Source: an optimization exercise on an open RTL-to-GDS flow (aim: small area and a short achievable clock period). Production flows keep margins and buffers that such runs may drop.
At most, simulation tests tie the RTL to the original design; equivalence was not proved.
Some runs may be left out. An edit can pass the tests and still lose a function that they never use.
The RTL of runs 1 to 5, 8 and 9 was laid out without a check of its function.

### config.mk
export PLATFORM = sky130hd
export DESIGN_NAME = CS
export DESIGN_NICKNAME = CS
export VERILOG_FILES = /design/flow/design.v
export SDC_FILE = /design/flow/constraint.sdc
export NUM_CORES = 4
export LEC_CHECK = 0
export CAP_MARGIN = 20
export CORE_MARGIN = 2
export CORE_UTILIZATION = 40
export CTS_BUF_LIST = sky130_fd_sc_hd__clkbuf_8
export SLEW_MARGIN = 20
export SYNTH_HIERARCHICAL = 1
export SYNTH_MINIMUM_KEEP_SIZE = 0
### constraint.sdc
create_clock -name core_clock -period 23.0 [get_ports {clk}]
set_input_delay 4.6000 -clock core_clock [delete_from_list [all_inputs] [get_ports {clk}]]
set_output_delay 4.6000 -clock core_clock [all_outputs]
set_load 0.01 [all_outputs]
### design.v
`timescale 1ns/10ps
module cs_fa(input a, input b, input c, output s, output co);
  assign s = a ^ b ^ c;
  assign co = (a & b) | (a & c) | (b & c);
endmodule
module cs_ha(input a, input b, output s, output co);
  assign s = a ^ b;
  assign co = a & b;
endmodule
module cs_hb(input a, input b, output s, output co);
  assign s = ~(a ^ b);
  assign co = a | b;
endmodule
module cs_xor(input a, input b, output y);
  assign y = a ^ b;
endmodule
module cs_xnor(input a, input b, output y);
  assign y = ~(a ^ b);
endmodule
module cs_maj(input a, input b, input c, output y);
  assign y = (a & b) | (a & c) | (b & c);
endmodule
module cs_and(input a, input b, output y);
  assign y = a & b;
endmodule
module cs_or(input a, input b, output y);
  assign y = a | b;
endmodule
module cs_inv(input a, output y);
  assign y = ~a;
endmodule
module cs_nand(input a, input b, output y);
  assign y = ~(a & b);
endmodule
module cs_orn(input a, input b, output y);
  assign y = a | ~b;
endmodule
module cs_o21a(input a, input b, input c, output y);
  assign y = (a | b) & c;
endmodule
module cs_nand3(input a, input b, input c, output y);
  assign y = ~(a & b & c);
endmodule
module cs_nor3(input a, input b, input c, output y);
  assign y = ~(a | b | c);
endmodule
module cs_or3(input a, input b, input c, output y);
  assign y = a | b | c;
endmodule
module cs_and9(input [8:0] a, output y, output ny);
  assign y = &a;
  assign ny = ~(&a);
endmodule
module cs_ao222i(input a0, input b0, input a1, input b1, input a2, input b2, output y);
  assign y = ~((a0 & b0) | (a1 & b1) | (a2 & b2));
endmodule
module cs_and3(input a, input b, input c, output y);
  assign y = a & b & c;
endmodule
module cs_o221a(input a1, input a2, input b1, input b2, input c, output y);
  assign y = (a1 | a2) & (b1 | b2) & c;
endmodule
module cs_mux(input s, input a, input b, output y);
  assign y = s ? b : a;
endmodule
module cs_ge(input [4:0] h, output g1, output g2);
  assign g1 = h[4] | (h[3] & (h[2] | h[1] | h[0]));
  assign g2 = h[4] & (h[3] | h[2] | h[1]);
endmodule
module cs_add5(input [4:0] a, input [4:0] b, output [4:0] s);
  assign s = a + b;
endmodule
module cs_add8(input [7:0] a, input [7:0] b, output [7:0] s);
  assign s = a + b;
endmodule
module cs_add13(input [12:0] a, input [12:0] b, output [12:0] s);
  assign s = a + b;
endmodule
module CS(Y, X, reset, clk);
input clk, reset;
input [7:0] X;
output reg [9:0] Y;
reg [3:0] count;                  
reg [7:0] w0, w1, w2, w3, w4, w5, w6, w7, w8;    
reg [7:0] q;                      
reg [3:0] r;                      
wire nz = (count != 4'd0);
wire [7:0] qz = q & {8{nz}};
wire [3:0] rz = r & {4{nz}};
always @(posedge clk) begin
  q <= qn; r <= rn;
end
wire full = (count == 4'd9);
wire en = full & ~reset;
wire [7:0] qn;
wire [3:0] rn;
wire [9:0] Yd;
always @(posedge clk) begin
  w0 <= X; w1 <= w0; w2 <= w1; w3 <= w2; w4 <= w3;
  w5 <= w4; w6 <= w5; w7 <= w6; w8 <= w7;
end
always @(posedge clk) begin
  if (reset) count <= 4'd0;
  else if (!full) count <= count + 4'd1;
end
always @(posedge clk) Y <= Yd;
wire n1, n2, n3, n4, n5, n6, n7, n8, n9, n10, n11, n12, n13, n14, n15, n16, n17, n18, n19, n20, n21, n22, n23, n24, n25, n26, n27, n28, n29, n30, n31, n32, n33, n34, n35, n36, n37, n38, n39, n40, n41, n42, n43, n44, n45, n46, n47, n48, n49, n50, n51, n52, n53, n54, n55, n56, n57, n58, n59, n60, n61, n62, n63, n64, n65, n66, n67, n68, n69, n70, n71, n72, n73, n74, n75, n76, n77, n78, n79, n80, n81, n82, n83, n84, n85, n86, n87, n88, n89, n90, n91, n92, n93, n94, n95, n96, n97, n98, n99, n100, n101, n102, n103, n104, n105, n106, n107, n108, n109, n110, n111, n112, n113, n114, n115, n116, n117, n118, n119, n120, n121, n122, n123, n124, n125, n126, n127, n128, n129, n130, n131, n132, n133, n134, n135, n136, n137, n138, n139, n140, n141, n142, n143, n144, n145, n146, n147, n148, n149, n150, n151, n152, n153, n154, n155, n156, n157, n158, n159, n160, n161, n162, n163, n164, n165, n166, n167, n168, n169, n170, n171, n172, n173, n174, n175, n176, n177, n178, n179, n180, n181, n182, n183, n184, n185, n186, n187, n188, n189, n190, n191, n192, n193, n194, n195, n196, n197, n198, n199, n200, n201, n202, n203, n204, n205, n206, n207, n208, n209, n210, n211, n212, n213, n214, n215, n216, n217, n218, n219, n220, n221, n222, n223, n224, n225, n226, n227, n228, n229, n230, n231, n232, n233, n234, n235, n236, n237, n238, n239, n240, n241, n242, n243, n244, n245, n246, n247, n248, n249, n250, n251, n252, n253, n254, n255, n256, n257, n258, n259, n260, n261, n262, n263, n264, n265, n266, n267, n268, n269, n270, n271, n272, n273, n274, n275, n276, n277, n278, n279, n280, n281, n282, n283, n284, n285, n286, n287, n288, n289, n290, n291, n292, n293, n294, n295, n296, n297, n298, n299, n300, n301, n302, n303, n304, n305, n306, n307, n308, n309, n310, n311, n312, n313, n314, n315, n316, n317, n318, n319, n320, n321, n322, n323, n324, n325, n326, n327, n328, n329, n330, n331, n332, n333, n334, n335, n336, n337, n338, n339, n340, n341, n342, n343, n344, n345, n346, n347, n348, n349, n350, n351, n352, n353, n354, n355, n356, n357, n358, n359, n360, n361, n362, n363, n364, n365, n366, n367, n368, n369, n370, n371, n372, n373, n374, n375, n376, n377, n378, n379, n380, n381, n382, n383, n384, n385, n386, n387, n388, n389, n390, n391, n392, n393, n394, n395, n396, n397, n398, n399, n400, n401, n402, n403, n404, n405, n406, n407, n408, n409, n410, n411, n412, n413, n414, n415, n416, n417, n418, n419, n420, n421, n422, n423, n424, n425, n426, n427, n428, n429, n430, n431, n432, n433, n434, n435, n436, n437, n438, n439, n440, n441, n442, n443, n444, n445, n446, n447, n448, n449, n450, n451, n452, n453, n454, n455, n456, n457, n458, n459, n460, n461, n462, n463, n464, n465, n466, n467, n468, n469, n470, n471, n472, n473, n474, n475, n476, n477, n478, n479, n480, n481, n482, n483, n484, n485, n486, n487, n488;
cs_and u0 (.a(w8[0]), .b(full), .y(n1));
cs_and u1 (.a(w8[1]), .b(full), .y(n2));
cs_and u2 (.a(w8[2]), .b(full), .y(n3));
cs_and u3 (.a(w8[3]), .b(full), .y(n4));
cs_and u4 (.a(w8[4]), .b(full), .y(n5));
cs_and u5 (.a(w8[5]), .b(full), .y(n6));
cs_and u6 (.a(w8[6]), .b(full), .y(n7));
cs_and u7 (.a(w8[7]), .b(full), .y(n8));
cs_inv u8 (.a(n1), .y(n9));
cs_inv u9 (.a(n2), .y(n10));
cs_inv u10 (.a(n3), .y(n11));
cs_inv u11 (.a(n7), .y(n12));
cs_inv u12 (.a(n8), .y(n13));
cs_inv u13 (.a(rz[0]), .y(n14));
cs_fa u14 (.a(n14), .b(n4), .c(n9), .s(n15), .co(n16));
cs_fa u15 (.a(rz[1]), .b(rz[0]), .c(n5), .s(n17), .co(n18));
cs_fa u16 (.a(n10), .b(n13), .c(n17), .s(n19), .co(n20));
cs_fa u17 (.a(rz[2]), .b(n6), .c(n11), .s(n21), .co(n22));
cs_fa u18 (.a(n18), .b(n21), .c(n20), .s(n23), .co(n24));
cs_fa u19 (.a(rz[3]), .b(n22), .c(n24), .s(n25), .co(n26));
cs_ha u20 (.a(n12), .b(n15), .s(n27), .co(n28));
cs_fa u21 (.a(n16), .b(n19), .c(n28), .s(n29), .co(n30));
cs_ha u22 (.a(n23), .b(n30), .s(n31), .co(n32));
cs_ha u23 (.a(n25), .b(n32), .s(n33), .co(n34));
cs_xor u24 (.a(n26), .b(n34), .y(n35));
cs_ge u25 (.h({n35, n33, n31, n29, n27}), .g1(n36), .g2(n37));
cs_fa u26 (.a(n27), .b(n36), .c(n37), .s(n38), .co(n39));
cs_fa u27 (.a(n29), .b(n36), .c(n37), .s(n40), .co(n41));
cs_fa u28 (.a(n31), .b(n36), .c(n37), .s(n42), .co(n43));
cs_ha u29 (.a(n39), .b(n40), .s(n44), .co(n45));
cs_fa u30 (.a(n41), .b(n42), .c(n45), .s(n46), .co(n47));
cs_fa u31 (.a(n33), .b(n43), .c(n47), .s(n48), .co(n49));
cs_inv u32 (.a(X[3]), .y(n50));
cs_inv u33 (.a(X[4]), .y(n51));
cs_inv u34 (.a(X[5]), .y(n52));
cs_ha u35 (.a(n38), .b(X[0]), .s(n53), .co(n54));
cs_fa u36 (.a(X[1]), .b(X[7]), .c(n51), .s(n55), .co(n56));
cs_ha u37 (.a(X[2]), .b(n52), .s(n57), .co(n58));
cs_ha u38 (.a(X[6]), .b(n50), .s(n59), .co(n60));
cs_fa u39 (.a(n44), .b(n54), .c(n55), .s(n61), .co(n62));
cs_fa u40 (.a(n57), .b(n56), .c(n46), .s(n63), .co(n64));
cs_ha u41 (.a(n58), .b(n48), .s(n65), .co(n66));
cs_add5 u42 (.a({n66, n65, n63, n61, n53}), .b({1'b0, n64, n62, n60, n59}), .s({n71, n70, n69, n68, n67}));
cs_ge u43 (.h({n71, n70, n69, n68, n67}), .g1(n72), .g2(n73));
cs_fa u44 (.a(n67), .b(n72), .c(n73), .s(n74), .co(n75));
cs_fa u45 (.a(n68), .b(n72), .c(n73), .s(n76), .co(n77));
cs_fa u46 (.a(n69), .b(n72), .c(n73), .s(n78), .co(n79));
cs_ha u47 (.a(n75), .b(n76), .s(n80), .co(n81));
cs_fa u48 (.a(n77), .b(n78), .c(n81), .s(n82), .co(n83));
cs_fa u49 (.a(n70), .b(n79), .c(n83), .s(n84), .co(n85));
cs_inv u50 (.a(n4), .y(n86));
cs_inv u51 (.a(n5), .y(n87));
cs_inv u52 (.a(n6), .y(n88));
cs_inv u53 (.a(qz[1]), .y(n89));
cs_inv u54 (.a(qz[5]), .y(n90));
cs_inv u55 (.a(qz[6]), .y(n91));
cs_inv u56 (.a(qz[7]), .y(n92));
cs_fa u57 (.a(qz[0]), .b(n86), .c(n12), .s(n93), .co(n94));
cs_ha u58 (.a(n36), .b(n37), .s(n95), .co(n96));
cs_fa u59 (.a(n89), .b(n87), .c(n12), .s(n97), .co(n98));
cs_ha u60 (.a(n13), .b(X[4]), .s(n99), .co(n100));
cs_fa u61 (.a(qz[2]), .b(qz[1]), .c(n88), .s(n101), .co(n102));
cs_fa u62 (.a(n12), .b(n13), .c(X[5]), .s(n103), .co(n104));
cs_fa u63 (.a(n93), .b(n95), .c(X[3]), .s(n105), .co(n106));
cs_fa u64 (.a(n97), .b(n94), .c(n96), .s(n107), .co(n108));
cs_ha u65 (.a(X[6]), .b(X[7]), .s(n109), .co(n110));
cs_fa u66 (.a(n101), .b(n98), .c(X[6]), .s(n111), .co(n112));
cs_fa u67 (.a(X[7]), .b(n100), .c(n103), .s(n113), .co(n114));
cs_fa u68 (.a(qz[3]), .b(n13), .c(n102), .s(n115), .co(n116));
cs_ha u69 (.a(X[7]), .b(n104), .s(n117), .co(n118));
cs_ha u70 (.a(X[6]), .b(n105), .s(n119), .co(n120));
cs_fa u71 (.a(n107), .b(n99), .c(n109), .s(n121), .co(n122));
cs_fa u72 (.a(n108), .b(n110), .c(n111), .s(n123), .co(n124));
cs_fa u73 (.a(n115), .b(n112), .c(n117), .s(n125), .co(n126));
cs_ha u74 (.a(qz[4]), .b(n116), .s(n127), .co(n128));
cs_ha u75 (.a(n119), .b(n72), .s(n129), .co(n130));
cs_fa u76 (.a(n106), .b(n121), .c(n120), .s(n131), .co(n132));
cs_fa u77 (.a(n122), .b(n113), .c(n123), .s(n133), .co(n134));
cs_fa u78 (.a(n114), .b(n124), .c(n125), .s(n135), .co(n136));
cs_fa u79 (.a(n127), .b(n118), .c(n126), .s(n137), .co(n138));
cs_ha u80 (.a(n90), .b(n128), .s(n139), .co(n140));
cs_ha u81 (.a(qz[5]), .b(n91), .s(n141), .co(n142));
cs_ha u82 (.a(qz[6]), .b(n92), .s(n143), .co(n144));
cs_add8 u83 (.a({n143, n141, n139, n137, n135, n133, n131, n73}), .b({n142, n140, n138, n136, n134, n132, n130, n129}), .s({n152, n151, n150, n149, n148, n147, n146, n145}));
cs_inv u84 (.a(q[0]), .y(n153));
cs_inv u85 (.a(q[1]), .y(n154));
cs_inv u86 (.a(q[2]), .y(n155));
cs_inv u87 (.a(q[3]), .y(n156));
cs_inv u88 (.a(q[4]), .y(n157));
cs_inv u89 (.a(q[5]), .y(n158));
cs_inv u90 (.a(q[6]), .y(n159));
cs_inv u91 (.a(q[7]), .y(n160));
cs_and u92 (.a(w0[0]), .b(n153), .y(n161));
cs_maj u93 (.a(w0[1]), .b(n154), .c(n161), .y(n162));
cs_maj u94 (.a(w0[2]), .b(n155), .c(n162), .y(n163));
cs_maj u95 (.a(w0[3]), .b(n156), .c(n163), .y(n164));
cs_and u96 (.a(w0[4]), .b(n157), .y(n165));
cs_or u97 (.a(w0[4]), .b(n157), .y(n166));
cs_maj u98 (.a(w0[5]), .b(n158), .c(n165), .y(n167));
cs_maj u99 (.a(w0[5]), .b(n158), .c(n166), .y(n168));
cs_maj u100 (.a(w0[6]), .b(n159), .c(n167), .y(n169));
cs_maj u101 (.a(w0[6]), .b(n159), .c(n168), .y(n170));
cs_maj u102 (.a(w0[7]), .b(n160), .c(n169), .y(n171));
cs_maj u103 (.a(w0[7]), .b(n160), .c(n170), .y(n172));
cs_mux u104 (.s(n164), .a(n171), .b(n172), .y(n173));
cs_and u105 (.a(w1[0]), .b(n153), .y(n174));
cs_maj u106 (.a(w1[1]), .b(n154), .c(n174), .y(n175));
cs_maj u107 (.a(w1[2]), .b(n155), .c(n175), .y(n176));
cs_maj u108 (.a(w1[3]), .b(n156), .c(n176), .y(n177));
cs_and u109 (.a(w1[4]), .b(n157), .y(n178));
cs_or u110 (.a(w1[4]), .b(n157), .y(n179));
cs_maj u111 (.a(w1[5]), .b(n158), .c(n178), .y(n180));
cs_maj u112 (.a(w1[5]), .b(n158), .c(n179), .y(n181));
cs_maj u113 (.a(w1[6]), .b(n159), .c(n180), .y(n182));
cs_maj u114 (.a(w1[6]), .b(n159), .c(n181), .y(n183));
cs_maj u115 (.a(w1[7]), .b(n160), .c(n182), .y(n184));
cs_maj u116 (.a(w1[7]), .b(n160), .c(n183), .y(n185));
cs_mux u117 (.s(n177), .a(n184), .b(n185), .y(n186));
cs_and u118 (.a(w2[0]), .b(n153), .y(n187));
cs_maj u119 (.a(w2[1]), .b(n154), .c(n187), .y(n188));
cs_maj u120 (.a(w2[2]), .b(n155), .c(n188), .y(n189));
cs_maj u121 (.a(w2[3]), .b(n156), .c(n189), .y(n190));
cs_and u122 (.a(w2[4]), .b(n157), .y(n191));
cs_or u123 (.a(w2[4]), .b(n157), .y(n192));
cs_maj u124 (.a(w2[5]), .b(n158), .c(n191), .y(n193));
cs_maj u125 (.a(w2[5]), .b(n158), .c(n192), .y(n194));
cs_maj u126 (.a(w2[6]), .b(n159), .c(n193), .y(n195));
cs_maj u127 (.a(w2[6]), .b(n159), .c(n194), .y(n196));
cs_maj u128 (.a(w2[7]), .b(n160), .c(n195), .y(n197));
cs_maj u129 (.a(w2[7]), .b(n160), .c(n196), .y(n198));
cs_mux u130 (.s(n190), .a(n197), .b(n198), .y(n199));
cs_and u131 (.a(w3[0]), .b(n153), .y(n200));
cs_maj u132 (.a(w3[1]), .b(n154), .c(n200), .y(n201));
cs_maj u133 (.a(w3[2]), .b(n155), .c(n201), .y(n202));
cs_maj u134 (.a(w3[3]), .b(n156), .c(n202), .y(n203));
cs_and u135 (.a(w3[4]), .b(n157), .y(n204));
cs_or u136 (.a(w3[4]), .b(n157), .y(n205));
cs_maj u137 (.a(w3[5]), .b(n158), .c(n204), .y(n206));
cs_maj u138 (.a(w3[5]), .b(n158), .c(n205), .y(n207));
cs_maj u139 (.a(w3[6]), .b(n159), .c(n206), .y(n208));
cs_maj u140 (.a(w3[6]), .b(n159), .c(n207), .y(n209));
cs_maj u141 (.a(w3[7]), .b(n160), .c(n208), .y(n210));
cs_maj u142 (.a(w3[7]), .b(n160), .c(n209), .y(n211));
cs_mux u143 (.s(n203), .a(n210), .b(n211), .y(n212));
cs_and u144 (.a(w4[0]), .b(n153), .y(n213));
cs_maj u145 (.a(w4[1]), .b(n154), .c(n213), .y(n214));
cs_maj u146 (.a(w4[2]), .b(n155), .c(n214), .y(n215));
cs_maj u147 (.a(w4[3]), .b(n156), .c(n215), .y(n216));
cs_and u148 (.a(w4[4]), .b(n157), .y(n217));
cs_or u149 (.a(w4[4]), .b(n157), .y(n218));
cs_maj u150 (.a(w4[5]), .b(n158), .c(n217), .y(n219));
cs_maj u151 (.a(w4[5]), .b(n158), .c(n218), .y(n220));
cs_maj u152 (.a(w4[6]), .b(n159), .c(n219), .y(n221));
cs_maj u153 (.a(w4[6]), .b(n159), .c(n220), .y(n222));
cs_maj u154 (.a(w4[7]), .b(n160), .c(n221), .y(n223));
cs_maj u155 (.a(w4[7]), .b(n160), .c(n222), .y(n224));
cs_mux u156 (.s(n216), .a(n223), .b(n224), .y(n225));
cs_and u157 (.a(w5[0]), .b(n153), .y(n226));
cs_maj u158 (.a(w5[1]), .b(n154), .c(n226), .y(n227));
cs_maj u159 (.a(w5[2]), .b(n155), .c(n227), .y(n228));
cs_maj u160 (.a(w5[3]), .b(n156), .c(n228), .y(n229));
cs_and u161 (.a(w5[4]), .b(n157), .y(n230));
cs_or u162 (.a(w5[4]), .b(n157), .y(n231));
cs_maj u163 (.a(w5[5]), .b(n158), .c(n230), .y(n232));
cs_maj u164 (.a(w5[5]), .b(n158), .c(n231), .y(n233));
cs_maj u165 (.a(w5[6]), .b(n159), .c(n232), .y(n234));
cs_maj u166 (.a(w5[6]), .b(n159), .c(n233), .y(n235));
cs_maj u167 (.a(w5[7]), .b(n160), .c(n234), .y(n236));
cs_maj u168 (.a(w5[7]), .b(n160), .c(n235), .y(n237));
cs_mux u169 (.s(n229), .a(n236), .b(n237), .y(n238));
cs_and u170 (.a(w6[0]), .b(n153), .y(n239));
cs_maj u171 (.a(w6[1]), .b(n154), .c(n239), .y(n240));
cs_maj u172 (.a(w6[2]), .b(n155), .c(n240), .y(n241));
cs_maj u173 (.a(w6[3]), .b(n156), .c(n241), .y(n242));
cs_and u174 (.a(w6[4]), .b(n157), .y(n243));
cs_or u175 (.a(w6[4]), .b(n157), .y(n244));
cs_maj u176 (.a(w6[5]), .b(n158), .c(n243), .y(n245));
cs_maj u177 (.a(w6[5]), .b(n158), .c(n244), .y(n246));
cs_maj u178 (.a(w6[6]), .b(n159), .c(n245), .y(n247));
cs_maj u179 (.a(w6[6]), .b(n159), .c(n246), .y(n248));
cs_maj u180 (.a(w6[7]), .b(n160), .c(n247), .y(n249));
cs_maj u181 (.a(w6[7]), .b(n160), .c(n248), .y(n250));
cs_mux u182 (.s(n242), .a(n249), .b(n250), .y(n251));
cs_and u183 (.a(w7[0]), .b(n153), .y(n252));
cs_maj u184 (.a(w7[1]), .b(n154), .c(n252), .y(n253));
cs_maj u185 (.a(w7[2]), .b(n155), .c(n253), .y(n254));
cs_maj u186 (.a(w7[3]), .b(n156), .c(n254), .y(n255));
cs_and u187 (.a(w7[4]), .b(n157), .y(n256));
cs_or u188 (.a(w7[4]), .b(n157), .y(n257));
cs_maj u189 (.a(w7[5]), .b(n158), .c(n256), .y(n258));
cs_maj u190 (.a(w7[5]), .b(n158), .c(n257), .y(n259));
cs_maj u191 (.a(w7[6]), .b(n159), .c(n258), .y(n260));
cs_maj u192 (.a(w7[6]), .b(n159), .c(n259), .y(n261));
cs_maj u193 (.a(w7[7]), .b(n160), .c(n260), .y(n262));
cs_maj u194 (.a(w7[7]), .b(n160), .c(n261), .y(n263));
cs_mux u195 (.s(n255), .a(n262), .b(n263), .y(n264));
cs_and u196 (.a(w8[0]), .b(n153), .y(n265));
cs_maj u197 (.a(w8[1]), .b(n154), .c(n265), .y(n266));
cs_maj u198 (.a(w8[2]), .b(n155), .c(n266), .y(n267));
cs_maj u199 (.a(w8[3]), .b(n156), .c(n267), .y(n268));
cs_and u200 (.a(w8[4]), .b(n157), .y(n269));
cs_or u201 (.a(w8[4]), .b(n157), .y(n270));
cs_maj u202 (.a(w8[5]), .b(n158), .c(n269), .y(n271));
cs_maj u203 (.a(w8[5]), .b(n158), .c(n270), .y(n272));
cs_maj u204 (.a(w8[6]), .b(n159), .c(n271), .y(n273));
cs_maj u205 (.a(w8[6]), .b(n159), .c(n272), .y(n274));
cs_maj u206 (.a(w8[7]), .b(n160), .c(n273), .y(n275));
cs_maj u207 (.a(w8[7]), .b(n160), .c(n274), .y(n276));
cs_mux u208 (.s(n268), .a(n275), .b(n276), .y(n277));
cs_inv u209 (.a(n173), .y(n278));
cs_inv u210 (.a(n186), .y(n279));
cs_inv u211 (.a(n199), .y(n280));
cs_inv u212 (.a(n212), .y(n281));
cs_inv u213 (.a(n225), .y(n282));
cs_inv u214 (.a(n238), .y(n283));
cs_inv u215 (.a(n251), .y(n284));
cs_inv u216 (.a(n264), .y(n285));
cs_inv u217 (.a(n277), .y(n286));
cs_ao222i u218 (.a0(n278), .b0(w0[7]), .a1(n279), .b1(w1[7]), .a2(n280), .b2(w2[7]), .y(n287));
cs_ao222i u219 (.a0(n281), .b0(w3[7]), .a1(n282), .b1(w4[7]), .a2(n283), .b2(w5[7]), .y(n288));
cs_ao222i u220 (.a0(n284), .b0(w6[7]), .a1(n285), .b1(w7[7]), .a2(n286), .b2(w8[7]), .y(n289));
cs_and3 u221 (.a(n287), .b(n288), .c(n289), .y(n290));
cs_nand3 u222 (.a(n287), .b(n288), .c(n289), .y(n291));
cs_and u223 (.a(w0[7]), .b(w0[6]), .y(n292));
cs_and u224 (.a(w1[7]), .b(w1[6]), .y(n293));
cs_and u225 (.a(w2[7]), .b(w2[6]), .y(n294));
cs_and u226 (.a(w3[7]), .b(w3[6]), .y(n295));
cs_and u227 (.a(w4[7]), .b(w4[6]), .y(n296));
cs_and u228 (.a(w5[7]), .b(w5[6]), .y(n297));
cs_and u229 (.a(w6[7]), .b(w6[6]), .y(n298));
cs_and u230 (.a(w7[7]), .b(w7[6]), .y(n299));
cs_and u231 (.a(w8[7]), .b(w8[6]), .y(n300));
cs_ao222i u232 (.a0(n278), .b0(n292), .a1(n279), .b1(n293), .a2(n280), .b2(n294), .y(n301));
cs_ao222i u233 (.a0(n281), .b0(n295), .a1(n282), .b1(n296), .a2(n283), .b2(n297), .y(n302));
cs_ao222i u234 (.a0(n284), .b0(n298), .a1(n285), .b1(n299), .a2(n286), .b2(n300), .y(n303));
cs_and3 u235 (.a(n301), .b(n302), .c(n303), .y(n304));
cs_nand3 u236 (.a(n301), .b(n302), .c(n303), .y(n305));
cs_ao222i u237 (.a0(n278), .b0(w0[6]), .a1(n279), .b1(w1[6]), .a2(n280), .b2(w2[6]), .y(n306));
cs_ao222i u238 (.a0(n281), .b0(w3[6]), .a1(n282), .b1(w4[6]), .a2(n283), .b2(w5[6]), .y(n307));
cs_ao222i u239 (.a0(n284), .b0(w6[6]), .a1(n285), .b1(w7[6]), .a2(n286), .b2(w8[6]), .y(n308));
cs_and3 u240 (.a(n306), .b(n307), .c(n308), .y(n309));
cs_nand3 u241 (.a(n306), .b(n307), .c(n308), .y(n310));
cs_o21a u242 (.a(n291), .b(n309), .c(n304), .y(n311));
cs_inv u243 (.a(n311), .y(n312));
cs_o221a u244 (.a1(w0[7]), .a2(n290), .b1(w0[6]), .b2(n311), .c(n278), .y(n313));
cs_o221a u245 (.a1(w1[7]), .a2(n290), .b1(w1[6]), .b2(n311), .c(n279), .y(n314));
cs_o221a u246 (.a1(w2[7]), .a2(n290), .b1(w2[6]), .b2(n311), .c(n280), .y(n315));
cs_o221a u247 (.a1(w3[7]), .a2(n290), .b1(w3[6]), .b2(n311), .c(n281), .y(n316));
cs_o221a u248 (.a1(w4[7]), .a2(n290), .b1(w4[6]), .b2(n311), .c(n282), .y(n317));
cs_o221a u249 (.a1(w5[7]), .a2(n290), .b1(w5[6]), .b2(n311), .c(n283), .y(n318));
cs_o221a u250 (.a1(w6[7]), .a2(n290), .b1(w6[6]), .b2(n311), .c(n284), .y(n319));
cs_o221a u251 (.a1(w7[7]), .a2(n290), .b1(w7[6]), .b2(n311), .c(n285), .y(n320));
cs_o221a u252 (.a1(w8[7]), .a2(n290), .b1(w8[6]), .b2(n311), .c(n286), .y(n321));
cs_ao222i u253 (.a0(n313), .b0(w0[5]), .a1(n314), .b1(w1[5]), .a2(n315), .b2(w2[5]), .y(n322));
cs_ao222i u254 (.a0(n316), .b0(w3[5]), .a1(n317), .b1(w4[5]), .a2(n318), .b2(w5[5]), .y(n323));
cs_ao222i u255 (.a0(n319), .b0(w6[5]), .a1(n320), .b1(w7[5]), .a2(n321), .b2(w8[5]), .y(n324));
cs_and3 u256 (.a(n322), .b(n323), .c(n324), .y(n325));
cs_nand3 u257 (.a(n322), .b(n323), .c(n324), .y(n326));
cs_and u258 (.a(w0[5]), .b(w0[4]), .y(n327));
cs_and u259 (.a(w1[5]), .b(w1[4]), .y(n328));
cs_and u260 (.a(w2[5]), .b(w2[4]), .y(n329));
cs_and u261 (.a(w3[5]), .b(w3[4]), .y(n330));
cs_and u262 (.a(w4[5]), .b(w4[4]), .y(n331));
cs_and u263 (.a(w5[5]), .b(w5[4]), .y(n332));
cs_and u264 (.a(w6[5]), .b(w6[4]), .y(n333));
cs_and u265 (.a(w7[5]), .b(w7[4]), .y(n334));
cs_and u266 (.a(w8[5]), .b(w8[4]), .y(n335));
cs_ao222i u267 (.a0(n313), .b0(n327), .a1(n314), .b1(n328), .a2(n315), .b2(n329), .y(n336));
cs_ao222i u268 (.a0(n316), .b0(n330), .a1(n317), .b1(n331), .a2(n318), .b2(n332), .y(n337));
cs_ao222i u269 (.a0(n319), .b0(n333), .a1(n320), .b1(n334), .a2(n321), .b2(n335), .y(n338));
cs_and3 u270 (.a(n336), .b(n337), .c(n338), .y(n339));
cs_nand3 u271 (.a(n336), .b(n337), .c(n338), .y(n340));
cs_ao222i u272 (.a0(n313), .b0(w0[4]), .a1(n314), .b1(w1[4]), .a2(n315), .b2(w2[4]), .y(n341));
cs_ao222i u273 (.a0(n316), .b0(w3[4]), .a1(n317), .b1(w4[4]), .a2(n318), .b2(w5[4]), .y(n342));
cs_ao222i u274 (.a0(n319), .b0(w6[4]), .a1(n320), .b1(w7[4]), .a2(n321), .b2(w8[4]), .y(n343));
cs_and3 u275 (.a(n341), .b(n342), .c(n343), .y(n344));
cs_nand3 u276 (.a(n341), .b(n342), .c(n343), .y(n345));
cs_o21a u277 (.a(n326), .b(n344), .c(n339), .y(n346));
cs_inv u278 (.a(n346), .y(n347));
cs_o221a u279 (.a1(w0[5]), .a2(n325), .b1(w0[4]), .b2(n346), .c(n313), .y(n348));
cs_o221a u280 (.a1(w1[5]), .a2(n325), .b1(w1[4]), .b2(n346), .c(n314), .y(n349));
cs_o221a u281 (.a1(w2[5]), .a2(n325), .b1(w2[4]), .b2(n346), .c(n315), .y(n350));
cs_o221a u282 (.a1(w3[5]), .a2(n325), .b1(w3[4]), .b2(n346), .c(n316), .y(n351));
cs_o221a u283 (.a1(w4[5]), .a2(n325), .b1(w4[4]), .b2(n346), .c(n317), .y(n352));
cs_o221a u284 (.a1(w5[5]), .a2(n325), .b1(w5[4]), .b2(n346), .c(n318), .y(n353));
cs_o221a u285 (.a1(w6[5]), .a2(n325), .b1(w6[4]), .b2(n346), .c(n319), .y(n354));
cs_o221a u286 (.a1(w7[5]), .a2(n325), .b1(w7[4]), .b2(n346), .c(n320), .y(n355));
cs_o221a u287 (.a1(w8[5]), .a2(n325), .b1(w8[4]), .b2(n346), .c(n321), .y(n356));
cs_ao222i u288 (.a0(n348), .b0(w0[3]), .a1(n349), .b1(w1[3]), .a2(n350), .b2(w2[3]), .y(n357));
cs_ao222i u289 (.a0(n351), .b0(w3[3]), .a1(n352), .b1(w4[3]), .a2(n353), .b2(w5[3]), .y(n358));
cs_ao222i u290 (.a0(n354), .b0(w6[3]), .a1(n355), .b1(w7[3]), .a2(n356), .b2(w8[3]), .y(n359));
cs_and3 u291 (.a(n357), .b(n358), .c(n359), .y(n360));
cs_nand3 u292 (.a(n357), .b(n358), .c(n359), .y(n361));
cs_and u293 (.a(w0[3]), .b(w0[2]), .y(n362));
cs_and u294 (.a(w1[3]), .b(w1[2]), .y(n363));
cs_and u295 (.a(w2[3]), .b(w2[2]), .y(n364));
cs_and u296 (.a(w3[3]), .b(w3[2]), .y(n365));
cs_and u297 (.a(w4[3]), .b(w4[2]), .y(n366));
cs_and u298 (.a(w5[3]), .b(w5[2]), .y(n367));
cs_and u299 (.a(w6[3]), .b(w6[2]), .y(n368));
cs_and u300 (.a(w7[3]), .b(w7[2]), .y(n369));
cs_and u301 (.a(w8[3]), .b(w8[2]), .y(n370));
cs_ao222i u302 (.a0(n348), .b0(n362), .a1(n349), .b1(n363), .a2(n350), .b2(n364), .y(n371));
cs_ao222i u303 (.a0(n351), .b0(n365), .a1(n352), .b1(n366), .a2(n353), .b2(n367), .y(n372));
cs_ao222i u304 (.a0(n354), .b0(n368), .a1(n355), .b1(n369), .a2(n356), .b2(n370), .y(n373));
cs_and3 u305 (.a(n371), .b(n372), .c(n373), .y(n374));
cs_nand3 u306 (.a(n371), .b(n372), .c(n373), .y(n375));
cs_ao222i u307 (.a0(n348), .b0(w0[2]), .a1(n349), .b1(w1[2]), .a2(n350), .b2(w2[2]), .y(n376));
cs_ao222i u308 (.a0(n351), .b0(w3[2]), .a1(n352), .b1(w4[2]), .a2(n353), .b2(w5[2]), .y(n377));
cs_ao222i u309 (.a0(n354), .b0(w6[2]), .a1(n355), .b1(w7[2]), .a2(n356), .b2(w8[2]), .y(n378));
cs_and3 u310 (.a(n376), .b(n377), .c(n378), .y(n379));
cs_nand3 u311 (.a(n376), .b(n377), .c(n378), .y(n380));
cs_o21a u312 (.a(n361), .b(n379), .c(n374), .y(n381));
cs_inv u313 (.a(n381), .y(n382));
cs_o221a u314 (.a1(w0[3]), .a2(n360), .b1(w0[2]), .b2(n381), .c(n348), .y(n383));
cs_o221a u315 (.a1(w1[3]), .a2(n360), .b1(w1[2]), .b2(n381), .c(n349), .y(n384));
cs_o221a u316 (.a1(w2[3]), .a2(n360), .b1(w2[2]), .b2(n381), .c(n350), .y(n385));
cs_o221a u317 (.a1(w3[3]), .a2(n360), .b1(w3[2]), .b2(n381), .c(n351), .y(n386));
cs_o221a u318 (.a1(w4[3]), .a2(n360), .b1(w4[2]), .b2(n381), .c(n352), .y(n387));
cs_o221a u319 (.a1(w5[3]), .a2(n360), .b1(w5[2]), .b2(n381), .c(n353), .y(n388));
cs_o221a u320 (.a1(w6[3]), .a2(n360), .b1(w6[2]), .b2(n381), .c(n354), .y(n389));
cs_o221a u321 (.a1(w7[3]), .a2(n360), .b1(w7[2]), .b2(n381), .c(n355), .y(n390));
cs_o221a u322 (.a1(w8[3]), .a2(n360), .b1(w8[2]), .b2(n381), .c(n356), .y(n391));
cs_ao222i u323 (.a0(n383), .b0(w0[1]), .a1(n384), .b1(w1[1]), .a2(n385), .b2(w2[1]), .y(n392));
cs_ao222i u324 (.a0(n386), .b0(w3[1]), .a1(n387), .b1(w4[1]), .a2(n388), .b2(w5[1]), .y(n393));
cs_ao222i u325 (.a0(n389), .b0(w6[1]), .a1(n390), .b1(w7[1]), .a2(n391), .b2(w8[1]), .y(n394));
cs_and3 u326 (.a(n392), .b(n393), .c(n394), .y(n395));
cs_nand3 u327 (.a(n392), .b(n393), .c(n394), .y(n396));
cs_and u328 (.a(w0[1]), .b(w0[0]), .y(n397));
cs_and u329 (.a(w1[1]), .b(w1[0]), .y(n398));
cs_and u330 (.a(w2[1]), .b(w2[0]), .y(n399));
cs_and u331 (.a(w3[1]), .b(w3[0]), .y(n400));
cs_and u332 (.a(w4[1]), .b(w4[0]), .y(n401));
cs_and u333 (.a(w5[1]), .b(w5[0]), .y(n402));
cs_and u334 (.a(w6[1]), .b(w6[0]), .y(n403));
cs_and u335 (.a(w7[1]), .b(w7[0]), .y(n404));
cs_and u336 (.a(w8[1]), .b(w8[0]), .y(n405));
cs_ao222i u337 (.a0(n383), .b0(n397), .a1(n384), .b1(n398), .a2(n385), .b2(n399), .y(n406));
cs_ao222i u338 (.a0(n386), .b0(n400), .a1(n387), .b1(n401), .a2(n388), .b2(n402), .y(n407));
cs_ao222i u339 (.a0(n389), .b0(n403), .a1(n390), .b1(n404), .a2(n391), .b2(n405), .y(n408));
cs_and3 u340 (.a(n406), .b(n407), .c(n408), .y(n409));
cs_nand3 u341 (.a(n406), .b(n407), .c(n408), .y(n410));
cs_ao222i u342 (.a0(n383), .b0(w0[0]), .a1(n384), .b1(w1[0]), .a2(n385), .b2(w2[0]), .y(n411));
cs_ao222i u343 (.a0(n386), .b0(w3[0]), .a1(n387), .b1(w4[0]), .a2(n388), .b2(w5[0]), .y(n412));
cs_ao222i u344 (.a0(n389), .b0(w6[0]), .a1(n390), .b1(w7[0]), .a2(n391), .b2(w8[0]), .y(n413));
cs_and3 u345 (.a(n411), .b(n412), .c(n413), .y(n414));
cs_nand3 u346 (.a(n411), .b(n412), .c(n413), .y(n415));
cs_o21a u347 (.a(n396), .b(n414), .c(n409), .y(n416));
cs_inv u348 (.a(n416), .y(n417));
cs_fa u349 (.a(q[0]), .b(q[3]), .c(r[3]), .s(n418), .co(n419));
cs_fa u350 (.a(q[1]), .b(q[4]), .c(n419), .s(n420), .co(n421));
cs_fa u351 (.a(q[2]), .b(q[5]), .c(n421), .s(n422), .co(n423));
cs_fa u352 (.a(q[3]), .b(q[6]), .c(n423), .s(n424), .co(n425));
cs_fa u353 (.a(q[4]), .b(q[7]), .c(n425), .s(n426), .co(n427));
cs_ha u354 (.a(q[0]), .b(r[0]), .s(n428), .co(n429));
cs_fa u355 (.a(q[1]), .b(r[1]), .c(n429), .s(n430), .co(n431));
cs_fa u356 (.a(q[2]), .b(r[2]), .c(n431), .s(n432), .co(n433));
cs_ha u357 (.a(n418), .b(n433), .s(n434), .co(n435));
cs_ha u358 (.a(n420), .b(n435), .s(n436), .co(n437));
cs_ha u359 (.a(n422), .b(n437), .s(n438), .co(n439));
cs_ha u360 (.a(n424), .b(n439), .s(n440), .co(n441));
cs_ha u361 (.a(n426), .b(n441), .s(n442), .co(n443));
cs_fa u362 (.a(q[5]), .b(n427), .c(n443), .s(n444), .co(n445));
cs_ha u363 (.a(q[6]), .b(n445), .s(n446), .co(n447));
cs_ha u364 (.a(q[7]), .b(n447), .s(n448), .co(n449));
cs_ha u365 (.a(n434), .b(n361), .s(n450), .co(n451));
cs_fa u366 (.a(n436), .b(n347), .c(n396), .s(n452), .co(n453));
cs_fa u367 (.a(n438), .b(n326), .c(n382), .s(n454), .co(n455));
cs_fa u368 (.a(n440), .b(n312), .c(n361), .s(n456), .co(n457));
cs_fa u369 (.a(n291), .b(n442), .c(n347), .s(n458), .co(n459));
cs_ha u370 (.a(n444), .b(n326), .s(n460), .co(n461));
cs_ha u371 (.a(n446), .b(n312), .s(n462), .co(n463));
cs_ha u372 (.a(n291), .b(n448), .s(n464), .co(n465));
cs_add13 u373 (.a({1'b0, n449, n464, n462, n460, n458, n456, n454, n452, n417, n432, n430, n428}), .b({1'b0, n465, n463, n461, n459, n457, n455, n453, n451, n450, n382, n396, n417}), .s({n478, n477, n476, n475, n474, n473, n472, n471, n470, n469, n468, n467, n466}));
cs_and u374 (.a(n469), .b(en), .y(n479));
cs_and u375 (.a(n470), .b(en), .y(n480));
cs_and u376 (.a(n471), .b(en), .y(n481));
cs_and u377 (.a(n472), .b(en), .y(n482));
cs_and u378 (.a(n473), .b(en), .y(n483));
cs_and u379 (.a(n474), .b(en), .y(n484));
cs_and u380 (.a(n475), .b(en), .y(n485));
cs_and u381 (.a(n476), .b(en), .y(n486));
cs_and u382 (.a(n477), .b(en), .y(n487));
cs_and u383 (.a(n478), .b(en), .y(n488));
assign qn[0] = n145;
assign qn[1] = n146;
assign qn[2] = n147;
assign qn[3] = n148;
assign qn[4] = n149;
assign qn[5] = n150;
assign qn[6] = n151;
assign qn[7] = n152;
assign rn[0] = n74;
assign rn[1] = n80;
assign rn[2] = n82;
assign rn[3] = n84;
assign Yd[0] = n479;
assign Yd[1] = n480;
assign Yd[2] = n481;
assign Yd[3] = n482;
assign Yd[4] = n483;
assign Yd[5] = n484;
assign Yd[6] = n485;
assign Yd[7] = n486;
assign Yd[8] = n487;
assign Yd[9] = n488;
endmodule
### flow/run.sh
#!/bin/bash
# The standard layout (standard.sh), with two changes to how it is made:
#  - ORFS's timing repair aims at a setup slack of 14.5 ns at the design's clock
#    period (SETUP_SLACK_MARGIN), so repair_timing sizes and buffers critical paths;
#  - every input and output port still gets a buffer, of cell sky130_fd_sc_hd__buf_2.
set -e
export SETUP_SLACK_MARGIN=14.5
export BUFFER_PORTS_ARGS="-buffer_cell sky130_fd_sc_hd__buf_2"
bash standard.sh > standard.log 2>&1
### standard.sh
#!/bin/bash
# synth_recipe.tcl (not shown) runs the flow's synth.tcl, then flattens the netlist and writes it again
# the make line also repeats each setting of config.mk as NAME=value (left out here)
make -C /OpenROAD-flow-scripts/flow DESIGN_CONFIG=/design/flow/config.mk WORK_HOME=/design/flow/orfs CLKGATE_MAP_FILE= SYNTH_SCRIPT=/design/flow/synth_recipe.tcl "${@:-finish}"
==> flow_summary.json, run 1 <==
{
  "status": "no timing/DRC/antenna violations",
  "cp_common_cell": "fa_1",
  "met1_usage": 0.2425,
  "cp_top_family": "adder cells",
  "wl_per_cell_um": 18.63,
  "fin_util": 0.4691,
  "holdBufCountCts": 0,
  "grt_overflow": 0,
  "drt_iter0_markers": 535,
  "critPathKind": "input pin to register",
  "endpoint_kind": "register",
  "busiest_layer": "met2",
  "hold_viol": 0,
  "slew_viol_final": 0,
  "fin_area_um2": 8143,
  "synth_area_per_cell_um2": 11.09,
  "initial_core_util": 0.4097,
  "antenna_found_initial": 0,
  "wl_mm": 17.18,
  "route.detailed.drc": 0,
  "dpl.cell_count": 886,
  "finalNetCount": 811,
  "cts-buffers-inserted": 9,
  "startpoint_type": "input pin",
  "largest_reg_flops": 10,
  "fin_crit_ns": 8.309,
  "final_cell_mix": "dfxtp_1, maj3_2, and2_1, ha_1, fa_1",
  "yosys_warnings": 7,
  "cts.sinks": 98,
  "worst_ep_arrival_time_ns": 8.58,
  "grtUsageMet2": 0.3306,
  "cts_max_level": 3,
  "root_buffer": "clkbuf_8",
  "coreArea_um2": 17360,
  "regMostFlops": "Y",
  "grt_pass1_vias": 5454,
  "cts_buffer_depth": 2,
  "cp_slowest_stage_delay_ns": 0.59,
  "fp-row-count": 48,
  "min_period_over_period": 0.3612,
  "tightest_slew_ns": 0.7574,
  "detailedPlace.worstSlack_ns": 13.63,
  "tritoncts": "done",
  "drive_gt1_frac": 0.2826,
  "maxCapViolCount": 0,
  "synthesis.instances": 641,
  "crit_required_ns": 23.27,
  "grt_max_degree": 19
}
run 1: worst paths after layout:
kind,cells after the start,from,endpoint,slack [ns]
hold reg to reg,0,w2[0],w3[0],0.39
hold / removal,0,w2[0],w3[0],0.39
setup / recovery,15,X[4],r[3],14.69
setup reg to reg,30,q[0],Y[9],14.74
run 1: layer usage:
layer | vias to the layer above | part of all wire
met5 | - | 0
met1 | 2613 | 0.44
li1 | 2485 | -
met4 | 0 | 0.019
met3 | 28 | 0.049
met2 | 151 | 0.49
run 1: cell type report:
class | instances | area [um^2]
flip-flops and latches | 98 | 1974
repair buffers | 37 | 250.2
well taps | 225 | 281.5
multi-input cells | 497 | 5224
fillers | 1572 | 9214
clock inverters | 6 | 90.09
inverters | 50 | 198.9
clock buffers | 9 | 123.9
run 1: what timing repair did:
action	in CTS	in global routing
pin swaps	5	44
setup endpoints to repair	13	13
cloned	0	3
resized for setup	11	50
setup buffers	6	12
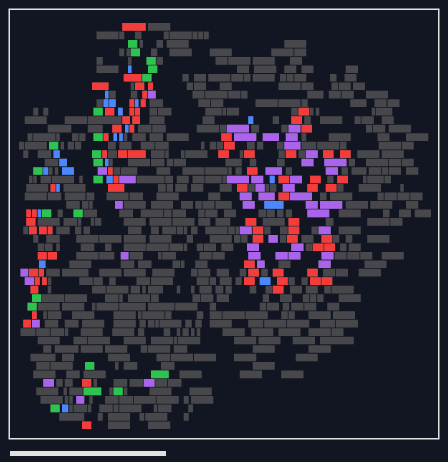
Fig. 1. Logic cells by family (run 1).
Scale bar: 50 um.
legend:
  purple:
    family: non-inverting ao/oa cells
    cells: 45
  green:
    family: xor and xnor cells
    cells: 21
  red:
    family: aoi and oai cells
    cells: 76
  blue:
    family: nand cells
    cells: 23
most common cell after layout, fill and taps aside: dfxtp_1
multi-input combinational area share: 0.6415

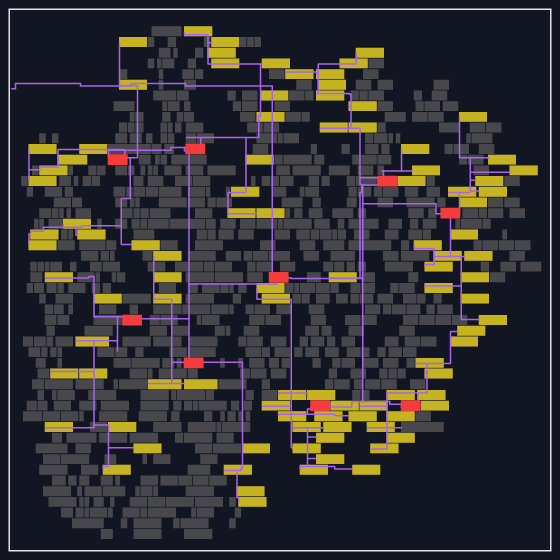
Fig. 2. Clock wires, drivers and flops (run 1).
legend:
  red:
    item: clock-net drivers
    count: 9
  yellow:
    item: flip-flops
    count: 98
  purple:
    item: clock wires
    length: 1290 um
flops lie: widely spread
Worst Skew: 0.01091 ns

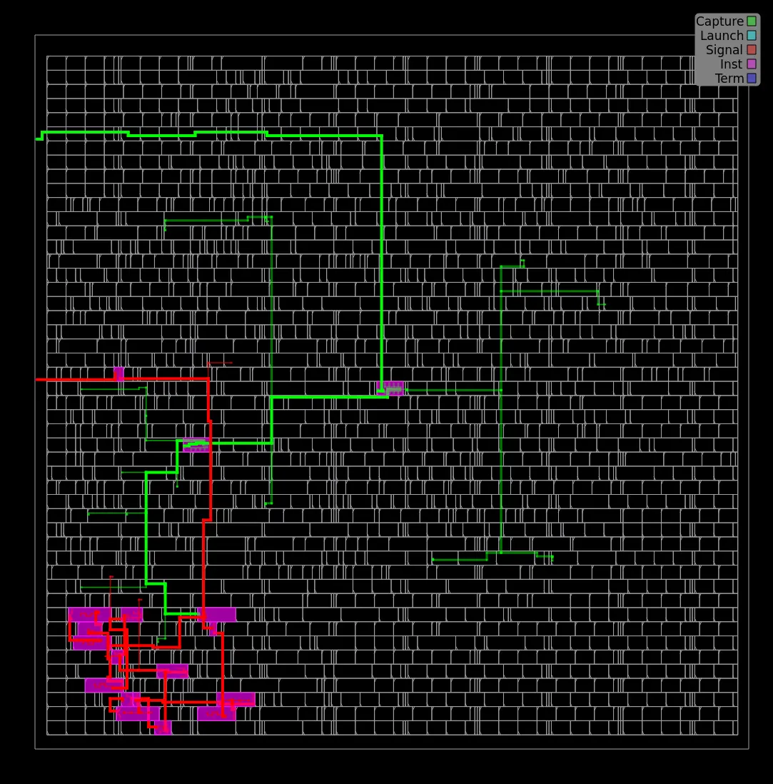
Fig. 3. Worst path highlighted (run 1).
setup TNS: 0 ns
Finished Layout Cells: 922

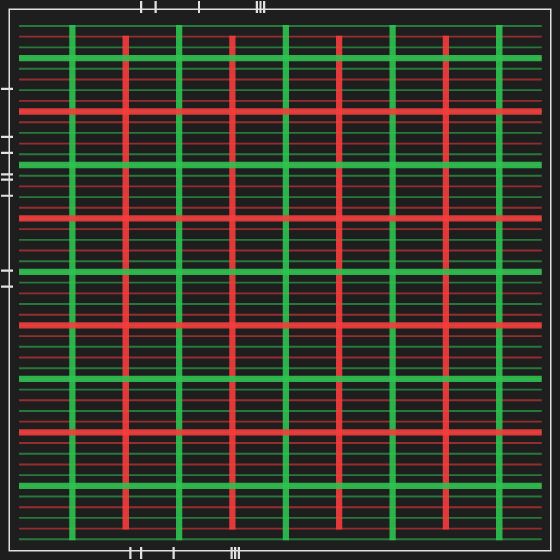
Fig. 4. Floorplan with the power grid (run 1).
Pins as bars on the die edge.
legend:
  green:
    net: VSS
  red:
    net: VDD
met5 straps: 9
met4 straps: 9
met1 rails: 49
rows: 48
signal pins: 20
Die W: 137.3 um

Fig. 5: run 1, metal 3
Scale bar: 50 um.
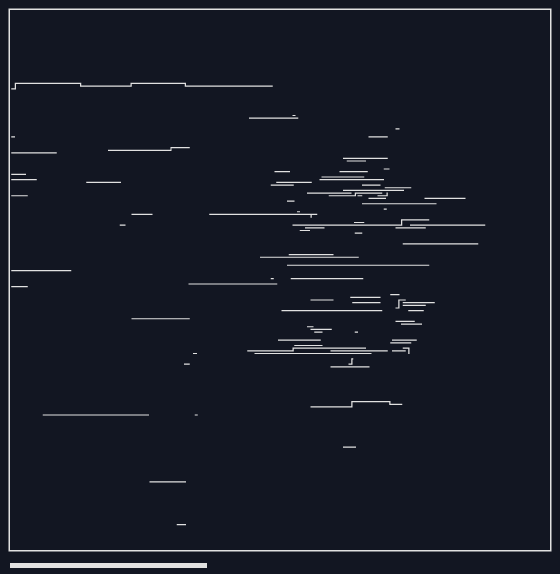

==> inputs of run 2 (changes only) <==
==> flow/run.sh (replaced) <==
#!/bin/bash
# The standard layout (standard.sh), with two changes to how it is made:
#  - ORFS's timing repair aims at a setup slack of 14 ns at the design's clock
#    period (SETUP_SLACK_MARGIN), so repair_timing sizes and buffers critical paths;
#  - every input and output port still gets a buffer, of cell sky130_fd_sc_hd__buf_2.
set -e
export SETUP_SLACK_MARGIN=14
export BUFFER_PORTS_ARGS="-buffer_cell sky130_fd_sc_hd__buf_2"
bash standard.sh > standard.log 2>&1
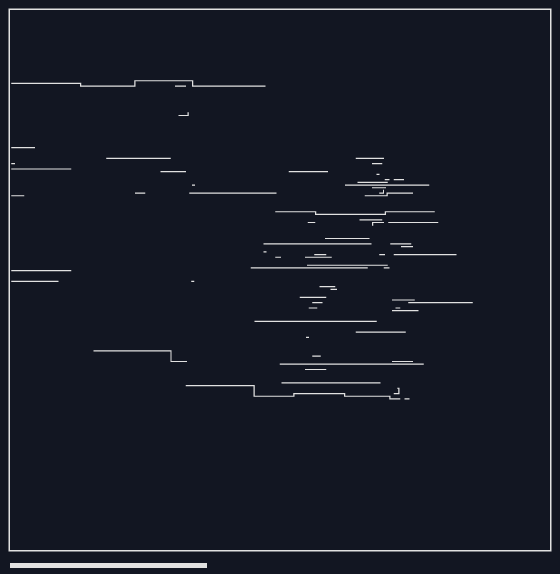
Fig. 6. Metal 3 (run 2).
Scale bar: 50 um.
main direction: horizontal
share of all routed wire: 4.1%
longest straight run: 36.3 um
nets with wire on the layer: 51
wire length on this layer: 679 um
met3 Use GR: 0.03900
Post-Route WL: 16.60 mm

==> run 2 against run 1 <==
Critical path depth is 14 higher. Area after synthesis unchanged. Largest cell class unchanged.
==> flow_summary.json, run 2 <==
{
  "drt_iter0_markers": 530,
  "multi_input_area_um2": 4982,
  "largest_reg_flops": 10,
  "dpl.cell_count": 886,
  "wl_per_cell_um": 18.30,
  "seq_area_um2": 1963,
  "slew_viol_final": 0,
  "final_common_cell": "dfxtp_1",
  "cts_buffer_depth": 2,
  "finalSetupTns_ns": 0,
  "min_period_over_period": 0.3712,
  "reg2reg_slack_ns": 14.46,
  "yosys_warnings": 7,
  "cp_num_cells": 29,
  "fp-row-count": 48,
  "status": "no timing/DRC/antenna violations",
  "cp_top_family": "compound AO/OA/AOI/OAI gates",
  "cp_slowest_stage_delay_ns": 0.48,
  "cts_max_level": 3,
  "hold_path_depth": 0,
  "cp_common_cell": "a222oi_1",
  "root_buffer": "clkbuf_8",
  "synthesis.instances": 641,
  "fin_crit_ns": 8.537,
  "r2r.worst_path.cells": 29,
  "fin_cells": 907,
  "cp-startpoint": "q[0]",
  "hold_start": "w3[0]",
  "final_cell_mix": "dfxtp_1, maj3_2, and2_1, ha_1, fa_1",
  "antenna_found_initial": 0,
  "cts.sinks": 98,
  "grt_overflow": 0,
  "endpoint_kind": "register",
  "crit_required_ns": 23.29,
  "r2r-start": "q[0]",
  "regMostFlops": "Y",
  "critPathKind": "register to register",
  "tritoncts": "done",
  "hold_viol": 0,
  "cts-buffers-inserted": 9,
  "drive_gt1_frac": 0.2214
}
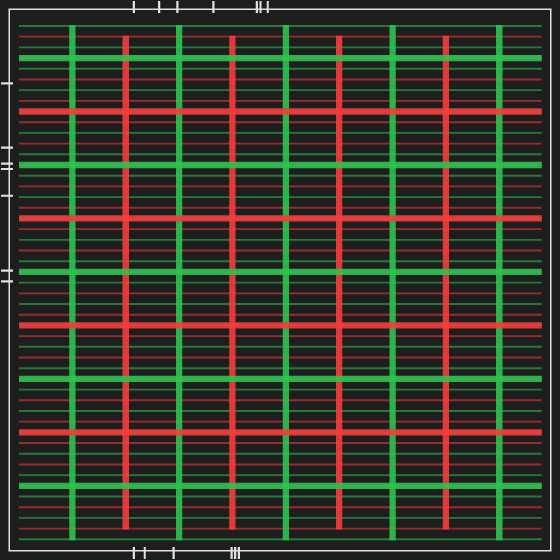
Fig. 7. Floorplan with the power grid (run 2).
Pins as bars on the die edge.
legend:
  green:
    net: VSS
  red:
    net: VDD
signal pins: 20
met4 straps: 9
met1 rails: 49
rows: 48
met5 straps: 9
Core ar.: 17360 um^2
die height: 137.3 um

[run 2: layout make-up]
cell class,count,area share
multi-input combinational,494,0.6413
sequential,98,0.2527
tap,225,0.03624
inverter,50,0.02512
timing repair buffer,24,0.01868
clock buffer,9,0.01594
clock inverter,7,0.009986
[run 2: repair_timing]
item                       CTS  global route
hold endpoints to repair     0             0
resized for setup            4             8
setup endpoints to repair    6            14
pin swaps                    2             5
setup buffers                2             3
cloned                       0             0
[run 2: per-layer routing]
metal,share of wire,vias up,GRT usage
li1,-,2448,-
met1,0.45,2569,0.2450
met2,0.50,115,0.3239
met3,0.041,16,0.03900
met4,0.011,0,0.04238
met5,0,-,0
[run 2: stage by stage]
step	instance area [um^2]	setup WS [ns]	util
2_1_floorplan	7119	14.47	-
3_3_place_gp	7488	13.99	0.4314
3_5_place_dp	7488	13.75	0.4314
4_1_cts	7716	14.02	0.4446
5_1_grt	7769	13.97	0.4476
6_report	7769	14.46	0.4476
Fig. 8: run 2, logic cells by family
Scale bar: 50 um.
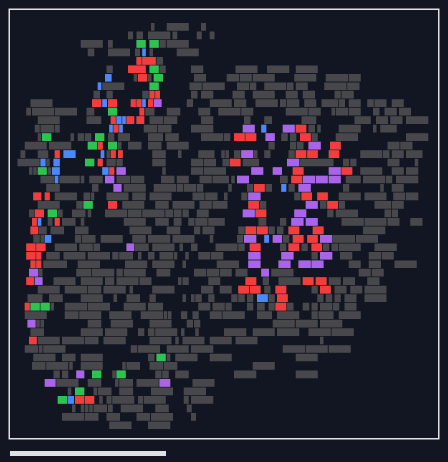

## Run 3: files that changed since run 2, shown whole
==> design.v <==
`timescale 1ns/10ps
module cs_fa(input a, input b, input c, output s, output co);
  assign s = a ^ b ^ c;
  assign co = (a & b) | (a & c) | (b & c);
endmodule
module cs_ha(input a, input b, output s, output co);
  assign s = a ^ b;
  assign co = a & b;
endmodule
module cs_hb(input a, input b, output s, output co);
  assign s = ~(a ^ b);
  assign co = a | b;
endmodule
module cs_xor(input a, input b, output y);
  assign y = a ^ b;
endmodule
module cs_xnor(input a, input b, output y);
  assign y = ~(a ^ b);
endmodule
module cs_maj(input a, input b, input c, output y);
  assign y = (a & b) | (a & c) | (b & c);
endmodule
module cs_and(input a, input b, output y);
  assign y = a & b;
endmodule
module cs_or(input a, input b, output y);
  assign y = a | b;
endmodule
module cs_inv(input a, output y);
  assign y = ~a;
endmodule
module cs_nand(input a, input b, output y);
  assign y = ~(a & b);
endmodule
module cs_orn(input a, input b, output y);
  assign y = a | ~b;
endmodule
module cs_o21a(input a, input b, input c, output y);
  assign y = (a | b) & c;
endmodule
module cs_nand3(input a, input b, input c, output y);
  assign y = ~(a & b & c);
endmodule
module cs_nor3(input a, input b, input c, output y);
  assign y = ~(a | b | c);
endmodule
module cs_or3(input a, input b, input c, output y);
  assign y = a | b | c;
endmodule
module cs_and9(input [8:0] a, output y, output ny);
  assign y = &a;
  assign ny = ~(&a);
endmodule
module cs_ao222i(input a0, input b0, input a1, input b1, input a2, input b2, output y);
  assign y = ~((a0 & b0) | (a1 & b1) | (a2 & b2));
endmodule
module cs_and3(input a, input b, input c, output y);
  assign y = a & b & c;
endmodule
module cs_o221a(input a1, input a2, input b1, input b2, input c, output y);
  assign y = (a1 | a2) & (b1 | b2) & c;
endmodule
module cs_mux(input s, input a, input b, output y);
  assign y = s ? b : a;
endmodule
module cs_ge(input [4:0] h, output g1, output g2);
  assign g1 = h[4] | (h[3] & (h[2] | h[1] | h[0]));
  assign g2 = h[4] & (h[3] | h[2] | h[1]);
endmodule
module cs_add5(input [4:0] a, input [4:0] b, output [4:0] s);
  assign s = a + b;
endmodule
module cs_add4(input [3:0] a, input [3:0] b, output [3:0] s);
  assign s = a + b;
endmodule
module cs_add8(input [7:0] a, input [7:0] b, output [7:0] s);
  assign s = a + b;
endmodule
module cs_add13(input [12:0] a, input [12:0] b, output [12:0] s);
  assign s = a + b;
endmodule
module CS(Y, X, reset, clk);
input clk, reset;
input [7:0] X;
output reg [9:0] Y;
reg [3:0] count;                  
reg [7:0] w0, w1, w2, w3, w4, w5, w6, w7, w8;    
reg [7:0] q;                      
reg [3:0] r;                      
wire nz = (count != 4'd0);
wire [7:0] qz = q & {8{nz}};
wire [3:0] rz = r & {4{nz}};
always @(posedge clk) begin
  q <= qn; r <= rn;
end
wire full = (count == 4'd9);
wire en = full & ~reset;
wire [7:0] qn;
wire [3:0] rn;
wire [9:0] Yd;
always @(posedge clk) begin
  w0 <= X; w1 <= w0; w2 <= w1; w3 <= w2; w4 <= w3;
  w5 <= w4; w6 <= w5; w7 <= w6; w8 <= w7;
end
always @(posedge clk) begin
  if (reset) count <= 4'd0;
  else if (!full) count <= count + 4'd1;
end
always @(posedge clk) Y <= Yd;
wire n1, n2, n3, n4, n5, n6, n7, n8, n9, n10, n11, n12, n13, n14, n15, n16, n17, n18, n19, n20, n21, n22, n23, n24, n25, n26, n27, n28, n29, n30, n31, n32, n33, n34, n35, n36, n37, n38, n39, n40, n41, n42, n43, n44, n45, n46, n47, n48, n49, n50, n51, n52, n53, n54, n55, n56, n57, n58, n59, n60, n61, n62, n63, n64, n65, n66, n67, n68, n69, n70, n71, n72, n73, n74, n75, n76, n77, n78, n79, n80, n81, n82, n83, n84, n85, n86, n87, n88, n89, n90, n91, n92, n93, n94, n95, n96, n97, n98, n99, n100, n101, n102, n103, n104, n105, n106, n107, n108, n109, n110, n111, n112, n113, n114, n115, n116, n117, n118, n119, n120, n121, n122, n123, n124, n125, n126, n127, n128, n129, n130, n131, n132, n133, n134, n135, n136, n137, n138, n139, n140, n141, n142, n143, n144, n145, n146, n147, n148, n149, n150, n151, n152, n153, n154, n155, n156, n157, n158, n159, n160, n161, n162, n163, n164, n165, n166, n167, n168, n169, n170, n171, n172, n173, n174, n175, n176, n177, n178, n179, n180, n181, n182, n183, n184, n185, n186, n187, n188, n189, n190, n191, n192, n193, n194, n195, n196, n197, n198, n199, n200, n201, n202, n203, n204, n205, n206, n207, n208, n209, n210, n211, n212, n213, n214, n215, n216, n217, n218, n219, n220, n221, n222, n223, n224, n225, n226, n227, n228, n229, n230, n231, n232, n233, n234, n235, n236, n237, n238, n239, n240, n241, n242, n243, n244, n245, n246, n247, n248, n249, n250, n251, n252, n253, n254, n255, n256, n257, n258, n259, n260, n261, n262, n263, n264, n265, n266, n267, n268, n269, n270, n271, n272, n273, n274, n275, n276, n277, n278, n279, n280, n281, n282, n283, n284, n285, n286, n287, n288, n289, n290, n291, n292, n293, n294, n295, n296, n297, n298, n299, n300, n301, n302, n303, n304, n305, n306, n307, n308, n309, n310, n311, n312, n313, n314, n315, n316, n317, n318, n319, n320, n321, n322, n323, n324, n325, n326, n327, n328, n329, n330, n331, n332, n333, n334, n335, n336, n337, n338, n339, n340, n341, n342, n343, n344, n345, n346, n347, n348, n349, n350, n351, n352, n353, n354, n355, n356, n357, n358, n359, n360, n361, n362, n363, n364, n365, n366, n367, n368, n369, n370, n371, n372, n373, n374, n375, n376, n377, n378, n379, n380, n381, n382, n383, n384, n385, n386, n387, n388, n389, n390, n391, n392, n393, n394, n395, n396, n397, n398, n399, n400, n401, n402, n403, n404, n405, n406, n407, n408, n409, n410, n411, n412, n413, n414, n415, n416, n417, n418, n419, n420, n421, n422, n423, n424, n425, n426, n427, n428, n429, n430, n431, n432, n433, n434, n435, n436, n437, n438, n439, n440, n441, n442, n443, n444, n445, n446, n447, n448, n449, n450, n451, n452, n453, n454, n455, n456, n457;
cs_and u0 (.a(w8[0]), .b(full), .y(n1));
cs_and u1 (.a(w8[1]), .b(full), .y(n2));
cs_and u2 (.a(w8[2]), .b(full), .y(n3));
cs_and u3 (.a(w8[3]), .b(full), .y(n4));
cs_and u4 (.a(w8[4]), .b(full), .y(n5));
cs_and u5 (.a(w8[5]), .b(full), .y(n6));
cs_and u6 (.a(w8[6]), .b(full), .y(n7));
cs_and u7 (.a(w8[7]), .b(full), .y(n8));
cs_inv u8 (.a(n1), .y(n9));
cs_inv u9 (.a(n2), .y(n10));
cs_inv u10 (.a(n3), .y(n11));
cs_inv u11 (.a(n7), .y(n12));
cs_inv u12 (.a(n8), .y(n13));
cs_inv u13 (.a(rz[0]), .y(n14));
cs_ha u14 (.a(rz[1]), .b(rz[0]), .s(n15), .co(n16));
cs_ha u15 (.a(n14), .b(n4), .s(n17), .co(n18));
cs_fa u16 (.a(n5), .b(n10), .c(n13), .s(n19), .co(n20));
cs_fa u17 (.a(rz[2]), .b(n6), .c(n11), .s(n21), .co(n22));
cs_ha u18 (.a(n9), .b(n12), .s(n23), .co(n24));
cs_fa u19 (.a(n15), .b(n18), .c(n19), .s(n25), .co(n26));
cs_fa u20 (.a(n16), .b(n21), .c(n20), .s(n27), .co(n28));
cs_ha u21 (.a(rz[3]), .b(n22), .s(n29), .co(n30));
cs_add5 u22 (.a({n30, n29, n27, n25, n17}), .b({1'b0, n28, n26, n24, n23}), .s({n35, n34, n33, n32, n31}));
cs_ge u23 (.h({n35, n34, n33, n32, n31}), .g1(n36), .g2(n37));
cs_ha u24 (.a(n31), .b(n36), .s(n38), .co(n39));
cs_fa u25 (.a(n32), .b(n36), .c(n37), .s(n40), .co(n41));
cs_fa u26 (.a(n33), .b(n36), .c(n37), .s(n42), .co(n43));
cs_add4 u27 (.a({n34, n42, n40, n37}), .b({n43, n41, n39, n38}), .s({n47, n46, n45, n44}));
cs_inv u28 (.a(X[3]), .y(n48));
cs_inv u29 (.a(X[4]), .y(n49));
cs_inv u30 (.a(X[5]), .y(n50));
cs_ha u31 (.a(X[0]), .b(X[6]), .s(n51), .co(n52));
cs_fa u32 (.a(X[1]), .b(X[7]), .c(n49), .s(n53), .co(n54));
cs_ha u33 (.a(X[2]), .b(n50), .s(n55), .co(n56));
cs_ha u34 (.a(n48), .b(n51), .s(n57), .co(n58));
cs_fa u35 (.a(n52), .b(n53), .c(n45), .s(n59), .co(n60));
cs_fa u36 (.a(n55), .b(n54), .c(n46), .s(n61), .co(n62));
cs_ha u37 (.a(n56), .b(n47), .s(n63), .co(n64));
cs_add5 u38 (.a({n64, n63, n61, n59, n44}), .b({1'b0, n62, n60, n58, n57}), .s({n69, n68, n67, n66, n65}));
cs_ge u39 (.h({n69, n68, n67, n66, n65}), .g1(n70), .g2(n71));
cs_fa u40 (.a(n65), .b(n70), .c(n71), .s(n72), .co(n73));
cs_fa u41 (.a(n66), .b(n70), .c(n71), .s(n74), .co(n75));
cs_fa u42 (.a(n67), .b(n70), .c(n71), .s(n76), .co(n77));
cs_ha u43 (.a(n73), .b(n74), .s(n78), .co(n79));
cs_fa u44 (.a(n75), .b(n76), .c(n79), .s(n80), .co(n81));
cs_fa u45 (.a(n68), .b(n77), .c(n81), .s(n82), .co(n83));
cs_inv u46 (.a(n4), .y(n84));
cs_inv u47 (.a(n5), .y(n85));
cs_inv u48 (.a(n6), .y(n86));
cs_inv u49 (.a(qz[1]), .y(n87));
cs_inv u50 (.a(qz[5]), .y(n88));
cs_inv u51 (.a(qz[6]), .y(n89));
cs_inv u52 (.a(qz[7]), .y(n90));
cs_fa u53 (.a(qz[0]), .b(n84), .c(n12), .s(n91), .co(n92));
cs_ha u54 (.a(n36), .b(n37), .s(n93), .co(n94));
cs_fa u55 (.a(n87), .b(n85), .c(n12), .s(n95), .co(n96));
cs_ha u56 (.a(n13), .b(X[4]), .s(n97), .co(n98));
cs_fa u57 (.a(qz[2]), .b(qz[1]), .c(n86), .s(n99), .co(n100));
cs_fa u58 (.a(n12), .b(n13), .c(X[5]), .s(n101), .co(n102));
cs_fa u59 (.a(n91), .b(n93), .c(X[3]), .s(n103), .co(n104));
cs_fa u60 (.a(n95), .b(n92), .c(n94), .s(n105), .co(n106));
cs_ha u61 (.a(X[6]), .b(X[7]), .s(n107), .co(n108));
cs_fa u62 (.a(n99), .b(n96), .c(X[6]), .s(n109), .co(n110));
cs_fa u63 (.a(X[7]), .b(n98), .c(n101), .s(n111), .co(n112));
cs_fa u64 (.a(qz[3]), .b(n13), .c(n100), .s(n113), .co(n114));
cs_ha u65 (.a(X[7]), .b(n102), .s(n115), .co(n116));
cs_ha u66 (.a(X[6]), .b(n103), .s(n117), .co(n118));
cs_fa u67 (.a(n105), .b(n97), .c(n107), .s(n119), .co(n120));
cs_fa u68 (.a(n106), .b(n108), .c(n109), .s(n121), .co(n122));
cs_fa u69 (.a(n113), .b(n110), .c(n115), .s(n123), .co(n124));
cs_ha u70 (.a(qz[4]), .b(n114), .s(n125), .co(n126));
cs_ha u71 (.a(n117), .b(n70), .s(n127), .co(n128));
cs_fa u72 (.a(n104), .b(n119), .c(n118), .s(n129), .co(n130));
cs_fa u73 (.a(n120), .b(n111), .c(n121), .s(n131), .co(n132));
cs_fa u74 (.a(n112), .b(n122), .c(n123), .s(n133), .co(n134));
cs_fa u75 (.a(n125), .b(n116), .c(n124), .s(n135), .co(n136));
cs_ha u76 (.a(n88), .b(n126), .s(n137), .co(n138));
cs_ha u77 (.a(qz[5]), .b(n89), .s(n139), .co(n140));
cs_ha u78 (.a(qz[6]), .b(n90), .s(n141), .co(n142));
cs_add8 u79 (.a({n141, n139, n137, n135, n133, n131, n129, n71}), .b({n140, n138, n136, n134, n132, n130, n128, n127}), .s({n150, n149, n148, n147, n146, n145, n144, n143}));
cs_inv u80 (.a(q[0]), .y(n151));
cs_inv u81 (.a(q[1]), .y(n152));
cs_inv u82 (.a(q[2]), .y(n153));
cs_inv u83 (.a(q[3]), .y(n154));
cs_inv u84 (.a(q[4]), .y(n155));
cs_inv u85 (.a(q[5]), .y(n156));
cs_inv u86 (.a(q[6]), .y(n157));
cs_inv u87 (.a(q[7]), .y(n158));
cs_inv u88 (.a(q[0]), .y(n159));
cs_inv u89 (.a(q[1]), .y(n160));
cs_inv u90 (.a(q[2]), .y(n161));
cs_inv u91 (.a(q[3]), .y(n162));
cs_inv u92 (.a(q[4]), .y(n163));
cs_inv u93 (.a(q[5]), .y(n164));
cs_inv u94 (.a(q[6]), .y(n165));
cs_inv u95 (.a(q[7]), .y(n166));
cs_inv u96 (.a(q[0]), .y(n167));
cs_inv u97 (.a(q[1]), .y(n168));
cs_inv u98 (.a(q[2]), .y(n169));
cs_inv u99 (.a(q[3]), .y(n170));
cs_inv u100 (.a(q[4]), .y(n171));
cs_inv u101 (.a(q[5]), .y(n172));
cs_inv u102 (.a(q[6]), .y(n173));
cs_inv u103 (.a(q[7]), .y(n174));
cs_and u104 (.a(w0[0]), .b(n151), .y(n175));
cs_maj u105 (.a(w0[1]), .b(n152), .c(n175), .y(n176));
cs_maj u106 (.a(w0[2]), .b(n153), .c(n176), .y(n177));
cs_maj u107 (.a(w0[3]), .b(n154), .c(n177), .y(n178));
cs_maj u108 (.a(w0[4]), .b(n155), .c(n178), .y(n179));
cs_maj u109 (.a(w0[5]), .b(n156), .c(n179), .y(n180));
cs_maj u110 (.a(w0[6]), .b(n157), .c(n180), .y(n181));
cs_maj u111 (.a(w0[7]), .b(n158), .c(n181), .y(n182));
cs_and u112 (.a(w1[0]), .b(n151), .y(n183));
cs_maj u113 (.a(w1[1]), .b(n152), .c(n183), .y(n184));
cs_maj u114 (.a(w1[2]), .b(n153), .c(n184), .y(n185));
cs_maj u115 (.a(w1[3]), .b(n154), .c(n185), .y(n186));
cs_maj u116 (.a(w1[4]), .b(n155), .c(n186), .y(n187));
cs_maj u117 (.a(w1[5]), .b(n156), .c(n187), .y(n188));
cs_maj u118 (.a(w1[6]), .b(n157), .c(n188), .y(n189));
cs_maj u119 (.a(w1[7]), .b(n158), .c(n189), .y(n190));
cs_and u120 (.a(w2[0]), .b(n151), .y(n191));
cs_maj u121 (.a(w2[1]), .b(n152), .c(n191), .y(n192));
cs_maj u122 (.a(w2[2]), .b(n153), .c(n192), .y(n193));
cs_maj u123 (.a(w2[3]), .b(n154), .c(n193), .y(n194));
cs_maj u124 (.a(w2[4]), .b(n155), .c(n194), .y(n195));
cs_maj u125 (.a(w2[5]), .b(n156), .c(n195), .y(n196));
cs_maj u126 (.a(w2[6]), .b(n157), .c(n196), .y(n197));
cs_maj u127 (.a(w2[7]), .b(n158), .c(n197), .y(n198));
cs_and u128 (.a(w3[0]), .b(n159), .y(n199));
cs_maj u129 (.a(w3[1]), .b(n160), .c(n199), .y(n200));
cs_maj u130 (.a(w3[2]), .b(n161), .c(n200), .y(n201));
cs_maj u131 (.a(w3[3]), .b(n162), .c(n201), .y(n202));
cs_maj u132 (.a(w3[4]), .b(n163), .c(n202), .y(n203));
cs_maj u133 (.a(w3[5]), .b(n164), .c(n203), .y(n204));
cs_maj u134 (.a(w3[6]), .b(n165), .c(n204), .y(n205));
cs_maj u135 (.a(w3[7]), .b(n166), .c(n205), .y(n206));
cs_and u136 (.a(w4[0]), .b(n159), .y(n207));
cs_maj u137 (.a(w4[1]), .b(n160), .c(n207), .y(n208));
cs_maj u138 (.a(w4[2]), .b(n161), .c(n208), .y(n209));
cs_maj u139 (.a(w4[3]), .b(n162), .c(n209), .y(n210));
cs_maj u140 (.a(w4[4]), .b(n163), .c(n210), .y(n211));
cs_maj u141 (.a(w4[5]), .b(n164), .c(n211), .y(n212));
cs_maj u142 (.a(w4[6]), .b(n165), .c(n212), .y(n213));
cs_maj u143 (.a(w4[7]), .b(n166), .c(n213), .y(n214));
cs_and u144 (.a(w5[0]), .b(n159), .y(n215));
cs_maj u145 (.a(w5[1]), .b(n160), .c(n215), .y(n216));
cs_maj u146 (.a(w5[2]), .b(n161), .c(n216), .y(n217));
cs_maj u147 (.a(w5[3]), .b(n162), .c(n217), .y(n218));
cs_maj u148 (.a(w5[4]), .b(n163), .c(n218), .y(n219));
cs_maj u149 (.a(w5[5]), .b(n164), .c(n219), .y(n220));
cs_maj u150 (.a(w5[6]), .b(n165), .c(n220), .y(n221));
cs_maj u151 (.a(w5[7]), .b(n166), .c(n221), .y(n222));
cs_and u152 (.a(w6[0]), .b(n167), .y(n223));
cs_maj u153 (.a(w6[1]), .b(n168), .c(n223), .y(n224));
cs_maj u154 (.a(w6[2]), .b(n169), .c(n224), .y(n225));
cs_maj u155 (.a(w6[3]), .b(n170), .c(n225), .y(n226));
cs_maj u156 (.a(w6[4]), .b(n171), .c(n226), .y(n227));
cs_maj u157 (.a(w6[5]), .b(n172), .c(n227), .y(n228));
cs_maj u158 (.a(w6[6]), .b(n173), .c(n228), .y(n229));
cs_maj u159 (.a(w6[7]), .b(n174), .c(n229), .y(n230));
cs_and u160 (.a(w7[0]), .b(n167), .y(n231));
cs_maj u161 (.a(w7[1]), .b(n168), .c(n231), .y(n232));
cs_maj u162 (.a(w7[2]), .b(n169), .c(n232), .y(n233));
cs_maj u163 (.a(w7[3]), .b(n170), .c(n233), .y(n234));
cs_maj u164 (.a(w7[4]), .b(n171), .c(n234), .y(n235));
cs_maj u165 (.a(w7[5]), .b(n172), .c(n235), .y(n236));
cs_maj u166 (.a(w7[6]), .b(n173), .c(n236), .y(n237));
cs_maj u167 (.a(w7[7]), .b(n174), .c(n237), .y(n238));
cs_and u168 (.a(w8[0]), .b(n167), .y(n239));
cs_maj u169 (.a(w8[1]), .b(n168), .c(n239), .y(n240));
cs_maj u170 (.a(w8[2]), .b(n169), .c(n240), .y(n241));
cs_maj u171 (.a(w8[3]), .b(n170), .c(n241), .y(n242));
cs_maj u172 (.a(w8[4]), .b(n171), .c(n242), .y(n243));
cs_maj u173 (.a(w8[5]), .b(n172), .c(n243), .y(n244));
cs_maj u174 (.a(w8[6]), .b(n173), .c(n244), .y(n245));
cs_maj u175 (.a(w8[7]), .b(n174), .c(n245), .y(n246));
cs_inv u176 (.a(n182), .y(n247));
cs_inv u177 (.a(n190), .y(n248));
cs_inv u178 (.a(n198), .y(n249));
cs_inv u179 (.a(n206), .y(n250));
cs_inv u180 (.a(n214), .y(n251));
cs_inv u181 (.a(n222), .y(n252));
cs_inv u182 (.a(n230), .y(n253));
cs_inv u183 (.a(n238), .y(n254));
cs_inv u184 (.a(n246), .y(n255));
cs_and u185 (.a(w0[7]), .b(w0[6]), .y(n256));
cs_and u186 (.a(w1[7]), .b(w1[6]), .y(n257));
cs_and u187 (.a(w2[7]), .b(w2[6]), .y(n258));
cs_and u188 (.a(w3[7]), .b(w3[6]), .y(n259));
cs_and u189 (.a(w4[7]), .b(w4[6]), .y(n260));
cs_and u190 (.a(w5[7]), .b(w5[6]), .y(n261));
cs_and u191 (.a(w6[7]), .b(w6[6]), .y(n262));
cs_and u192 (.a(w7[7]), .b(w7[6]), .y(n263));
cs_and u193 (.a(w8[7]), .b(w8[6]), .y(n264));
cs_ao222i u194 (.a0(n247), .b0(w0[7]), .a1(n248), .b1(w1[7]), .a2(n249), .b2(w2[7]), .y(n265));
cs_ao222i u195 (.a0(n250), .b0(w3[7]), .a1(n251), .b1(w4[7]), .a2(n252), .b2(w5[7]), .y(n266));
cs_ao222i u196 (.a0(n253), .b0(w6[7]), .a1(n254), .b1(w7[7]), .a2(n255), .b2(w8[7]), .y(n267));
cs_and3 u197 (.a(n265), .b(n266), .c(n267), .y(n268));
cs_nand3 u198 (.a(n265), .b(n266), .c(n267), .y(n269));
cs_ao222i u199 (.a0(n247), .b0(n256), .a1(n248), .b1(n257), .a2(n249), .b2(n258), .y(n270));
cs_ao222i u200 (.a0(n250), .b0(n259), .a1(n251), .b1(n260), .a2(n252), .b2(n261), .y(n271));
cs_ao222i u201 (.a0(n253), .b0(n262), .a1(n254), .b1(n263), .a2(n255), .b2(n264), .y(n272));
cs_and3 u202 (.a(n270), .b(n271), .c(n272), .y(n273));
cs_nand3 u203 (.a(n270), .b(n271), .c(n272), .y(n274));
cs_ao222i u204 (.a0(n247), .b0(w0[6]), .a1(n248), .b1(w1[6]), .a2(n249), .b2(w2[6]), .y(n275));
cs_ao222i u205 (.a0(n250), .b0(w3[6]), .a1(n251), .b1(w4[6]), .a2(n252), .b2(w5[6]), .y(n276));
cs_ao222i u206 (.a0(n253), .b0(w6[6]), .a1(n254), .b1(w7[6]), .a2(n255), .b2(w8[6]), .y(n277));
cs_and3 u207 (.a(n275), .b(n276), .c(n277), .y(n278));
cs_nand3 u208 (.a(n275), .b(n276), .c(n277), .y(n279));
cs_o21a u209 (.a(n269), .b(n278), .c(n273), .y(n280));
cs_inv u210 (.a(n280), .y(n281));
cs_o221a u211 (.a1(w0[7]), .a2(n268), .b1(w0[6]), .b2(n280), .c(n247), .y(n282));
cs_o221a u212 (.a1(w1[7]), .a2(n268), .b1(w1[6]), .b2(n280), .c(n248), .y(n283));
cs_o221a u213 (.a1(w2[7]), .a2(n268), .b1(w2[6]), .b2(n280), .c(n249), .y(n284));
cs_o221a u214 (.a1(w3[7]), .a2(n268), .b1(w3[6]), .b2(n280), .c(n250), .y(n285));
cs_o221a u215 (.a1(w4[7]), .a2(n268), .b1(w4[6]), .b2(n280), .c(n251), .y(n286));
cs_o221a u216 (.a1(w5[7]), .a2(n268), .b1(w5[6]), .b2(n280), .c(n252), .y(n287));
cs_o221a u217 (.a1(w6[7]), .a2(n268), .b1(w6[6]), .b2(n280), .c(n253), .y(n288));
cs_o221a u218 (.a1(w7[7]), .a2(n268), .b1(w7[6]), .b2(n280), .c(n254), .y(n289));
cs_o221a u219 (.a1(w8[7]), .a2(n268), .b1(w8[6]), .b2(n280), .c(n255), .y(n290));
cs_and u220 (.a(w0[5]), .b(w0[4]), .y(n291));
cs_and u221 (.a(w1[5]), .b(w1[4]), .y(n292));
cs_and u222 (.a(w2[5]), .b(w2[4]), .y(n293));
cs_and u223 (.a(w3[5]), .b(w3[4]), .y(n294));
cs_and u224 (.a(w4[5]), .b(w4[4]), .y(n295));
cs_and u225 (.a(w5[5]), .b(w5[4]), .y(n296));
cs_and u226 (.a(w6[5]), .b(w6[4]), .y(n297));
cs_and u227 (.a(w7[5]), .b(w7[4]), .y(n298));
cs_and u228 (.a(w8[5]), .b(w8[4]), .y(n299));
cs_ao222i u229 (.a0(n282), .b0(w0[5]), .a1(n283), .b1(w1[5]), .a2(n284), .b2(w2[5]), .y(n300));
cs_ao222i u230 (.a0(n285), .b0(w3[5]), .a1(n286), .b1(w4[5]), .a2(n287), .b2(w5[5]), .y(n301));
cs_ao222i u231 (.a0(n288), .b0(w6[5]), .a1(n289), .b1(w7[5]), .a2(n290), .b2(w8[5]), .y(n302));
cs_and3 u232 (.a(n300), .b(n301), .c(n302), .y(n303));
cs_nand3 u233 (.a(n300), .b(n301), .c(n302), .y(n304));
cs_ao222i u234 (.a0(n282), .b0(n291), .a1(n283), .b1(n292), .a2(n284), .b2(n293), .y(n305));
cs_ao222i u235 (.a0(n285), .b0(n294), .a1(n286), .b1(n295), .a2(n287), .b2(n296), .y(n306));
cs_ao222i u236 (.a0(n288), .b0(n297), .a1(n289), .b1(n298), .a2(n290), .b2(n299), .y(n307));
cs_and3 u237 (.a(n305), .b(n306), .c(n307), .y(n308));
cs_nand3 u238 (.a(n305), .b(n306), .c(n307), .y(n309));
cs_ao222i u239 (.a0(n282), .b0(w0[4]), .a1(n283), .b1(w1[4]), .a2(n284), .b2(w2[4]), .y(n310));
cs_ao222i u240 (.a0(n285), .b0(w3[4]), .a1(n286), .b1(w4[4]), .a2(n287), .b2(w5[4]), .y(n311));
cs_ao222i u241 (.a0(n288), .b0(w6[4]), .a1(n289), .b1(w7[4]), .a2(n290), .b2(w8[4]), .y(n312));
cs_and3 u242 (.a(n310), .b(n311), .c(n312), .y(n313));
cs_nand3 u243 (.a(n310), .b(n311), .c(n312), .y(n314));
cs_o21a u244 (.a(n304), .b(n313), .c(n308), .y(n315));
cs_inv u245 (.a(n315), .y(n316));
cs_o221a u246 (.a1(w0[5]), .a2(n303), .b1(w0[4]), .b2(n315), .c(n282), .y(n317));
cs_o221a u247 (.a1(w1[5]), .a2(n303), .b1(w1[4]), .b2(n315), .c(n283), .y(n318));
cs_o221a u248 (.a1(w2[5]), .a2(n303), .b1(w2[4]), .b2(n315), .c(n284), .y(n319));
cs_o221a u249 (.a1(w3[5]), .a2(n303), .b1(w3[4]), .b2(n315), .c(n285), .y(n320));
cs_o221a u250 (.a1(w4[5]), .a2(n303), .b1(w4[4]), .b2(n315), .c(n286), .y(n321));
cs_o221a u251 (.a1(w5[5]), .a2(n303), .b1(w5[4]), .b2(n315), .c(n287), .y(n322));
cs_o221a u252 (.a1(w6[5]), .a2(n303), .b1(w6[4]), .b2(n315), .c(n288), .y(n323));
cs_o221a u253 (.a1(w7[5]), .a2(n303), .b1(w7[4]), .b2(n315), .c(n289), .y(n324));
cs_o221a u254 (.a1(w8[5]), .a2(n303), .b1(w8[4]), .b2(n315), .c(n290), .y(n325));
cs_and u255 (.a(w0[3]), .b(w0[2]), .y(n326));
cs_and u256 (.a(w1[3]), .b(w1[2]), .y(n327));
cs_and u257 (.a(w2[3]), .b(w2[2]), .y(n328));
cs_and u258 (.a(w3[3]), .b(w3[2]), .y(n329));
cs_and u259 (.a(w4[3]), .b(w4[2]), .y(n330));
cs_and u260 (.a(w5[3]), .b(w5[2]), .y(n331));
cs_and u261 (.a(w6[3]), .b(w6[2]), .y(n332));
cs_and u262 (.a(w7[3]), .b(w7[2]), .y(n333));
cs_and u263 (.a(w8[3]), .b(w8[2]), .y(n334));
cs_ao222i u264 (.a0(n317), .b0(w0[3]), .a1(n318), .b1(w1[3]), .a2(n319), .b2(w2[3]), .y(n335));
cs_ao222i u265 (.a0(n320), .b0(w3[3]), .a1(n321), .b1(w4[3]), .a2(n322), .b2(w5[3]), .y(n336));
cs_ao222i u266 (.a0(n323), .b0(w6[3]), .a1(n324), .b1(w7[3]), .a2(n325), .b2(w8[3]), .y(n337));
cs_and3 u267 (.a(n335), .b(n336), .c(n337), .y(n338));
cs_nand3 u268 (.a(n335), .b(n336), .c(n337), .y(n339));
cs_ao222i u269 (.a0(n317), .b0(n326), .a1(n318), .b1(n327), .a2(n319), .b2(n328), .y(n340));
cs_ao222i u270 (.a0(n320), .b0(n329), .a1(n321), .b1(n330), .a2(n322), .b2(n331), .y(n341));
cs_ao222i u271 (.a0(n323), .b0(n332), .a1(n324), .b1(n333), .a2(n325), .b2(n334), .y(n342));
cs_and3 u272 (.a(n340), .b(n341), .c(n342), .y(n343));
cs_nand3 u273 (.a(n340), .b(n341), .c(n342), .y(n344));
cs_ao222i u274 (.a0(n317), .b0(w0[2]), .a1(n318), .b1(w1[2]), .a2(n319), .b2(w2[2]), .y(n345));
cs_ao222i u275 (.a0(n320), .b0(w3[2]), .a1(n321), .b1(w4[2]), .a2(n322), .b2(w5[2]), .y(n346));
cs_ao222i u276 (.a0(n323), .b0(w6[2]), .a1(n324), .b1(w7[2]), .a2(n325), .b2(w8[2]), .y(n347));
cs_and3 u277 (.a(n345), .b(n346), .c(n347), .y(n348));
cs_nand3 u278 (.a(n345), .b(n346), .c(n347), .y(n349));
cs_o21a u279 (.a(n339), .b(n348), .c(n343), .y(n350));
cs_inv u280 (.a(n350), .y(n351));
cs_o221a u281 (.a1(w0[3]), .a2(n338), .b1(w0[2]), .b2(n350), .c(n317), .y(n352));
cs_o221a u282 (.a1(w1[3]), .a2(n338), .b1(w1[2]), .b2(n350), .c(n318), .y(n353));
cs_o221a u283 (.a1(w2[3]), .a2(n338), .b1(w2[2]), .b2(n350), .c(n319), .y(n354));
cs_o221a u284 (.a1(w3[3]), .a2(n338), .b1(w3[2]), .b2(n350), .c(n320), .y(n355));
cs_o221a u285 (.a1(w4[3]), .a2(n338), .b1(w4[2]), .b2(n350), .c(n321), .y(n356));
cs_o221a u286 (.a1(w5[3]), .a2(n338), .b1(w5[2]), .b2(n350), .c(n322), .y(n357));
cs_o221a u287 (.a1(w6[3]), .a2(n338), .b1(w6[2]), .b2(n350), .c(n323), .y(n358));
cs_o221a u288 (.a1(w7[3]), .a2(n338), .b1(w7[2]), .b2(n350), .c(n324), .y(n359));
cs_o221a u289 (.a1(w8[3]), .a2(n338), .b1(w8[2]), .b2(n350), .c(n325), .y(n360));
cs_and u290 (.a(w0[1]), .b(w0[0]), .y(n361));
cs_and u291 (.a(w1[1]), .b(w1[0]), .y(n362));
cs_and u292 (.a(w2[1]), .b(w2[0]), .y(n363));
cs_and u293 (.a(w3[1]), .b(w3[0]), .y(n364));
cs_and u294 (.a(w4[1]), .b(w4[0]), .y(n365));
cs_and u295 (.a(w5[1]), .b(w5[0]), .y(n366));
cs_and u296 (.a(w6[1]), .b(w6[0]), .y(n367));
cs_and u297 (.a(w7[1]), .b(w7[0]), .y(n368));
cs_and u298 (.a(w8[1]), .b(w8[0]), .y(n369));
cs_ao222i u299 (.a0(n352), .b0(w0[1]), .a1(n353), .b1(w1[1]), .a2(n354), .b2(w2[1]), .y(n370));
cs_ao222i u300 (.a0(n355), .b0(w3[1]), .a1(n356), .b1(w4[1]), .a2(n357), .b2(w5[1]), .y(n371));
cs_ao222i u301 (.a0(n358), .b0(w6[1]), .a1(n359), .b1(w7[1]), .a2(n360), .b2(w8[1]), .y(n372));
cs_and3 u302 (.a(n370), .b(n371), .c(n372), .y(n373));
cs_nand3 u303 (.a(n370), .b(n371), .c(n372), .y(n374));
cs_ao222i u304 (.a0(n352), .b0(n361), .a1(n353), .b1(n362), .a2(n354), .b2(n363), .y(n375));
cs_ao222i u305 (.a0(n355), .b0(n364), .a1(n356), .b1(n365), .a2(n357), .b2(n366), .y(n376));
cs_ao222i u306 (.a0(n358), .b0(n367), .a1(n359), .b1(n368), .a2(n360), .b2(n369), .y(n377));
cs_and3 u307 (.a(n375), .b(n376), .c(n377), .y(n378));
cs_nand3 u308 (.a(n375), .b(n376), .c(n377), .y(n379));
cs_ao222i u309 (.a0(n352), .b0(w0[0]), .a1(n353), .b1(w1[0]), .a2(n354), .b2(w2[0]), .y(n380));
cs_ao222i u310 (.a0(n355), .b0(w3[0]), .a1(n356), .b1(w4[0]), .a2(n357), .b2(w5[0]), .y(n381));
cs_ao222i u311 (.a0(n358), .b0(w6[0]), .a1(n359), .b1(w7[0]), .a2(n360), .b2(w8[0]), .y(n382));
cs_and3 u312 (.a(n380), .b(n381), .c(n382), .y(n383));
cs_nand3 u313 (.a(n380), .b(n381), .c(n382), .y(n384));
cs_o21a u314 (.a(n374), .b(n383), .c(n378), .y(n385));
cs_inv u315 (.a(n385), .y(n386));
cs_fa u316 (.a(q[0]), .b(q[3]), .c(r[3]), .s(n387), .co(n388));
cs_fa u317 (.a(q[1]), .b(q[4]), .c(n388), .s(n389), .co(n390));
cs_fa u318 (.a(q[2]), .b(q[5]), .c(n390), .s(n391), .co(n392));
cs_fa u319 (.a(q[3]), .b(q[6]), .c(n392), .s(n393), .co(n394));
cs_fa u320 (.a(q[4]), .b(q[7]), .c(n394), .s(n395), .co(n396));
cs_ha u321 (.a(q[0]), .b(r[0]), .s(n397), .co(n398));
cs_fa u322 (.a(q[1]), .b(r[1]), .c(n398), .s(n399), .co(n400));
cs_fa u323 (.a(q[2]), .b(r[2]), .c(n400), .s(n401), .co(n402));
cs_ha u324 (.a(n387), .b(n402), .s(n403), .co(n404));
cs_ha u325 (.a(n389), .b(n404), .s(n405), .co(n406));
cs_ha u326 (.a(n391), .b(n406), .s(n407), .co(n408));
cs_ha u327 (.a(n393), .b(n408), .s(n409), .co(n410));
cs_ha u328 (.a(n395), .b(n410), .s(n411), .co(n412));
cs_fa u329 (.a(q[5]), .b(n396), .c(n412), .s(n413), .co(n414));
cs_ha u330 (.a(q[6]), .b(n414), .s(n415), .co(n416));
cs_ha u331 (.a(q[7]), .b(n416), .s(n417), .co(n418));
cs_ha u332 (.a(n403), .b(n339), .s(n419), .co(n420));
cs_fa u333 (.a(n405), .b(n316), .c(n374), .s(n421), .co(n422));
cs_fa u334 (.a(n407), .b(n304), .c(n351), .s(n423), .co(n424));
cs_fa u335 (.a(n409), .b(n281), .c(n339), .s(n425), .co(n426));
cs_fa u336 (.a(n411), .b(n269), .c(n316), .s(n427), .co(n428));
cs_ha u337 (.a(n413), .b(n304), .s(n429), .co(n430));
cs_ha u338 (.a(n415), .b(n281), .s(n431), .co(n432));
cs_ha u339 (.a(n269), .b(n417), .s(n433), .co(n434));
cs_add13 u340 (.a({1'b0, n418, n433, n431, n429, n427, n425, n423, n421, n386, n401, n399, n397}), .b({1'b0, n434, n432, n430, n428, n426, n424, n422, n420, n419, n351, n374, n386}), .s({n447, n446, n445, n444, n443, n442, n441, n440, n439, n438, n437, n436, n435}));
cs_and u341 (.a(n438), .b(en), .y(n448));
cs_and u342 (.a(n439), .b(en), .y(n449));
cs_and u343 (.a(n440), .b(en), .y(n450));
cs_and u344 (.a(n441), .b(en), .y(n451));
cs_and u345 (.a(n442), .b(en), .y(n452));
cs_and u346 (.a(n443), .b(en), .y(n453));
cs_and u347 (.a(n444), .b(en), .y(n454));
cs_and u348 (.a(n445), .b(en), .y(n455));
cs_and u349 (.a(n446), .b(en), .y(n456));
cs_and u350 (.a(n447), .b(en), .y(n457));
assign qn[0] = n143;
assign qn[1] = n144;
assign qn[2] = n145;
assign qn[3] = n146;
assign qn[4] = n147;
assign qn[5] = n148;
assign qn[6] = n149;
assign qn[7] = n150;
assign rn[0] = n72;
assign rn[1] = n78;
assign rn[2] = n80;
assign rn[3] = n82;
assign Yd[0] = n448;
assign Yd[1] = n449;
assign Yd[2] = n450;
assign Yd[3] = n451;
assign Yd[4] = n452;
assign Yd[5] = n453;
assign Yd[6] = n454;
assign Yd[7] = n455;
assign Yd[8] = n456;
assign Yd[9] = n457;
endmodule
==> flow/run.sh <==
#!/bin/bash
# The standard layout (standard.sh), with two changes to how it is made:
#  - ORFS's timing repair aims at a setup slack of 13.5 ns at the design's clock
#    period (SETUP_SLACK_MARGIN), so repair_timing sizes and buffers critical paths;
#  - every input and output port still gets a buffer, of cell sky130_fd_sc_hd__buf_2.
set -e
export SETUP_SLACK_MARGIN=13.5
export BUFFER_PORTS_ARGS="-buffer_cell sky130_fd_sc_hd__buf_2"
bash standard.sh > standard.log 2>&1
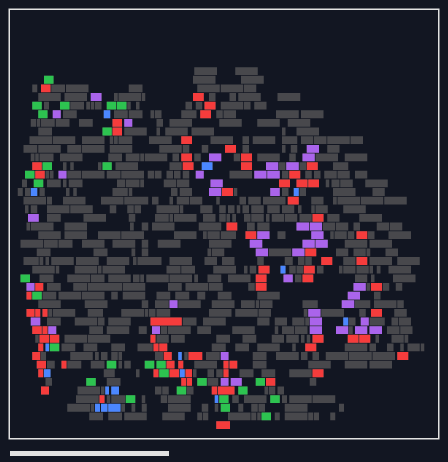
Fig. 9. Logic cells by family (run 3).
Scale bar: 50 um.
legend:
  blue:
    family: nand cells
    cells: 16
  green:
    family: xor and xnor cells
    cells: 28
  red:
    family: aoi and oai cells
    cells: 77
  purple:
    family: non-inverting ao/oa cells
    cells: 44
Finished Layout Cells: 885
multi-input combinational area share: 0.6227

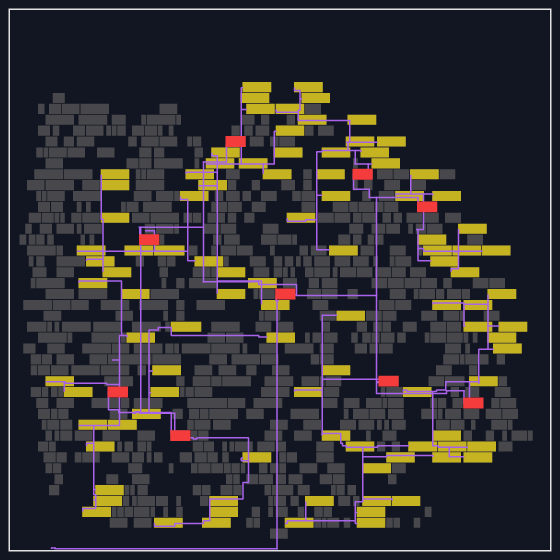
Fig. 10. Clock wires, drivers and flops (run 3).
legend:
  yellow:
    item: flip-flops
    count: 98
  red:
    item: clock-net drivers
    count: 9
  purple:
    item: clock wires
    length: 1290 um
flops lie: widely spread
routed clock nets: 10
clock latency on the worst-skew pair: 0.40 ns
Worst Skew: 0.01963 ns

==> run 3 against run 2 <==
Wire length fell by 3.9%. Critical endpoint is now Y[7]. Critical path depth up 6. Register-to-register slack got worse by 0.58 ns.
==> flow_summary.json, run 3 <==
{
  "hold_path_depth": 0,
  "synthesis.instances": 625,
  "dpl.cell_count": 866,
  "cpMaxStageDelayCell": "a222oi_1",
  "fp-row-count": 47,
  "final_cell_mix": "dfxtp_1, inv_1, ha_1, and2_1, maj3_2",
  "cts.sinks": 98,
  "seq_area_um2": 1964,
  "setup_ws_ns": 13.88,
  "wl_per_cell_um": 18.02,
  "ant_nets": 0,
  "drive_gt1_frac": 0.1880,
  "initial_core_util": 0.4115,
  "dr_wl_met3_um": 556,
  "min_period_over_period": 0.3963,
  "timing.final.setup_violations": 0,
  "cts_max_level": 3,
  "top_layer": "met4",
  "grt_overflow": 0,
  "cp_common_cell": "maj3_2",
  "wl_mm": 15.95,
  "multi_input_area_um2": 4649,
  "cp_slowest_stage_delay_ns": 0.43,
  "grt_setup_unrepaired": "no",
  "finalNetCount": 783,
  "fmax_mhz": 109.7,
  "die_h_um": 134.9,
  "wl_met2_mm": 7.693,
  "grt.met3_usage": 0.02965,
  "root_buffer": "clkbuf_8",
  "drt_iter0_markers": 432,
  "crit_required_ns": 23.31,
  "endpoint_kind": "register",
  "met1_usage": 0.2448,
  "wl_met1_mm": 7.404,
  "die_area_um2": 18190,
  "status": "no timing/DRC/antenna violations",
  "coreArea_um2": 16640,
  "largest_reg_flops": 10,
  "detailedPlace.worstSlack_ns": 13.25,
  "dp_hpwl_mm": 13.12,
  "vias": 4880,
  "cts_buffer_depth": 2,
  "busiest_layer": "met2",
  "yosys_warnings": 7,
  "critPathKind": "register to register",
  "antenna_found_initial": 0,
  "regMostFlops": "Y",
  "r2r.worst_path.cells": 35,
  "hold_viol": 0,
  "final_common_cell": "dfxtp_1",
  "syn_to_final_growth_pct": 9.024,
  "route.detailed.drc": 0,
  "finalSetupTns_ns": 0,
  "min_path_type": "register to register",
  "gp_congestion": 0.9070,
  "fin_area_um2": 7467,
  "fin_crit_ns": 9.116,
  "dpl-instance-area_um2": 7223,
  "cts-buffers-inserted": 9,
  "tritoncts": "done",
  "clkTransAtPathRegs_ns": 0.10,
  "grtUsageMet2": 0.3034,
  "slew_viol_final": 0,
  "reg2reg_slack_ns": 13.88,
  "grt_pass1_wl_mm": 26.05
}
[run 3: path summary, 6_finish.rpt]
path          from    end
max reg2reg   q[0]   Y[7]
min reg2reg  w1[0]  w2[0]
min          w1[0]  w2[0]
max           q[0]   Y[7]
[run 3: per-stage QoR]
step,hold slack (ns),utilization
after floorplan,0.3541,-
after global placement,0.3745,0.4340
after detailed placement,0.3712,0.4340
after CTS,0.3847,0.4466
after global routing,0.3889,0.4487
final,0.3819,0.4487
[run 3: area by class of cell]
type | instances | share of cell area
clock buffer | 10 | 0.01843
clock inverter | 5 | 0.007540
inverter | 69 | 0.03468
multi-input combinational | 460 | 0.6227
sequential | 98 | 0.2631
tap | 220 | 0.03686
timing repair buffer | 23 | 0.01676
[run 3: worst max-delay path: cells and delay by family, from the launching register on]
kind,cells,cell delay (ns)
AOI/OAI and AO/OA,15,4.21
adders and majority gates,9,2.80
DFF,1,0.40
buffers and inverters,4,0.48
and+or+nand+nor,6,0.97
xor gates and xnor gates,1,0.15
[run 3: what timing repair did]
item / CTS / global route
hold buffers: 0 / 0
endpoints found under the setup margin: 7 / 8
buffers inserted: 2 / 2
pin swaps: 2 / 5
resized for setup: 0 / 9
Fig. 11: run 3, worst path highlighted
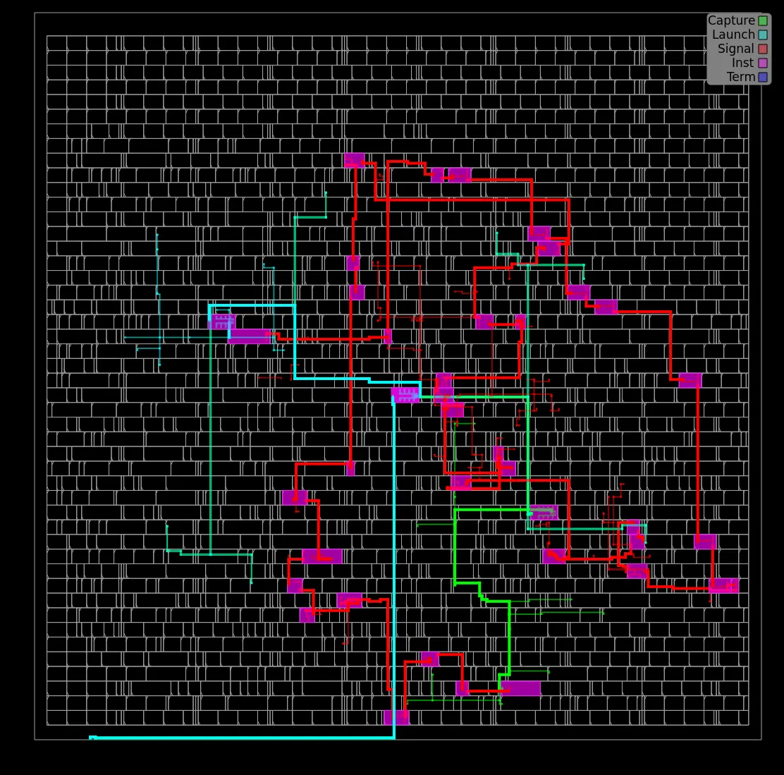

--- run 4 (changed files replaced; the others as in run 3) ---
==> design.v <==
`timescale 1ns/10ps
module cs_fa(input a, input b, input c, output s, output co);
  assign s = a ^ b ^ c;
  assign co = (a & b) | (a & c) | (b & c);
endmodule
module cs_ha(input a, input b, output s, output co);
  assign s = a ^ b;
  assign co = a & b;
endmodule
module cs_hb(input a, input b, output s, output co);
  assign s = ~(a ^ b);
  assign co = a | b;
endmodule
module cs_xor(input a, input b, output y);
  assign y = a ^ b;
endmodule
module cs_xnor(input a, input b, output y);
  assign y = ~(a ^ b);
endmodule
module cs_maj(input a, input b, input c, output y);
  assign y = (a & b) | (a & c) | (b & c);
endmodule
module cs_and(input a, input b, output y);
  assign y = a & b;
endmodule
module cs_or(input a, input b, output y);
  assign y = a | b;
endmodule
module cs_inv(input a, output y);
  assign y = ~a;
endmodule
module cs_nand(input a, input b, output y);
  assign y = ~(a & b);
endmodule
module cs_orn(input a, input b, output y);
  assign y = a | ~b;
endmodule
module cs_o21a(input a, input b, input c, output y);
  assign y = (a | b) & c;
endmodule
module cs_nand3(input a, input b, input c, output y);
  assign y = ~(a & b & c);
endmodule
module cs_nor3(input a, input b, input c, output y);
  assign y = ~(a | b | c);
endmodule
module cs_or3(input a, input b, input c, output y);
  assign y = a | b | c;
endmodule
module cs_and9(input [8:0] a, output y, output ny);
  assign y = &a;
  assign ny = ~(&a);
endmodule
module cs_ao222i(input a0, input b0, input a1, input b1, input a2, input b2, output y);
  assign y = ~((a0 & b0) | (a1 & b1) | (a2 & b2));
endmodule
module cs_and3(input a, input b, input c, output y);
  assign y = a & b & c;
endmodule
module cs_o221a(input a1, input a2, input b1, input b2, input c, output y);
  assign y = (a1 | a2) & (b1 | b2) & c;
endmodule
module cs_mux(input s, input a, input b, output y);
  assign y = s ? b : a;
endmodule
module cs_ge(input [4:0] h, output g1, output g2);
  assign g1 = h[4] | (h[3] & (h[2] | h[1] | h[0]));
  assign g2 = h[4] & (h[3] | h[2] | h[1]);
endmodule
module cs_add5(input [4:0] a, input [4:0] b, output [4:0] s);
  assign s = a + b;
endmodule
module cs_add4(input [3:0] a, input [3:0] b, output [3:0] s);
  assign s = a + b;
endmodule
module cs_add8(input [7:0] a, input [7:0] b, output [7:0] s);
  assign s = a + b;
endmodule
module cs_add13(input [12:0] a, input [12:0] b, output [12:0] s);
  assign s = a + b;
endmodule
module CS(Y, X, reset, clk);
input clk, reset;
input [7:0] X;
output reg [9:0] Y;
reg [3:0] count;                  
reg [7:0] w0, w1, w2, w3, w4, w5, w6, w7, w8;    
reg [7:0] q;                      
reg [3:0] r;                      
reg nz;                           
always @(posedge clk) nz <= ~reset;
wire [7:0] qz = q & {8{nz}};
wire [3:0] rz = r & {4{nz}};
always @(posedge clk) begin
  q <= qn; r <= rn;
end
wire full = (count == 4'd9);
wire en = full & ~reset;
wire [7:0] qn;
wire [3:0] rn;
wire [9:0] Yd;
always @(posedge clk) begin
  w0 <= X; w1 <= w0; w2 <= w1; w3 <= w2; w4 <= w3;
  w5 <= w4; w6 <= w5; w7 <= w6; w8 <= w7;
end
always @(posedge clk) begin
  if (reset) count <= 4'd0;
  else if (!full) count <= count + 4'd1;
end
always @(posedge clk) Y <= Yd;
wire n1, n2, n3, n4, n5, n6, n7, n8, n9, n10, n11, n12, n13, n14, n15, n16, n17, n18, n19, n20, n21, n22, n23, n24, n25, n26, n27, n28, n29, n30, n31, n32, n33, n34, n35, n36, n37, n38, n39, n40, n41, n42, n43, n44, n45, n46, n47, n48, n49, n50, n51, n52, n53, n54, n55, n56, n57, n58, n59, n60, n61, n62, n63, n64, n65, n66, n67, n68, n69, n70, n71, n72, n73, n74, n75, n76, n77, n78, n79, n80, n81, n82, n83, n84, n85, n86, n87, n88, n89, n90, n91, n92, n93, n94, n95, n96, n97, n98, n99, n100, n101, n102, n103, n104, n105, n106, n107, n108, n109, n110, n111, n112, n113, n114, n115, n116, n117, n118, n119, n120, n121, n122, n123, n124, n125, n126, n127, n128, n129, n130, n131, n132, n133, n134, n135, n136, n137, n138, n139, n140, n141, n142, n143, n144, n145, n146, n147, n148, n149, n150, n151, n152, n153, n154, n155, n156, n157, n158, n159, n160, n161, n162, n163, n164, n165, n166, n167, n168, n169, n170, n171, n172, n173, n174, n175, n176, n177, n178, n179, n180, n181, n182, n183, n184, n185, n186, n187, n188, n189, n190, n191, n192, n193, n194, n195, n196, n197, n198, n199, n200, n201, n202, n203, n204, n205, n206, n207, n208, n209, n210, n211, n212, n213, n214, n215, n216, n217, n218, n219, n220, n221, n222, n223, n224, n225, n226, n227, n228, n229, n230, n231, n232, n233, n234, n235, n236, n237, n238, n239, n240, n241, n242, n243, n244, n245, n246, n247, n248, n249, n250, n251, n252, n253, n254, n255, n256, n257, n258, n259, n260, n261, n262, n263, n264, n265, n266, n267, n268, n269, n270, n271, n272, n273, n274, n275, n276, n277, n278, n279, n280, n281, n282, n283, n284, n285, n286, n287, n288, n289, n290, n291, n292, n293, n294, n295, n296, n297, n298, n299, n300, n301, n302, n303, n304, n305, n306, n307, n308, n309, n310, n311, n312, n313, n314, n315, n316, n317, n318, n319, n320, n321, n322, n323, n324, n325, n326, n327, n328, n329, n330, n331, n332, n333, n334, n335, n336, n337, n338, n339, n340, n341, n342, n343, n344, n345, n346, n347, n348, n349, n350, n351, n352, n353, n354, n355, n356, n357, n358, n359, n360, n361, n362, n363, n364, n365, n366, n367, n368, n369, n370, n371, n372, n373, n374, n375, n376, n377, n378, n379, n380, n381, n382, n383, n384, n385, n386, n387, n388, n389, n390, n391, n392, n393, n394, n395, n396, n397, n398, n399, n400, n401, n402, n403, n404, n405, n406, n407, n408, n409, n410, n411, n412, n413, n414, n415, n416, n417, n418, n419, n420, n421, n422, n423, n424, n425, n426, n427, n428, n429, n430, n431, n432, n433, n434, n435, n436, n437, n438, n439, n440, n441;
cs_and u0 (.a(w8[0]), .b(full), .y(n1));
cs_and u1 (.a(w8[1]), .b(full), .y(n2));
cs_and u2 (.a(w8[2]), .b(full), .y(n3));
cs_and u3 (.a(w8[3]), .b(full), .y(n4));
cs_and u4 (.a(w8[4]), .b(full), .y(n5));
cs_and u5 (.a(w8[5]), .b(full), .y(n6));
cs_and u6 (.a(w8[6]), .b(full), .y(n7));
cs_and u7 (.a(w8[7]), .b(full), .y(n8));
cs_inv u8 (.a(n1), .y(n9));
cs_inv u9 (.a(n2), .y(n10));
cs_inv u10 (.a(n3), .y(n11));
cs_inv u11 (.a(n7), .y(n12));
cs_inv u12 (.a(n8), .y(n13));
cs_inv u13 (.a(rz[0]), .y(n14));
cs_ha u14 (.a(rz[1]), .b(rz[0]), .s(n15), .co(n16));
cs_ha u15 (.a(n14), .b(n4), .s(n17), .co(n18));
cs_fa u16 (.a(n5), .b(n10), .c(n13), .s(n19), .co(n20));
cs_fa u17 (.a(rz[2]), .b(n6), .c(n11), .s(n21), .co(n22));
cs_ha u18 (.a(n9), .b(n12), .s(n23), .co(n24));
cs_fa u19 (.a(n15), .b(n18), .c(n19), .s(n25), .co(n26));
cs_fa u20 (.a(n16), .b(n21), .c(n20), .s(n27), .co(n28));
cs_ha u21 (.a(rz[3]), .b(n22), .s(n29), .co(n30));
cs_add5 u22 (.a({n30, n29, n27, n25, n17}), .b({1'b0, n28, n26, n24, n23}), .s({n35, n34, n33, n32, n31}));
cs_ge u23 (.h({n35, n34, n33, n32, n31}), .g1(n36), .g2(n37));
cs_ha u24 (.a(n31), .b(n36), .s(n38), .co(n39));
cs_fa u25 (.a(n32), .b(n36), .c(n37), .s(n40), .co(n41));
cs_fa u26 (.a(n33), .b(n36), .c(n37), .s(n42), .co(n43));
cs_add4 u27 (.a({n34, n42, n40, n37}), .b({n43, n41, n39, n38}), .s({n47, n46, n45, n44}));
cs_inv u28 (.a(X[3]), .y(n48));
cs_inv u29 (.a(X[4]), .y(n49));
cs_inv u30 (.a(X[5]), .y(n50));
cs_ha u31 (.a(X[0]), .b(X[6]), .s(n51), .co(n52));
cs_fa u32 (.a(X[1]), .b(X[7]), .c(n49), .s(n53), .co(n54));
cs_ha u33 (.a(X[2]), .b(n50), .s(n55), .co(n56));
cs_ha u34 (.a(n48), .b(n51), .s(n57), .co(n58));
cs_fa u35 (.a(n52), .b(n53), .c(n45), .s(n59), .co(n60));
cs_fa u36 (.a(n55), .b(n54), .c(n46), .s(n61), .co(n62));
cs_ha u37 (.a(n56), .b(n47), .s(n63), .co(n64));
cs_add5 u38 (.a({n64, n63, n61, n59, n44}), .b({1'b0, n62, n60, n58, n57}), .s({n69, n68, n67, n66, n65}));
cs_ge u39 (.h({n69, n68, n67, n66, n65}), .g1(n70), .g2(n71));
cs_fa u40 (.a(n65), .b(n70), .c(n71), .s(n72), .co(n73));
cs_fa u41 (.a(n66), .b(n70), .c(n71), .s(n74), .co(n75));
cs_fa u42 (.a(n67), .b(n70), .c(n71), .s(n76), .co(n77));
cs_ha u43 (.a(n73), .b(n74), .s(n78), .co(n79));
cs_fa u44 (.a(n75), .b(n76), .c(n79), .s(n80), .co(n81));
cs_fa u45 (.a(n68), .b(n77), .c(n81), .s(n82), .co(n83));
cs_inv u46 (.a(n4), .y(n84));
cs_inv u47 (.a(n5), .y(n85));
cs_inv u48 (.a(n6), .y(n86));
cs_inv u49 (.a(qz[1]), .y(n87));
cs_inv u50 (.a(qz[5]), .y(n88));
cs_inv u51 (.a(qz[6]), .y(n89));
cs_inv u52 (.a(qz[7]), .y(n90));
cs_fa u53 (.a(qz[0]), .b(n84), .c(n12), .s(n91), .co(n92));
cs_ha u54 (.a(n36), .b(n37), .s(n93), .co(n94));
cs_fa u55 (.a(n87), .b(n85), .c(n12), .s(n95), .co(n96));
cs_ha u56 (.a(n13), .b(X[4]), .s(n97), .co(n98));
cs_fa u57 (.a(qz[2]), .b(qz[1]), .c(n86), .s(n99), .co(n100));
cs_fa u58 (.a(n12), .b(n13), .c(X[5]), .s(n101), .co(n102));
cs_fa u59 (.a(n91), .b(n93), .c(X[3]), .s(n103), .co(n104));
cs_fa u60 (.a(n95), .b(n92), .c(n94), .s(n105), .co(n106));
cs_ha u61 (.a(X[6]), .b(X[7]), .s(n107), .co(n108));
cs_fa u62 (.a(n99), .b(n96), .c(X[6]), .s(n109), .co(n110));
cs_fa u63 (.a(X[7]), .b(n98), .c(n101), .s(n111), .co(n112));
cs_fa u64 (.a(qz[3]), .b(n13), .c(n100), .s(n113), .co(n114));
cs_ha u65 (.a(X[7]), .b(n102), .s(n115), .co(n116));
cs_ha u66 (.a(X[6]), .b(n103), .s(n117), .co(n118));
cs_fa u67 (.a(n105), .b(n97), .c(n107), .s(n119), .co(n120));
cs_fa u68 (.a(n106), .b(n108), .c(n109), .s(n121), .co(n122));
cs_fa u69 (.a(n113), .b(n110), .c(n115), .s(n123), .co(n124));
cs_ha u70 (.a(qz[4]), .b(n114), .s(n125), .co(n126));
cs_ha u71 (.a(n117), .b(n70), .s(n127), .co(n128));
cs_fa u72 (.a(n104), .b(n119), .c(n118), .s(n129), .co(n130));
cs_fa u73 (.a(n120), .b(n111), .c(n121), .s(n131), .co(n132));
cs_fa u74 (.a(n112), .b(n122), .c(n123), .s(n133), .co(n134));
cs_fa u75 (.a(n125), .b(n116), .c(n124), .s(n135), .co(n136));
cs_ha u76 (.a(n88), .b(n126), .s(n137), .co(n138));
cs_ha u77 (.a(qz[5]), .b(n89), .s(n139), .co(n140));
cs_ha u78 (.a(qz[6]), .b(n90), .s(n141), .co(n142));
cs_add8 u79 (.a({n141, n139, n137, n135, n133, n131, n129, n71}), .b({n140, n138, n136, n134, n132, n130, n128, n127}), .s({n150, n149, n148, n147, n146, n145, n144, n143}));
cs_inv u80 (.a(q[0]), .y(n151));
cs_inv u81 (.a(q[1]), .y(n152));
cs_inv u82 (.a(q[2]), .y(n153));
cs_inv u83 (.a(q[3]), .y(n154));
cs_inv u84 (.a(q[4]), .y(n155));
cs_inv u85 (.a(q[5]), .y(n156));
cs_inv u86 (.a(q[6]), .y(n157));
cs_inv u87 (.a(q[7]), .y(n158));
cs_and u88 (.a(w0[0]), .b(n151), .y(n159));
cs_maj u89 (.a(w0[1]), .b(n152), .c(n159), .y(n160));
cs_maj u90 (.a(w0[2]), .b(n153), .c(n160), .y(n161));
cs_maj u91 (.a(w0[3]), .b(n154), .c(n161), .y(n162));
cs_maj u92 (.a(w0[4]), .b(n155), .c(n162), .y(n163));
cs_maj u93 (.a(w0[5]), .b(n156), .c(n163), .y(n164));
cs_maj u94 (.a(w0[6]), .b(n157), .c(n164), .y(n165));
cs_maj u95 (.a(w0[7]), .b(n158), .c(n165), .y(n166));
cs_and u96 (.a(w1[0]), .b(n151), .y(n167));
cs_maj u97 (.a(w1[1]), .b(n152), .c(n167), .y(n168));
cs_maj u98 (.a(w1[2]), .b(n153), .c(n168), .y(n169));
cs_maj u99 (.a(w1[3]), .b(n154), .c(n169), .y(n170));
cs_maj u100 (.a(w1[4]), .b(n155), .c(n170), .y(n171));
cs_maj u101 (.a(w1[5]), .b(n156), .c(n171), .y(n172));
cs_maj u102 (.a(w1[6]), .b(n157), .c(n172), .y(n173));
cs_maj u103 (.a(w1[7]), .b(n158), .c(n173), .y(n174));
cs_and u104 (.a(w2[0]), .b(n151), .y(n175));
cs_maj u105 (.a(w2[1]), .b(n152), .c(n175), .y(n176));
cs_maj u106 (.a(w2[2]), .b(n153), .c(n176), .y(n177));
cs_maj u107 (.a(w2[3]), .b(n154), .c(n177), .y(n178));
cs_maj u108 (.a(w2[4]), .b(n155), .c(n178), .y(n179));
cs_maj u109 (.a(w2[5]), .b(n156), .c(n179), .y(n180));
cs_maj u110 (.a(w2[6]), .b(n157), .c(n180), .y(n181));
cs_maj u111 (.a(w2[7]), .b(n158), .c(n181), .y(n182));
cs_and u112 (.a(w3[0]), .b(n151), .y(n183));
cs_maj u113 (.a(w3[1]), .b(n152), .c(n183), .y(n184));
cs_maj u114 (.a(w3[2]), .b(n153), .c(n184), .y(n185));
cs_maj u115 (.a(w3[3]), .b(n154), .c(n185), .y(n186));
cs_maj u116 (.a(w3[4]), .b(n155), .c(n186), .y(n187));
cs_maj u117 (.a(w3[5]), .b(n156), .c(n187), .y(n188));
cs_maj u118 (.a(w3[6]), .b(n157), .c(n188), .y(n189));
cs_maj u119 (.a(w3[7]), .b(n158), .c(n189), .y(n190));
cs_and u120 (.a(w4[0]), .b(n151), .y(n191));
cs_maj u121 (.a(w4[1]), .b(n152), .c(n191), .y(n192));
cs_maj u122 (.a(w4[2]), .b(n153), .c(n192), .y(n193));
cs_maj u123 (.a(w4[3]), .b(n154), .c(n193), .y(n194));
cs_maj u124 (.a(w4[4]), .b(n155), .c(n194), .y(n195));
cs_maj u125 (.a(w4[5]), .b(n156), .c(n195), .y(n196));
cs_maj u126 (.a(w4[6]), .b(n157), .c(n196), .y(n197));
cs_maj u127 (.a(w4[7]), .b(n158), .c(n197), .y(n198));
cs_and u128 (.a(w5[0]), .b(n151), .y(n199));
cs_maj u129 (.a(w5[1]), .b(n152), .c(n199), .y(n200));
cs_maj u130 (.a(w5[2]), .b(n153), .c(n200), .y(n201));
cs_maj u131 (.a(w5[3]), .b(n154), .c(n201), .y(n202));
cs_maj u132 (.a(w5[4]), .b(n155), .c(n202), .y(n203));
cs_maj u133 (.a(w5[5]), .b(n156), .c(n203), .y(n204));
cs_maj u134 (.a(w5[6]), .b(n157), .c(n204), .y(n205));
cs_maj u135 (.a(w5[7]), .b(n158), .c(n205), .y(n206));
cs_and u136 (.a(w6[0]), .b(n151), .y(n207));
cs_maj u137 (.a(w6[1]), .b(n152), .c(n207), .y(n208));
cs_maj u138 (.a(w6[2]), .b(n153), .c(n208), .y(n209));
cs_maj u139 (.a(w6[3]), .b(n154), .c(n209), .y(n210));
cs_maj u140 (.a(w6[4]), .b(n155), .c(n210), .y(n211));
cs_maj u141 (.a(w6[5]), .b(n156), .c(n211), .y(n212));
cs_maj u142 (.a(w6[6]), .b(n157), .c(n212), .y(n213));
cs_maj u143 (.a(w6[7]), .b(n158), .c(n213), .y(n214));
cs_and u144 (.a(w7[0]), .b(n151), .y(n215));
cs_maj u145 (.a(w7[1]), .b(n152), .c(n215), .y(n216));
cs_maj u146 (.a(w7[2]), .b(n153), .c(n216), .y(n217));
cs_maj u147 (.a(w7[3]), .b(n154), .c(n217), .y(n218));
cs_maj u148 (.a(w7[4]), .b(n155), .c(n218), .y(n219));
cs_maj u149 (.a(w7[5]), .b(n156), .c(n219), .y(n220));
cs_maj u150 (.a(w7[6]), .b(n157), .c(n220), .y(n221));
cs_maj u151 (.a(w7[7]), .b(n158), .c(n221), .y(n222));
cs_and u152 (.a(w8[0]), .b(n151), .y(n223));
cs_maj u153 (.a(w8[1]), .b(n152), .c(n223), .y(n224));
cs_maj u154 (.a(w8[2]), .b(n153), .c(n224), .y(n225));
cs_maj u155 (.a(w8[3]), .b(n154), .c(n225), .y(n226));
cs_maj u156 (.a(w8[4]), .b(n155), .c(n226), .y(n227));
cs_maj u157 (.a(w8[5]), .b(n156), .c(n227), .y(n228));
cs_maj u158 (.a(w8[6]), .b(n157), .c(n228), .y(n229));
cs_maj u159 (.a(w8[7]), .b(n158), .c(n229), .y(n230));
cs_inv u160 (.a(n166), .y(n231));
cs_inv u161 (.a(n174), .y(n232));
cs_inv u162 (.a(n182), .y(n233));
cs_inv u163 (.a(n190), .y(n234));
cs_inv u164 (.a(n198), .y(n235));
cs_inv u165 (.a(n206), .y(n236));
cs_inv u166 (.a(n214), .y(n237));
cs_inv u167 (.a(n222), .y(n238));
cs_inv u168 (.a(n230), .y(n239));
cs_ao222i u169 (.a0(n231), .b0(w0[7]), .a1(n232), .b1(w1[7]), .a2(n233), .b2(w2[7]), .y(n240));
cs_ao222i u170 (.a0(n234), .b0(w3[7]), .a1(n235), .b1(w4[7]), .a2(n236), .b2(w5[7]), .y(n241));
cs_ao222i u171 (.a0(n237), .b0(w6[7]), .a1(n238), .b1(w7[7]), .a2(n239), .b2(w8[7]), .y(n242));
cs_and3 u172 (.a(n240), .b(n241), .c(n242), .y(n243));
cs_nand3 u173 (.a(n240), .b(n241), .c(n242), .y(n244));
cs_and u174 (.a(w0[7]), .b(w0[6]), .y(n245));
cs_and u175 (.a(w1[7]), .b(w1[6]), .y(n246));
cs_and u176 (.a(w2[7]), .b(w2[6]), .y(n247));
cs_and u177 (.a(w3[7]), .b(w3[6]), .y(n248));
cs_and u178 (.a(w4[7]), .b(w4[6]), .y(n249));
cs_and u179 (.a(w5[7]), .b(w5[6]), .y(n250));
cs_and u180 (.a(w6[7]), .b(w6[6]), .y(n251));
cs_and u181 (.a(w7[7]), .b(w7[6]), .y(n252));
cs_and u182 (.a(w8[7]), .b(w8[6]), .y(n253));
cs_ao222i u183 (.a0(n231), .b0(n245), .a1(n232), .b1(n246), .a2(n233), .b2(n247), .y(n254));
cs_ao222i u184 (.a0(n234), .b0(n248), .a1(n235), .b1(n249), .a2(n236), .b2(n250), .y(n255));
cs_ao222i u185 (.a0(n237), .b0(n251), .a1(n238), .b1(n252), .a2(n239), .b2(n253), .y(n256));
cs_and3 u186 (.a(n254), .b(n255), .c(n256), .y(n257));
cs_nand3 u187 (.a(n254), .b(n255), .c(n256), .y(n258));
cs_ao222i u188 (.a0(n231), .b0(w0[6]), .a1(n232), .b1(w1[6]), .a2(n233), .b2(w2[6]), .y(n259));
cs_ao222i u189 (.a0(n234), .b0(w3[6]), .a1(n235), .b1(w4[6]), .a2(n236), .b2(w5[6]), .y(n260));
cs_ao222i u190 (.a0(n237), .b0(w6[6]), .a1(n238), .b1(w7[6]), .a2(n239), .b2(w8[6]), .y(n261));
cs_and3 u191 (.a(n259), .b(n260), .c(n261), .y(n262));
cs_nand3 u192 (.a(n259), .b(n260), .c(n261), .y(n263));
cs_o21a u193 (.a(n244), .b(n262), .c(n257), .y(n264));
cs_inv u194 (.a(n264), .y(n265));
cs_o221a u195 (.a1(w0[7]), .a2(n243), .b1(w0[6]), .b2(n264), .c(n231), .y(n266));
cs_o221a u196 (.a1(w1[7]), .a2(n243), .b1(w1[6]), .b2(n264), .c(n232), .y(n267));
cs_o221a u197 (.a1(w2[7]), .a2(n243), .b1(w2[6]), .b2(n264), .c(n233), .y(n268));
cs_o221a u198 (.a1(w3[7]), .a2(n243), .b1(w3[6]), .b2(n264), .c(n234), .y(n269));
cs_o221a u199 (.a1(w4[7]), .a2(n243), .b1(w4[6]), .b2(n264), .c(n235), .y(n270));
cs_o221a u200 (.a1(w5[7]), .a2(n243), .b1(w5[6]), .b2(n264), .c(n236), .y(n271));
cs_o221a u201 (.a1(w6[7]), .a2(n243), .b1(w6[6]), .b2(n264), .c(n237), .y(n272));
cs_o221a u202 (.a1(w7[7]), .a2(n243), .b1(w7[6]), .b2(n264), .c(n238), .y(n273));
cs_o221a u203 (.a1(w8[7]), .a2(n243), .b1(w8[6]), .b2(n264), .c(n239), .y(n274));
cs_ao222i u204 (.a0(n266), .b0(w0[5]), .a1(n267), .b1(w1[5]), .a2(n268), .b2(w2[5]), .y(n275));
cs_ao222i u205 (.a0(n269), .b0(w3[5]), .a1(n270), .b1(w4[5]), .a2(n271), .b2(w5[5]), .y(n276));
cs_ao222i u206 (.a0(n272), .b0(w6[5]), .a1(n273), .b1(w7[5]), .a2(n274), .b2(w8[5]), .y(n277));
cs_and3 u207 (.a(n275), .b(n276), .c(n277), .y(n278));
cs_nand3 u208 (.a(n275), .b(n276), .c(n277), .y(n279));
cs_and u209 (.a(w0[5]), .b(w0[4]), .y(n280));
cs_and u210 (.a(w1[5]), .b(w1[4]), .y(n281));
cs_and u211 (.a(w2[5]), .b(w2[4]), .y(n282));
cs_and u212 (.a(w3[5]), .b(w3[4]), .y(n283));
cs_and u213 (.a(w4[5]), .b(w4[4]), .y(n284));
cs_and u214 (.a(w5[5]), .b(w5[4]), .y(n285));
cs_and u215 (.a(w6[5]), .b(w6[4]), .y(n286));
cs_and u216 (.a(w7[5]), .b(w7[4]), .y(n287));
cs_and u217 (.a(w8[5]), .b(w8[4]), .y(n288));
cs_ao222i u218 (.a0(n266), .b0(n280), .a1(n267), .b1(n281), .a2(n268), .b2(n282), .y(n289));
cs_ao222i u219 (.a0(n269), .b0(n283), .a1(n270), .b1(n284), .a2(n271), .b2(n285), .y(n290));
cs_ao222i u220 (.a0(n272), .b0(n286), .a1(n273), .b1(n287), .a2(n274), .b2(n288), .y(n291));
cs_and3 u221 (.a(n289), .b(n290), .c(n291), .y(n292));
cs_nand3 u222 (.a(n289), .b(n290), .c(n291), .y(n293));
cs_ao222i u223 (.a0(n266), .b0(w0[4]), .a1(n267), .b1(w1[4]), .a2(n268), .b2(w2[4]), .y(n294));
cs_ao222i u224 (.a0(n269), .b0(w3[4]), .a1(n270), .b1(w4[4]), .a2(n271), .b2(w5[4]), .y(n295));
cs_ao222i u225 (.a0(n272), .b0(w6[4]), .a1(n273), .b1(w7[4]), .a2(n274), .b2(w8[4]), .y(n296));
cs_and3 u226 (.a(n294), .b(n295), .c(n296), .y(n297));
cs_nand3 u227 (.a(n294), .b(n295), .c(n296), .y(n298));
cs_o21a u228 (.a(n279), .b(n297), .c(n292), .y(n299));
cs_inv u229 (.a(n299), .y(n300));
cs_o221a u230 (.a1(w0[5]), .a2(n278), .b1(w0[4]), .b2(n299), .c(n266), .y(n301));
cs_o221a u231 (.a1(w1[5]), .a2(n278), .b1(w1[4]), .b2(n299), .c(n267), .y(n302));
cs_o221a u232 (.a1(w2[5]), .a2(n278), .b1(w2[4]), .b2(n299), .c(n268), .y(n303));
cs_o221a u233 (.a1(w3[5]), .a2(n278), .b1(w3[4]), .b2(n299), .c(n269), .y(n304));
cs_o221a u234 (.a1(w4[5]), .a2(n278), .b1(w4[4]), .b2(n299), .c(n270), .y(n305));
cs_o221a u235 (.a1(w5[5]), .a2(n278), .b1(w5[4]), .b2(n299), .c(n271), .y(n306));
cs_o221a u236 (.a1(w6[5]), .a2(n278), .b1(w6[4]), .b2(n299), .c(n272), .y(n307));
cs_o221a u237 (.a1(w7[5]), .a2(n278), .b1(w7[4]), .b2(n299), .c(n273), .y(n308));
cs_o221a u238 (.a1(w8[5]), .a2(n278), .b1(w8[4]), .b2(n299), .c(n274), .y(n309));
cs_ao222i u239 (.a0(n301), .b0(w0[3]), .a1(n302), .b1(w1[3]), .a2(n303), .b2(w2[3]), .y(n310));
cs_ao222i u240 (.a0(n304), .b0(w3[3]), .a1(n305), .b1(w4[3]), .a2(n306), .b2(w5[3]), .y(n311));
cs_ao222i u241 (.a0(n307), .b0(w6[3]), .a1(n308), .b1(w7[3]), .a2(n309), .b2(w8[3]), .y(n312));
cs_and3 u242 (.a(n310), .b(n311), .c(n312), .y(n313));
cs_nand3 u243 (.a(n310), .b(n311), .c(n312), .y(n314));
cs_and u244 (.a(w0[3]), .b(w0[2]), .y(n315));
cs_and u245 (.a(w1[3]), .b(w1[2]), .y(n316));
cs_and u246 (.a(w2[3]), .b(w2[2]), .y(n317));
cs_and u247 (.a(w3[3]), .b(w3[2]), .y(n318));
cs_and u248 (.a(w4[3]), .b(w4[2]), .y(n319));
cs_and u249 (.a(w5[3]), .b(w5[2]), .y(n320));
cs_and u250 (.a(w6[3]), .b(w6[2]), .y(n321));
cs_and u251 (.a(w7[3]), .b(w7[2]), .y(n322));
cs_and u252 (.a(w8[3]), .b(w8[2]), .y(n323));
cs_ao222i u253 (.a0(n301), .b0(n315), .a1(n302), .b1(n316), .a2(n303), .b2(n317), .y(n324));
cs_ao222i u254 (.a0(n304), .b0(n318), .a1(n305), .b1(n319), .a2(n306), .b2(n320), .y(n325));
cs_ao222i u255 (.a0(n307), .b0(n321), .a1(n308), .b1(n322), .a2(n309), .b2(n323), .y(n326));
cs_and3 u256 (.a(n324), .b(n325), .c(n326), .y(n327));
cs_nand3 u257 (.a(n324), .b(n325), .c(n326), .y(n328));
cs_ao222i u258 (.a0(n301), .b0(w0[2]), .a1(n302), .b1(w1[2]), .a2(n303), .b2(w2[2]), .y(n329));
cs_ao222i u259 (.a0(n304), .b0(w3[2]), .a1(n305), .b1(w4[2]), .a2(n306), .b2(w5[2]), .y(n330));
cs_ao222i u260 (.a0(n307), .b0(w6[2]), .a1(n308), .b1(w7[2]), .a2(n309), .b2(w8[2]), .y(n331));
cs_and3 u261 (.a(n329), .b(n330), .c(n331), .y(n332));
cs_nand3 u262 (.a(n329), .b(n330), .c(n331), .y(n333));
cs_o21a u263 (.a(n314), .b(n332), .c(n327), .y(n334));
cs_inv u264 (.a(n334), .y(n335));
cs_o221a u265 (.a1(w0[3]), .a2(n313), .b1(w0[2]), .b2(n334), .c(n301), .y(n336));
cs_o221a u266 (.a1(w1[3]), .a2(n313), .b1(w1[2]), .b2(n334), .c(n302), .y(n337));
cs_o221a u267 (.a1(w2[3]), .a2(n313), .b1(w2[2]), .b2(n334), .c(n303), .y(n338));
cs_o221a u268 (.a1(w3[3]), .a2(n313), .b1(w3[2]), .b2(n334), .c(n304), .y(n339));
cs_o221a u269 (.a1(w4[3]), .a2(n313), .b1(w4[2]), .b2(n334), .c(n305), .y(n340));
cs_o221a u270 (.a1(w5[3]), .a2(n313), .b1(w5[2]), .b2(n334), .c(n306), .y(n341));
cs_o221a u271 (.a1(w6[3]), .a2(n313), .b1(w6[2]), .b2(n334), .c(n307), .y(n342));
cs_o221a u272 (.a1(w7[3]), .a2(n313), .b1(w7[2]), .b2(n334), .c(n308), .y(n343));
cs_o221a u273 (.a1(w8[3]), .a2(n313), .b1(w8[2]), .b2(n334), .c(n309), .y(n344));
cs_ao222i u274 (.a0(n336), .b0(w0[1]), .a1(n337), .b1(w1[1]), .a2(n338), .b2(w2[1]), .y(n345));
cs_ao222i u275 (.a0(n339), .b0(w3[1]), .a1(n340), .b1(w4[1]), .a2(n341), .b2(w5[1]), .y(n346));
cs_ao222i u276 (.a0(n342), .b0(w6[1]), .a1(n343), .b1(w7[1]), .a2(n344), .b2(w8[1]), .y(n347));
cs_and3 u277 (.a(n345), .b(n346), .c(n347), .y(n348));
cs_nand3 u278 (.a(n345), .b(n346), .c(n347), .y(n349));
cs_and u279 (.a(w0[1]), .b(w0[0]), .y(n350));
cs_and u280 (.a(w1[1]), .b(w1[0]), .y(n351));
cs_and u281 (.a(w2[1]), .b(w2[0]), .y(n352));
cs_and u282 (.a(w3[1]), .b(w3[0]), .y(n353));
cs_and u283 (.a(w4[1]), .b(w4[0]), .y(n354));
cs_and u284 (.a(w5[1]), .b(w5[0]), .y(n355));
cs_and u285 (.a(w6[1]), .b(w6[0]), .y(n356));
cs_and u286 (.a(w7[1]), .b(w7[0]), .y(n357));
cs_and u287 (.a(w8[1]), .b(w8[0]), .y(n358));
cs_ao222i u288 (.a0(n336), .b0(n350), .a1(n337), .b1(n351), .a2(n338), .b2(n352), .y(n359));
cs_ao222i u289 (.a0(n339), .b0(n353), .a1(n340), .b1(n354), .a2(n341), .b2(n355), .y(n360));
cs_ao222i u290 (.a0(n342), .b0(n356), .a1(n343), .b1(n357), .a2(n344), .b2(n358), .y(n361));
cs_and3 u291 (.a(n359), .b(n360), .c(n361), .y(n362));
cs_nand3 u292 (.a(n359), .b(n360), .c(n361), .y(n363));
cs_ao222i u293 (.a0(n336), .b0(w0[0]), .a1(n337), .b1(w1[0]), .a2(n338), .b2(w2[0]), .y(n364));
cs_ao222i u294 (.a0(n339), .b0(w3[0]), .a1(n340), .b1(w4[0]), .a2(n341), .b2(w5[0]), .y(n365));
cs_ao222i u295 (.a0(n342), .b0(w6[0]), .a1(n343), .b1(w7[0]), .a2(n344), .b2(w8[0]), .y(n366));
cs_and3 u296 (.a(n364), .b(n365), .c(n366), .y(n367));
cs_nand3 u297 (.a(n364), .b(n365), .c(n366), .y(n368));
cs_o21a u298 (.a(n349), .b(n367), .c(n362), .y(n369));
cs_inv u299 (.a(n369), .y(n370));
cs_fa u300 (.a(q[0]), .b(q[3]), .c(r[3]), .s(n371), .co(n372));
cs_fa u301 (.a(q[1]), .b(q[4]), .c(n372), .s(n373), .co(n374));
cs_fa u302 (.a(q[2]), .b(q[5]), .c(n374), .s(n375), .co(n376));
cs_fa u303 (.a(q[3]), .b(q[6]), .c(n376), .s(n377), .co(n378));
cs_fa u304 (.a(q[4]), .b(q[7]), .c(n378), .s(n379), .co(n380));
cs_ha u305 (.a(q[0]), .b(r[0]), .s(n381), .co(n382));
cs_fa u306 (.a(q[1]), .b(r[1]), .c(n382), .s(n383), .co(n384));
cs_fa u307 (.a(q[2]), .b(r[2]), .c(n384), .s(n385), .co(n386));
cs_ha u308 (.a(n371), .b(n386), .s(n387), .co(n388));
cs_ha u309 (.a(n373), .b(n388), .s(n389), .co(n390));
cs_ha u310 (.a(n375), .b(n390), .s(n391), .co(n392));
cs_ha u311 (.a(n377), .b(n392), .s(n393), .co(n394));
cs_ha u312 (.a(n379), .b(n394), .s(n395), .co(n396));
cs_fa u313 (.a(q[5]), .b(n380), .c(n396), .s(n397), .co(n398));
cs_ha u314 (.a(q[6]), .b(n398), .s(n399), .co(n400));
cs_ha u315 (.a(q[7]), .b(n400), .s(n401), .co(n402));
cs_ha u316 (.a(n387), .b(n314), .s(n403), .co(n404));
cs_fa u317 (.a(n389), .b(n300), .c(n349), .s(n405), .co(n406));
cs_fa u318 (.a(n391), .b(n279), .c(n335), .s(n407), .co(n408));
cs_fa u319 (.a(n393), .b(n265), .c(n314), .s(n409), .co(n410));
cs_fa u320 (.a(n395), .b(n244), .c(n300), .s(n411), .co(n412));
cs_ha u321 (.a(n397), .b(n279), .s(n413), .co(n414));
cs_ha u322 (.a(n399), .b(n265), .s(n415), .co(n416));
cs_ha u323 (.a(n244), .b(n401), .s(n417), .co(n418));
cs_add13 u324 (.a({1'b0, n402, n417, n415, n413, n411, n409, n407, n405, n370, n385, n383, n381}), .b({1'b0, n418, n416, n414, n412, n410, n408, n406, n404, n403, n335, n349, n370}), .s({n431, n430, n429, n428, n427, n426, n425, n424, n423, n422, n421, n420, n419}));
cs_and u325 (.a(n422), .b(en), .y(n432));
cs_and u326 (.a(n423), .b(en), .y(n433));
cs_and u327 (.a(n424), .b(en), .y(n434));
cs_and u328 (.a(n425), .b(en), .y(n435));
cs_and u329 (.a(n426), .b(en), .y(n436));
cs_and u330 (.a(n427), .b(en), .y(n437));
cs_and u331 (.a(n428), .b(en), .y(n438));
cs_and u332 (.a(n429), .b(en), .y(n439));
cs_and u333 (.a(n430), .b(en), .y(n440));
cs_and u334 (.a(n431), .b(en), .y(n441));
assign qn[0] = n143;
assign qn[1] = n144;
assign qn[2] = n145;
assign qn[3] = n146;
assign qn[4] = n147;
assign qn[5] = n148;
assign qn[6] = n149;
assign qn[7] = n150;
assign rn[0] = n72;
assign rn[1] = n78;
assign rn[2] = n80;
assign rn[3] = n82;
assign Yd[0] = n432;
assign Yd[1] = n433;
assign Yd[2] = n434;
assign Yd[3] = n435;
assign Yd[4] = n436;
assign Yd[5] = n437;
assign Yd[6] = n438;
assign Yd[7] = n439;
assign Yd[8] = n440;
assign Yd[9] = n441;
endmodule
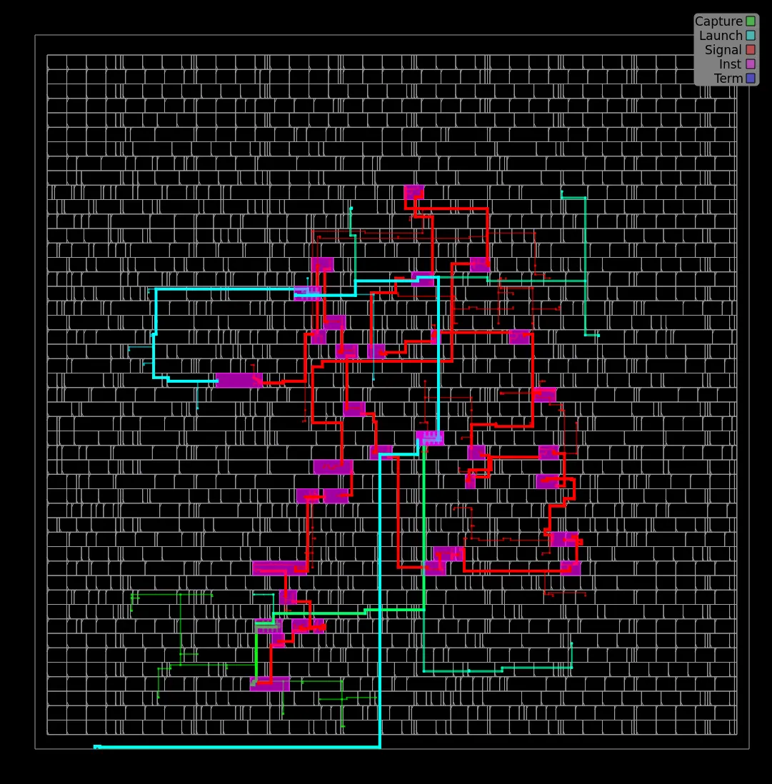
Fig. 12. Worst path highlighted (run 4).
Finished Layout Cells: 869
post-layout util: 0.4496
worst setup margin: 13.91 ns

==> run 4 against run 3 <==
Die area decreased by 0.78%. Via count increased by 0.23%. Critical endpoint is now Y[6]. Sequential share of layout area increased by 0.34 points. Final area decreased by 0.15%. Synthesized cell count decreased by 2.7%. Clock skew decreased by 0.0066 ns. Highest routed layer unchanged. Worst hold slack improved by 0.0031 ns.
==> flow_summary.json, run 4 <==
{
  "r2r.worst_path.cells": 31,
  "n_antenna_cell": 0,
  "drt_iter0_markers": 534,
  "cts_buffer_depth": 2,
  "fin_hold_ws_ns": 0.3850,
  "die_w_um": 134.3,
  "busiest_layer": "met2",
  "fin_area_um2": 7456,
  "final_cell_mix": "dfxtp_1, and2_1, ha_1, maj3_2, inv_1",
  "cts-buffers-inserted": 9,
  "hold_viol": 0,
  "routed_via_density": 5.628,
  "met1_usage": 0.2389,
  "route.detailed.drc": 0,
  "fin_crit_ns": 9.088,
  "status": "no timing/DRC/antenna violations",
  "synth_area_um2": 6794,
  "dpl-instance-area_um2": 7172,
  "min_path_type": "register to register",
  "dp_hpwl_mm": 12.41,
  "cts.sinks": 99,
  "cp_top_family": "compound AO/OA/AOI/OAI gates",
  "fill_cells": 1575,
  "regMostFlops": "Y",
  "wl_per_cell_um": 17.77,
  "fp-row-count": 47,
  "cp_common_cell": "maj3_2",
  "setup.worst_path.end": "Y[6]",
  "ios": 20,
  "cpMaxStageDelayCell": "a222oi_1",
  "synth_area_per_cell_um2": 11.17,
  "cts_max_level": 3,
  "clkTransAtPathRegs_ns": 0.10,
  "fmax_mhz": 110.0,
  "cp-startpoint": "q[1]",
  "startpoint_type": "register",
  "drt_first_pass_iters": 6,
  "grt_setup_unrepaired": "no",
  "largest_reg_flops": 10,
  "drive_gt1_frac": 0.1957,
  "ant_nets": 0,
  "die_area_um2": 18040,
  "final_common_cell": "dfxtp_1",
  "worst_ep_arrival_time_ns": 9.38,
  "finalSetupTns_ns": 0,
  "coreArea_um2": 16580,
  "yosys_warnings": 7,
  "crit_required_ns": 23.29,
  "maxCapViolCount": 0,
  "tritoncts": "done",
  "initial_core_util": 0.4097,
  "grt_pass1_wl_mm": 25.92,
  "synthesis.instances": 608,
  "r2r_end": "Y[6]",
  "multi_input_area_um2": 4633,
  "gp_congestion": 0.9393,
  "cp_num_cells": 31,
  "endpoint_kind": "register",
  "grt_overflow": 0,
  "clock_latency_ns": 0.39,
  "slew_viol_final": 0,
  "timing.final.setup_violations": 0,
  "reg2reg_slack_ns": 13.91,
  "grt_usage": 0.1796,
  "r2r-start": "q[1]",
  "grtUsageMet2": 0.2968,
  "hold_path_depth": 0,
  "holdBufCountCts": 0,
  "detailedPlace.worstSlack_ns": 13.49,
  "grt_max_degree": 18,
  "hold_end": "w3[0]",
  "finalNetCount": 765,
  "cp_slowest_stage_delay_ns": 0.51,
  "antenna_found_initial": 0,
  "root_buffer": "clkbuf_8",
  "finalClockSkew_ns": 0.01300,
  "dpl.cell_count": 849,
  "port_buffers": 19,
  "die_h_um": 134.3,
  "min_period_over_period": 0.3951,
  "critPathKind": "register to register",
  "crit_buf_inv": 2,
  "seq_area_um2": 1987,
  "grt_pass1_vias": 5088,
  "hold_start": "w2[0]",
  "critPathMaxFanout": 10,
  "syn_to_final_growth_pct": 9.742
}
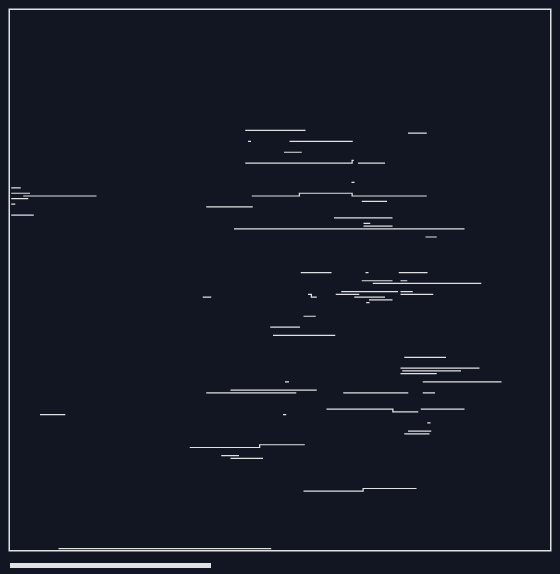
Fig. 13. Metal 3 (run 4).
Scale bar: 50 um.
wire length on this layer: 682 um
nets with wire on the layer: 47
share of all routed wire: 4.4%
longest straight run: 57.0 um
via count: 4891
Post-Route WL: 15.44 mm
met3 Use GR: 0.03515

run 4: changes by cell type in the layout (fill, tap and decap cells not counted), sizes merged:
cell and delta:
clkinv +2, inv -16, nor3b -1, bufinv +1, clkinvlp -1, ha -1, a211oi +1, mux2i -1
and2 +12, nor2b -12, buf -1, dfxtp +1
run 4: layer usage:
layer,vias up,share of wire
li1,2318,-
met1,2439,0.46
met2,111,0.49
met3,23,0.044
met4,0,0.014
met5,-,0
run 4: final cells by class:
type | instances | share of cell area
clock inverters | 6 | 0.01275
inverters | 53 | 0.02719
multi-input cells | 458 | 0.6214
well taps | 220 | 0.03692
flip-flops and latches | 99 | 0.2665
clock buffers | 10 | 0.01846
repair buffers | 22 | 0.01577
repair inverters | 1 | 0.001007
run 4: repair_timing:
| action | in CTS | in global routing |
|---|---|---|
| setup endpoints to repair | 1 | 8 |
| setup buffers | 0 | 3 |
| pin swaps | 1 | 6 |
| resized for setup | 1 | 10 |
| gates cloned | 0 | 1 |
Fig. 14: run 4, logic cells by family
Scale bar: 50 um.
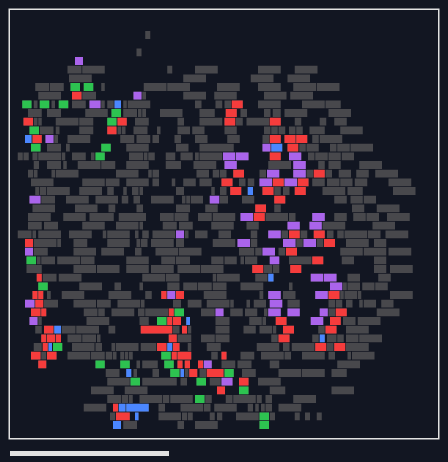

--- run 5 (changed files replaced; the others as in run 4) ---
==> design.v <==
`timescale 1ns/10ps
module cs_fa(input a, input b, input c, output s, output co);
  assign s = a ^ b ^ c;
  assign co = (a & b) | (a & c) | (b & c);
endmodule
module cs_ha(input a, input b, output s, output co);
  assign s = a ^ b;
  assign co = a & b;
endmodule
module cs_hb(input a, input b, output s, output co);
  assign s = ~(a ^ b);
  assign co = a | b;
endmodule
module cs_xor(input a, input b, output y);
  assign y = a ^ b;
endmodule
module cs_xnor(input a, input b, output y);
  assign y = ~(a ^ b);
endmodule
module cs_maj(input a, input b, input c, output y);
  assign y = (a & b) | (a & c) | (b & c);
endmodule
module cs_and(input a, input b, output y);
  assign y = a & b;
endmodule
module cs_or(input a, input b, output y);
  assign y = a | b;
endmodule
module cs_inv(input a, output y);
  assign y = ~a;
endmodule
module cs_nand(input a, input b, output y);
  assign y = ~(a & b);
endmodule
module cs_orn(input a, input b, output y);
  assign y = a | ~b;
endmodule
module cs_o21a(input a, input b, input c, output y);
  assign y = (a | b) & c;
endmodule
module cs_nand3(input a, input b, input c, output y);
  assign y = ~(a & b & c);
endmodule
module cs_nor3(input a, input b, input c, output y);
  assign y = ~(a | b | c);
endmodule
module cs_or3(input a, input b, input c, output y);
  assign y = a | b | c;
endmodule
module cs_and9(input [8:0] a, output y, output ny);
  assign y = &a;
  assign ny = ~(&a);
endmodule
module cs_ao222i(input a0, input b0, input a1, input b1, input a2, input b2, output y);
  assign y = ~((a0 & b0) | (a1 & b1) | (a2 & b2));
endmodule
module cs_and3(input a, input b, input c, output y);
  assign y = a & b & c;
endmodule
module cs_o221a(input a1, input a2, input b1, input b2, input c, output y);
  assign y = (a1 | a2) & (b1 | b2) & c;
endmodule
module cs_mux(input s, input a, input b, output y);
  assign y = s ? b : a;
endmodule
module cs_ge(input [4:0] h, output g1, output g2);
  assign g1 = h[4] | (h[3] & (h[2] | h[1] | h[0]));
  assign g2 = h[4] & (h[3] | h[2] | h[1]);
endmodule
module cs_add5(input [4:0] a, input [4:0] b, output [4:0] s);
  assign s = a + b;
endmodule
module cs_add4(input [3:0] a, input [3:0] b, output [3:0] s);
  assign s = a + b;
endmodule
module cs_add8(input [7:0] a, input [7:0] b, output [7:0] s);
  assign s = a + b;
endmodule
module cs_add13(input [12:0] a, input [12:0] b, output [12:0] s);
  assign s = a + b;
endmodule
module CS(Y, X, reset, clk);
input clk, reset;
input [7:0] X;
output reg [9:0] Y;
reg [3:0] count;                  
reg [7:0] w0, w1, w2, w3, w4, w5, w6, w7, w8;    
reg [7:0] q;                      
reg [3:0] r;                      
reg nz;                           
always @(posedge clk) nz <= ~reset;
wire [7:0] qz = q & {8{nz}};
wire [3:0] rz = r & {4{nz}};
always @(posedge clk) begin
  q <= qn; r <= rn;
end
wire full = (count == 4'd9);
wire en = full & ~reset;
wire [7:0] qn;
wire [3:0] rn;
wire [9:0] Yd;
always @(posedge clk) begin
  w0 <= X; w1 <= w0; w2 <= w1; w3 <= w2; w4 <= w3;
  w5 <= w4; w6 <= w5; w7 <= w6; w8 <= w7;
end
always @(posedge clk) begin
  if (reset) count <= 4'd0;
  else if (!full) count <= count + 4'd1;
end
always @(posedge clk) Y <= Yd;
wire n1, n2, n3, n4, n5, n6, n7, n8, n9, n10, n11, n12, n13, n14, n15, n16, n17, n18, n19, n20, n21, n22, n23, n24, n25, n26, n27, n28, n29, n30, n31, n32, n33, n34, n35, n36, n37, n38, n39, n40, n41, n42, n43, n44, n45, n46, n47, n48, n49, n50, n51, n52, n53, n54, n55, n56, n57, n58, n59, n60, n61, n62, n63, n64, n65, n66, n67, n68, n69, n70, n71, n72, n73, n74, n75, n76, n77, n78, n79, n80, n81, n82, n83, n84, n85, n86, n87, n88, n89, n90, n91, n92, n93, n94, n95, n96, n97, n98, n99, n100, n101, n102, n103, n104, n105, n106, n107, n108, n109, n110, n111, n112, n113, n114, n115, n116, n117, n118, n119, n120, n121, n122, n123, n124, n125, n126, n127, n128, n129, n130, n131, n132, n133, n134, n135, n136, n137, n138, n139, n140, n141, n142, n143, n144, n145, n146, n147, n148, n149, n150, n151, n152, n153, n154, n155, n156, n157, n158, n159, n160, n161, n162, n163, n164, n165, n166, n167, n168, n169, n170, n171, n172, n173, n174, n175, n176, n177, n178, n179, n180, n181, n182, n183, n184, n185, n186, n187, n188, n189, n190, n191, n192, n193, n194, n195, n196, n197, n198, n199, n200, n201, n202, n203, n204, n205, n206, n207, n208, n209, n210, n211, n212, n213, n214, n215, n216, n217, n218, n219, n220, n221, n222, n223, n224, n225, n226, n227, n228, n229, n230, n231, n232, n233, n234, n235, n236, n237, n238, n239, n240, n241, n242, n243, n244, n245, n246, n247, n248, n249, n250, n251, n252, n253, n254, n255, n256, n257, n258, n259, n260, n261, n262, n263, n264, n265, n266, n267, n268, n269, n270, n271, n272, n273, n274, n275, n276, n277, n278, n279, n280, n281, n282, n283, n284, n285, n286, n287, n288, n289, n290, n291, n292, n293, n294, n295, n296, n297, n298, n299, n300, n301, n302, n303, n304, n305, n306, n307, n308, n309, n310, n311, n312, n313, n314, n315, n316, n317, n318, n319, n320, n321, n322, n323, n324, n325, n326, n327, n328, n329, n330, n331, n332, n333, n334, n335, n336, n337, n338, n339, n340, n341, n342, n343, n344, n345, n346, n347, n348, n349, n350, n351, n352, n353, n354, n355, n356, n357, n358, n359, n360, n361, n362, n363, n364, n365, n366, n367, n368, n369, n370, n371, n372, n373, n374, n375, n376, n377, n378, n379, n380, n381, n382, n383, n384, n385, n386, n387, n388, n389, n390, n391, n392, n393, n394, n395, n396, n397, n398, n399, n400, n401, n402, n403, n404, n405, n406, n407, n408, n409, n410, n411, n412, n413, n414, n415, n416, n417, n418, n419, n420, n421, n422, n423, n424, n425, n426, n427, n428, n429, n430, n431, n432, n433, n434, n435, n436, n437, n438, n439, n440, n441, n442, n443, n444, n445, n446, n447, n448, n449, n450, n451, n452, n453, n454, n455, n456, n457, n458, n459, n460, n461, n462, n463, n464, n465, n466, n467, n468, n469, n470, n471, n472, n473, n474, n475, n476, n477, n478, n479, n480, n481, n482, n483, n484, n485, n486;
cs_and u0 (.a(w8[0]), .b(full), .y(n1));
cs_and u1 (.a(w8[1]), .b(full), .y(n2));
cs_and u2 (.a(w8[2]), .b(full), .y(n3));
cs_and u3 (.a(w8[3]), .b(full), .y(n4));
cs_and u4 (.a(w8[4]), .b(full), .y(n5));
cs_and u5 (.a(w8[5]), .b(full), .y(n6));
cs_and u6 (.a(w8[6]), .b(full), .y(n7));
cs_and u7 (.a(w8[7]), .b(full), .y(n8));
cs_inv u8 (.a(n1), .y(n9));
cs_inv u9 (.a(n2), .y(n10));
cs_inv u10 (.a(n3), .y(n11));
cs_inv u11 (.a(n7), .y(n12));
cs_inv u12 (.a(n8), .y(n13));
cs_inv u13 (.a(rz[0]), .y(n14));
cs_ha u14 (.a(rz[1]), .b(rz[0]), .s(n15), .co(n16));
cs_ha u15 (.a(n14), .b(n4), .s(n17), .co(n18));
cs_fa u16 (.a(n5), .b(n10), .c(n13), .s(n19), .co(n20));
cs_fa u17 (.a(rz[2]), .b(n6), .c(n11), .s(n21), .co(n22));
cs_ha u18 (.a(n9), .b(n12), .s(n23), .co(n24));
cs_fa u19 (.a(n15), .b(n18), .c(n19), .s(n25), .co(n26));
cs_fa u20 (.a(n16), .b(n21), .c(n20), .s(n27), .co(n28));
cs_ha u21 (.a(rz[3]), .b(n22), .s(n29), .co(n30));
cs_add5 u22 (.a({n30, n29, n27, n25, n17}), .b({1'b0, n28, n26, n24, n23}), .s({n35, n34, n33, n32, n31}));
cs_ge u23 (.h({n35, n34, n33, n32, n31}), .g1(n36), .g2(n37));
cs_ha u24 (.a(n31), .b(n36), .s(n38), .co(n39));
cs_fa u25 (.a(n32), .b(n36), .c(n37), .s(n40), .co(n41));
cs_fa u26 (.a(n33), .b(n36), .c(n37), .s(n42), .co(n43));
cs_add4 u27 (.a({n34, n42, n40, n37}), .b({n43, n41, n39, n38}), .s({n47, n46, n45, n44}));
cs_inv u28 (.a(X[3]), .y(n48));
cs_inv u29 (.a(X[4]), .y(n49));
cs_inv u30 (.a(X[5]), .y(n50));
cs_ha u31 (.a(X[0]), .b(X[6]), .s(n51), .co(n52));
cs_fa u32 (.a(X[1]), .b(X[7]), .c(n49), .s(n53), .co(n54));
cs_ha u33 (.a(X[2]), .b(n50), .s(n55), .co(n56));
cs_ha u34 (.a(n48), .b(n51), .s(n57), .co(n58));
cs_fa u35 (.a(n52), .b(n53), .c(n45), .s(n59), .co(n60));
cs_fa u36 (.a(n55), .b(n54), .c(n46), .s(n61), .co(n62));
cs_ha u37 (.a(n56), .b(n47), .s(n63), .co(n64));
cs_add5 u38 (.a({n64, n63, n61, n59, n44}), .b({1'b0, n62, n60, n58, n57}), .s({n69, n68, n67, n66, n65}));
cs_ge u39 (.h({n69, n68, n67, n66, n65}), .g1(n70), .g2(n71));
cs_fa u40 (.a(n65), .b(n70), .c(n71), .s(n72), .co(n73));
cs_fa u41 (.a(n66), .b(n70), .c(n71), .s(n74), .co(n75));
cs_fa u42 (.a(n67), .b(n70), .c(n71), .s(n76), .co(n77));
cs_ha u43 (.a(n73), .b(n74), .s(n78), .co(n79));
cs_fa u44 (.a(n75), .b(n76), .c(n79), .s(n80), .co(n81));
cs_fa u45 (.a(n68), .b(n77), .c(n81), .s(n82), .co(n83));
cs_inv u46 (.a(n4), .y(n84));
cs_inv u47 (.a(n5), .y(n85));
cs_inv u48 (.a(n6), .y(n86));
cs_inv u49 (.a(qz[1]), .y(n87));
cs_inv u50 (.a(qz[5]), .y(n88));
cs_inv u51 (.a(qz[6]), .y(n89));
cs_inv u52 (.a(qz[7]), .y(n90));
cs_fa u53 (.a(qz[0]), .b(n84), .c(n12), .s(n91), .co(n92));
cs_ha u54 (.a(n36), .b(n37), .s(n93), .co(n94));
cs_fa u55 (.a(n87), .b(n85), .c(n12), .s(n95), .co(n96));
cs_ha u56 (.a(n13), .b(X[4]), .s(n97), .co(n98));
cs_fa u57 (.a(qz[2]), .b(qz[1]), .c(n86), .s(n99), .co(n100));
cs_fa u58 (.a(n12), .b(n13), .c(X[5]), .s(n101), .co(n102));
cs_fa u59 (.a(n91), .b(n93), .c(X[3]), .s(n103), .co(n104));
cs_fa u60 (.a(n95), .b(n92), .c(n94), .s(n105), .co(n106));
cs_ha u61 (.a(X[6]), .b(X[7]), .s(n107), .co(n108));
cs_fa u62 (.a(n99), .b(n96), .c(X[6]), .s(n109), .co(n110));
cs_fa u63 (.a(X[7]), .b(n98), .c(n101), .s(n111), .co(n112));
cs_fa u64 (.a(qz[3]), .b(n13), .c(n100), .s(n113), .co(n114));
cs_ha u65 (.a(X[7]), .b(n102), .s(n115), .co(n116));
cs_ha u66 (.a(X[6]), .b(n103), .s(n117), .co(n118));
cs_fa u67 (.a(n105), .b(n97), .c(n107), .s(n119), .co(n120));
cs_fa u68 (.a(n106), .b(n108), .c(n109), .s(n121), .co(n122));
cs_fa u69 (.a(n113), .b(n110), .c(n115), .s(n123), .co(n124));
cs_ha u70 (.a(qz[4]), .b(n114), .s(n125), .co(n126));
cs_ha u71 (.a(n117), .b(n70), .s(n127), .co(n128));
cs_fa u72 (.a(n104), .b(n119), .c(n118), .s(n129), .co(n130));
cs_fa u73 (.a(n120), .b(n111), .c(n121), .s(n131), .co(n132));
cs_fa u74 (.a(n112), .b(n122), .c(n123), .s(n133), .co(n134));
cs_fa u75 (.a(n125), .b(n116), .c(n124), .s(n135), .co(n136));
cs_ha u76 (.a(n88), .b(n126), .s(n137), .co(n138));
cs_ha u77 (.a(qz[5]), .b(n89), .s(n139), .co(n140));
cs_ha u78 (.a(qz[6]), .b(n90), .s(n141), .co(n142));
cs_add8 u79 (.a({n141, n139, n137, n135, n133, n131, n129, n71}), .b({n140, n138, n136, n134, n132, n130, n128, n127}), .s({n150, n149, n148, n147, n146, n145, n144, n143}));
cs_inv u80 (.a(q[0]), .y(n151));
cs_inv u81 (.a(q[1]), .y(n152));
cs_inv u82 (.a(q[2]), .y(n153));
cs_inv u83 (.a(q[3]), .y(n154));
cs_inv u84 (.a(q[4]), .y(n155));
cs_inv u85 (.a(q[5]), .y(n156));
cs_inv u86 (.a(q[6]), .y(n157));
cs_inv u87 (.a(q[7]), .y(n158));
cs_and u88 (.a(w0[0]), .b(n151), .y(n159));
cs_maj u89 (.a(w0[1]), .b(n152), .c(n159), .y(n160));
cs_maj u90 (.a(w0[2]), .b(n153), .c(n160), .y(n161));
cs_maj u91 (.a(w0[3]), .b(n154), .c(n161), .y(n162));
cs_and u92 (.a(w0[4]), .b(n155), .y(n163));
cs_or u93 (.a(w0[4]), .b(n155), .y(n164));
cs_maj u94 (.a(w0[5]), .b(n156), .c(n163), .y(n165));
cs_maj u95 (.a(w0[5]), .b(n156), .c(n164), .y(n166));
cs_maj u96 (.a(w0[6]), .b(n157), .c(n165), .y(n167));
cs_maj u97 (.a(w0[6]), .b(n157), .c(n166), .y(n168));
cs_maj u98 (.a(w0[7]), .b(n158), .c(n167), .y(n169));
cs_maj u99 (.a(w0[7]), .b(n158), .c(n168), .y(n170));
cs_mux u100 (.s(n162), .a(n169), .b(n170), .y(n171));
cs_and u101 (.a(w1[0]), .b(n151), .y(n172));
cs_maj u102 (.a(w1[1]), .b(n152), .c(n172), .y(n173));
cs_maj u103 (.a(w1[2]), .b(n153), .c(n173), .y(n174));
cs_maj u104 (.a(w1[3]), .b(n154), .c(n174), .y(n175));
cs_and u105 (.a(w1[4]), .b(n155), .y(n176));
cs_or u106 (.a(w1[4]), .b(n155), .y(n177));
cs_maj u107 (.a(w1[5]), .b(n156), .c(n176), .y(n178));
cs_maj u108 (.a(w1[5]), .b(n156), .c(n177), .y(n179));
cs_maj u109 (.a(w1[6]), .b(n157), .c(n178), .y(n180));
cs_maj u110 (.a(w1[6]), .b(n157), .c(n179), .y(n181));
cs_maj u111 (.a(w1[7]), .b(n158), .c(n180), .y(n182));
cs_maj u112 (.a(w1[7]), .b(n158), .c(n181), .y(n183));
cs_mux u113 (.s(n175), .a(n182), .b(n183), .y(n184));
cs_and u114 (.a(w2[0]), .b(n151), .y(n185));
cs_maj u115 (.a(w2[1]), .b(n152), .c(n185), .y(n186));
cs_maj u116 (.a(w2[2]), .b(n153), .c(n186), .y(n187));
cs_maj u117 (.a(w2[3]), .b(n154), .c(n187), .y(n188));
cs_and u118 (.a(w2[4]), .b(n155), .y(n189));
cs_or u119 (.a(w2[4]), .b(n155), .y(n190));
cs_maj u120 (.a(w2[5]), .b(n156), .c(n189), .y(n191));
cs_maj u121 (.a(w2[5]), .b(n156), .c(n190), .y(n192));
cs_maj u122 (.a(w2[6]), .b(n157), .c(n191), .y(n193));
cs_maj u123 (.a(w2[6]), .b(n157), .c(n192), .y(n194));
cs_maj u124 (.a(w2[7]), .b(n158), .c(n193), .y(n195));
cs_maj u125 (.a(w2[7]), .b(n158), .c(n194), .y(n196));
cs_mux u126 (.s(n188), .a(n195), .b(n196), .y(n197));
cs_and u127 (.a(w3[0]), .b(n151), .y(n198));
cs_maj u128 (.a(w3[1]), .b(n152), .c(n198), .y(n199));
cs_maj u129 (.a(w3[2]), .b(n153), .c(n199), .y(n200));
cs_maj u130 (.a(w3[3]), .b(n154), .c(n200), .y(n201));
cs_and u131 (.a(w3[4]), .b(n155), .y(n202));
cs_or u132 (.a(w3[4]), .b(n155), .y(n203));
cs_maj u133 (.a(w3[5]), .b(n156), .c(n202), .y(n204));
cs_maj u134 (.a(w3[5]), .b(n156), .c(n203), .y(n205));
cs_maj u135 (.a(w3[6]), .b(n157), .c(n204), .y(n206));
cs_maj u136 (.a(w3[6]), .b(n157), .c(n205), .y(n207));
cs_maj u137 (.a(w3[7]), .b(n158), .c(n206), .y(n208));
cs_maj u138 (.a(w3[7]), .b(n158), .c(n207), .y(n209));
cs_mux u139 (.s(n201), .a(n208), .b(n209), .y(n210));
cs_and u140 (.a(w4[0]), .b(n151), .y(n211));
cs_maj u141 (.a(w4[1]), .b(n152), .c(n211), .y(n212));
cs_maj u142 (.a(w4[2]), .b(n153), .c(n212), .y(n213));
cs_maj u143 (.a(w4[3]), .b(n154), .c(n213), .y(n214));
cs_and u144 (.a(w4[4]), .b(n155), .y(n215));
cs_or u145 (.a(w4[4]), .b(n155), .y(n216));
cs_maj u146 (.a(w4[5]), .b(n156), .c(n215), .y(n217));
cs_maj u147 (.a(w4[5]), .b(n156), .c(n216), .y(n218));
cs_maj u148 (.a(w4[6]), .b(n157), .c(n217), .y(n219));
cs_maj u149 (.a(w4[6]), .b(n157), .c(n218), .y(n220));
cs_maj u150 (.a(w4[7]), .b(n158), .c(n219), .y(n221));
cs_maj u151 (.a(w4[7]), .b(n158), .c(n220), .y(n222));
cs_mux u152 (.s(n214), .a(n221), .b(n222), .y(n223));
cs_and u153 (.a(w5[0]), .b(n151), .y(n224));
cs_maj u154 (.a(w5[1]), .b(n152), .c(n224), .y(n225));
cs_maj u155 (.a(w5[2]), .b(n153), .c(n225), .y(n226));
cs_maj u156 (.a(w5[3]), .b(n154), .c(n226), .y(n227));
cs_and u157 (.a(w5[4]), .b(n155), .y(n228));
cs_or u158 (.a(w5[4]), .b(n155), .y(n229));
cs_maj u159 (.a(w5[5]), .b(n156), .c(n228), .y(n230));
cs_maj u160 (.a(w5[5]), .b(n156), .c(n229), .y(n231));
cs_maj u161 (.a(w5[6]), .b(n157), .c(n230), .y(n232));
cs_maj u162 (.a(w5[6]), .b(n157), .c(n231), .y(n233));
cs_maj u163 (.a(w5[7]), .b(n158), .c(n232), .y(n234));
cs_maj u164 (.a(w5[7]), .b(n158), .c(n233), .y(n235));
cs_mux u165 (.s(n227), .a(n234), .b(n235), .y(n236));
cs_and u166 (.a(w6[0]), .b(n151), .y(n237));
cs_maj u167 (.a(w6[1]), .b(n152), .c(n237), .y(n238));
cs_maj u168 (.a(w6[2]), .b(n153), .c(n238), .y(n239));
cs_maj u169 (.a(w6[3]), .b(n154), .c(n239), .y(n240));
cs_and u170 (.a(w6[4]), .b(n155), .y(n241));
cs_or u171 (.a(w6[4]), .b(n155), .y(n242));
cs_maj u172 (.a(w6[5]), .b(n156), .c(n241), .y(n243));
cs_maj u173 (.a(w6[5]), .b(n156), .c(n242), .y(n244));
cs_maj u174 (.a(w6[6]), .b(n157), .c(n243), .y(n245));
cs_maj u175 (.a(w6[6]), .b(n157), .c(n244), .y(n246));
cs_maj u176 (.a(w6[7]), .b(n158), .c(n245), .y(n247));
cs_maj u177 (.a(w6[7]), .b(n158), .c(n246), .y(n248));
cs_mux u178 (.s(n240), .a(n247), .b(n248), .y(n249));
cs_and u179 (.a(w7[0]), .b(n151), .y(n250));
cs_maj u180 (.a(w7[1]), .b(n152), .c(n250), .y(n251));
cs_maj u181 (.a(w7[2]), .b(n153), .c(n251), .y(n252));
cs_maj u182 (.a(w7[3]), .b(n154), .c(n252), .y(n253));
cs_and u183 (.a(w7[4]), .b(n155), .y(n254));
cs_or u184 (.a(w7[4]), .b(n155), .y(n255));
cs_maj u185 (.a(w7[5]), .b(n156), .c(n254), .y(n256));
cs_maj u186 (.a(w7[5]), .b(n156), .c(n255), .y(n257));
cs_maj u187 (.a(w7[6]), .b(n157), .c(n256), .y(n258));
cs_maj u188 (.a(w7[6]), .b(n157), .c(n257), .y(n259));
cs_maj u189 (.a(w7[7]), .b(n158), .c(n258), .y(n260));
cs_maj u190 (.a(w7[7]), .b(n158), .c(n259), .y(n261));
cs_mux u191 (.s(n253), .a(n260), .b(n261), .y(n262));
cs_and u192 (.a(w8[0]), .b(n151), .y(n263));
cs_maj u193 (.a(w8[1]), .b(n152), .c(n263), .y(n264));
cs_maj u194 (.a(w8[2]), .b(n153), .c(n264), .y(n265));
cs_maj u195 (.a(w8[3]), .b(n154), .c(n265), .y(n266));
cs_and u196 (.a(w8[4]), .b(n155), .y(n267));
cs_or u197 (.a(w8[4]), .b(n155), .y(n268));
cs_maj u198 (.a(w8[5]), .b(n156), .c(n267), .y(n269));
cs_maj u199 (.a(w8[5]), .b(n156), .c(n268), .y(n270));
cs_maj u200 (.a(w8[6]), .b(n157), .c(n269), .y(n271));
cs_maj u201 (.a(w8[6]), .b(n157), .c(n270), .y(n272));
cs_maj u202 (.a(w8[7]), .b(n158), .c(n271), .y(n273));
cs_maj u203 (.a(w8[7]), .b(n158), .c(n272), .y(n274));
cs_mux u204 (.s(n266), .a(n273), .b(n274), .y(n275));
cs_inv u205 (.a(n171), .y(n276));
cs_inv u206 (.a(n184), .y(n277));
cs_inv u207 (.a(n197), .y(n278));
cs_inv u208 (.a(n210), .y(n279));
cs_inv u209 (.a(n223), .y(n280));
cs_inv u210 (.a(n236), .y(n281));
cs_inv u211 (.a(n249), .y(n282));
cs_inv u212 (.a(n262), .y(n283));
cs_inv u213 (.a(n275), .y(n284));
cs_ao222i u214 (.a0(n276), .b0(w0[7]), .a1(n277), .b1(w1[7]), .a2(n278), .b2(w2[7]), .y(n285));
cs_ao222i u215 (.a0(n279), .b0(w3[7]), .a1(n280), .b1(w4[7]), .a2(n281), .b2(w5[7]), .y(n286));
cs_ao222i u216 (.a0(n282), .b0(w6[7]), .a1(n283), .b1(w7[7]), .a2(n284), .b2(w8[7]), .y(n287));
cs_and3 u217 (.a(n285), .b(n286), .c(n287), .y(n288));
cs_nand3 u218 (.a(n285), .b(n286), .c(n287), .y(n289));
cs_and u219 (.a(w0[7]), .b(w0[6]), .y(n290));
cs_and u220 (.a(w1[7]), .b(w1[6]), .y(n291));
cs_and u221 (.a(w2[7]), .b(w2[6]), .y(n292));
cs_and u222 (.a(w3[7]), .b(w3[6]), .y(n293));
cs_and u223 (.a(w4[7]), .b(w4[6]), .y(n294));
cs_and u224 (.a(w5[7]), .b(w5[6]), .y(n295));
cs_and u225 (.a(w6[7]), .b(w6[6]), .y(n296));
cs_and u226 (.a(w7[7]), .b(w7[6]), .y(n297));
cs_and u227 (.a(w8[7]), .b(w8[6]), .y(n298));
cs_ao222i u228 (.a0(n276), .b0(n290), .a1(n277), .b1(n291), .a2(n278), .b2(n292), .y(n299));
cs_ao222i u229 (.a0(n279), .b0(n293), .a1(n280), .b1(n294), .a2(n281), .b2(n295), .y(n300));
cs_ao222i u230 (.a0(n282), .b0(n296), .a1(n283), .b1(n297), .a2(n284), .b2(n298), .y(n301));
cs_and3 u231 (.a(n299), .b(n300), .c(n301), .y(n302));
cs_nand3 u232 (.a(n299), .b(n300), .c(n301), .y(n303));
cs_ao222i u233 (.a0(n276), .b0(w0[6]), .a1(n277), .b1(w1[6]), .a2(n278), .b2(w2[6]), .y(n304));
cs_ao222i u234 (.a0(n279), .b0(w3[6]), .a1(n280), .b1(w4[6]), .a2(n281), .b2(w5[6]), .y(n305));
cs_ao222i u235 (.a0(n282), .b0(w6[6]), .a1(n283), .b1(w7[6]), .a2(n284), .b2(w8[6]), .y(n306));
cs_and3 u236 (.a(n304), .b(n305), .c(n306), .y(n307));
cs_nand3 u237 (.a(n304), .b(n305), .c(n306), .y(n308));
cs_o21a u238 (.a(n289), .b(n307), .c(n302), .y(n309));
cs_inv u239 (.a(n309), .y(n310));
cs_o221a u240 (.a1(w0[7]), .a2(n288), .b1(w0[6]), .b2(n309), .c(n276), .y(n311));
cs_o221a u241 (.a1(w1[7]), .a2(n288), .b1(w1[6]), .b2(n309), .c(n277), .y(n312));
cs_o221a u242 (.a1(w2[7]), .a2(n288), .b1(w2[6]), .b2(n309), .c(n278), .y(n313));
cs_o221a u243 (.a1(w3[7]), .a2(n288), .b1(w3[6]), .b2(n309), .c(n279), .y(n314));
cs_o221a u244 (.a1(w4[7]), .a2(n288), .b1(w4[6]), .b2(n309), .c(n280), .y(n315));
cs_o221a u245 (.a1(w5[7]), .a2(n288), .b1(w5[6]), .b2(n309), .c(n281), .y(n316));
cs_o221a u246 (.a1(w6[7]), .a2(n288), .b1(w6[6]), .b2(n309), .c(n282), .y(n317));
cs_o221a u247 (.a1(w7[7]), .a2(n288), .b1(w7[6]), .b2(n309), .c(n283), .y(n318));
cs_o221a u248 (.a1(w8[7]), .a2(n288), .b1(w8[6]), .b2(n309), .c(n284), .y(n319));
cs_ao222i u249 (.a0(n311), .b0(w0[5]), .a1(n312), .b1(w1[5]), .a2(n313), .b2(w2[5]), .y(n320));
cs_ao222i u250 (.a0(n314), .b0(w3[5]), .a1(n315), .b1(w4[5]), .a2(n316), .b2(w5[5]), .y(n321));
cs_ao222i u251 (.a0(n317), .b0(w6[5]), .a1(n318), .b1(w7[5]), .a2(n319), .b2(w8[5]), .y(n322));
cs_and3 u252 (.a(n320), .b(n321), .c(n322), .y(n323));
cs_nand3 u253 (.a(n320), .b(n321), .c(n322), .y(n324));
cs_and u254 (.a(w0[5]), .b(w0[4]), .y(n325));
cs_and u255 (.a(w1[5]), .b(w1[4]), .y(n326));
cs_and u256 (.a(w2[5]), .b(w2[4]), .y(n327));
cs_and u257 (.a(w3[5]), .b(w3[4]), .y(n328));
cs_and u258 (.a(w4[5]), .b(w4[4]), .y(n329));
cs_and u259 (.a(w5[5]), .b(w5[4]), .y(n330));
cs_and u260 (.a(w6[5]), .b(w6[4]), .y(n331));
cs_and u261 (.a(w7[5]), .b(w7[4]), .y(n332));
cs_and u262 (.a(w8[5]), .b(w8[4]), .y(n333));
cs_ao222i u263 (.a0(n311), .b0(n325), .a1(n312), .b1(n326), .a2(n313), .b2(n327), .y(n334));
cs_ao222i u264 (.a0(n314), .b0(n328), .a1(n315), .b1(n329), .a2(n316), .b2(n330), .y(n335));
cs_ao222i u265 (.a0(n317), .b0(n331), .a1(n318), .b1(n332), .a2(n319), .b2(n333), .y(n336));
cs_and3 u266 (.a(n334), .b(n335), .c(n336), .y(n337));
cs_nand3 u267 (.a(n334), .b(n335), .c(n336), .y(n338));
cs_ao222i u268 (.a0(n311), .b0(w0[4]), .a1(n312), .b1(w1[4]), .a2(n313), .b2(w2[4]), .y(n339));
cs_ao222i u269 (.a0(n314), .b0(w3[4]), .a1(n315), .b1(w4[4]), .a2(n316), .b2(w5[4]), .y(n340));
cs_ao222i u270 (.a0(n317), .b0(w6[4]), .a1(n318), .b1(w7[4]), .a2(n319), .b2(w8[4]), .y(n341));
cs_and3 u271 (.a(n339), .b(n340), .c(n341), .y(n342));
cs_nand3 u272 (.a(n339), .b(n340), .c(n341), .y(n343));
cs_o21a u273 (.a(n324), .b(n342), .c(n337), .y(n344));
cs_inv u274 (.a(n344), .y(n345));
cs_o221a u275 (.a1(w0[5]), .a2(n323), .b1(w0[4]), .b2(n344), .c(n311), .y(n346));
cs_o221a u276 (.a1(w1[5]), .a2(n323), .b1(w1[4]), .b2(n344), .c(n312), .y(n347));
cs_o221a u277 (.a1(w2[5]), .a2(n323), .b1(w2[4]), .b2(n344), .c(n313), .y(n348));
cs_o221a u278 (.a1(w3[5]), .a2(n323), .b1(w3[4]), .b2(n344), .c(n314), .y(n349));
cs_o221a u279 (.a1(w4[5]), .a2(n323), .b1(w4[4]), .b2(n344), .c(n315), .y(n350));
cs_o221a u280 (.a1(w5[5]), .a2(n323), .b1(w5[4]), .b2(n344), .c(n316), .y(n351));
cs_o221a u281 (.a1(w6[5]), .a2(n323), .b1(w6[4]), .b2(n344), .c(n317), .y(n352));
cs_o221a u282 (.a1(w7[5]), .a2(n323), .b1(w7[4]), .b2(n344), .c(n318), .y(n353));
cs_o221a u283 (.a1(w8[5]), .a2(n323), .b1(w8[4]), .b2(n344), .c(n319), .y(n354));
cs_ao222i u284 (.a0(n346), .b0(w0[3]), .a1(n347), .b1(w1[3]), .a2(n348), .b2(w2[3]), .y(n355));
cs_ao222i u285 (.a0(n349), .b0(w3[3]), .a1(n350), .b1(w4[3]), .a2(n351), .b2(w5[3]), .y(n356));
cs_ao222i u286 (.a0(n352), .b0(w6[3]), .a1(n353), .b1(w7[3]), .a2(n354), .b2(w8[3]), .y(n357));
cs_and3 u287 (.a(n355), .b(n356), .c(n357), .y(n358));
cs_nand3 u288 (.a(n355), .b(n356), .c(n357), .y(n359));
cs_and u289 (.a(w0[3]), .b(w0[2]), .y(n360));
cs_and u290 (.a(w1[3]), .b(w1[2]), .y(n361));
cs_and u291 (.a(w2[3]), .b(w2[2]), .y(n362));
cs_and u292 (.a(w3[3]), .b(w3[2]), .y(n363));
cs_and u293 (.a(w4[3]), .b(w4[2]), .y(n364));
cs_and u294 (.a(w5[3]), .b(w5[2]), .y(n365));
cs_and u295 (.a(w6[3]), .b(w6[2]), .y(n366));
cs_and u296 (.a(w7[3]), .b(w7[2]), .y(n367));
cs_and u297 (.a(w8[3]), .b(w8[2]), .y(n368));
cs_ao222i u298 (.a0(n346), .b0(n360), .a1(n347), .b1(n361), .a2(n348), .b2(n362), .y(n369));
cs_ao222i u299 (.a0(n349), .b0(n363), .a1(n350), .b1(n364), .a2(n351), .b2(n365), .y(n370));
cs_ao222i u300 (.a0(n352), .b0(n366), .a1(n353), .b1(n367), .a2(n354), .b2(n368), .y(n371));
cs_and3 u301 (.a(n369), .b(n370), .c(n371), .y(n372));
cs_nand3 u302 (.a(n369), .b(n370), .c(n371), .y(n373));
cs_ao222i u303 (.a0(n346), .b0(w0[2]), .a1(n347), .b1(w1[2]), .a2(n348), .b2(w2[2]), .y(n374));
cs_ao222i u304 (.a0(n349), .b0(w3[2]), .a1(n350), .b1(w4[2]), .a2(n351), .b2(w5[2]), .y(n375));
cs_ao222i u305 (.a0(n352), .b0(w6[2]), .a1(n353), .b1(w7[2]), .a2(n354), .b2(w8[2]), .y(n376));
cs_and3 u306 (.a(n374), .b(n375), .c(n376), .y(n377));
cs_nand3 u307 (.a(n374), .b(n375), .c(n376), .y(n378));
cs_o21a u308 (.a(n359), .b(n377), .c(n372), .y(n379));
cs_inv u309 (.a(n379), .y(n380));
cs_o221a u310 (.a1(w0[3]), .a2(n358), .b1(w0[2]), .b2(n379), .c(n346), .y(n381));
cs_o221a u311 (.a1(w1[3]), .a2(n358), .b1(w1[2]), .b2(n379), .c(n347), .y(n382));
cs_o221a u312 (.a1(w2[3]), .a2(n358), .b1(w2[2]), .b2(n379), .c(n348), .y(n383));
cs_o221a u313 (.a1(w3[3]), .a2(n358), .b1(w3[2]), .b2(n379), .c(n349), .y(n384));
cs_o221a u314 (.a1(w4[3]), .a2(n358), .b1(w4[2]), .b2(n379), .c(n350), .y(n385));
cs_o221a u315 (.a1(w5[3]), .a2(n358), .b1(w5[2]), .b2(n379), .c(n351), .y(n386));
cs_o221a u316 (.a1(w6[3]), .a2(n358), .b1(w6[2]), .b2(n379), .c(n352), .y(n387));
cs_o221a u317 (.a1(w7[3]), .a2(n358), .b1(w7[2]), .b2(n379), .c(n353), .y(n388));
cs_o221a u318 (.a1(w8[3]), .a2(n358), .b1(w8[2]), .b2(n379), .c(n354), .y(n389));
cs_ao222i u319 (.a0(n381), .b0(w0[1]), .a1(n382), .b1(w1[1]), .a2(n383), .b2(w2[1]), .y(n390));
cs_ao222i u320 (.a0(n384), .b0(w3[1]), .a1(n385), .b1(w4[1]), .a2(n386), .b2(w5[1]), .y(n391));
cs_ao222i u321 (.a0(n387), .b0(w6[1]), .a1(n388), .b1(w7[1]), .a2(n389), .b2(w8[1]), .y(n392));
cs_and3 u322 (.a(n390), .b(n391), .c(n392), .y(n393));
cs_nand3 u323 (.a(n390), .b(n391), .c(n392), .y(n394));
cs_and u324 (.a(w0[1]), .b(w0[0]), .y(n395));
cs_and u325 (.a(w1[1]), .b(w1[0]), .y(n396));
cs_and u326 (.a(w2[1]), .b(w2[0]), .y(n397));
cs_and u327 (.a(w3[1]), .b(w3[0]), .y(n398));
cs_and u328 (.a(w4[1]), .b(w4[0]), .y(n399));
cs_and u329 (.a(w5[1]), .b(w5[0]), .y(n400));
cs_and u330 (.a(w6[1]), .b(w6[0]), .y(n401));
cs_and u331 (.a(w7[1]), .b(w7[0]), .y(n402));
cs_and u332 (.a(w8[1]), .b(w8[0]), .y(n403));
cs_ao222i u333 (.a0(n381), .b0(n395), .a1(n382), .b1(n396), .a2(n383), .b2(n397), .y(n404));
cs_ao222i u334 (.a0(n384), .b0(n398), .a1(n385), .b1(n399), .a2(n386), .b2(n400), .y(n405));
cs_ao222i u335 (.a0(n387), .b0(n401), .a1(n388), .b1(n402), .a2(n389), .b2(n403), .y(n406));
cs_and3 u336 (.a(n404), .b(n405), .c(n406), .y(n407));
cs_nand3 u337 (.a(n404), .b(n405), .c(n406), .y(n408));
cs_ao222i u338 (.a0(n381), .b0(w0[0]), .a1(n382), .b1(w1[0]), .a2(n383), .b2(w2[0]), .y(n409));
cs_ao222i u339 (.a0(n384), .b0(w3[0]), .a1(n385), .b1(w4[0]), .a2(n386), .b2(w5[0]), .y(n410));
cs_ao222i u340 (.a0(n387), .b0(w6[0]), .a1(n388), .b1(w7[0]), .a2(n389), .b2(w8[0]), .y(n411));
cs_and3 u341 (.a(n409), .b(n410), .c(n411), .y(n412));
cs_nand3 u342 (.a(n409), .b(n410), .c(n411), .y(n413));
cs_o21a u343 (.a(n394), .b(n412), .c(n407), .y(n414));
cs_inv u344 (.a(n414), .y(n415));
cs_fa u345 (.a(q[0]), .b(q[3]), .c(r[3]), .s(n416), .co(n417));
cs_fa u346 (.a(q[1]), .b(q[4]), .c(n417), .s(n418), .co(n419));
cs_fa u347 (.a(q[2]), .b(q[5]), .c(n419), .s(n420), .co(n421));
cs_fa u348 (.a(q[3]), .b(q[6]), .c(n421), .s(n422), .co(n423));
cs_fa u349 (.a(q[4]), .b(q[7]), .c(n423), .s(n424), .co(n425));
cs_ha u350 (.a(q[0]), .b(r[0]), .s(n426), .co(n427));
cs_fa u351 (.a(q[1]), .b(r[1]), .c(n427), .s(n428), .co(n429));
cs_fa u352 (.a(q[2]), .b(r[2]), .c(n429), .s(n430), .co(n431));
cs_ha u353 (.a(n416), .b(n431), .s(n432), .co(n433));
cs_ha u354 (.a(n418), .b(n433), .s(n434), .co(n435));
cs_ha u355 (.a(n420), .b(n435), .s(n436), .co(n437));
cs_ha u356 (.a(n422), .b(n437), .s(n438), .co(n439));
cs_ha u357 (.a(n424), .b(n439), .s(n440), .co(n441));
cs_fa u358 (.a(q[5]), .b(n425), .c(n441), .s(n442), .co(n443));
cs_ha u359 (.a(q[6]), .b(n443), .s(n444), .co(n445));
cs_ha u360 (.a(q[7]), .b(n445), .s(n446), .co(n447));
cs_ha u361 (.a(n432), .b(n359), .s(n448), .co(n449));
cs_fa u362 (.a(n434), .b(n345), .c(n394), .s(n450), .co(n451));
cs_fa u363 (.a(n436), .b(n324), .c(n380), .s(n452), .co(n453));
cs_fa u364 (.a(n438), .b(n310), .c(n359), .s(n454), .co(n455));
cs_fa u365 (.a(n289), .b(n440), .c(n345), .s(n456), .co(n457));
cs_ha u366 (.a(n442), .b(n324), .s(n458), .co(n459));
cs_ha u367 (.a(n444), .b(n310), .s(n460), .co(n461));
cs_ha u368 (.a(n289), .b(n446), .s(n462), .co(n463));
cs_add13 u369 (.a({1'b0, n447, n462, n460, n458, n456, n454, n452, n450, n415, n430, n428, n426}), .b({1'b0, n463, n461, n459, n457, n455, n453, n451, n449, n448, n380, n394, n415}), .s({n476, n475, n474, n473, n472, n471, n470, n469, n468, n467, n466, n465, n464}));
cs_and u370 (.a(n467), .b(en), .y(n477));
cs_and u371 (.a(n468), .b(en), .y(n478));
cs_and u372 (.a(n469), .b(en), .y(n479));
cs_and u373 (.a(n470), .b(en), .y(n480));
cs_and u374 (.a(n471), .b(en), .y(n481));
cs_and u375 (.a(n472), .b(en), .y(n482));
cs_and u376 (.a(n473), .b(en), .y(n483));
cs_and u377 (.a(n474), .b(en), .y(n484));
cs_and u378 (.a(n475), .b(en), .y(n485));
cs_and u379 (.a(n476), .b(en), .y(n486));
assign qn[0] = n143;
assign qn[1] = n144;
assign qn[2] = n145;
assign qn[3] = n146;
assign qn[4] = n147;
assign qn[5] = n148;
assign qn[6] = n149;
assign qn[7] = n150;
assign rn[0] = n72;
assign rn[1] = n78;
assign rn[2] = n80;
assign rn[3] = n82;
assign Yd[0] = n477;
assign Yd[1] = n478;
assign Yd[2] = n479;
assign Yd[3] = n480;
assign Yd[4] = n481;
assign Yd[5] = n482;
assign Yd[6] = n483;
assign Yd[7] = n484;
assign Yd[8] = n485;
assign Yd[9] = n486;
endmodule
==> flow/run.sh <==
#!/bin/bash
# The standard layout (standard.sh), with two changes to how it is made:
#  - ORFS's timing repair aims at a setup slack of 14 ns at the design's clock
#    period (SETUP_SLACK_MARGIN), so repair_timing sizes and buffers critical paths;
#  - every input and output port still gets a buffer, of cell sky130_fd_sc_hd__buf_2.
set -e
export SETUP_SLACK_MARGIN=14
export BUFFER_PORTS_ARGS="-buffer_cell sky130_fd_sc_hd__buf_2"
bash standard.sh > standard.log 2>&1
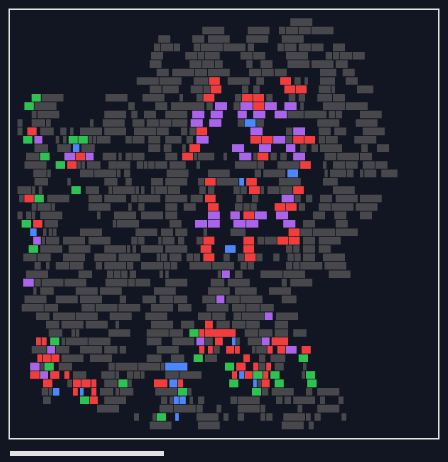
Fig. 15. Logic cells by family (run 5).
Scale bar: 50 um.
legend:
  purple:
    family: non-inverting ao/oa cells
    cells: 44
  blue:
    family: nand cells
    cells: 16
  green:
    family: xor and xnor cells
    cells: 28
  red:
    family: aoi and oai cells
    cells: 78
Finished Layout Cells: 926
multi-input combinational area share: 0.6417

==> run 5 against run 4 <==
Cell count is 6.6% higher. Clock skew is 0.0020 ns higher. Non-clock buffer count is 4 higher. Global-route usage is 0.42 points lower. Wire length is 6.8% higher. Maximum frequency is 5.3% higher. Critical endpoint is now Y[7]. Sequential share of layout area is 1.7 points lower. Count of clock-buffer cells in the layout is 2 higher. Utilization is 0.48 points lower.
==> flow_summary.json, run 5 <==
{
  "status": "no timing/DRC/antenna violations",
  "cts_buffer_depth": 2,
  "ant_nets": 0,
  "grtUsageMet2": 0.2923,
  "grt_max_degree": 19,
  "synth_area_um2": 7244,
  "worst_ep_arrival_time_ns": 8.91,
  "cp_slowest_stage_delay_ns": 0.59,
  "cp_common_cell": "a222oi_1",
  "busiest_layer": "met2",
  "dp_hpwl_mm": 13.15,
  "port_buffers": 19,
  "tritoncts": "done",
  "die_w_um": 138.6,
  "critPathKind": "register to register",
  "cts_resized": 2,
  "fill_cells": 1657,
  "route.detailed.drc": 0,
  "cpMaxStageDelayCell": "a222oi_1",
  "startpoint_type": "register",
  "post_cts_buffers": 1,
  "fin_util": 0.4448,
  "synthesis.instances": 653,
  "cp-startpoint": "q[0]",
  "n_antenna_cell": 0,
  "root_buffer": "clkbuf_8",
  "grt_usage": 0.1754,
  "hold_viol": 0,
  "cts_max_level": 3,
  "endpoint_kind": "register",
  "yosys_warnings": 7,
  "holdBufCountCts": 0,
  "met1_usage": 0.2295,
  "syn_to_final_growth_pct": 9.551,
  "initial_core_util": 0.4061,
  "fmax_mhz": 115.9,
  "reg2reg_slack_ns": 14.37,
  "wl_met2_mm": 8.099,
  "antenna_found_initial": 0,
  "grt_pass1_vias": 5293,
  "grt_setup_unrepaired": "no",
  "wl_per_cell_um": 17.82,
  "fin_hold_ws_ns": 0.3889,
  "crit_required_ns": 23.28,
  "fin_crit_ns": 8.631,
  "grt_overflow": 0,
  "clkTransAtPathRegs_ns": 0.10,
  "min_period_over_period": 0.3752,
  "tightest_slew_ns": 0.8152,
  "crit_buf_inv": 3,
  "synth_area_per_cell_um2": 11.09,
  "gp_congestion": 0.8515,
  "coreArea_um2": 17840,
  "timing.final.setup_violations": 0,
  "die_h_um": 138.6,
  "cp_num_cells": 31,
  "drive_gt1_frac": 0.2238,
  "largest_reg_flops": 10,
  "grt.met3_usage": 0.02590,
  "grt_pass1_wl_mm": 27.10,
  "drt_iter0_markers": 524,
  "wl_met1_mm": 7.191,
  "regMostFlops": "Y",
  "routed_via_density": 5.626,
  "min_path_type": "register to register",
  "top_layer": "met4",
  "final_common_cell": "dfxtp_1",
  "setup.worst_path.end": "Y[7]",
  "wl_mm": 16.50,
  "slew_viol_final": 0,
  "dr_wl_met3_um": 865,
  "r2r.worst_path.cells": 31,
  "fp-row-count": 49,
  "critPathMaxFanout": 10,
  "drt_first_pass_iters": 6,
  "maxCapViolCount": 0,
  "cts.sinks": 99,
  "cp_top_family": "compound AO/OA/AOI/OAI gates",
  "cts-buffers-inserted": 9,
  "vias": 5210,
  "finalNetCount": 813,
  "finalSetupTns_ns": 0,
  "r2r_end": "Y[7]",
  "ios": 20,
  "die_area_um2": 19200,
  "r2r-start": "q[0]",
  "final_cell_mix": "dfxtp_1, and2_1, maj3_2, ha_1, inv_1"
}
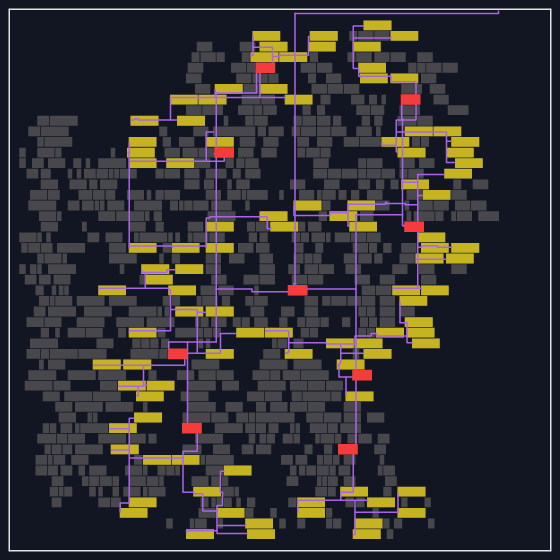
Fig. 16. Clock wires, drivers and flops (run 5).
legend:
  purple:
    item: clock wires
    length: 1220 um
  yellow:
    item: flip-flops
    count: 99
  red:
    item: clock-net drivers
    count: 9
routed clock nets: 10
clock latency on the worst-skew pair: 0.39 ns
Worst Skew: 0.01505 ns

==> run 5: how the worst min path moves through the flow <==
stage	startpoint	to	slack (ns)	cells past startpoint
3_5_place_dp	w2[0]	w3[0]	0.38	0
6_report	w2[0]	w3[0]	0.39	0
5_1_grt	w2[0]	w3[0]	0.40	0
4_1_cts	w5[0]	w6[0]	0.39	0
2_1_floorplan	w1[0]	w2[0]	0.35	0
3_3_place_gp	w1[0]	w2[0]	0.37	0
==> run 5: area by class of cell <==
cell class / instances / area (um^2) / area share
Tap cell: 229 / 286.5 / 0.03610
Sequential cell: 99 / 1982 / 0.2497
Inverter: 53 / 202.7 / 0.02554
Multi-Input combinational cell: 503 / 5092 / 0.6417
Clock inverter: 4 / 47.55 / 0.005991
Clock buffer: 12 / 165.2 / 0.02081
Timing Repair Buffer: 26 / 160.2 / 0.02018
==> run 5: per-stage QoR <==
| step | area (um^2) | setup WS (ns) | std cells |
|---|---|---|---|
| 2_1_floorplan | 7256 | 14.44 | 656 |
| 3_3_place_gp | 7634 | 14.06 | 903 |
| 3_5_place_dp | 7634 | 13.98 | 903 |
| 4_1_cts | 7875 | 14.01 | 920 |
| 5_1_grt | 7936 | 14.00 | 926 |
| 6_report | 7936 | 14.37 | 926 |
Fig. 17: run 5, worst path highlighted
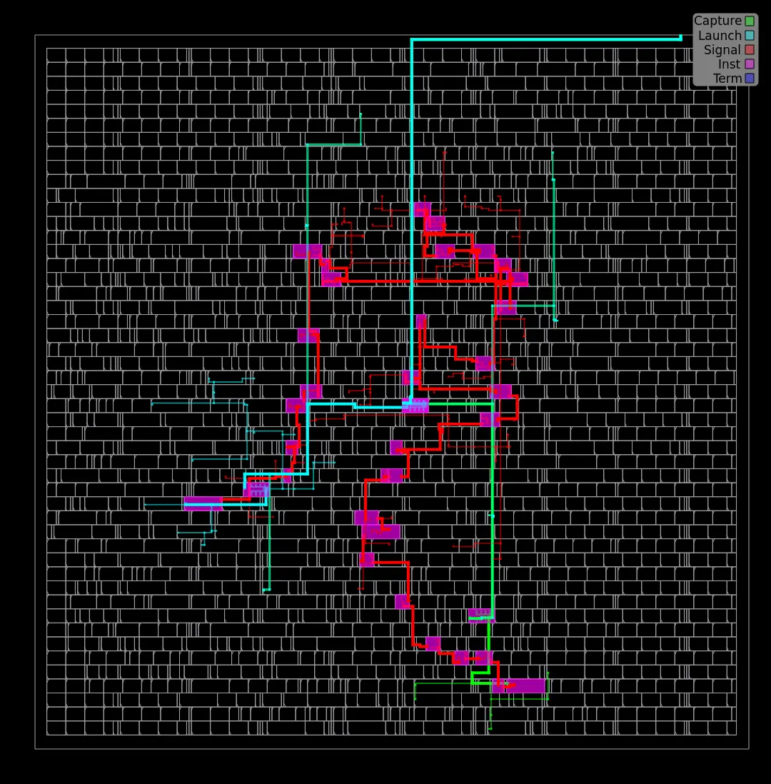

## Run 6: files that changed since run 5, shown whole
removed: flow/run.sh
removed: standard.sh
==> design.v <==
`timescale 1ns/10ps
module cs_fa(input a, input b, input c, output s, output co);
  assign s = a ^ b ^ c;
  assign co = (a & b) | (a & c) | (b & c);
endmodule
module cs_ha(input a, input b, output s, output co);
  assign s = a ^ b;
  assign co = a & b;
endmodule
module cs_hb(input a, input b, output s, output co);
  assign s = ~(a ^ b);
  assign co = a | b;
endmodule
module cs_xor(input a, input b, output y);
  assign y = a ^ b;
endmodule
module cs_xnor(input a, input b, output y);
  assign y = ~(a ^ b);
endmodule
module cs_maj(input a, input b, input c, output y);
  assign y = (a & b) | (a & c) | (b & c);
endmodule
module cs_and(input a, input b, output y);
  assign y = a & b;
endmodule
module cs_or(input a, input b, output y);
  assign y = a | b;
endmodule
module cs_inv(input a, output y);
  assign y = ~a;
endmodule
module cs_nand(input a, input b, output y);
  assign y = ~(a & b);
endmodule
module cs_orn(input a, input b, output y);
  assign y = a | ~b;
endmodule
module cs_o21a(input a, input b, input c, output y);
  assign y = (a | b) & c;
endmodule
module cs_nand3(input a, input b, input c, output y);
  assign y = ~(a & b & c);
endmodule
module cs_nor3(input a, input b, input c, output y);
  assign y = ~(a | b | c);
endmodule
module cs_or3(input a, input b, input c, output y);
  assign y = a | b | c;
endmodule
module cs_and9(input [8:0] a, output y, output ny);
  assign y = &a;
  assign ny = ~(&a);
endmodule
module cs_mux(input s, input a, input b, output y);
  assign y = s ? b : a;
endmodule
module cs_ge(input [4:0] h, output g1, output g2);
  assign g1 = h[4] | (h[3] & (h[2] | h[1] | h[0]));
  assign g2 = h[4] & (h[3] | h[2] | h[1]);
endmodule
module CS(Y, X, reset, clk);
input clk, reset;
input [7:0] X;
output reg [9:0] Y;
reg [3:0] count;                  
reg [7:0] w0, w1, w2, w3, w4, w5, w6, w7, w8;    
reg [7:0] q;                      
reg [3:0] r;                      
wire full = (count == 4'd9);
wire en = full & ~reset;
wire [7:0] qn;
wire [3:0] rn;
wire [9:0] Yd;
always @(posedge clk) begin
  w0 <= X; w1 <= w0; w2 <= w1; w3 <= w2; w4 <= w3;
  w5 <= w4; w6 <= w5; w7 <= w6; w8 <= w7;
end
always @(posedge clk) begin
  if (reset) count <= 4'd0;
  else if (!full) count <= count + 4'd1;
end
always @(posedge clk) begin
  if (reset) begin q <= 8'd0; r <= 4'd0; end
  else begin q <= qn; r <= rn; end
end
always @(posedge clk) Y <= Yd;
wire n1, n2, n3, n4, n5, n6, n7, n8, n9, n10, n11, n12, n13, n14, n15, n16, n17, n18, n19, n20, n21, n22, n23, n24, n25, n26, n27, n28, n29, n30, n31, n32, n33, n34, n35, n36, n37, n38, n39, n40, n41, n42, n43, n44, n45, n46, n47, n48, n49, n50, n51, n52, n53, n54, n55, n56, n57, n58, n59, n60, n61, n62, n63, n64, n65, n66, n67, n68, n69, n70, n71, n72, n73, n74, n75, n76, n77, n78, n79, n80, n81, n82, n83, n84, n85, n86, n87, n88, n89, n90, n91, n92, n93, n94, n95, n96, n97, n98, n99, n100, n101, n102, n103, n104, n105, n106, n107, n108, n109, n110, n111, n112, n113, n114, n115, n116, n117, n118, n119, n120, n121, n122, n123, n124, n125, n126, n127, n128, n129, n130, n131, n132, n133, n134, n135, n136, n137, n138, n139, n140, n141, n142, n143, n144, n145, n146, n147, n148, n149, n150, n151, n152, n153, n154, n155, n156, n157, n158, n159, n160, n161, n162, n163, n164, n165, n166, n167, n168, n169, n170, n171, n172, n173, n174, n175, n176, n177, n178, n179, n180, n181, n182, n183, n184, n185, n186, n187, n188, n189, n190, n191, n192, n193, n194, n195, n196, n197, n198, n199, n200, n201, n202, n203, n204, n205, n206, n207, n208, n209, n210, n211, n212, n213, n214, n215, n216, n217, n218, n219, n220, n221, n222, n223, n224, n225, n226, n227, n228, n229, n230, n231, n232, n233, n234, n235, n236, n237, n238, n239, n240, n241, n242, n243, n244, n245, n246, n247, n248, n249, n250, n251, n252, n253, n254, n255, n256, n257, n258, n259, n260, n261, n262, n263, n264, n265, n266, n267, n268, n269, n270, n271, n272, n273, n274, n275, n276, n277, n278, n279, n280, n281, n282, n283, n284, n285, n286, n287, n288, n289, n290, n291, n292, n293, n294, n295, n296, n297, n298, n299, n300, n301, n302, n303, n304, n305, n306, n307, n308, n309, n310, n311, n312, n313, n314, n315, n316, n317, n318, n319, n320, n321, n322, n323, n324, n325, n326, n327, n328, n329, n330, n331, n332, n333, n334, n335, n336, n337, n338, n339, n340, n341, n342, n343, n344, n345, n346, n347, n348, n349, n350, n351, n352, n353, n354, n355, n356, n357, n358, n359, n360, n361, n362, n363, n364, n365, n366, n367, n368, n369, n370, n371, n372, n373, n374, n375, n376, n377, n378, n379, n380, n381, n382, n383, n384, n385, n386, n387, n388, n389, n390, n391, n392, n393, n394, n395, n396, n397, n398, n399, n400, n401, n402, n403, n404, n405, n406, n407, n408, n409, n410, n411, n412, n413, n414, n415, n416, n417, n418, n419, n420, n421, n422, n423, n424, n425, n426, n427, n428, n429, n430, n431, n432, n433, n434, n435, n436, n437, n438, n439, n440, n441, n442, n443, n444, n445, n446, n447, n448, n449, n450, n451, n452, n453, n454, n455, n456, n457, n458, n459, n460, n461, n462, n463, n464, n465, n466, n467, n468, n469, n470, n471, n472, n473, n474, n475, n476, n477, n478, n479, n480, n481, n482, n483, n484, n485, n486, n487, n488, n489, n490, n491, n492, n493, n494, n495, n496, n497, n498, n499, n500;
cs_and u0 (.a(w8[0]), .b(full), .y(n1));
cs_and u1 (.a(w8[1]), .b(full), .y(n2));
cs_and u2 (.a(w8[2]), .b(full), .y(n3));
cs_and u3 (.a(w8[3]), .b(full), .y(n4));
cs_and u4 (.a(w8[4]), .b(full), .y(n5));
cs_and u5 (.a(w8[5]), .b(full), .y(n6));
cs_and u6 (.a(w8[6]), .b(full), .y(n7));
cs_and u7 (.a(w8[7]), .b(full), .y(n8));
cs_inv u8 (.a(n1), .y(n9));
cs_inv u9 (.a(n2), .y(n10));
cs_inv u10 (.a(n3), .y(n11));
cs_inv u11 (.a(n7), .y(n12));
cs_inv u12 (.a(n8), .y(n13));
cs_inv u13 (.a(r[0]), .y(n14));
cs_fa u14 (.a(n14), .b(n4), .c(n9), .s(n15), .co(n16));
cs_fa u15 (.a(r[1]), .b(r[0]), .c(n5), .s(n17), .co(n18));
cs_fa u16 (.a(n10), .b(n13), .c(n17), .s(n19), .co(n20));
cs_fa u17 (.a(r[2]), .b(n6), .c(n11), .s(n21), .co(n22));
cs_fa u18 (.a(n18), .b(n21), .c(n20), .s(n23), .co(n24));
cs_fa u19 (.a(r[3]), .b(n22), .c(n24), .s(n25), .co(n26));
cs_ha u20 (.a(n12), .b(n15), .s(n27), .co(n28));
cs_fa u21 (.a(n16), .b(n19), .c(n28), .s(n29), .co(n30));
cs_ha u22 (.a(n23), .b(n30), .s(n31), .co(n32));
cs_ha u23 (.a(n25), .b(n32), .s(n33), .co(n34));
cs_xor u24 (.a(n26), .b(n34), .y(n35));
cs_ge u25 (.h({n35, n33, n31, n29, n27}), .g1(n36), .g2(n37));
cs_fa u26 (.a(n27), .b(n36), .c(n37), .s(n38), .co(n39));
cs_fa u27 (.a(n29), .b(n36), .c(n37), .s(n40), .co(n41));
cs_fa u28 (.a(n31), .b(n36), .c(n37), .s(n42), .co(n43));
cs_ha u29 (.a(n39), .b(n40), .s(n44), .co(n45));
cs_fa u30 (.a(n41), .b(n42), .c(n45), .s(n46), .co(n47));
cs_fa u31 (.a(n33), .b(n43), .c(n47), .s(n48), .co(n49));
cs_inv u32 (.a(X[3]), .y(n50));
cs_inv u33 (.a(X[4]), .y(n51));
cs_inv u34 (.a(X[5]), .y(n52));
cs_fa u35 (.a(n38), .b(X[0]), .c(X[6]), .s(n53), .co(n54));
cs_fa u36 (.a(X[1]), .b(X[7]), .c(n51), .s(n55), .co(n56));
cs_fa u37 (.a(n44), .b(n54), .c(n55), .s(n57), .co(n58));
cs_fa u38 (.a(X[2]), .b(n52), .c(n56), .s(n59), .co(n60));
cs_fa u39 (.a(n46), .b(n58), .c(n59), .s(n61), .co(n62));
cs_fa u40 (.a(n60), .b(n48), .c(n62), .s(n63), .co(n64));
cs_ha u41 (.a(n50), .b(n53), .s(n65), .co(n66));
cs_ha u42 (.a(n57), .b(n66), .s(n67), .co(n68));
cs_ha u43 (.a(n61), .b(n68), .s(n69), .co(n70));
cs_ha u44 (.a(n63), .b(n70), .s(n71), .co(n72));
cs_xor u45 (.a(n64), .b(n72), .y(n73));
cs_ge u46 (.h({n73, n71, n69, n67, n65}), .g1(n74), .g2(n75));
cs_fa u47 (.a(n65), .b(n74), .c(n75), .s(n76), .co(n77));
cs_fa u48 (.a(n67), .b(n74), .c(n75), .s(n78), .co(n79));
cs_fa u49 (.a(n69), .b(n74), .c(n75), .s(n80), .co(n81));
cs_ha u50 (.a(n77), .b(n78), .s(n82), .co(n83));
cs_fa u51 (.a(n79), .b(n80), .c(n83), .s(n84), .co(n85));
cs_fa u52 (.a(n71), .b(n81), .c(n85), .s(n86), .co(n87));
cs_inv u53 (.a(n4), .y(n88));
cs_inv u54 (.a(n5), .y(n89));
cs_inv u55 (.a(n6), .y(n90));
cs_inv u56 (.a(q[1]), .y(n91));
cs_inv u57 (.a(q[5]), .y(n92));
cs_inv u58 (.a(q[6]), .y(n93));
cs_inv u59 (.a(q[7]), .y(n94));
cs_fa u60 (.a(q[0]), .b(n88), .c(n12), .s(n95), .co(n96));
cs_fa u61 (.a(n95), .b(n36), .c(n37), .s(n97), .co(n98));
cs_fa u62 (.a(n97), .b(X[3]), .c(X[6]), .s(n99), .co(n100));
cs_fa u63 (.a(n99), .b(n74), .c(n75), .s(n101), .co(n102));
cs_fa u64 (.a(n91), .b(n89), .c(n12), .s(n103), .co(n104));
cs_fa u65 (.a(n13), .b(n96), .c(n103), .s(n105), .co(n106));
cs_fa u66 (.a(n105), .b(n98), .c(X[4]), .s(n107), .co(n108));
cs_fa u67 (.a(X[6]), .b(X[7]), .c(n100), .s(n109), .co(n110));
cs_fa u68 (.a(n107), .b(n109), .c(n102), .s(n111), .co(n112));
cs_fa u69 (.a(q[2]), .b(q[1]), .c(n90), .s(n113), .co(n114));
cs_fa u70 (.a(n12), .b(n13), .c(n104), .s(n115), .co(n116));
cs_fa u71 (.a(n113), .b(n106), .c(n115), .s(n117), .co(n118));
cs_fa u72 (.a(n117), .b(X[5]), .c(X[6]), .s(n119), .co(n120));
cs_fa u73 (.a(X[7]), .b(n108), .c(n119), .s(n121), .co(n122));
cs_fa u74 (.a(n110), .b(n121), .c(n112), .s(n123), .co(n124));
cs_fa u75 (.a(q[3]), .b(n13), .c(n114), .s(n125), .co(n126));
cs_fa u76 (.a(n116), .b(n125), .c(n118), .s(n127), .co(n128));
cs_fa u77 (.a(n127), .b(X[7]), .c(n120), .s(n129), .co(n130));
cs_fa u78 (.a(n122), .b(n129), .c(n124), .s(n131), .co(n132));
cs_fa u79 (.a(q[4]), .b(n126), .c(n128), .s(n133), .co(n134));
cs_fa u80 (.a(n133), .b(n130), .c(n132), .s(n135), .co(n136));
cs_fa u81 (.a(n92), .b(n134), .c(n136), .s(n137), .co(n138));
cs_fa u82 (.a(q[5]), .b(n93), .c(n138), .s(n139), .co(n140));
cs_fa u83 (.a(q[6]), .b(n94), .c(n140), .s(n141), .co(n142));
cs_inv u84 (.a(q[0]), .y(n143));
cs_inv u85 (.a(q[2]), .y(n144));
cs_inv u86 (.a(q[3]), .y(n145));
cs_inv u87 (.a(q[4]), .y(n146));
cs_and u88 (.a(w0[0]), .b(n143), .y(n147));
cs_maj u89 (.a(w0[1]), .b(n91), .c(n147), .y(n148));
cs_maj u90 (.a(w0[2]), .b(n144), .c(n148), .y(n149));
cs_maj u91 (.a(w0[3]), .b(n145), .c(n149), .y(n150));
cs_maj u92 (.a(w0[4]), .b(n146), .c(n150), .y(n151));
cs_maj u93 (.a(w0[5]), .b(n92), .c(n151), .y(n152));
cs_maj u94 (.a(w0[6]), .b(n93), .c(n152), .y(n153));
cs_maj u95 (.a(w0[7]), .b(n94), .c(n153), .y(n154));
cs_and u96 (.a(w1[0]), .b(n143), .y(n155));
cs_maj u97 (.a(w1[1]), .b(n91), .c(n155), .y(n156));
cs_maj u98 (.a(w1[2]), .b(n144), .c(n156), .y(n157));
cs_maj u99 (.a(w1[3]), .b(n145), .c(n157), .y(n158));
cs_maj u100 (.a(w1[4]), .b(n146), .c(n158), .y(n159));
cs_maj u101 (.a(w1[5]), .b(n92), .c(n159), .y(n160));
cs_maj u102 (.a(w1[6]), .b(n93), .c(n160), .y(n161));
cs_maj u103 (.a(w1[7]), .b(n94), .c(n161), .y(n162));
cs_and u104 (.a(w2[0]), .b(n143), .y(n163));
cs_maj u105 (.a(w2[1]), .b(n91), .c(n163), .y(n164));
cs_maj u106 (.a(w2[2]), .b(n144), .c(n164), .y(n165));
cs_maj u107 (.a(w2[3]), .b(n145), .c(n165), .y(n166));
cs_maj u108 (.a(w2[4]), .b(n146), .c(n166), .y(n167));
cs_maj u109 (.a(w2[5]), .b(n92), .c(n167), .y(n168));
cs_maj u110 (.a(w2[6]), .b(n93), .c(n168), .y(n169));
cs_maj u111 (.a(w2[7]), .b(n94), .c(n169), .y(n170));
cs_and u112 (.a(w3[0]), .b(n143), .y(n171));
cs_maj u113 (.a(w3[1]), .b(n91), .c(n171), .y(n172));
cs_maj u114 (.a(w3[2]), .b(n144), .c(n172), .y(n173));
cs_maj u115 (.a(w3[3]), .b(n145), .c(n173), .y(n174));
cs_maj u116 (.a(w3[4]), .b(n146), .c(n174), .y(n175));
cs_maj u117 (.a(w3[5]), .b(n92), .c(n175), .y(n176));
cs_maj u118 (.a(w3[6]), .b(n93), .c(n176), .y(n177));
cs_maj u119 (.a(w3[7]), .b(n94), .c(n177), .y(n178));
cs_and u120 (.a(w4[0]), .b(n143), .y(n179));
cs_maj u121 (.a(w4[1]), .b(n91), .c(n179), .y(n180));
cs_maj u122 (.a(w4[2]), .b(n144), .c(n180), .y(n181));
cs_maj u123 (.a(w4[3]), .b(n145), .c(n181), .y(n182));
cs_maj u124 (.a(w4[4]), .b(n146), .c(n182), .y(n183));
cs_maj u125 (.a(w4[5]), .b(n92), .c(n183), .y(n184));
cs_maj u126 (.a(w4[6]), .b(n93), .c(n184), .y(n185));
cs_maj u127 (.a(w4[7]), .b(n94), .c(n185), .y(n186));
cs_and u128 (.a(w5[0]), .b(n143), .y(n187));
cs_maj u129 (.a(w5[1]), .b(n91), .c(n187), .y(n188));
cs_maj u130 (.a(w5[2]), .b(n144), .c(n188), .y(n189));
cs_maj u131 (.a(w5[3]), .b(n145), .c(n189), .y(n190));
cs_maj u132 (.a(w5[4]), .b(n146), .c(n190), .y(n191));
cs_maj u133 (.a(w5[5]), .b(n92), .c(n191), .y(n192));
cs_maj u134 (.a(w5[6]), .b(n93), .c(n192), .y(n193));
cs_maj u135 (.a(w5[7]), .b(n94), .c(n193), .y(n194));
cs_and u136 (.a(w6[0]), .b(n143), .y(n195));
cs_maj u137 (.a(w6[1]), .b(n91), .c(n195), .y(n196));
cs_maj u138 (.a(w6[2]), .b(n144), .c(n196), .y(n197));
cs_maj u139 (.a(w6[3]), .b(n145), .c(n197), .y(n198));
cs_maj u140 (.a(w6[4]), .b(n146), .c(n198), .y(n199));
cs_maj u141 (.a(w6[5]), .b(n92), .c(n199), .y(n200));
cs_maj u142 (.a(w6[6]), .b(n93), .c(n200), .y(n201));
cs_maj u143 (.a(w6[7]), .b(n94), .c(n201), .y(n202));
cs_and u144 (.a(w7[0]), .b(n143), .y(n203));
cs_maj u145 (.a(w7[1]), .b(n91), .c(n203), .y(n204));
cs_maj u146 (.a(w7[2]), .b(n144), .c(n204), .y(n205));
cs_maj u147 (.a(w7[3]), .b(n145), .c(n205), .y(n206));
cs_maj u148 (.a(w7[4]), .b(n146), .c(n206), .y(n207));
cs_maj u149 (.a(w7[5]), .b(n92), .c(n207), .y(n208));
cs_maj u150 (.a(w7[6]), .b(n93), .c(n208), .y(n209));
cs_maj u151 (.a(w7[7]), .b(n94), .c(n209), .y(n210));
cs_and u152 (.a(w8[0]), .b(n143), .y(n211));
cs_maj u153 (.a(w8[1]), .b(n91), .c(n211), .y(n212));
cs_maj u154 (.a(w8[2]), .b(n144), .c(n212), .y(n213));
cs_maj u155 (.a(w8[3]), .b(n145), .c(n213), .y(n214));
cs_maj u156 (.a(w8[4]), .b(n146), .c(n214), .y(n215));
cs_maj u157 (.a(w8[5]), .b(n92), .c(n215), .y(n216));
cs_maj u158 (.a(w8[6]), .b(n93), .c(n216), .y(n217));
cs_maj u159 (.a(w8[7]), .b(n94), .c(n217), .y(n218));
cs_orn u160 (.a(n154), .b(w0[7]), .y(n219));
cs_orn u161 (.a(n162), .b(w1[7]), .y(n220));
cs_orn u162 (.a(n170), .b(w2[7]), .y(n221));
cs_orn u163 (.a(n178), .b(w3[7]), .y(n222));
cs_orn u164 (.a(n186), .b(w4[7]), .y(n223));
cs_orn u165 (.a(n194), .b(w5[7]), .y(n224));
cs_orn u166 (.a(n202), .b(w6[7]), .y(n225));
cs_orn u167 (.a(n210), .b(w7[7]), .y(n226));
cs_orn u168 (.a(n218), .b(w8[7]), .y(n227));
cs_nand3 u169 (.a(n219), .b(n220), .c(n221), .y(n228));
cs_nand3 u170 (.a(n222), .b(n223), .c(n224), .y(n229));
cs_nand3 u171 (.a(n225), .b(n226), .c(n227), .y(n230));
cs_nor3 u172 (.a(n228), .b(n229), .c(n230), .y(n231));
cs_or3 u173 (.a(n228), .b(n229), .c(n230), .y(n232));
cs_inv u174 (.a(n154), .y(n233));
cs_o21a u175 (.a(w0[7]), .b(n231), .c(n233), .y(n234));
cs_inv u176 (.a(n162), .y(n235));
cs_o21a u177 (.a(w1[7]), .b(n231), .c(n235), .y(n236));
cs_inv u178 (.a(n170), .y(n237));
cs_o21a u179 (.a(w2[7]), .b(n231), .c(n237), .y(n238));
cs_inv u180 (.a(n178), .y(n239));
cs_o21a u181 (.a(w3[7]), .b(n231), .c(n239), .y(n240));
cs_inv u182 (.a(n186), .y(n241));
cs_o21a u183 (.a(w4[7]), .b(n231), .c(n241), .y(n242));
cs_inv u184 (.a(n194), .y(n243));
cs_o21a u185 (.a(w5[7]), .b(n231), .c(n243), .y(n244));
cs_inv u186 (.a(n202), .y(n245));
cs_o21a u187 (.a(w6[7]), .b(n231), .c(n245), .y(n246));
cs_inv u188 (.a(n210), .y(n247));
cs_o21a u189 (.a(w7[7]), .b(n231), .c(n247), .y(n248));
cs_inv u190 (.a(n218), .y(n249));
cs_o21a u191 (.a(w8[7]), .b(n231), .c(n249), .y(n250));
cs_nand u192 (.a(n234), .b(w0[6]), .y(n251));
cs_nand u193 (.a(n236), .b(w1[6]), .y(n252));
cs_nand u194 (.a(n238), .b(w2[6]), .y(n253));
cs_nand u195 (.a(n240), .b(w3[6]), .y(n254));
cs_nand u196 (.a(n242), .b(w4[6]), .y(n255));
cs_nand u197 (.a(n244), .b(w5[6]), .y(n256));
cs_nand u198 (.a(n246), .b(w6[6]), .y(n257));
cs_nand u199 (.a(n248), .b(w7[6]), .y(n258));
cs_nand u200 (.a(n250), .b(w8[6]), .y(n259));
cs_nand3 u201 (.a(n251), .b(n252), .c(n253), .y(n260));
cs_nand3 u202 (.a(n254), .b(n255), .c(n256), .y(n261));
cs_nand3 u203 (.a(n257), .b(n258), .c(n259), .y(n262));
cs_nor3 u204 (.a(n260), .b(n261), .c(n262), .y(n263));
cs_or3 u205 (.a(n260), .b(n261), .c(n262), .y(n264));
cs_o21a u206 (.a(w0[6]), .b(n263), .c(n234), .y(n265));
cs_o21a u207 (.a(w1[6]), .b(n263), .c(n236), .y(n266));
cs_o21a u208 (.a(w2[6]), .b(n263), .c(n238), .y(n267));
cs_o21a u209 (.a(w3[6]), .b(n263), .c(n240), .y(n268));
cs_o21a u210 (.a(w4[6]), .b(n263), .c(n242), .y(n269));
cs_o21a u211 (.a(w5[6]), .b(n263), .c(n244), .y(n270));
cs_o21a u212 (.a(w6[6]), .b(n263), .c(n246), .y(n271));
cs_o21a u213 (.a(w7[6]), .b(n263), .c(n248), .y(n272));
cs_o21a u214 (.a(w8[6]), .b(n263), .c(n250), .y(n273));
cs_nand u215 (.a(n265), .b(w0[5]), .y(n274));
cs_nand u216 (.a(n266), .b(w1[5]), .y(n275));
cs_nand u217 (.a(n267), .b(w2[5]), .y(n276));
cs_nand u218 (.a(n268), .b(w3[5]), .y(n277));
cs_nand u219 (.a(n269), .b(w4[5]), .y(n278));
cs_nand u220 (.a(n270), .b(w5[5]), .y(n279));
cs_nand u221 (.a(n271), .b(w6[5]), .y(n280));
cs_nand u222 (.a(n272), .b(w7[5]), .y(n281));
cs_nand u223 (.a(n273), .b(w8[5]), .y(n282));
cs_nand3 u224 (.a(n274), .b(n275), .c(n276), .y(n283));
cs_nand3 u225 (.a(n277), .b(n278), .c(n279), .y(n284));
cs_nand3 u226 (.a(n280), .b(n281), .c(n282), .y(n285));
cs_nor3 u227 (.a(n283), .b(n284), .c(n285), .y(n286));
cs_or3 u228 (.a(n283), .b(n284), .c(n285), .y(n287));
cs_o21a u229 (.a(w0[5]), .b(n286), .c(n265), .y(n288));
cs_o21a u230 (.a(w1[5]), .b(n286), .c(n266), .y(n289));
cs_o21a u231 (.a(w2[5]), .b(n286), .c(n267), .y(n290));
cs_o21a u232 (.a(w3[5]), .b(n286), .c(n268), .y(n291));
cs_o21a u233 (.a(w4[5]), .b(n286), .c(n269), .y(n292));
cs_o21a u234 (.a(w5[5]), .b(n286), .c(n270), .y(n293));
cs_o21a u235 (.a(w6[5]), .b(n286), .c(n271), .y(n294));
cs_o21a u236 (.a(w7[5]), .b(n286), .c(n272), .y(n295));
cs_o21a u237 (.a(w8[5]), .b(n286), .c(n273), .y(n296));
cs_nand u238 (.a(n288), .b(w0[4]), .y(n297));
cs_nand u239 (.a(n289), .b(w1[4]), .y(n298));
cs_nand u240 (.a(n290), .b(w2[4]), .y(n299));
cs_nand u241 (.a(n291), .b(w3[4]), .y(n300));
cs_nand u242 (.a(n292), .b(w4[4]), .y(n301));
cs_nand u243 (.a(n293), .b(w5[4]), .y(n302));
cs_nand u244 (.a(n294), .b(w6[4]), .y(n303));
cs_nand u245 (.a(n295), .b(w7[4]), .y(n304));
cs_nand u246 (.a(n296), .b(w8[4]), .y(n305));
cs_nand3 u247 (.a(n297), .b(n298), .c(n299), .y(n306));
cs_nand3 u248 (.a(n300), .b(n301), .c(n302), .y(n307));
cs_nand3 u249 (.a(n303), .b(n304), .c(n305), .y(n308));
cs_nor3 u250 (.a(n306), .b(n307), .c(n308), .y(n309));
cs_or3 u251 (.a(n306), .b(n307), .c(n308), .y(n310));
cs_o21a u252 (.a(w0[4]), .b(n309), .c(n288), .y(n311));
cs_o21a u253 (.a(w1[4]), .b(n309), .c(n289), .y(n312));
cs_o21a u254 (.a(w2[4]), .b(n309), .c(n290), .y(n313));
cs_o21a u255 (.a(w3[4]), .b(n309), .c(n291), .y(n314));
cs_o21a u256 (.a(w4[4]), .b(n309), .c(n292), .y(n315));
cs_o21a u257 (.a(w5[4]), .b(n309), .c(n293), .y(n316));
cs_o21a u258 (.a(w6[4]), .b(n309), .c(n294), .y(n317));
cs_o21a u259 (.a(w7[4]), .b(n309), .c(n295), .y(n318));
cs_o21a u260 (.a(w8[4]), .b(n309), .c(n296), .y(n319));
cs_nand u261 (.a(n311), .b(w0[3]), .y(n320));
cs_nand u262 (.a(n312), .b(w1[3]), .y(n321));
cs_nand u263 (.a(n313), .b(w2[3]), .y(n322));
cs_nand u264 (.a(n314), .b(w3[3]), .y(n323));
cs_nand u265 (.a(n315), .b(w4[3]), .y(n324));
cs_nand u266 (.a(n316), .b(w5[3]), .y(n325));
cs_nand u267 (.a(n317), .b(w6[3]), .y(n326));
cs_nand u268 (.a(n318), .b(w7[3]), .y(n327));
cs_nand u269 (.a(n319), .b(w8[3]), .y(n328));
cs_nand3 u270 (.a(n320), .b(n321), .c(n322), .y(n329));
cs_nand3 u271 (.a(n323), .b(n324), .c(n325), .y(n330));
cs_nand3 u272 (.a(n326), .b(n327), .c(n328), .y(n331));
cs_nor3 u273 (.a(n329), .b(n330), .c(n331), .y(n332));
cs_or3 u274 (.a(n329), .b(n330), .c(n331), .y(n333));
cs_o21a u275 (.a(w0[3]), .b(n332), .c(n311), .y(n334));
cs_o21a u276 (.a(w1[3]), .b(n332), .c(n312), .y(n335));
cs_o21a u277 (.a(w2[3]), .b(n332), .c(n313), .y(n336));
cs_o21a u278 (.a(w3[3]), .b(n332), .c(n314), .y(n337));
cs_o21a u279 (.a(w4[3]), .b(n332), .c(n315), .y(n338));
cs_o21a u280 (.a(w5[3]), .b(n332), .c(n316), .y(n339));
cs_o21a u281 (.a(w6[3]), .b(n332), .c(n317), .y(n340));
cs_o21a u282 (.a(w7[3]), .b(n332), .c(n318), .y(n341));
cs_o21a u283 (.a(w8[3]), .b(n332), .c(n319), .y(n342));
cs_nand u284 (.a(n334), .b(w0[2]), .y(n343));
cs_nand u285 (.a(n335), .b(w1[2]), .y(n344));
cs_nand u286 (.a(n336), .b(w2[2]), .y(n345));
cs_nand u287 (.a(n337), .b(w3[2]), .y(n346));
cs_nand u288 (.a(n338), .b(w4[2]), .y(n347));
cs_nand u289 (.a(n339), .b(w5[2]), .y(n348));
cs_nand u290 (.a(n340), .b(w6[2]), .y(n349));
cs_nand u291 (.a(n341), .b(w7[2]), .y(n350));
cs_nand u292 (.a(n342), .b(w8[2]), .y(n351));
cs_nand3 u293 (.a(n343), .b(n344), .c(n345), .y(n352));
cs_nand3 u294 (.a(n346), .b(n347), .c(n348), .y(n353));
cs_nand3 u295 (.a(n349), .b(n350), .c(n351), .y(n354));
cs_nor3 u296 (.a(n352), .b(n353), .c(n354), .y(n355));
cs_or3 u297 (.a(n352), .b(n353), .c(n354), .y(n356));
cs_o21a u298 (.a(w0[2]), .b(n355), .c(n334), .y(n357));
cs_o21a u299 (.a(w1[2]), .b(n355), .c(n335), .y(n358));
cs_o21a u300 (.a(w2[2]), .b(n355), .c(n336), .y(n359));
cs_o21a u301 (.a(w3[2]), .b(n355), .c(n337), .y(n360));
cs_o21a u302 (.a(w4[2]), .b(n355), .c(n338), .y(n361));
cs_o21a u303 (.a(w5[2]), .b(n355), .c(n339), .y(n362));
cs_o21a u304 (.a(w6[2]), .b(n355), .c(n340), .y(n363));
cs_o21a u305 (.a(w7[2]), .b(n355), .c(n341), .y(n364));
cs_o21a u306 (.a(w8[2]), .b(n355), .c(n342), .y(n365));
cs_nand u307 (.a(n357), .b(w0[1]), .y(n366));
cs_nand u308 (.a(n358), .b(w1[1]), .y(n367));
cs_nand u309 (.a(n359), .b(w2[1]), .y(n368));
cs_nand u310 (.a(n360), .b(w3[1]), .y(n369));
cs_nand u311 (.a(n361), .b(w4[1]), .y(n370));
cs_nand u312 (.a(n362), .b(w5[1]), .y(n371));
cs_nand u313 (.a(n363), .b(w6[1]), .y(n372));
cs_nand u314 (.a(n364), .b(w7[1]), .y(n373));
cs_nand u315 (.a(n365), .b(w8[1]), .y(n374));
cs_nand3 u316 (.a(n366), .b(n367), .c(n368), .y(n375));
cs_nand3 u317 (.a(n369), .b(n370), .c(n371), .y(n376));
cs_nand3 u318 (.a(n372), .b(n373), .c(n374), .y(n377));
cs_nor3 u319 (.a(n375), .b(n376), .c(n377), .y(n378));
cs_or3 u320 (.a(n375), .b(n376), .c(n377), .y(n379));
cs_o21a u321 (.a(w0[1]), .b(n378), .c(n357), .y(n380));
cs_o21a u322 (.a(w1[1]), .b(n378), .c(n358), .y(n381));
cs_o21a u323 (.a(w2[1]), .b(n378), .c(n359), .y(n382));
cs_o21a u324 (.a(w3[1]), .b(n378), .c(n360), .y(n383));
cs_o21a u325 (.a(w4[1]), .b(n378), .c(n361), .y(n384));
cs_o21a u326 (.a(w5[1]), .b(n378), .c(n362), .y(n385));
cs_o21a u327 (.a(w6[1]), .b(n378), .c(n363), .y(n386));
cs_o21a u328 (.a(w7[1]), .b(n378), .c(n364), .y(n387));
cs_o21a u329 (.a(w8[1]), .b(n378), .c(n365), .y(n388));
cs_nand u330 (.a(n380), .b(w0[0]), .y(n389));
cs_nand u331 (.a(n381), .b(w1[0]), .y(n390));
cs_nand u332 (.a(n382), .b(w2[0]), .y(n391));
cs_nand u333 (.a(n383), .b(w3[0]), .y(n392));
cs_nand u334 (.a(n384), .b(w4[0]), .y(n393));
cs_nand u335 (.a(n385), .b(w5[0]), .y(n394));
cs_nand u336 (.a(n386), .b(w6[0]), .y(n395));
cs_nand u337 (.a(n387), .b(w7[0]), .y(n396));
cs_nand u338 (.a(n388), .b(w8[0]), .y(n397));
cs_nand3 u339 (.a(n389), .b(n390), .c(n391), .y(n398));
cs_nand3 u340 (.a(n392), .b(n393), .c(n394), .y(n399));
cs_nand3 u341 (.a(n395), .b(n396), .c(n397), .y(n400));
cs_nor3 u342 (.a(n398), .b(n399), .c(n400), .y(n401));
cs_or3 u343 (.a(n398), .b(n399), .c(n400), .y(n402));
cs_fa u344 (.a(q[0]), .b(q[3]), .c(r[3]), .s(n403), .co(n404));
cs_fa u345 (.a(q[1]), .b(q[4]), .c(n404), .s(n405), .co(n406));
cs_fa u346 (.a(q[2]), .b(q[5]), .c(n406), .s(n407), .co(n408));
cs_fa u347 (.a(q[3]), .b(q[6]), .c(n408), .s(n409), .co(n410));
cs_fa u348 (.a(q[4]), .b(q[7]), .c(n410), .s(n411), .co(n412));
cs_ha u349 (.a(q[0]), .b(r[0]), .s(n413), .co(n414));
cs_fa u350 (.a(q[1]), .b(r[1]), .c(n414), .s(n415), .co(n416));
cs_fa u351 (.a(q[2]), .b(r[2]), .c(n416), .s(n417), .co(n418));
cs_ha u352 (.a(n403), .b(n418), .s(n419), .co(n420));
cs_ha u353 (.a(n405), .b(n420), .s(n421), .co(n422));
cs_ha u354 (.a(n407), .b(n422), .s(n423), .co(n424));
cs_ha u355 (.a(n409), .b(n424), .s(n425), .co(n426));
cs_ha u356 (.a(n411), .b(n426), .s(n427), .co(n428));
cs_fa u357 (.a(q[5]), .b(n412), .c(n428), .s(n429), .co(n430));
cs_ha u358 (.a(q[6]), .b(n430), .s(n431), .co(n432));
cs_ha u359 (.a(q[7]), .b(n432), .s(n433), .co(n434));
cs_fa u360 (.a(n419), .b(n333), .c(n402), .s(n435), .co(n436));
cs_fa u361 (.a(n421), .b(n310), .c(n379), .s(n437), .co(n438));
cs_fa u362 (.a(n423), .b(n287), .c(n356), .s(n439), .co(n440));
cs_fa u363 (.a(n425), .b(n264), .c(n333), .s(n441), .co(n442));
cs_fa u364 (.a(n427), .b(n232), .c(n310), .s(n443), .co(n444));
cs_fa u365 (.a(n429), .b(n287), .c(n444), .s(n445), .co(n446));
cs_fa u366 (.a(n431), .b(n264), .c(n446), .s(n447), .co(n448));
cs_fa u367 (.a(n232), .b(n433), .c(n448), .s(n449), .co(n450));
cs_ha u368 (.a(n413), .b(n402), .s(n451), .co(n452));
cs_fa u369 (.a(n415), .b(n379), .c(n452), .s(n453), .co(n454));
cs_fa u370 (.a(n417), .b(n356), .c(n454), .s(n455), .co(n456));
cs_ha u371 (.a(n435), .b(n456), .s(n457), .co(n458));
cs_fa u372 (.a(n437), .b(n436), .c(n458), .s(n459), .co(n460));
cs_fa u373 (.a(n439), .b(n438), .c(n460), .s(n461), .co(n462));
cs_fa u374 (.a(n441), .b(n440), .c(n462), .s(n463), .co(n464));
cs_ha u375 (.a(n443), .b(n442), .s(n465), .co(n466));
cs_ha u376 (.a(n445), .b(n466), .s(n467), .co(n468));
cs_ha u377 (.a(n447), .b(n468), .s(n469), .co(n470));
cs_ha u378 (.a(n449), .b(n470), .s(n471), .co(n472));
cs_fa u379 (.a(n434), .b(n450), .c(n472), .s(n473), .co(n474));
cs_hb u380 (.a(n443), .b(n442), .s(n475), .co(n476));
cs_ha u381 (.a(n445), .b(n476), .s(n477), .co(n478));
cs_ha u382 (.a(n447), .b(n478), .s(n479), .co(n480));
cs_ha u383 (.a(n449), .b(n480), .s(n481), .co(n482));
cs_fa u384 (.a(n434), .b(n450), .c(n482), .s(n483), .co(n484));
cs_mux u385 (.s(n464), .a(n465), .b(n475), .y(n485));
cs_mux u386 (.s(n464), .a(n467), .b(n477), .y(n486));
cs_mux u387 (.s(n464), .a(n469), .b(n479), .y(n487));
cs_mux u388 (.s(n464), .a(n471), .b(n481), .y(n488));
cs_mux u389 (.s(n464), .a(n473), .b(n483), .y(n489));
cs_mux u390 (.s(n464), .a(n474), .b(n484), .y(n490));
cs_and u391 (.a(n457), .b(en), .y(n491));
cs_and u392 (.a(n459), .b(en), .y(n492));
cs_and u393 (.a(n461), .b(en), .y(n493));
cs_and u394 (.a(n463), .b(en), .y(n494));
cs_and u395 (.a(n485), .b(en), .y(n495));
cs_and u396 (.a(n486), .b(en), .y(n496));
cs_and u397 (.a(n487), .b(en), .y(n497));
cs_and u398 (.a(n488), .b(en), .y(n498));
cs_and u399 (.a(n489), .b(en), .y(n499));
cs_and u400 (.a(n490), .b(en), .y(n500));
assign qn[0] = n101;
assign qn[1] = n111;
assign qn[2] = n123;
assign qn[3] = n131;
assign qn[4] = n135;
assign qn[5] = n137;
assign qn[6] = n139;
assign qn[7] = n141;
assign rn[0] = n76;
assign rn[1] = n82;
assign rn[2] = n84;
assign rn[3] = n86;
assign Yd[0] = n491;
assign Yd[1] = n492;
assign Yd[2] = n493;
assign Yd[3] = n494;
assign Yd[4] = n495;
assign Yd[5] = n496;
assign Yd[6] = n497;
assign Yd[7] = n498;
assign Yd[8] = n499;
assign Yd[9] = n500;
endmodule
==> run.sh <==
#!/bin/bash
# synth_recipe.tcl (not shown) runs the flow's synth.tcl, then flattens the netlist and writes it again
# the make line also repeats each setting of config.mk as NAME=value (left out here)
make -C /OpenROAD-flow-scripts/flow DESIGN_CONFIG=/design/flow/config.mk WORK_HOME=/design/flow/orfs CLKGATE_MAP_FILE= SYNTH_SCRIPT=/design/flow/synth_recipe.tcl finish
==> config.mk <==
export PLATFORM = sky130hd
export DESIGN_NAME = CS
export DESIGN_NICKNAME = CS
export VERILOG_FILES = /design/flow/design.v
export SDC_FILE = /design/flow/constraint.sdc
export NUM_CORES = 4
export LEC_CHECK = 0
export CAP_MARGIN = 20
export CORE_MARGIN = 2
export CORE_UTILIZATION = 40
export SLEW_MARGIN = 20
export SYNTH_HIERARCHICAL = 1
export SYNTH_MINIMUM_KEEP_SIZE = 0
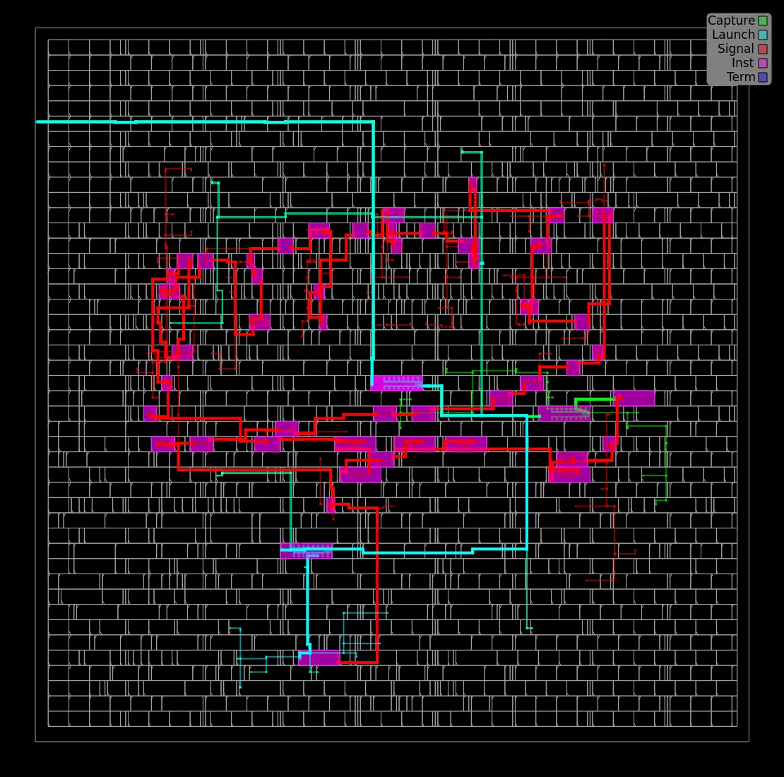
Fig. 18. Worst path highlighted (run 6).
worst setup margin: 11.37 ns
Finished Layout Cells: 760
post-layout util: 0.4509
final worst path period need: 11.63 ns

==> run 6 against run 5 <==
Worst setup slack worse by 3.0 ns. Highest routed layer unchanged. Largest cell class unchanged. Cell count decreased by 18%. Critical path type unchanged. Via count down 27%. Flip-flop and latch count is 1 lower. Die area decreased by 16%. Global-route usage decreased by 1.1 points. Maximum frequency down 26%. Final area down 15%. Critical endpoint is now Y[4]. Utilization rose by 0.60 points. Clock skew down 0.0070 ns.
==> flow_summary.json, run 6 <==
{
  "cp_common_cell": "nand3_1",
  "finalNetCount": 676,
  "die_area_um2": 16190,
  "slew_viol_final": 0,
  "seq_area_um2": 1962,
  "dpl.cell_count": 744,
  "n_antenna_cell": 0,
  "grt_pass1_wl_mm": 20.84,
  "yosys_warnings": 7,
  "regMostFlops": "Y",
  "cp_top_family": "adder cells",
  "synthesis.instances": 538,
  "cp-startpoint": "q[1]",
  "cts_buffer_depth": 2,
  "clock_latency_ns": 0.36,
  "critPathMaxFanout": 10,
  "root_buffer": "clkbuf_16",
  "r2r_end": "Y[4]",
  "drive_gt1_frac": 0.1696,
  "largest_reg_flops": 10,
  "timing.final.setup_violations": 0,
  "fill_cells": 1391,
  "cts-buffers-inserted": 9,
  "wl_mm": 12.28,
  "startpoint_type": "register",
  "maxCapViolCount": 0,
  "fin_area_um2": 6778,
  "wl_per_cell_um": 16.16,
  "r2r-start": "q[1]",
  "grt_max_degree": 19,
  "synth_area_per_cell_um2": 11.29,
  "post_cts_buffers": 0,
  "final_cell_mix": "dfxtp_1, fa_1, nand2_1, maj3_2, o21a_1",
  "min_period_over_period": 0.5055,
  "dp_hpwl_mm": 10.24,
  "finalSetupTns_ns": 0,
  "detailedPlace.worstSlack_ns": 11.41,
  "cts.sinks": 98,
  "grt_pass1_vias": 4113,
  "status": "no timing/DRC/antenna violations",
  "min_path_type": "register to register",
  "wl_met1_mm": 5.818
}
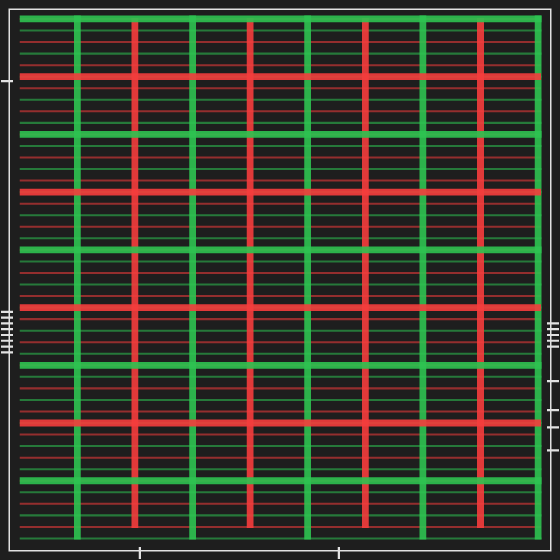
Fig. 19. Floorplan with the power grid (run 6).
Pins as bars on the die edge.
legend:
  green:
    net: VSS
  red:
    net: VDD
met4 straps: 9
rows: 45
die height: 127.2 um
Core ar.: 15030 um^2
Die W: 127.2 um

run 6: final cells by class:
type	count	share of cell area
inverter	35	0.01938
sequential	98	0.2895
tap	188	0.03471
clock inverter	7	0.008861
multi-input combinational	404	0.5863
clock buffer	9	0.03323
timing repair buffer	19	0.02806
run 6: Yosys stat by module (local to each module, per instance), excerpt:
module | copies in the design | cells inside | flops+latches | area, um^2
cs_hb | 1 | 5 | 0 | 27.53
cs_ge | 2 | 4 | 0 | 23.77
cs_ha | 26 | 1 | 0 | 12.51
cs_nor3 | 7 | 1 | 0 | 10.01
cs_xor | 2 | 1 | 0 | 8.758
cs_or3 | 8 | 1 | 0 | 6.256
cs_orn | 9 | 1 | 0 | 6.256
cs_nand3 | 24 | 1 | 0 | 5.005
cs_nand | 63 | 1 | 0 | 3.754
cs_inv | 29 | 1 | 0 | 3.754
run 6: per-layer routing:
layer / GRT usage / vias to the layer above
met5: 0 / -
met4: 0.06981 / 0
met3: 0.02889 / 16
met2: 0.2720 / 52
met1: 0.2143 / 1850
li1: - / 1864
Fig. 20: run 6, clock wires, drivers and flops
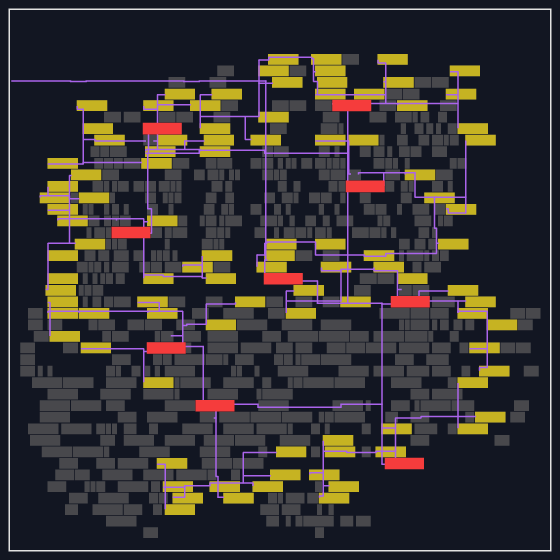

==> run 7: too many edits to list; what changed since run 6 <==
design.v: 511 -> 498 lines; modules unchanged: 18
  cs_add8: new, 3 lines
  cs_add13: new, 3 lines
  CS: edited, 451 -> 432 lines
==> module cs_add13 as of run 7 <==
module cs_add13(input [12:0] a, input [12:0] b, output [12:0] s);
  assign s = a + b;
endmodule
==> module cs_add8 as of run 7 <==
module cs_add8(input [7:0] a, input [7:0] b, output [7:0] s);
  assign s = a + b;
endmodule
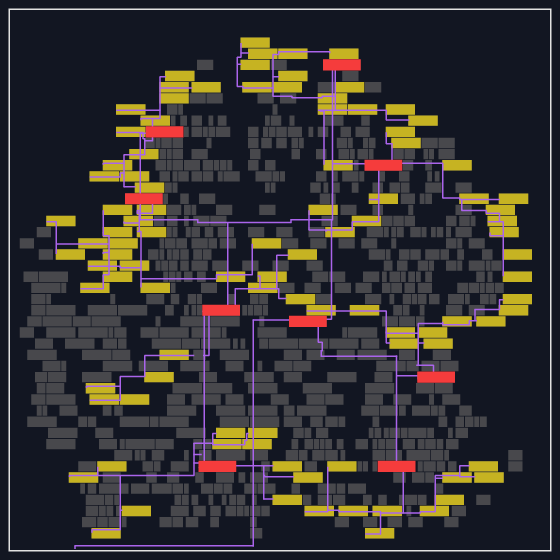
Fig. 21. Clock wires, drivers and flops (run 7).
legend:
  red:
    item: clock-net drivers
    count: 9
  purple:
    item: clock wires
    length: 1240 um
  yellow:
    item: flip-flops
    count: 98
flops lie: widely spread
routed clock nets: 10
clock latency on the worst-skew pair: 0.36 ns
Worst Skew: 0.01013 ns

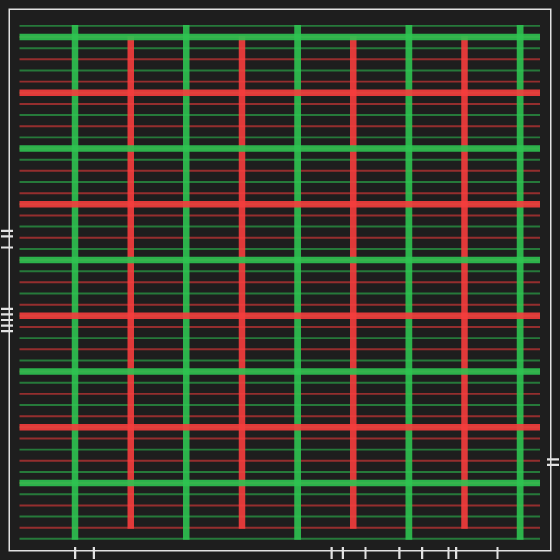
Fig. 22. Floorplan with the power grid (run 7).
Pins as bars on the die edge.
legend:
  green:
    net: VSS
  red:
    net: VDD
met1 rails: 47
rows: 46
met4 straps: 9
Core ar.: 15890 um^2
Die W: 131.7 um
die height: 131.7 um

==> run 7 against run 6 <==
Largest cell class unchanged. Via count rose by 21%. Critical endpoint is now Y[8]. Die area rose by 7.2%. Worst setup slack improved by 1.2 ns. Synthesized cell count rose by 16%. Cell count rose by 15%. First-iteration DRC count rose by 80%. Sequential share of layout area fell by 1.9 points.
==> flow_summary.json, run 7 <==
{
  "wl_met1_mm": 6.656,
  "startpoint_type": "register",
  "setup_ws_ns": 12.60,
  "dp_hpwl_mm": 11.91,
  "cts_buffer_depth": 2,
  "finalNetCount": 771,
  "die_area_um2": 17350,
  "cts_resized": 0,
  "initial_core_util": 0.4107,
  "synth_area_per_cell_um2": 10.42,
  "timing.final.setup_violations": 0,
  "synthesis.instances": 626,
  "routed_via_density": 5.210,
  "wl_per_cell_um": 16.11,
  "critPathMaxFanout": 9,
  "fin_cells": 877,
  "reg2reg_slack_ns": 12.60,
  "cts-buffers-inserted": 9,
  "syn_to_final_growth_pct": 11.39,
  "r2r_end": "Y[8]",
  "dr_wl_met3_um": 440,
  "slew_viol_final": 0,
  "grtUsageMet2": 0.2749,
  "detailedPlace.worstSlack_ns": 12.69,
  "gp_congestion": 0.9330,
  "grt_pass1_vias": 4656,
  "tritoncts": "done",
  "met1_usage": 0.2280,
  "synth_area_um2": 6524,
  "critPathKind": "register to register",
  "hold_start": "w7[0]",
  "hold_path_depth": 0,
  "fmax_mhz": 96.17,
  "setup.worst_path.end": "Y[8]",
  "r2r-start": "q[0]",
  "seq_area_um2": 1962,
  "fill_cells": 1526,
  "min_path_type": "register to register",
  "crit_required_ns": 23.25,
  "top_layer": "met4",
  "worst_ep_arrival_time_ns": 10.65,
  "drt_iter0_markers": 231,
  "n_antenna_cell": 0,
  "fin_crit_ns": 10.40,
  "largest_reg_flops": 10,
  "r2r.worst_path.cells": 47,
  "grt_max_degree": 18,
  "fin_util": 0.4575,
  "cpMaxStageDelayCell": "nor3_2",
  "grt.met3_usage": 0.02392,
  "cts.sinks": 98,
  "cts_max_level": 3,
  "grt_pass1_wl_mm": 23.80,
  "drive_gt1_frac": 0.1467,
  "endpoint_kind": "register",
  "min_period_over_period": 0.4521,
  "final_cell_mix": "dfxtp_1, nand2_1, o21a_1, maj3_2, fa_1",
  "multi_input_area_um2": 4419,
  "port_buffers": 19,
  "cp_slowest_stage_delay_ns": 0.49,
  "dpl.cell_count": 861,
  "fin_hold_ws_ns": 0.3790,
  "fin_area_um2": 7267,
  "cp_common_cell": "nand3_1",
  "regMostFlops": "Y",
  "busiest_layer": "met2",
  "maxCapViolCount": 0,
  "grt_overflow": 0,
  "dpl-instance-area_um2": 6980,
  "status": "no timing/DRC/antenna violations",
  "grt_setup_unrepaired": "no",
  "hold_end": "w8[0]",
  "ant_nets": 0,
  "yosys_warnings": 7,
  "cp-startpoint": "q[0]",
  "finalSetupTns_ns": 0,
  "vias": 4569,
  "post_cts_buffers": 0,
  "root_buffer": "clkbuf_16",
  "wl_mm": 14.13
}
run 7: cell types whose count changed in the layout (fill, tap and decap cells not counted), sizes merged, moves of 5 or more:
| cell | before | now |
|---|---|---|
| xor2 | 3 | 8 |
| a21oi | 1 | 18 |
| fa | 70 | 53 |
| a21o | 0 | 5 |
| nand2 | 64 | 72 |
| xnor2 | 1 | 10 |
| ha | 29 | 52 |
| mux2 | 6 | 0 |
run 7: area by class of cell:
| class | instances | area share |
|---|---|---|
| Multi-Input combinational cell | 491 | 0.6081 |
| Sequential cell | 98 | 0.2700 |
| Tap cell | 216 | 0.03719 |
| Clock buffer | 10 | 0.03289 |
| Timing Repair Buffer | 19 | 0.02617 |
| Inverter | 37 | 0.01911 |
| Clock inverter | 6 | 0.006543 |
run 7: critical path, delay by kind of cell, from the launching register on:
family | cells | cell delay [ns]
flops | 1 | 0.46
fa+ha+maj | 8 | 2.66
compound gates | 11 | 2.69
simple gates | 27 | 4.33
buf+inv | 1 | 0.16
Fig. 23: run 7, metal 3
Scale bar: 50 um.
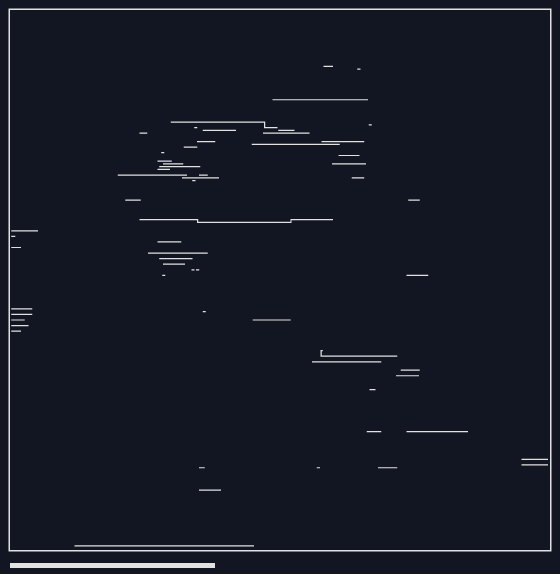

==> run 8: too many edits to list; what changed since run 7 <==
design.v: 498 -> 524 lines; modules unchanged: 20
  CS: edited, 432 -> 458 lines
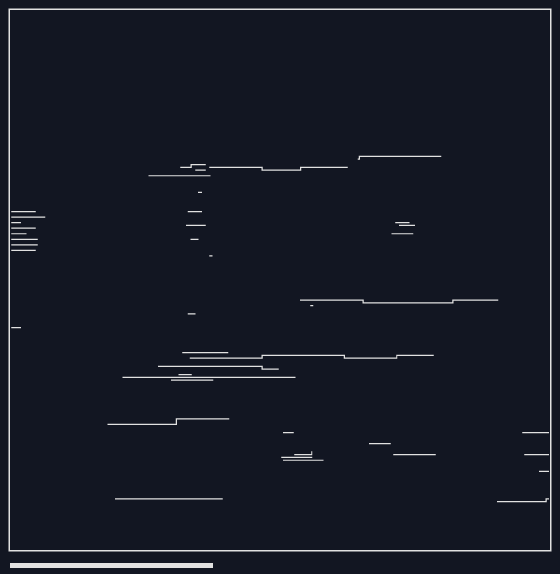
Fig. 24. Metal 3 (run 8).
Scale bar: 50 um.
nets with wire on the layer: 33
share of all routed wire: 3.5%
main direction: horizontal
wire length on this layer: 482 um
met3 Use GR: 0.04368
Post-Route WL: 13.95 mm
via count: 4541

==> run 8 against run 7 <==
Critical path type unchanged. Sequential share of layout area down 0.57 points. Synthesized cell count up 4.0%. Maximum frequency down 1.0%. First-iteration DRC count up 21%. Still clean. Area after synthesis up 2.0%. Clock skew down 0.0024 ns.
==> flow_summary.json, run 8 <==
{
  "r2r-start": "q[0]",
  "die_h_um": 133.0,
  "drt_iter0_markers": 280,
  "final_cell_mix": "dfxtp_1, nand2_1, o21a_1, maj3_2, inv_1",
  "wl_met1_mm": 6.727,
  "port_buffers": 19,
  "worst_ep_arrival_time_ns": 10.76,
  "crit_buf_inv": 1,
  "r2r.worst_path.cells": 48,
  "cp-startpoint": "q[0]",
  "coreArea_um2": 16410,
  "setup.worst_path.end": "Y[8]",
  "cp_num_cells": 48,
  "ant_nets": 0,
  "finalClockSkew_ns": 0.007765,
  "critPathKind": "register to register",
  "dpl-instance-area_um2": 7117,
  "reg2reg_slack_ns": 12.49,
  "cpMaxStageDelayCell": "dfxtp_1",
  "cts.sinks": 98,
  "busiest_layer": "met2",
  "fmax_mhz": 95.16,
  "hold_start": "w7[0]",
  "grt_max_degree": 19,
  "setup_ws_ns": 12.49,
  "post_cts_buffers": 0,
  "cts-buffers-inserted": 9,
  "fin_util": 0.4525,
  "largest_reg_flops": 10,
  "dp_hpwl_mm": 11.42,
  "dpl.cell_count": 891,
  "grt_setup_unrepaired": "no",
  "crit_required_ns": 23.25,
  "fin_hold_ws_ns": 0.3661,
  "syn_to_final_growth_pct": 11.61,
  "initial_core_util": 0.4054,
  "finalNetCount": 795,
  "relSlewSlack": 0.5538,
  "cp_top_family": "simple AND/OR/NAND/NOR gates",
  "detailedPlace.worstSlack_ns": 12.50,
  "die_w_um": 133.0,
  "min_period_over_period": 0.4569,
  "fill_cells": 1554,
  "maxCapViolCount": 0,
  "status": "no timing/DRC/antenna violations",
  "regMostFlops": "Y",
  "drive_gt1_frac": 0.1514,
  "timing.final.setup_violations": 0,
  "clock_latency_ns": 0.36,
  "finalSetupTns_ns": 0,
  "tritoncts": "done",
  "endpoint_kind": "register",
  "grt_pass1_vias": 4626,
  "die_area_um2": 17680,
  "cp_slowest_stage_delay_ns": 0.55,
  "min_path_type": "register to register",
  "grt_pass1_wl_mm": 23.29,
  "grtUsageMet2": 0.2755,
  "dr_wl_met3_um": 481,
  "grt_overflow": 0,
  "yosys_warnings": 7,
  "n_antenna_cell": 0,
  "met1_usage": 0.2189,
  "cts_buffer_depth": 2,
  "fin_area_um2": 7423,
  "cp_common_cell": "nand3_1",
  "routed_via_density": 5.007,
  "wl_per_cell_um": 15.38,
  "gp_congestion": 0.8498,
  "synth_area_um2": 6651,
  "slew_viol_final": 0,
  "fin_crit_ns": 10.51,
  "drt_first_pass_iters": 4,
  "root_buffer": "clkbuf_16",
  "hold_end": "w8[0]",
  "cts_max_level": 3
}
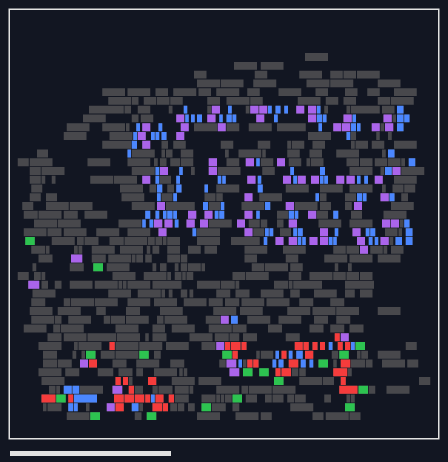
Fig. 25. Logic cells by family (run 8).
Scale bar: 50 um.
legend:
  red:
    family: aoi and oai cells
    cells: 39
  green:
    family: xor and xnor cells
    cells: 18
  blue:
    family: nand cells
    cells: 114
  purple:
    family: non-inverting ao/oa cells
    cells: 73
Finished Layout Cells: 907
multi-input combinational area share: 0.6029

[run 8: worst register-to-register path: cells and delay by family (launching register included)]
| kind | cells | cell delay, ns |
|---|---|---|
| simple gates | 27 | 4.33 |
| compound gates | 11 | 2.36 |
| buf+inv | 1 | 0.11 |
| flops | 1 | 0.55 |
| fa+ha+maj | 9 | 3.07 |
[run 8: final cells by class]
cell class                      count  area, um^2  area share
Clock buffer                        9       225.2     0.03034
Inverter                           57       214.0     0.02882
Multi-Input combinational cell    497        4476      0.6029
Tap cell                          220       275.3     0.03708
Sequential cell                    98        1962      0.2643
Clock inverter                      7       81.33     0.01096
Timing Repair Buffer               19       190.2     0.02562
Fig. 26: run 8, clock wires, drivers and flops
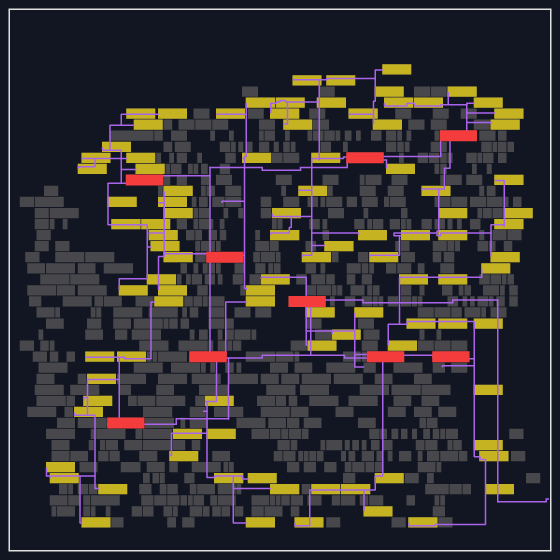

==> inputs of run 9 (changes only) <==
--- a/config.mk
+++ b/config.mk
@@ -7,7 +7,9 @@
 export LEC_CHECK = 0
 export CAP_MARGIN = 20
 export CORE_MARGIN = 2
-export CORE_UTILIZATION = 40
+export CORE_UTILIZATION = 65
+export CTS_BUF_LIST = sky130_fd_sc_hd__clkbuf_4 sky130_fd_sc_hd__clkbuf_8
+export PLACE_DENSITY = 0.75
 export SLEW_MARGIN = 20
 export SYNTH_HIERARCHICAL = 1
 export SYNTH_MINIMUM_KEEP_SIZE = 0
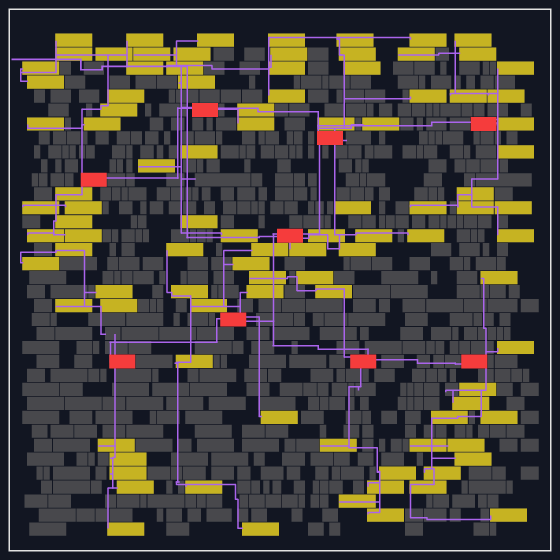
Fig. 27. Clock wires, drivers and flops (run 9).
legend:
  red:
    item: clock-net drivers
    count: 9
  purple:
    item: clock wires
    length: 1200 um
  yellow:
    item: flip-flops
    count: 98
flops lie: widely spread
Worst Skew: 0.01271 ns
clock latency on the worst-skew pair: 0.39 ns

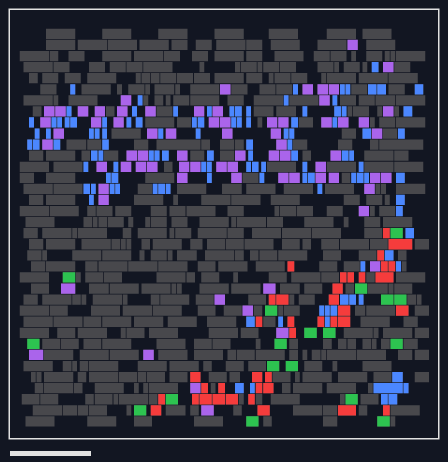
Fig. 28. Logic cells by family (run 9).
Scale bar: 20 um.
legend:
  red:
    family: aoi and oai cells
    cells: 39
  green:
    family: xor and xnor cells
    cells: 18
  blue:
    family: nand cells
    cells: 114
  purple:
    family: non-inverting ao/oa cells
    cells: 73
Finished Layout Cells: 821
multi-input combinational area share: 0.6174

==> run 9 against run 8 <==
Still clean. Maximum frequency fell by 0.95%. Global-route usage grew 11 points. Synthesized cell count stayed put. Critical path depth is the same. Worst hold slack gained 0.0079 ns. First-iteration DRC count down 29%. Wire length rose by 0.47%. Utilization grew 28 points. Die area shrank 37%. Cell count shrank 9.5%.
==> flow_summary.json, run 9 <==
{
  "status": "no timing/DRC/antenna violations",
  "tritoncts": "done",
  "cts_max_level": 3,
  "drt_first_pass_iters": 4,
  "cts-buffers-inserted": 9,
  "port_buffers": 19,
  "crit_buf_inv": 1,
  "dp_hpwl_mm": 11.41,
  "syn_to_final_growth_pct": 8.992,
  "cpMaxStageDelayCell": "dfxtp_1",
  "final_common_cell": "dfxtp_1",
  "maxCapViolCount": 0,
  "synth_area_um2": 6651,
  "initial_core_util": 0.6743,
  "vias": 4664,
  "min_period_over_period": 0.4613,
  "r2r-start": "q[0]",
  "slew_viol_final": 0,
  "dpl-instance-area_um2": 7015,
  "largest_reg_flops": 10,
  "cp_common_cell": "nand3_1",
  "cp_top_family": "simple AND/OR/NAND/NOR gates",
  "finalNetCount": 796,
  "cts.sinks": 98,
  "route.detailed.drc": 0,
  "critPathKind": "register to register",
  "grt_max_degree": 18,
  "cts_buffer_depth": 2,
  "ant_nets": 0,
  "reg2reg_slack_ns": 12.39,
  "wl_mm": 14.02,
  "relSlewSlack": 0.6636,
  "grt_setup_unrepaired": "no",
  "grt_pass1_vias": 4882,
  "gp_congestion": 0.8981,
  "cp_slowest_stage_delay_ns": 0.59,
  "routed_via_density": 5.681,
  "coreArea_um2": 9864,
  "die_w_um": 105.2,
  "timing.final.setup_violations": 0,
  "die_h_um": 105.2,
  "cts_resized": 0,
  "ios": 20,
  "fmax_mhz": 94.26,
  "n_antenna_cell": 0,
  "holdBufCountCts": 0,
  "regMostFlops": "Y",
  "finalSetupTns_ns": 0,
  "worst_ep_arrival_time_ns": 10.89,
  "hold_start": "w7[0]",
  "tightest_slew_ns": 0.5028,
  "root_buffer": "clkbuf_8",
  "grt_overflow": 0,
  "drive_gt1_frac": 0.1526,
  "post_cts_buffers": 0,
  "drt_iter0_markers": 198,
  "grt_pass1_wl_mm": 24.02,
  "die_area_um2": 11060,
  "yosys_warnings": 7,
  "fin_area_um2": 7249,
  "cp-startpoint": "q[0]",
  "crit_required_ns": 23.28,
  "fin_util": 0.7349,
  "min_path_type": "register to register",
  "final_cell_mix": "dfxtp_1, nand2_1, o21a_1, maj3_2, inv_1",
  "wl_per_cell_um": 17.07,
  "fin_crit_ns": 10.61,
  "endpoint_kind": "register"
}
## run 9: cell count changes in the layout (fill, tap and decap cells not counted)
cell / before / now
buf_4: 0 / 1
bufinv_16: 1 / 2
clkbuf_16: 9 / 0
clkbuf_8: 0 / 10
clkinv_2: 1 / 0
clkinv_4: 1 / 0
clkinvlp_4: 0 / 1
inv_6: 3 / 2
## run 9: final cells by class
class	instances	area, um^2
Multi-Input combinational cell	497	4476
Fill cell	712	2615
Sequential cell	98	1962
Inverter	57	214.0
Timing Repair Buffer	20	197.7
Tap cell	133	166.4
Clock buffer	10	137.6
Clock inverter	6	96.34
## run 9: path summary, 6_finish.rpt
path	endpoint	cells after the start
max	Y[8]	48
min	w8[0]	0
max reg2reg	Y[8]	48
min reg2reg	w8[0]	0
## run 9: through the flow
step | setup slack (ns) | cells | hold slack [ns]
floorplan | 13.89 | 653 | 0.3438
global placement | 12.78 | 805 | 0.3596
detailed placement | 12.58 | 805 | 0.3611
CTS | 12.44 | 821 | 0.3751
global route | 11.72 | 821 | 0.3832
finish | 12.39 | 821 | 0.3740
## run 9: metal layers
layer  part of all wire  global-route usage
met5                  0                   0
met4              0.015             0.08000
met3              0.048             0.07299
met2               0.50              0.4675
met1               0.44              0.3466

## Gallery

Floorplan with the power grid.
Pins as bars on the die edge.
(a)
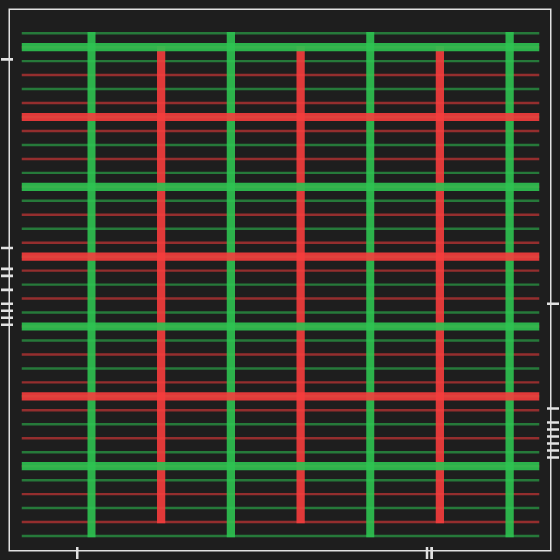
(b)
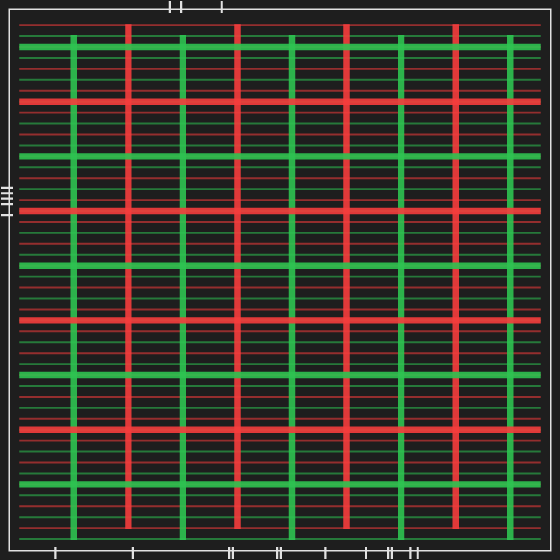
(c)
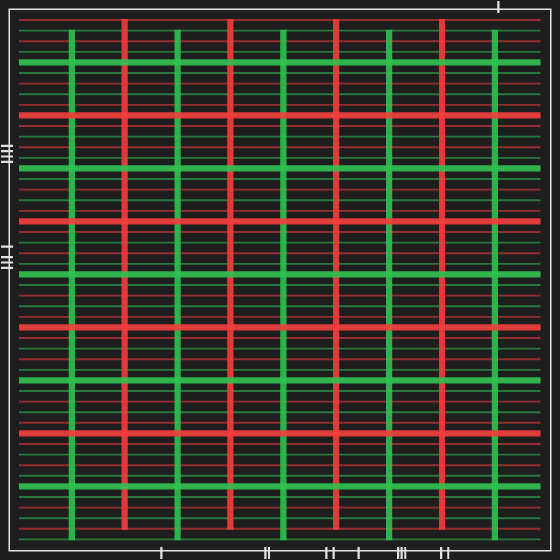
(d)
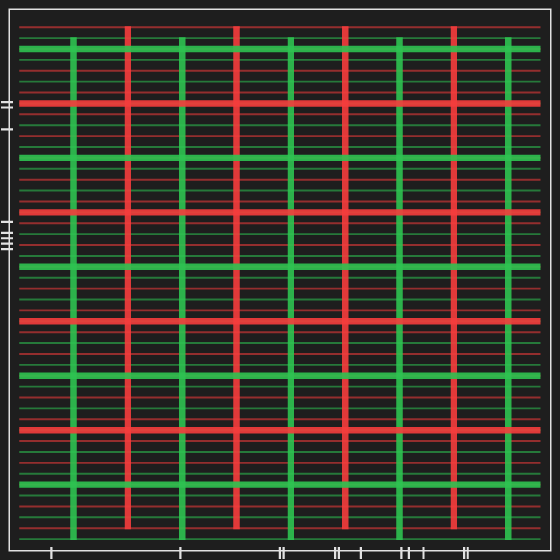
- run 4 = (b)
- run 3 = (d)
- run 9 = (a)
- run 5 = (c)
Of these, smallest die: (a)


==> layout pictures side by side <==
Metal 3.
Plate I
Scale bar: 50 um.
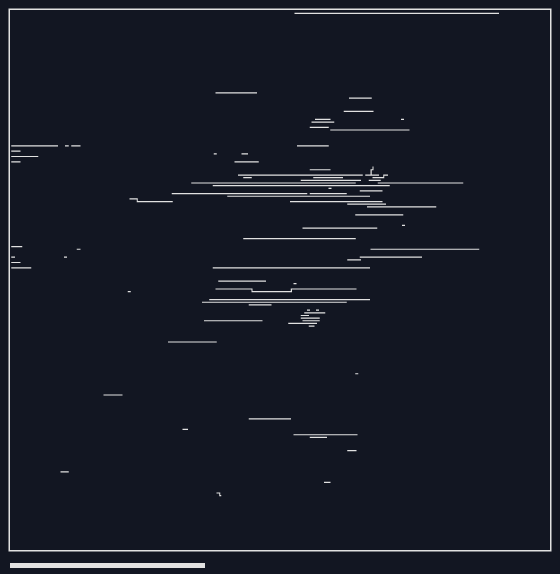
Plate II
Scale bar: 50 um.
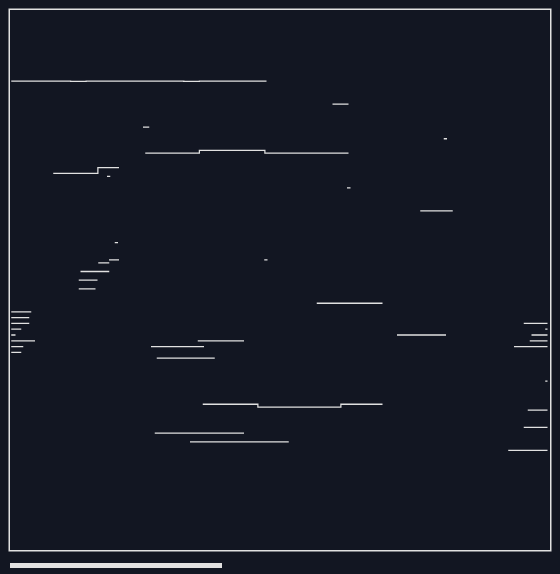
Plate III
Scale bar: 20 um.
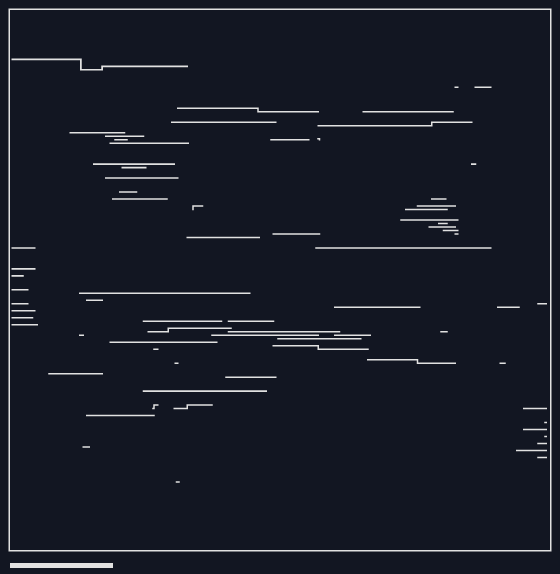
| picture | from |
|---|---|
| Plate III | run 9 |
| Plate II | run 6 |
| Plate I | run 5 |
The one with the largest die is Plate I.
The one with the smallest die is Plate III.

[port drivers added, routing unchanged]
The flow's constraints put no driver on any port. The routed layouts listed below were extracted and timed again, unchanged, in two steps. Step 1 assumes that a clkbuf_16 drives the clock port and a buf_2 every other input. Step 2 adds t to the input delays and takes it off the output delays; t is the mean of the earliest and latest rising clock arrival at the registers after step 1. Input paths then give back, and output paths get back, about the clock's delay inside the block. Slacks: ideal ports / drivers / drivers and shift; pairs: ideal ports / drivers.
| run | t, ns | setup WS [ns] | worst setup path at the end | pins driven straight from the clock port |
|---|---|---|---|---|
| run 1 | 0.419 | 14.691 / 14.697 / 14.278 | input to register | 1 |
| run 2 | 0.419 | 14.463 / 14.463 / 14.164 | input to register | 1 |
| run 3 | 0.425 | 13.884 / 13.884 / 13.884 | register to register | 1 |
| run 4 | 0.424 | 13.912 / 13.912 / 13.912 | register to register | 1 |
| run 5 | 0.419 | 14.370 / 14.370 / 14.129 | input to register | 1 |
| run 6 | 0.392 | 11.373 / 11.373 / 11.373 | register to register | 1 |
| run 7 | 0.391 | 12.602 / 12.602 / 12.602 | register to register | 1 |
| run 8 | 0.395 | 12.491 / 12.491 / 12.491 | register to register | 1 |
| run 9 | 0.413 | 12.391 / 12.391 / 12.391 | register to register | 1 |
After both steps every run listed still meets setup and hold. For run 1, which loses most, drivers alone change the setup slack by +0.006 ns; drivers and shift together by -0.413 ns.
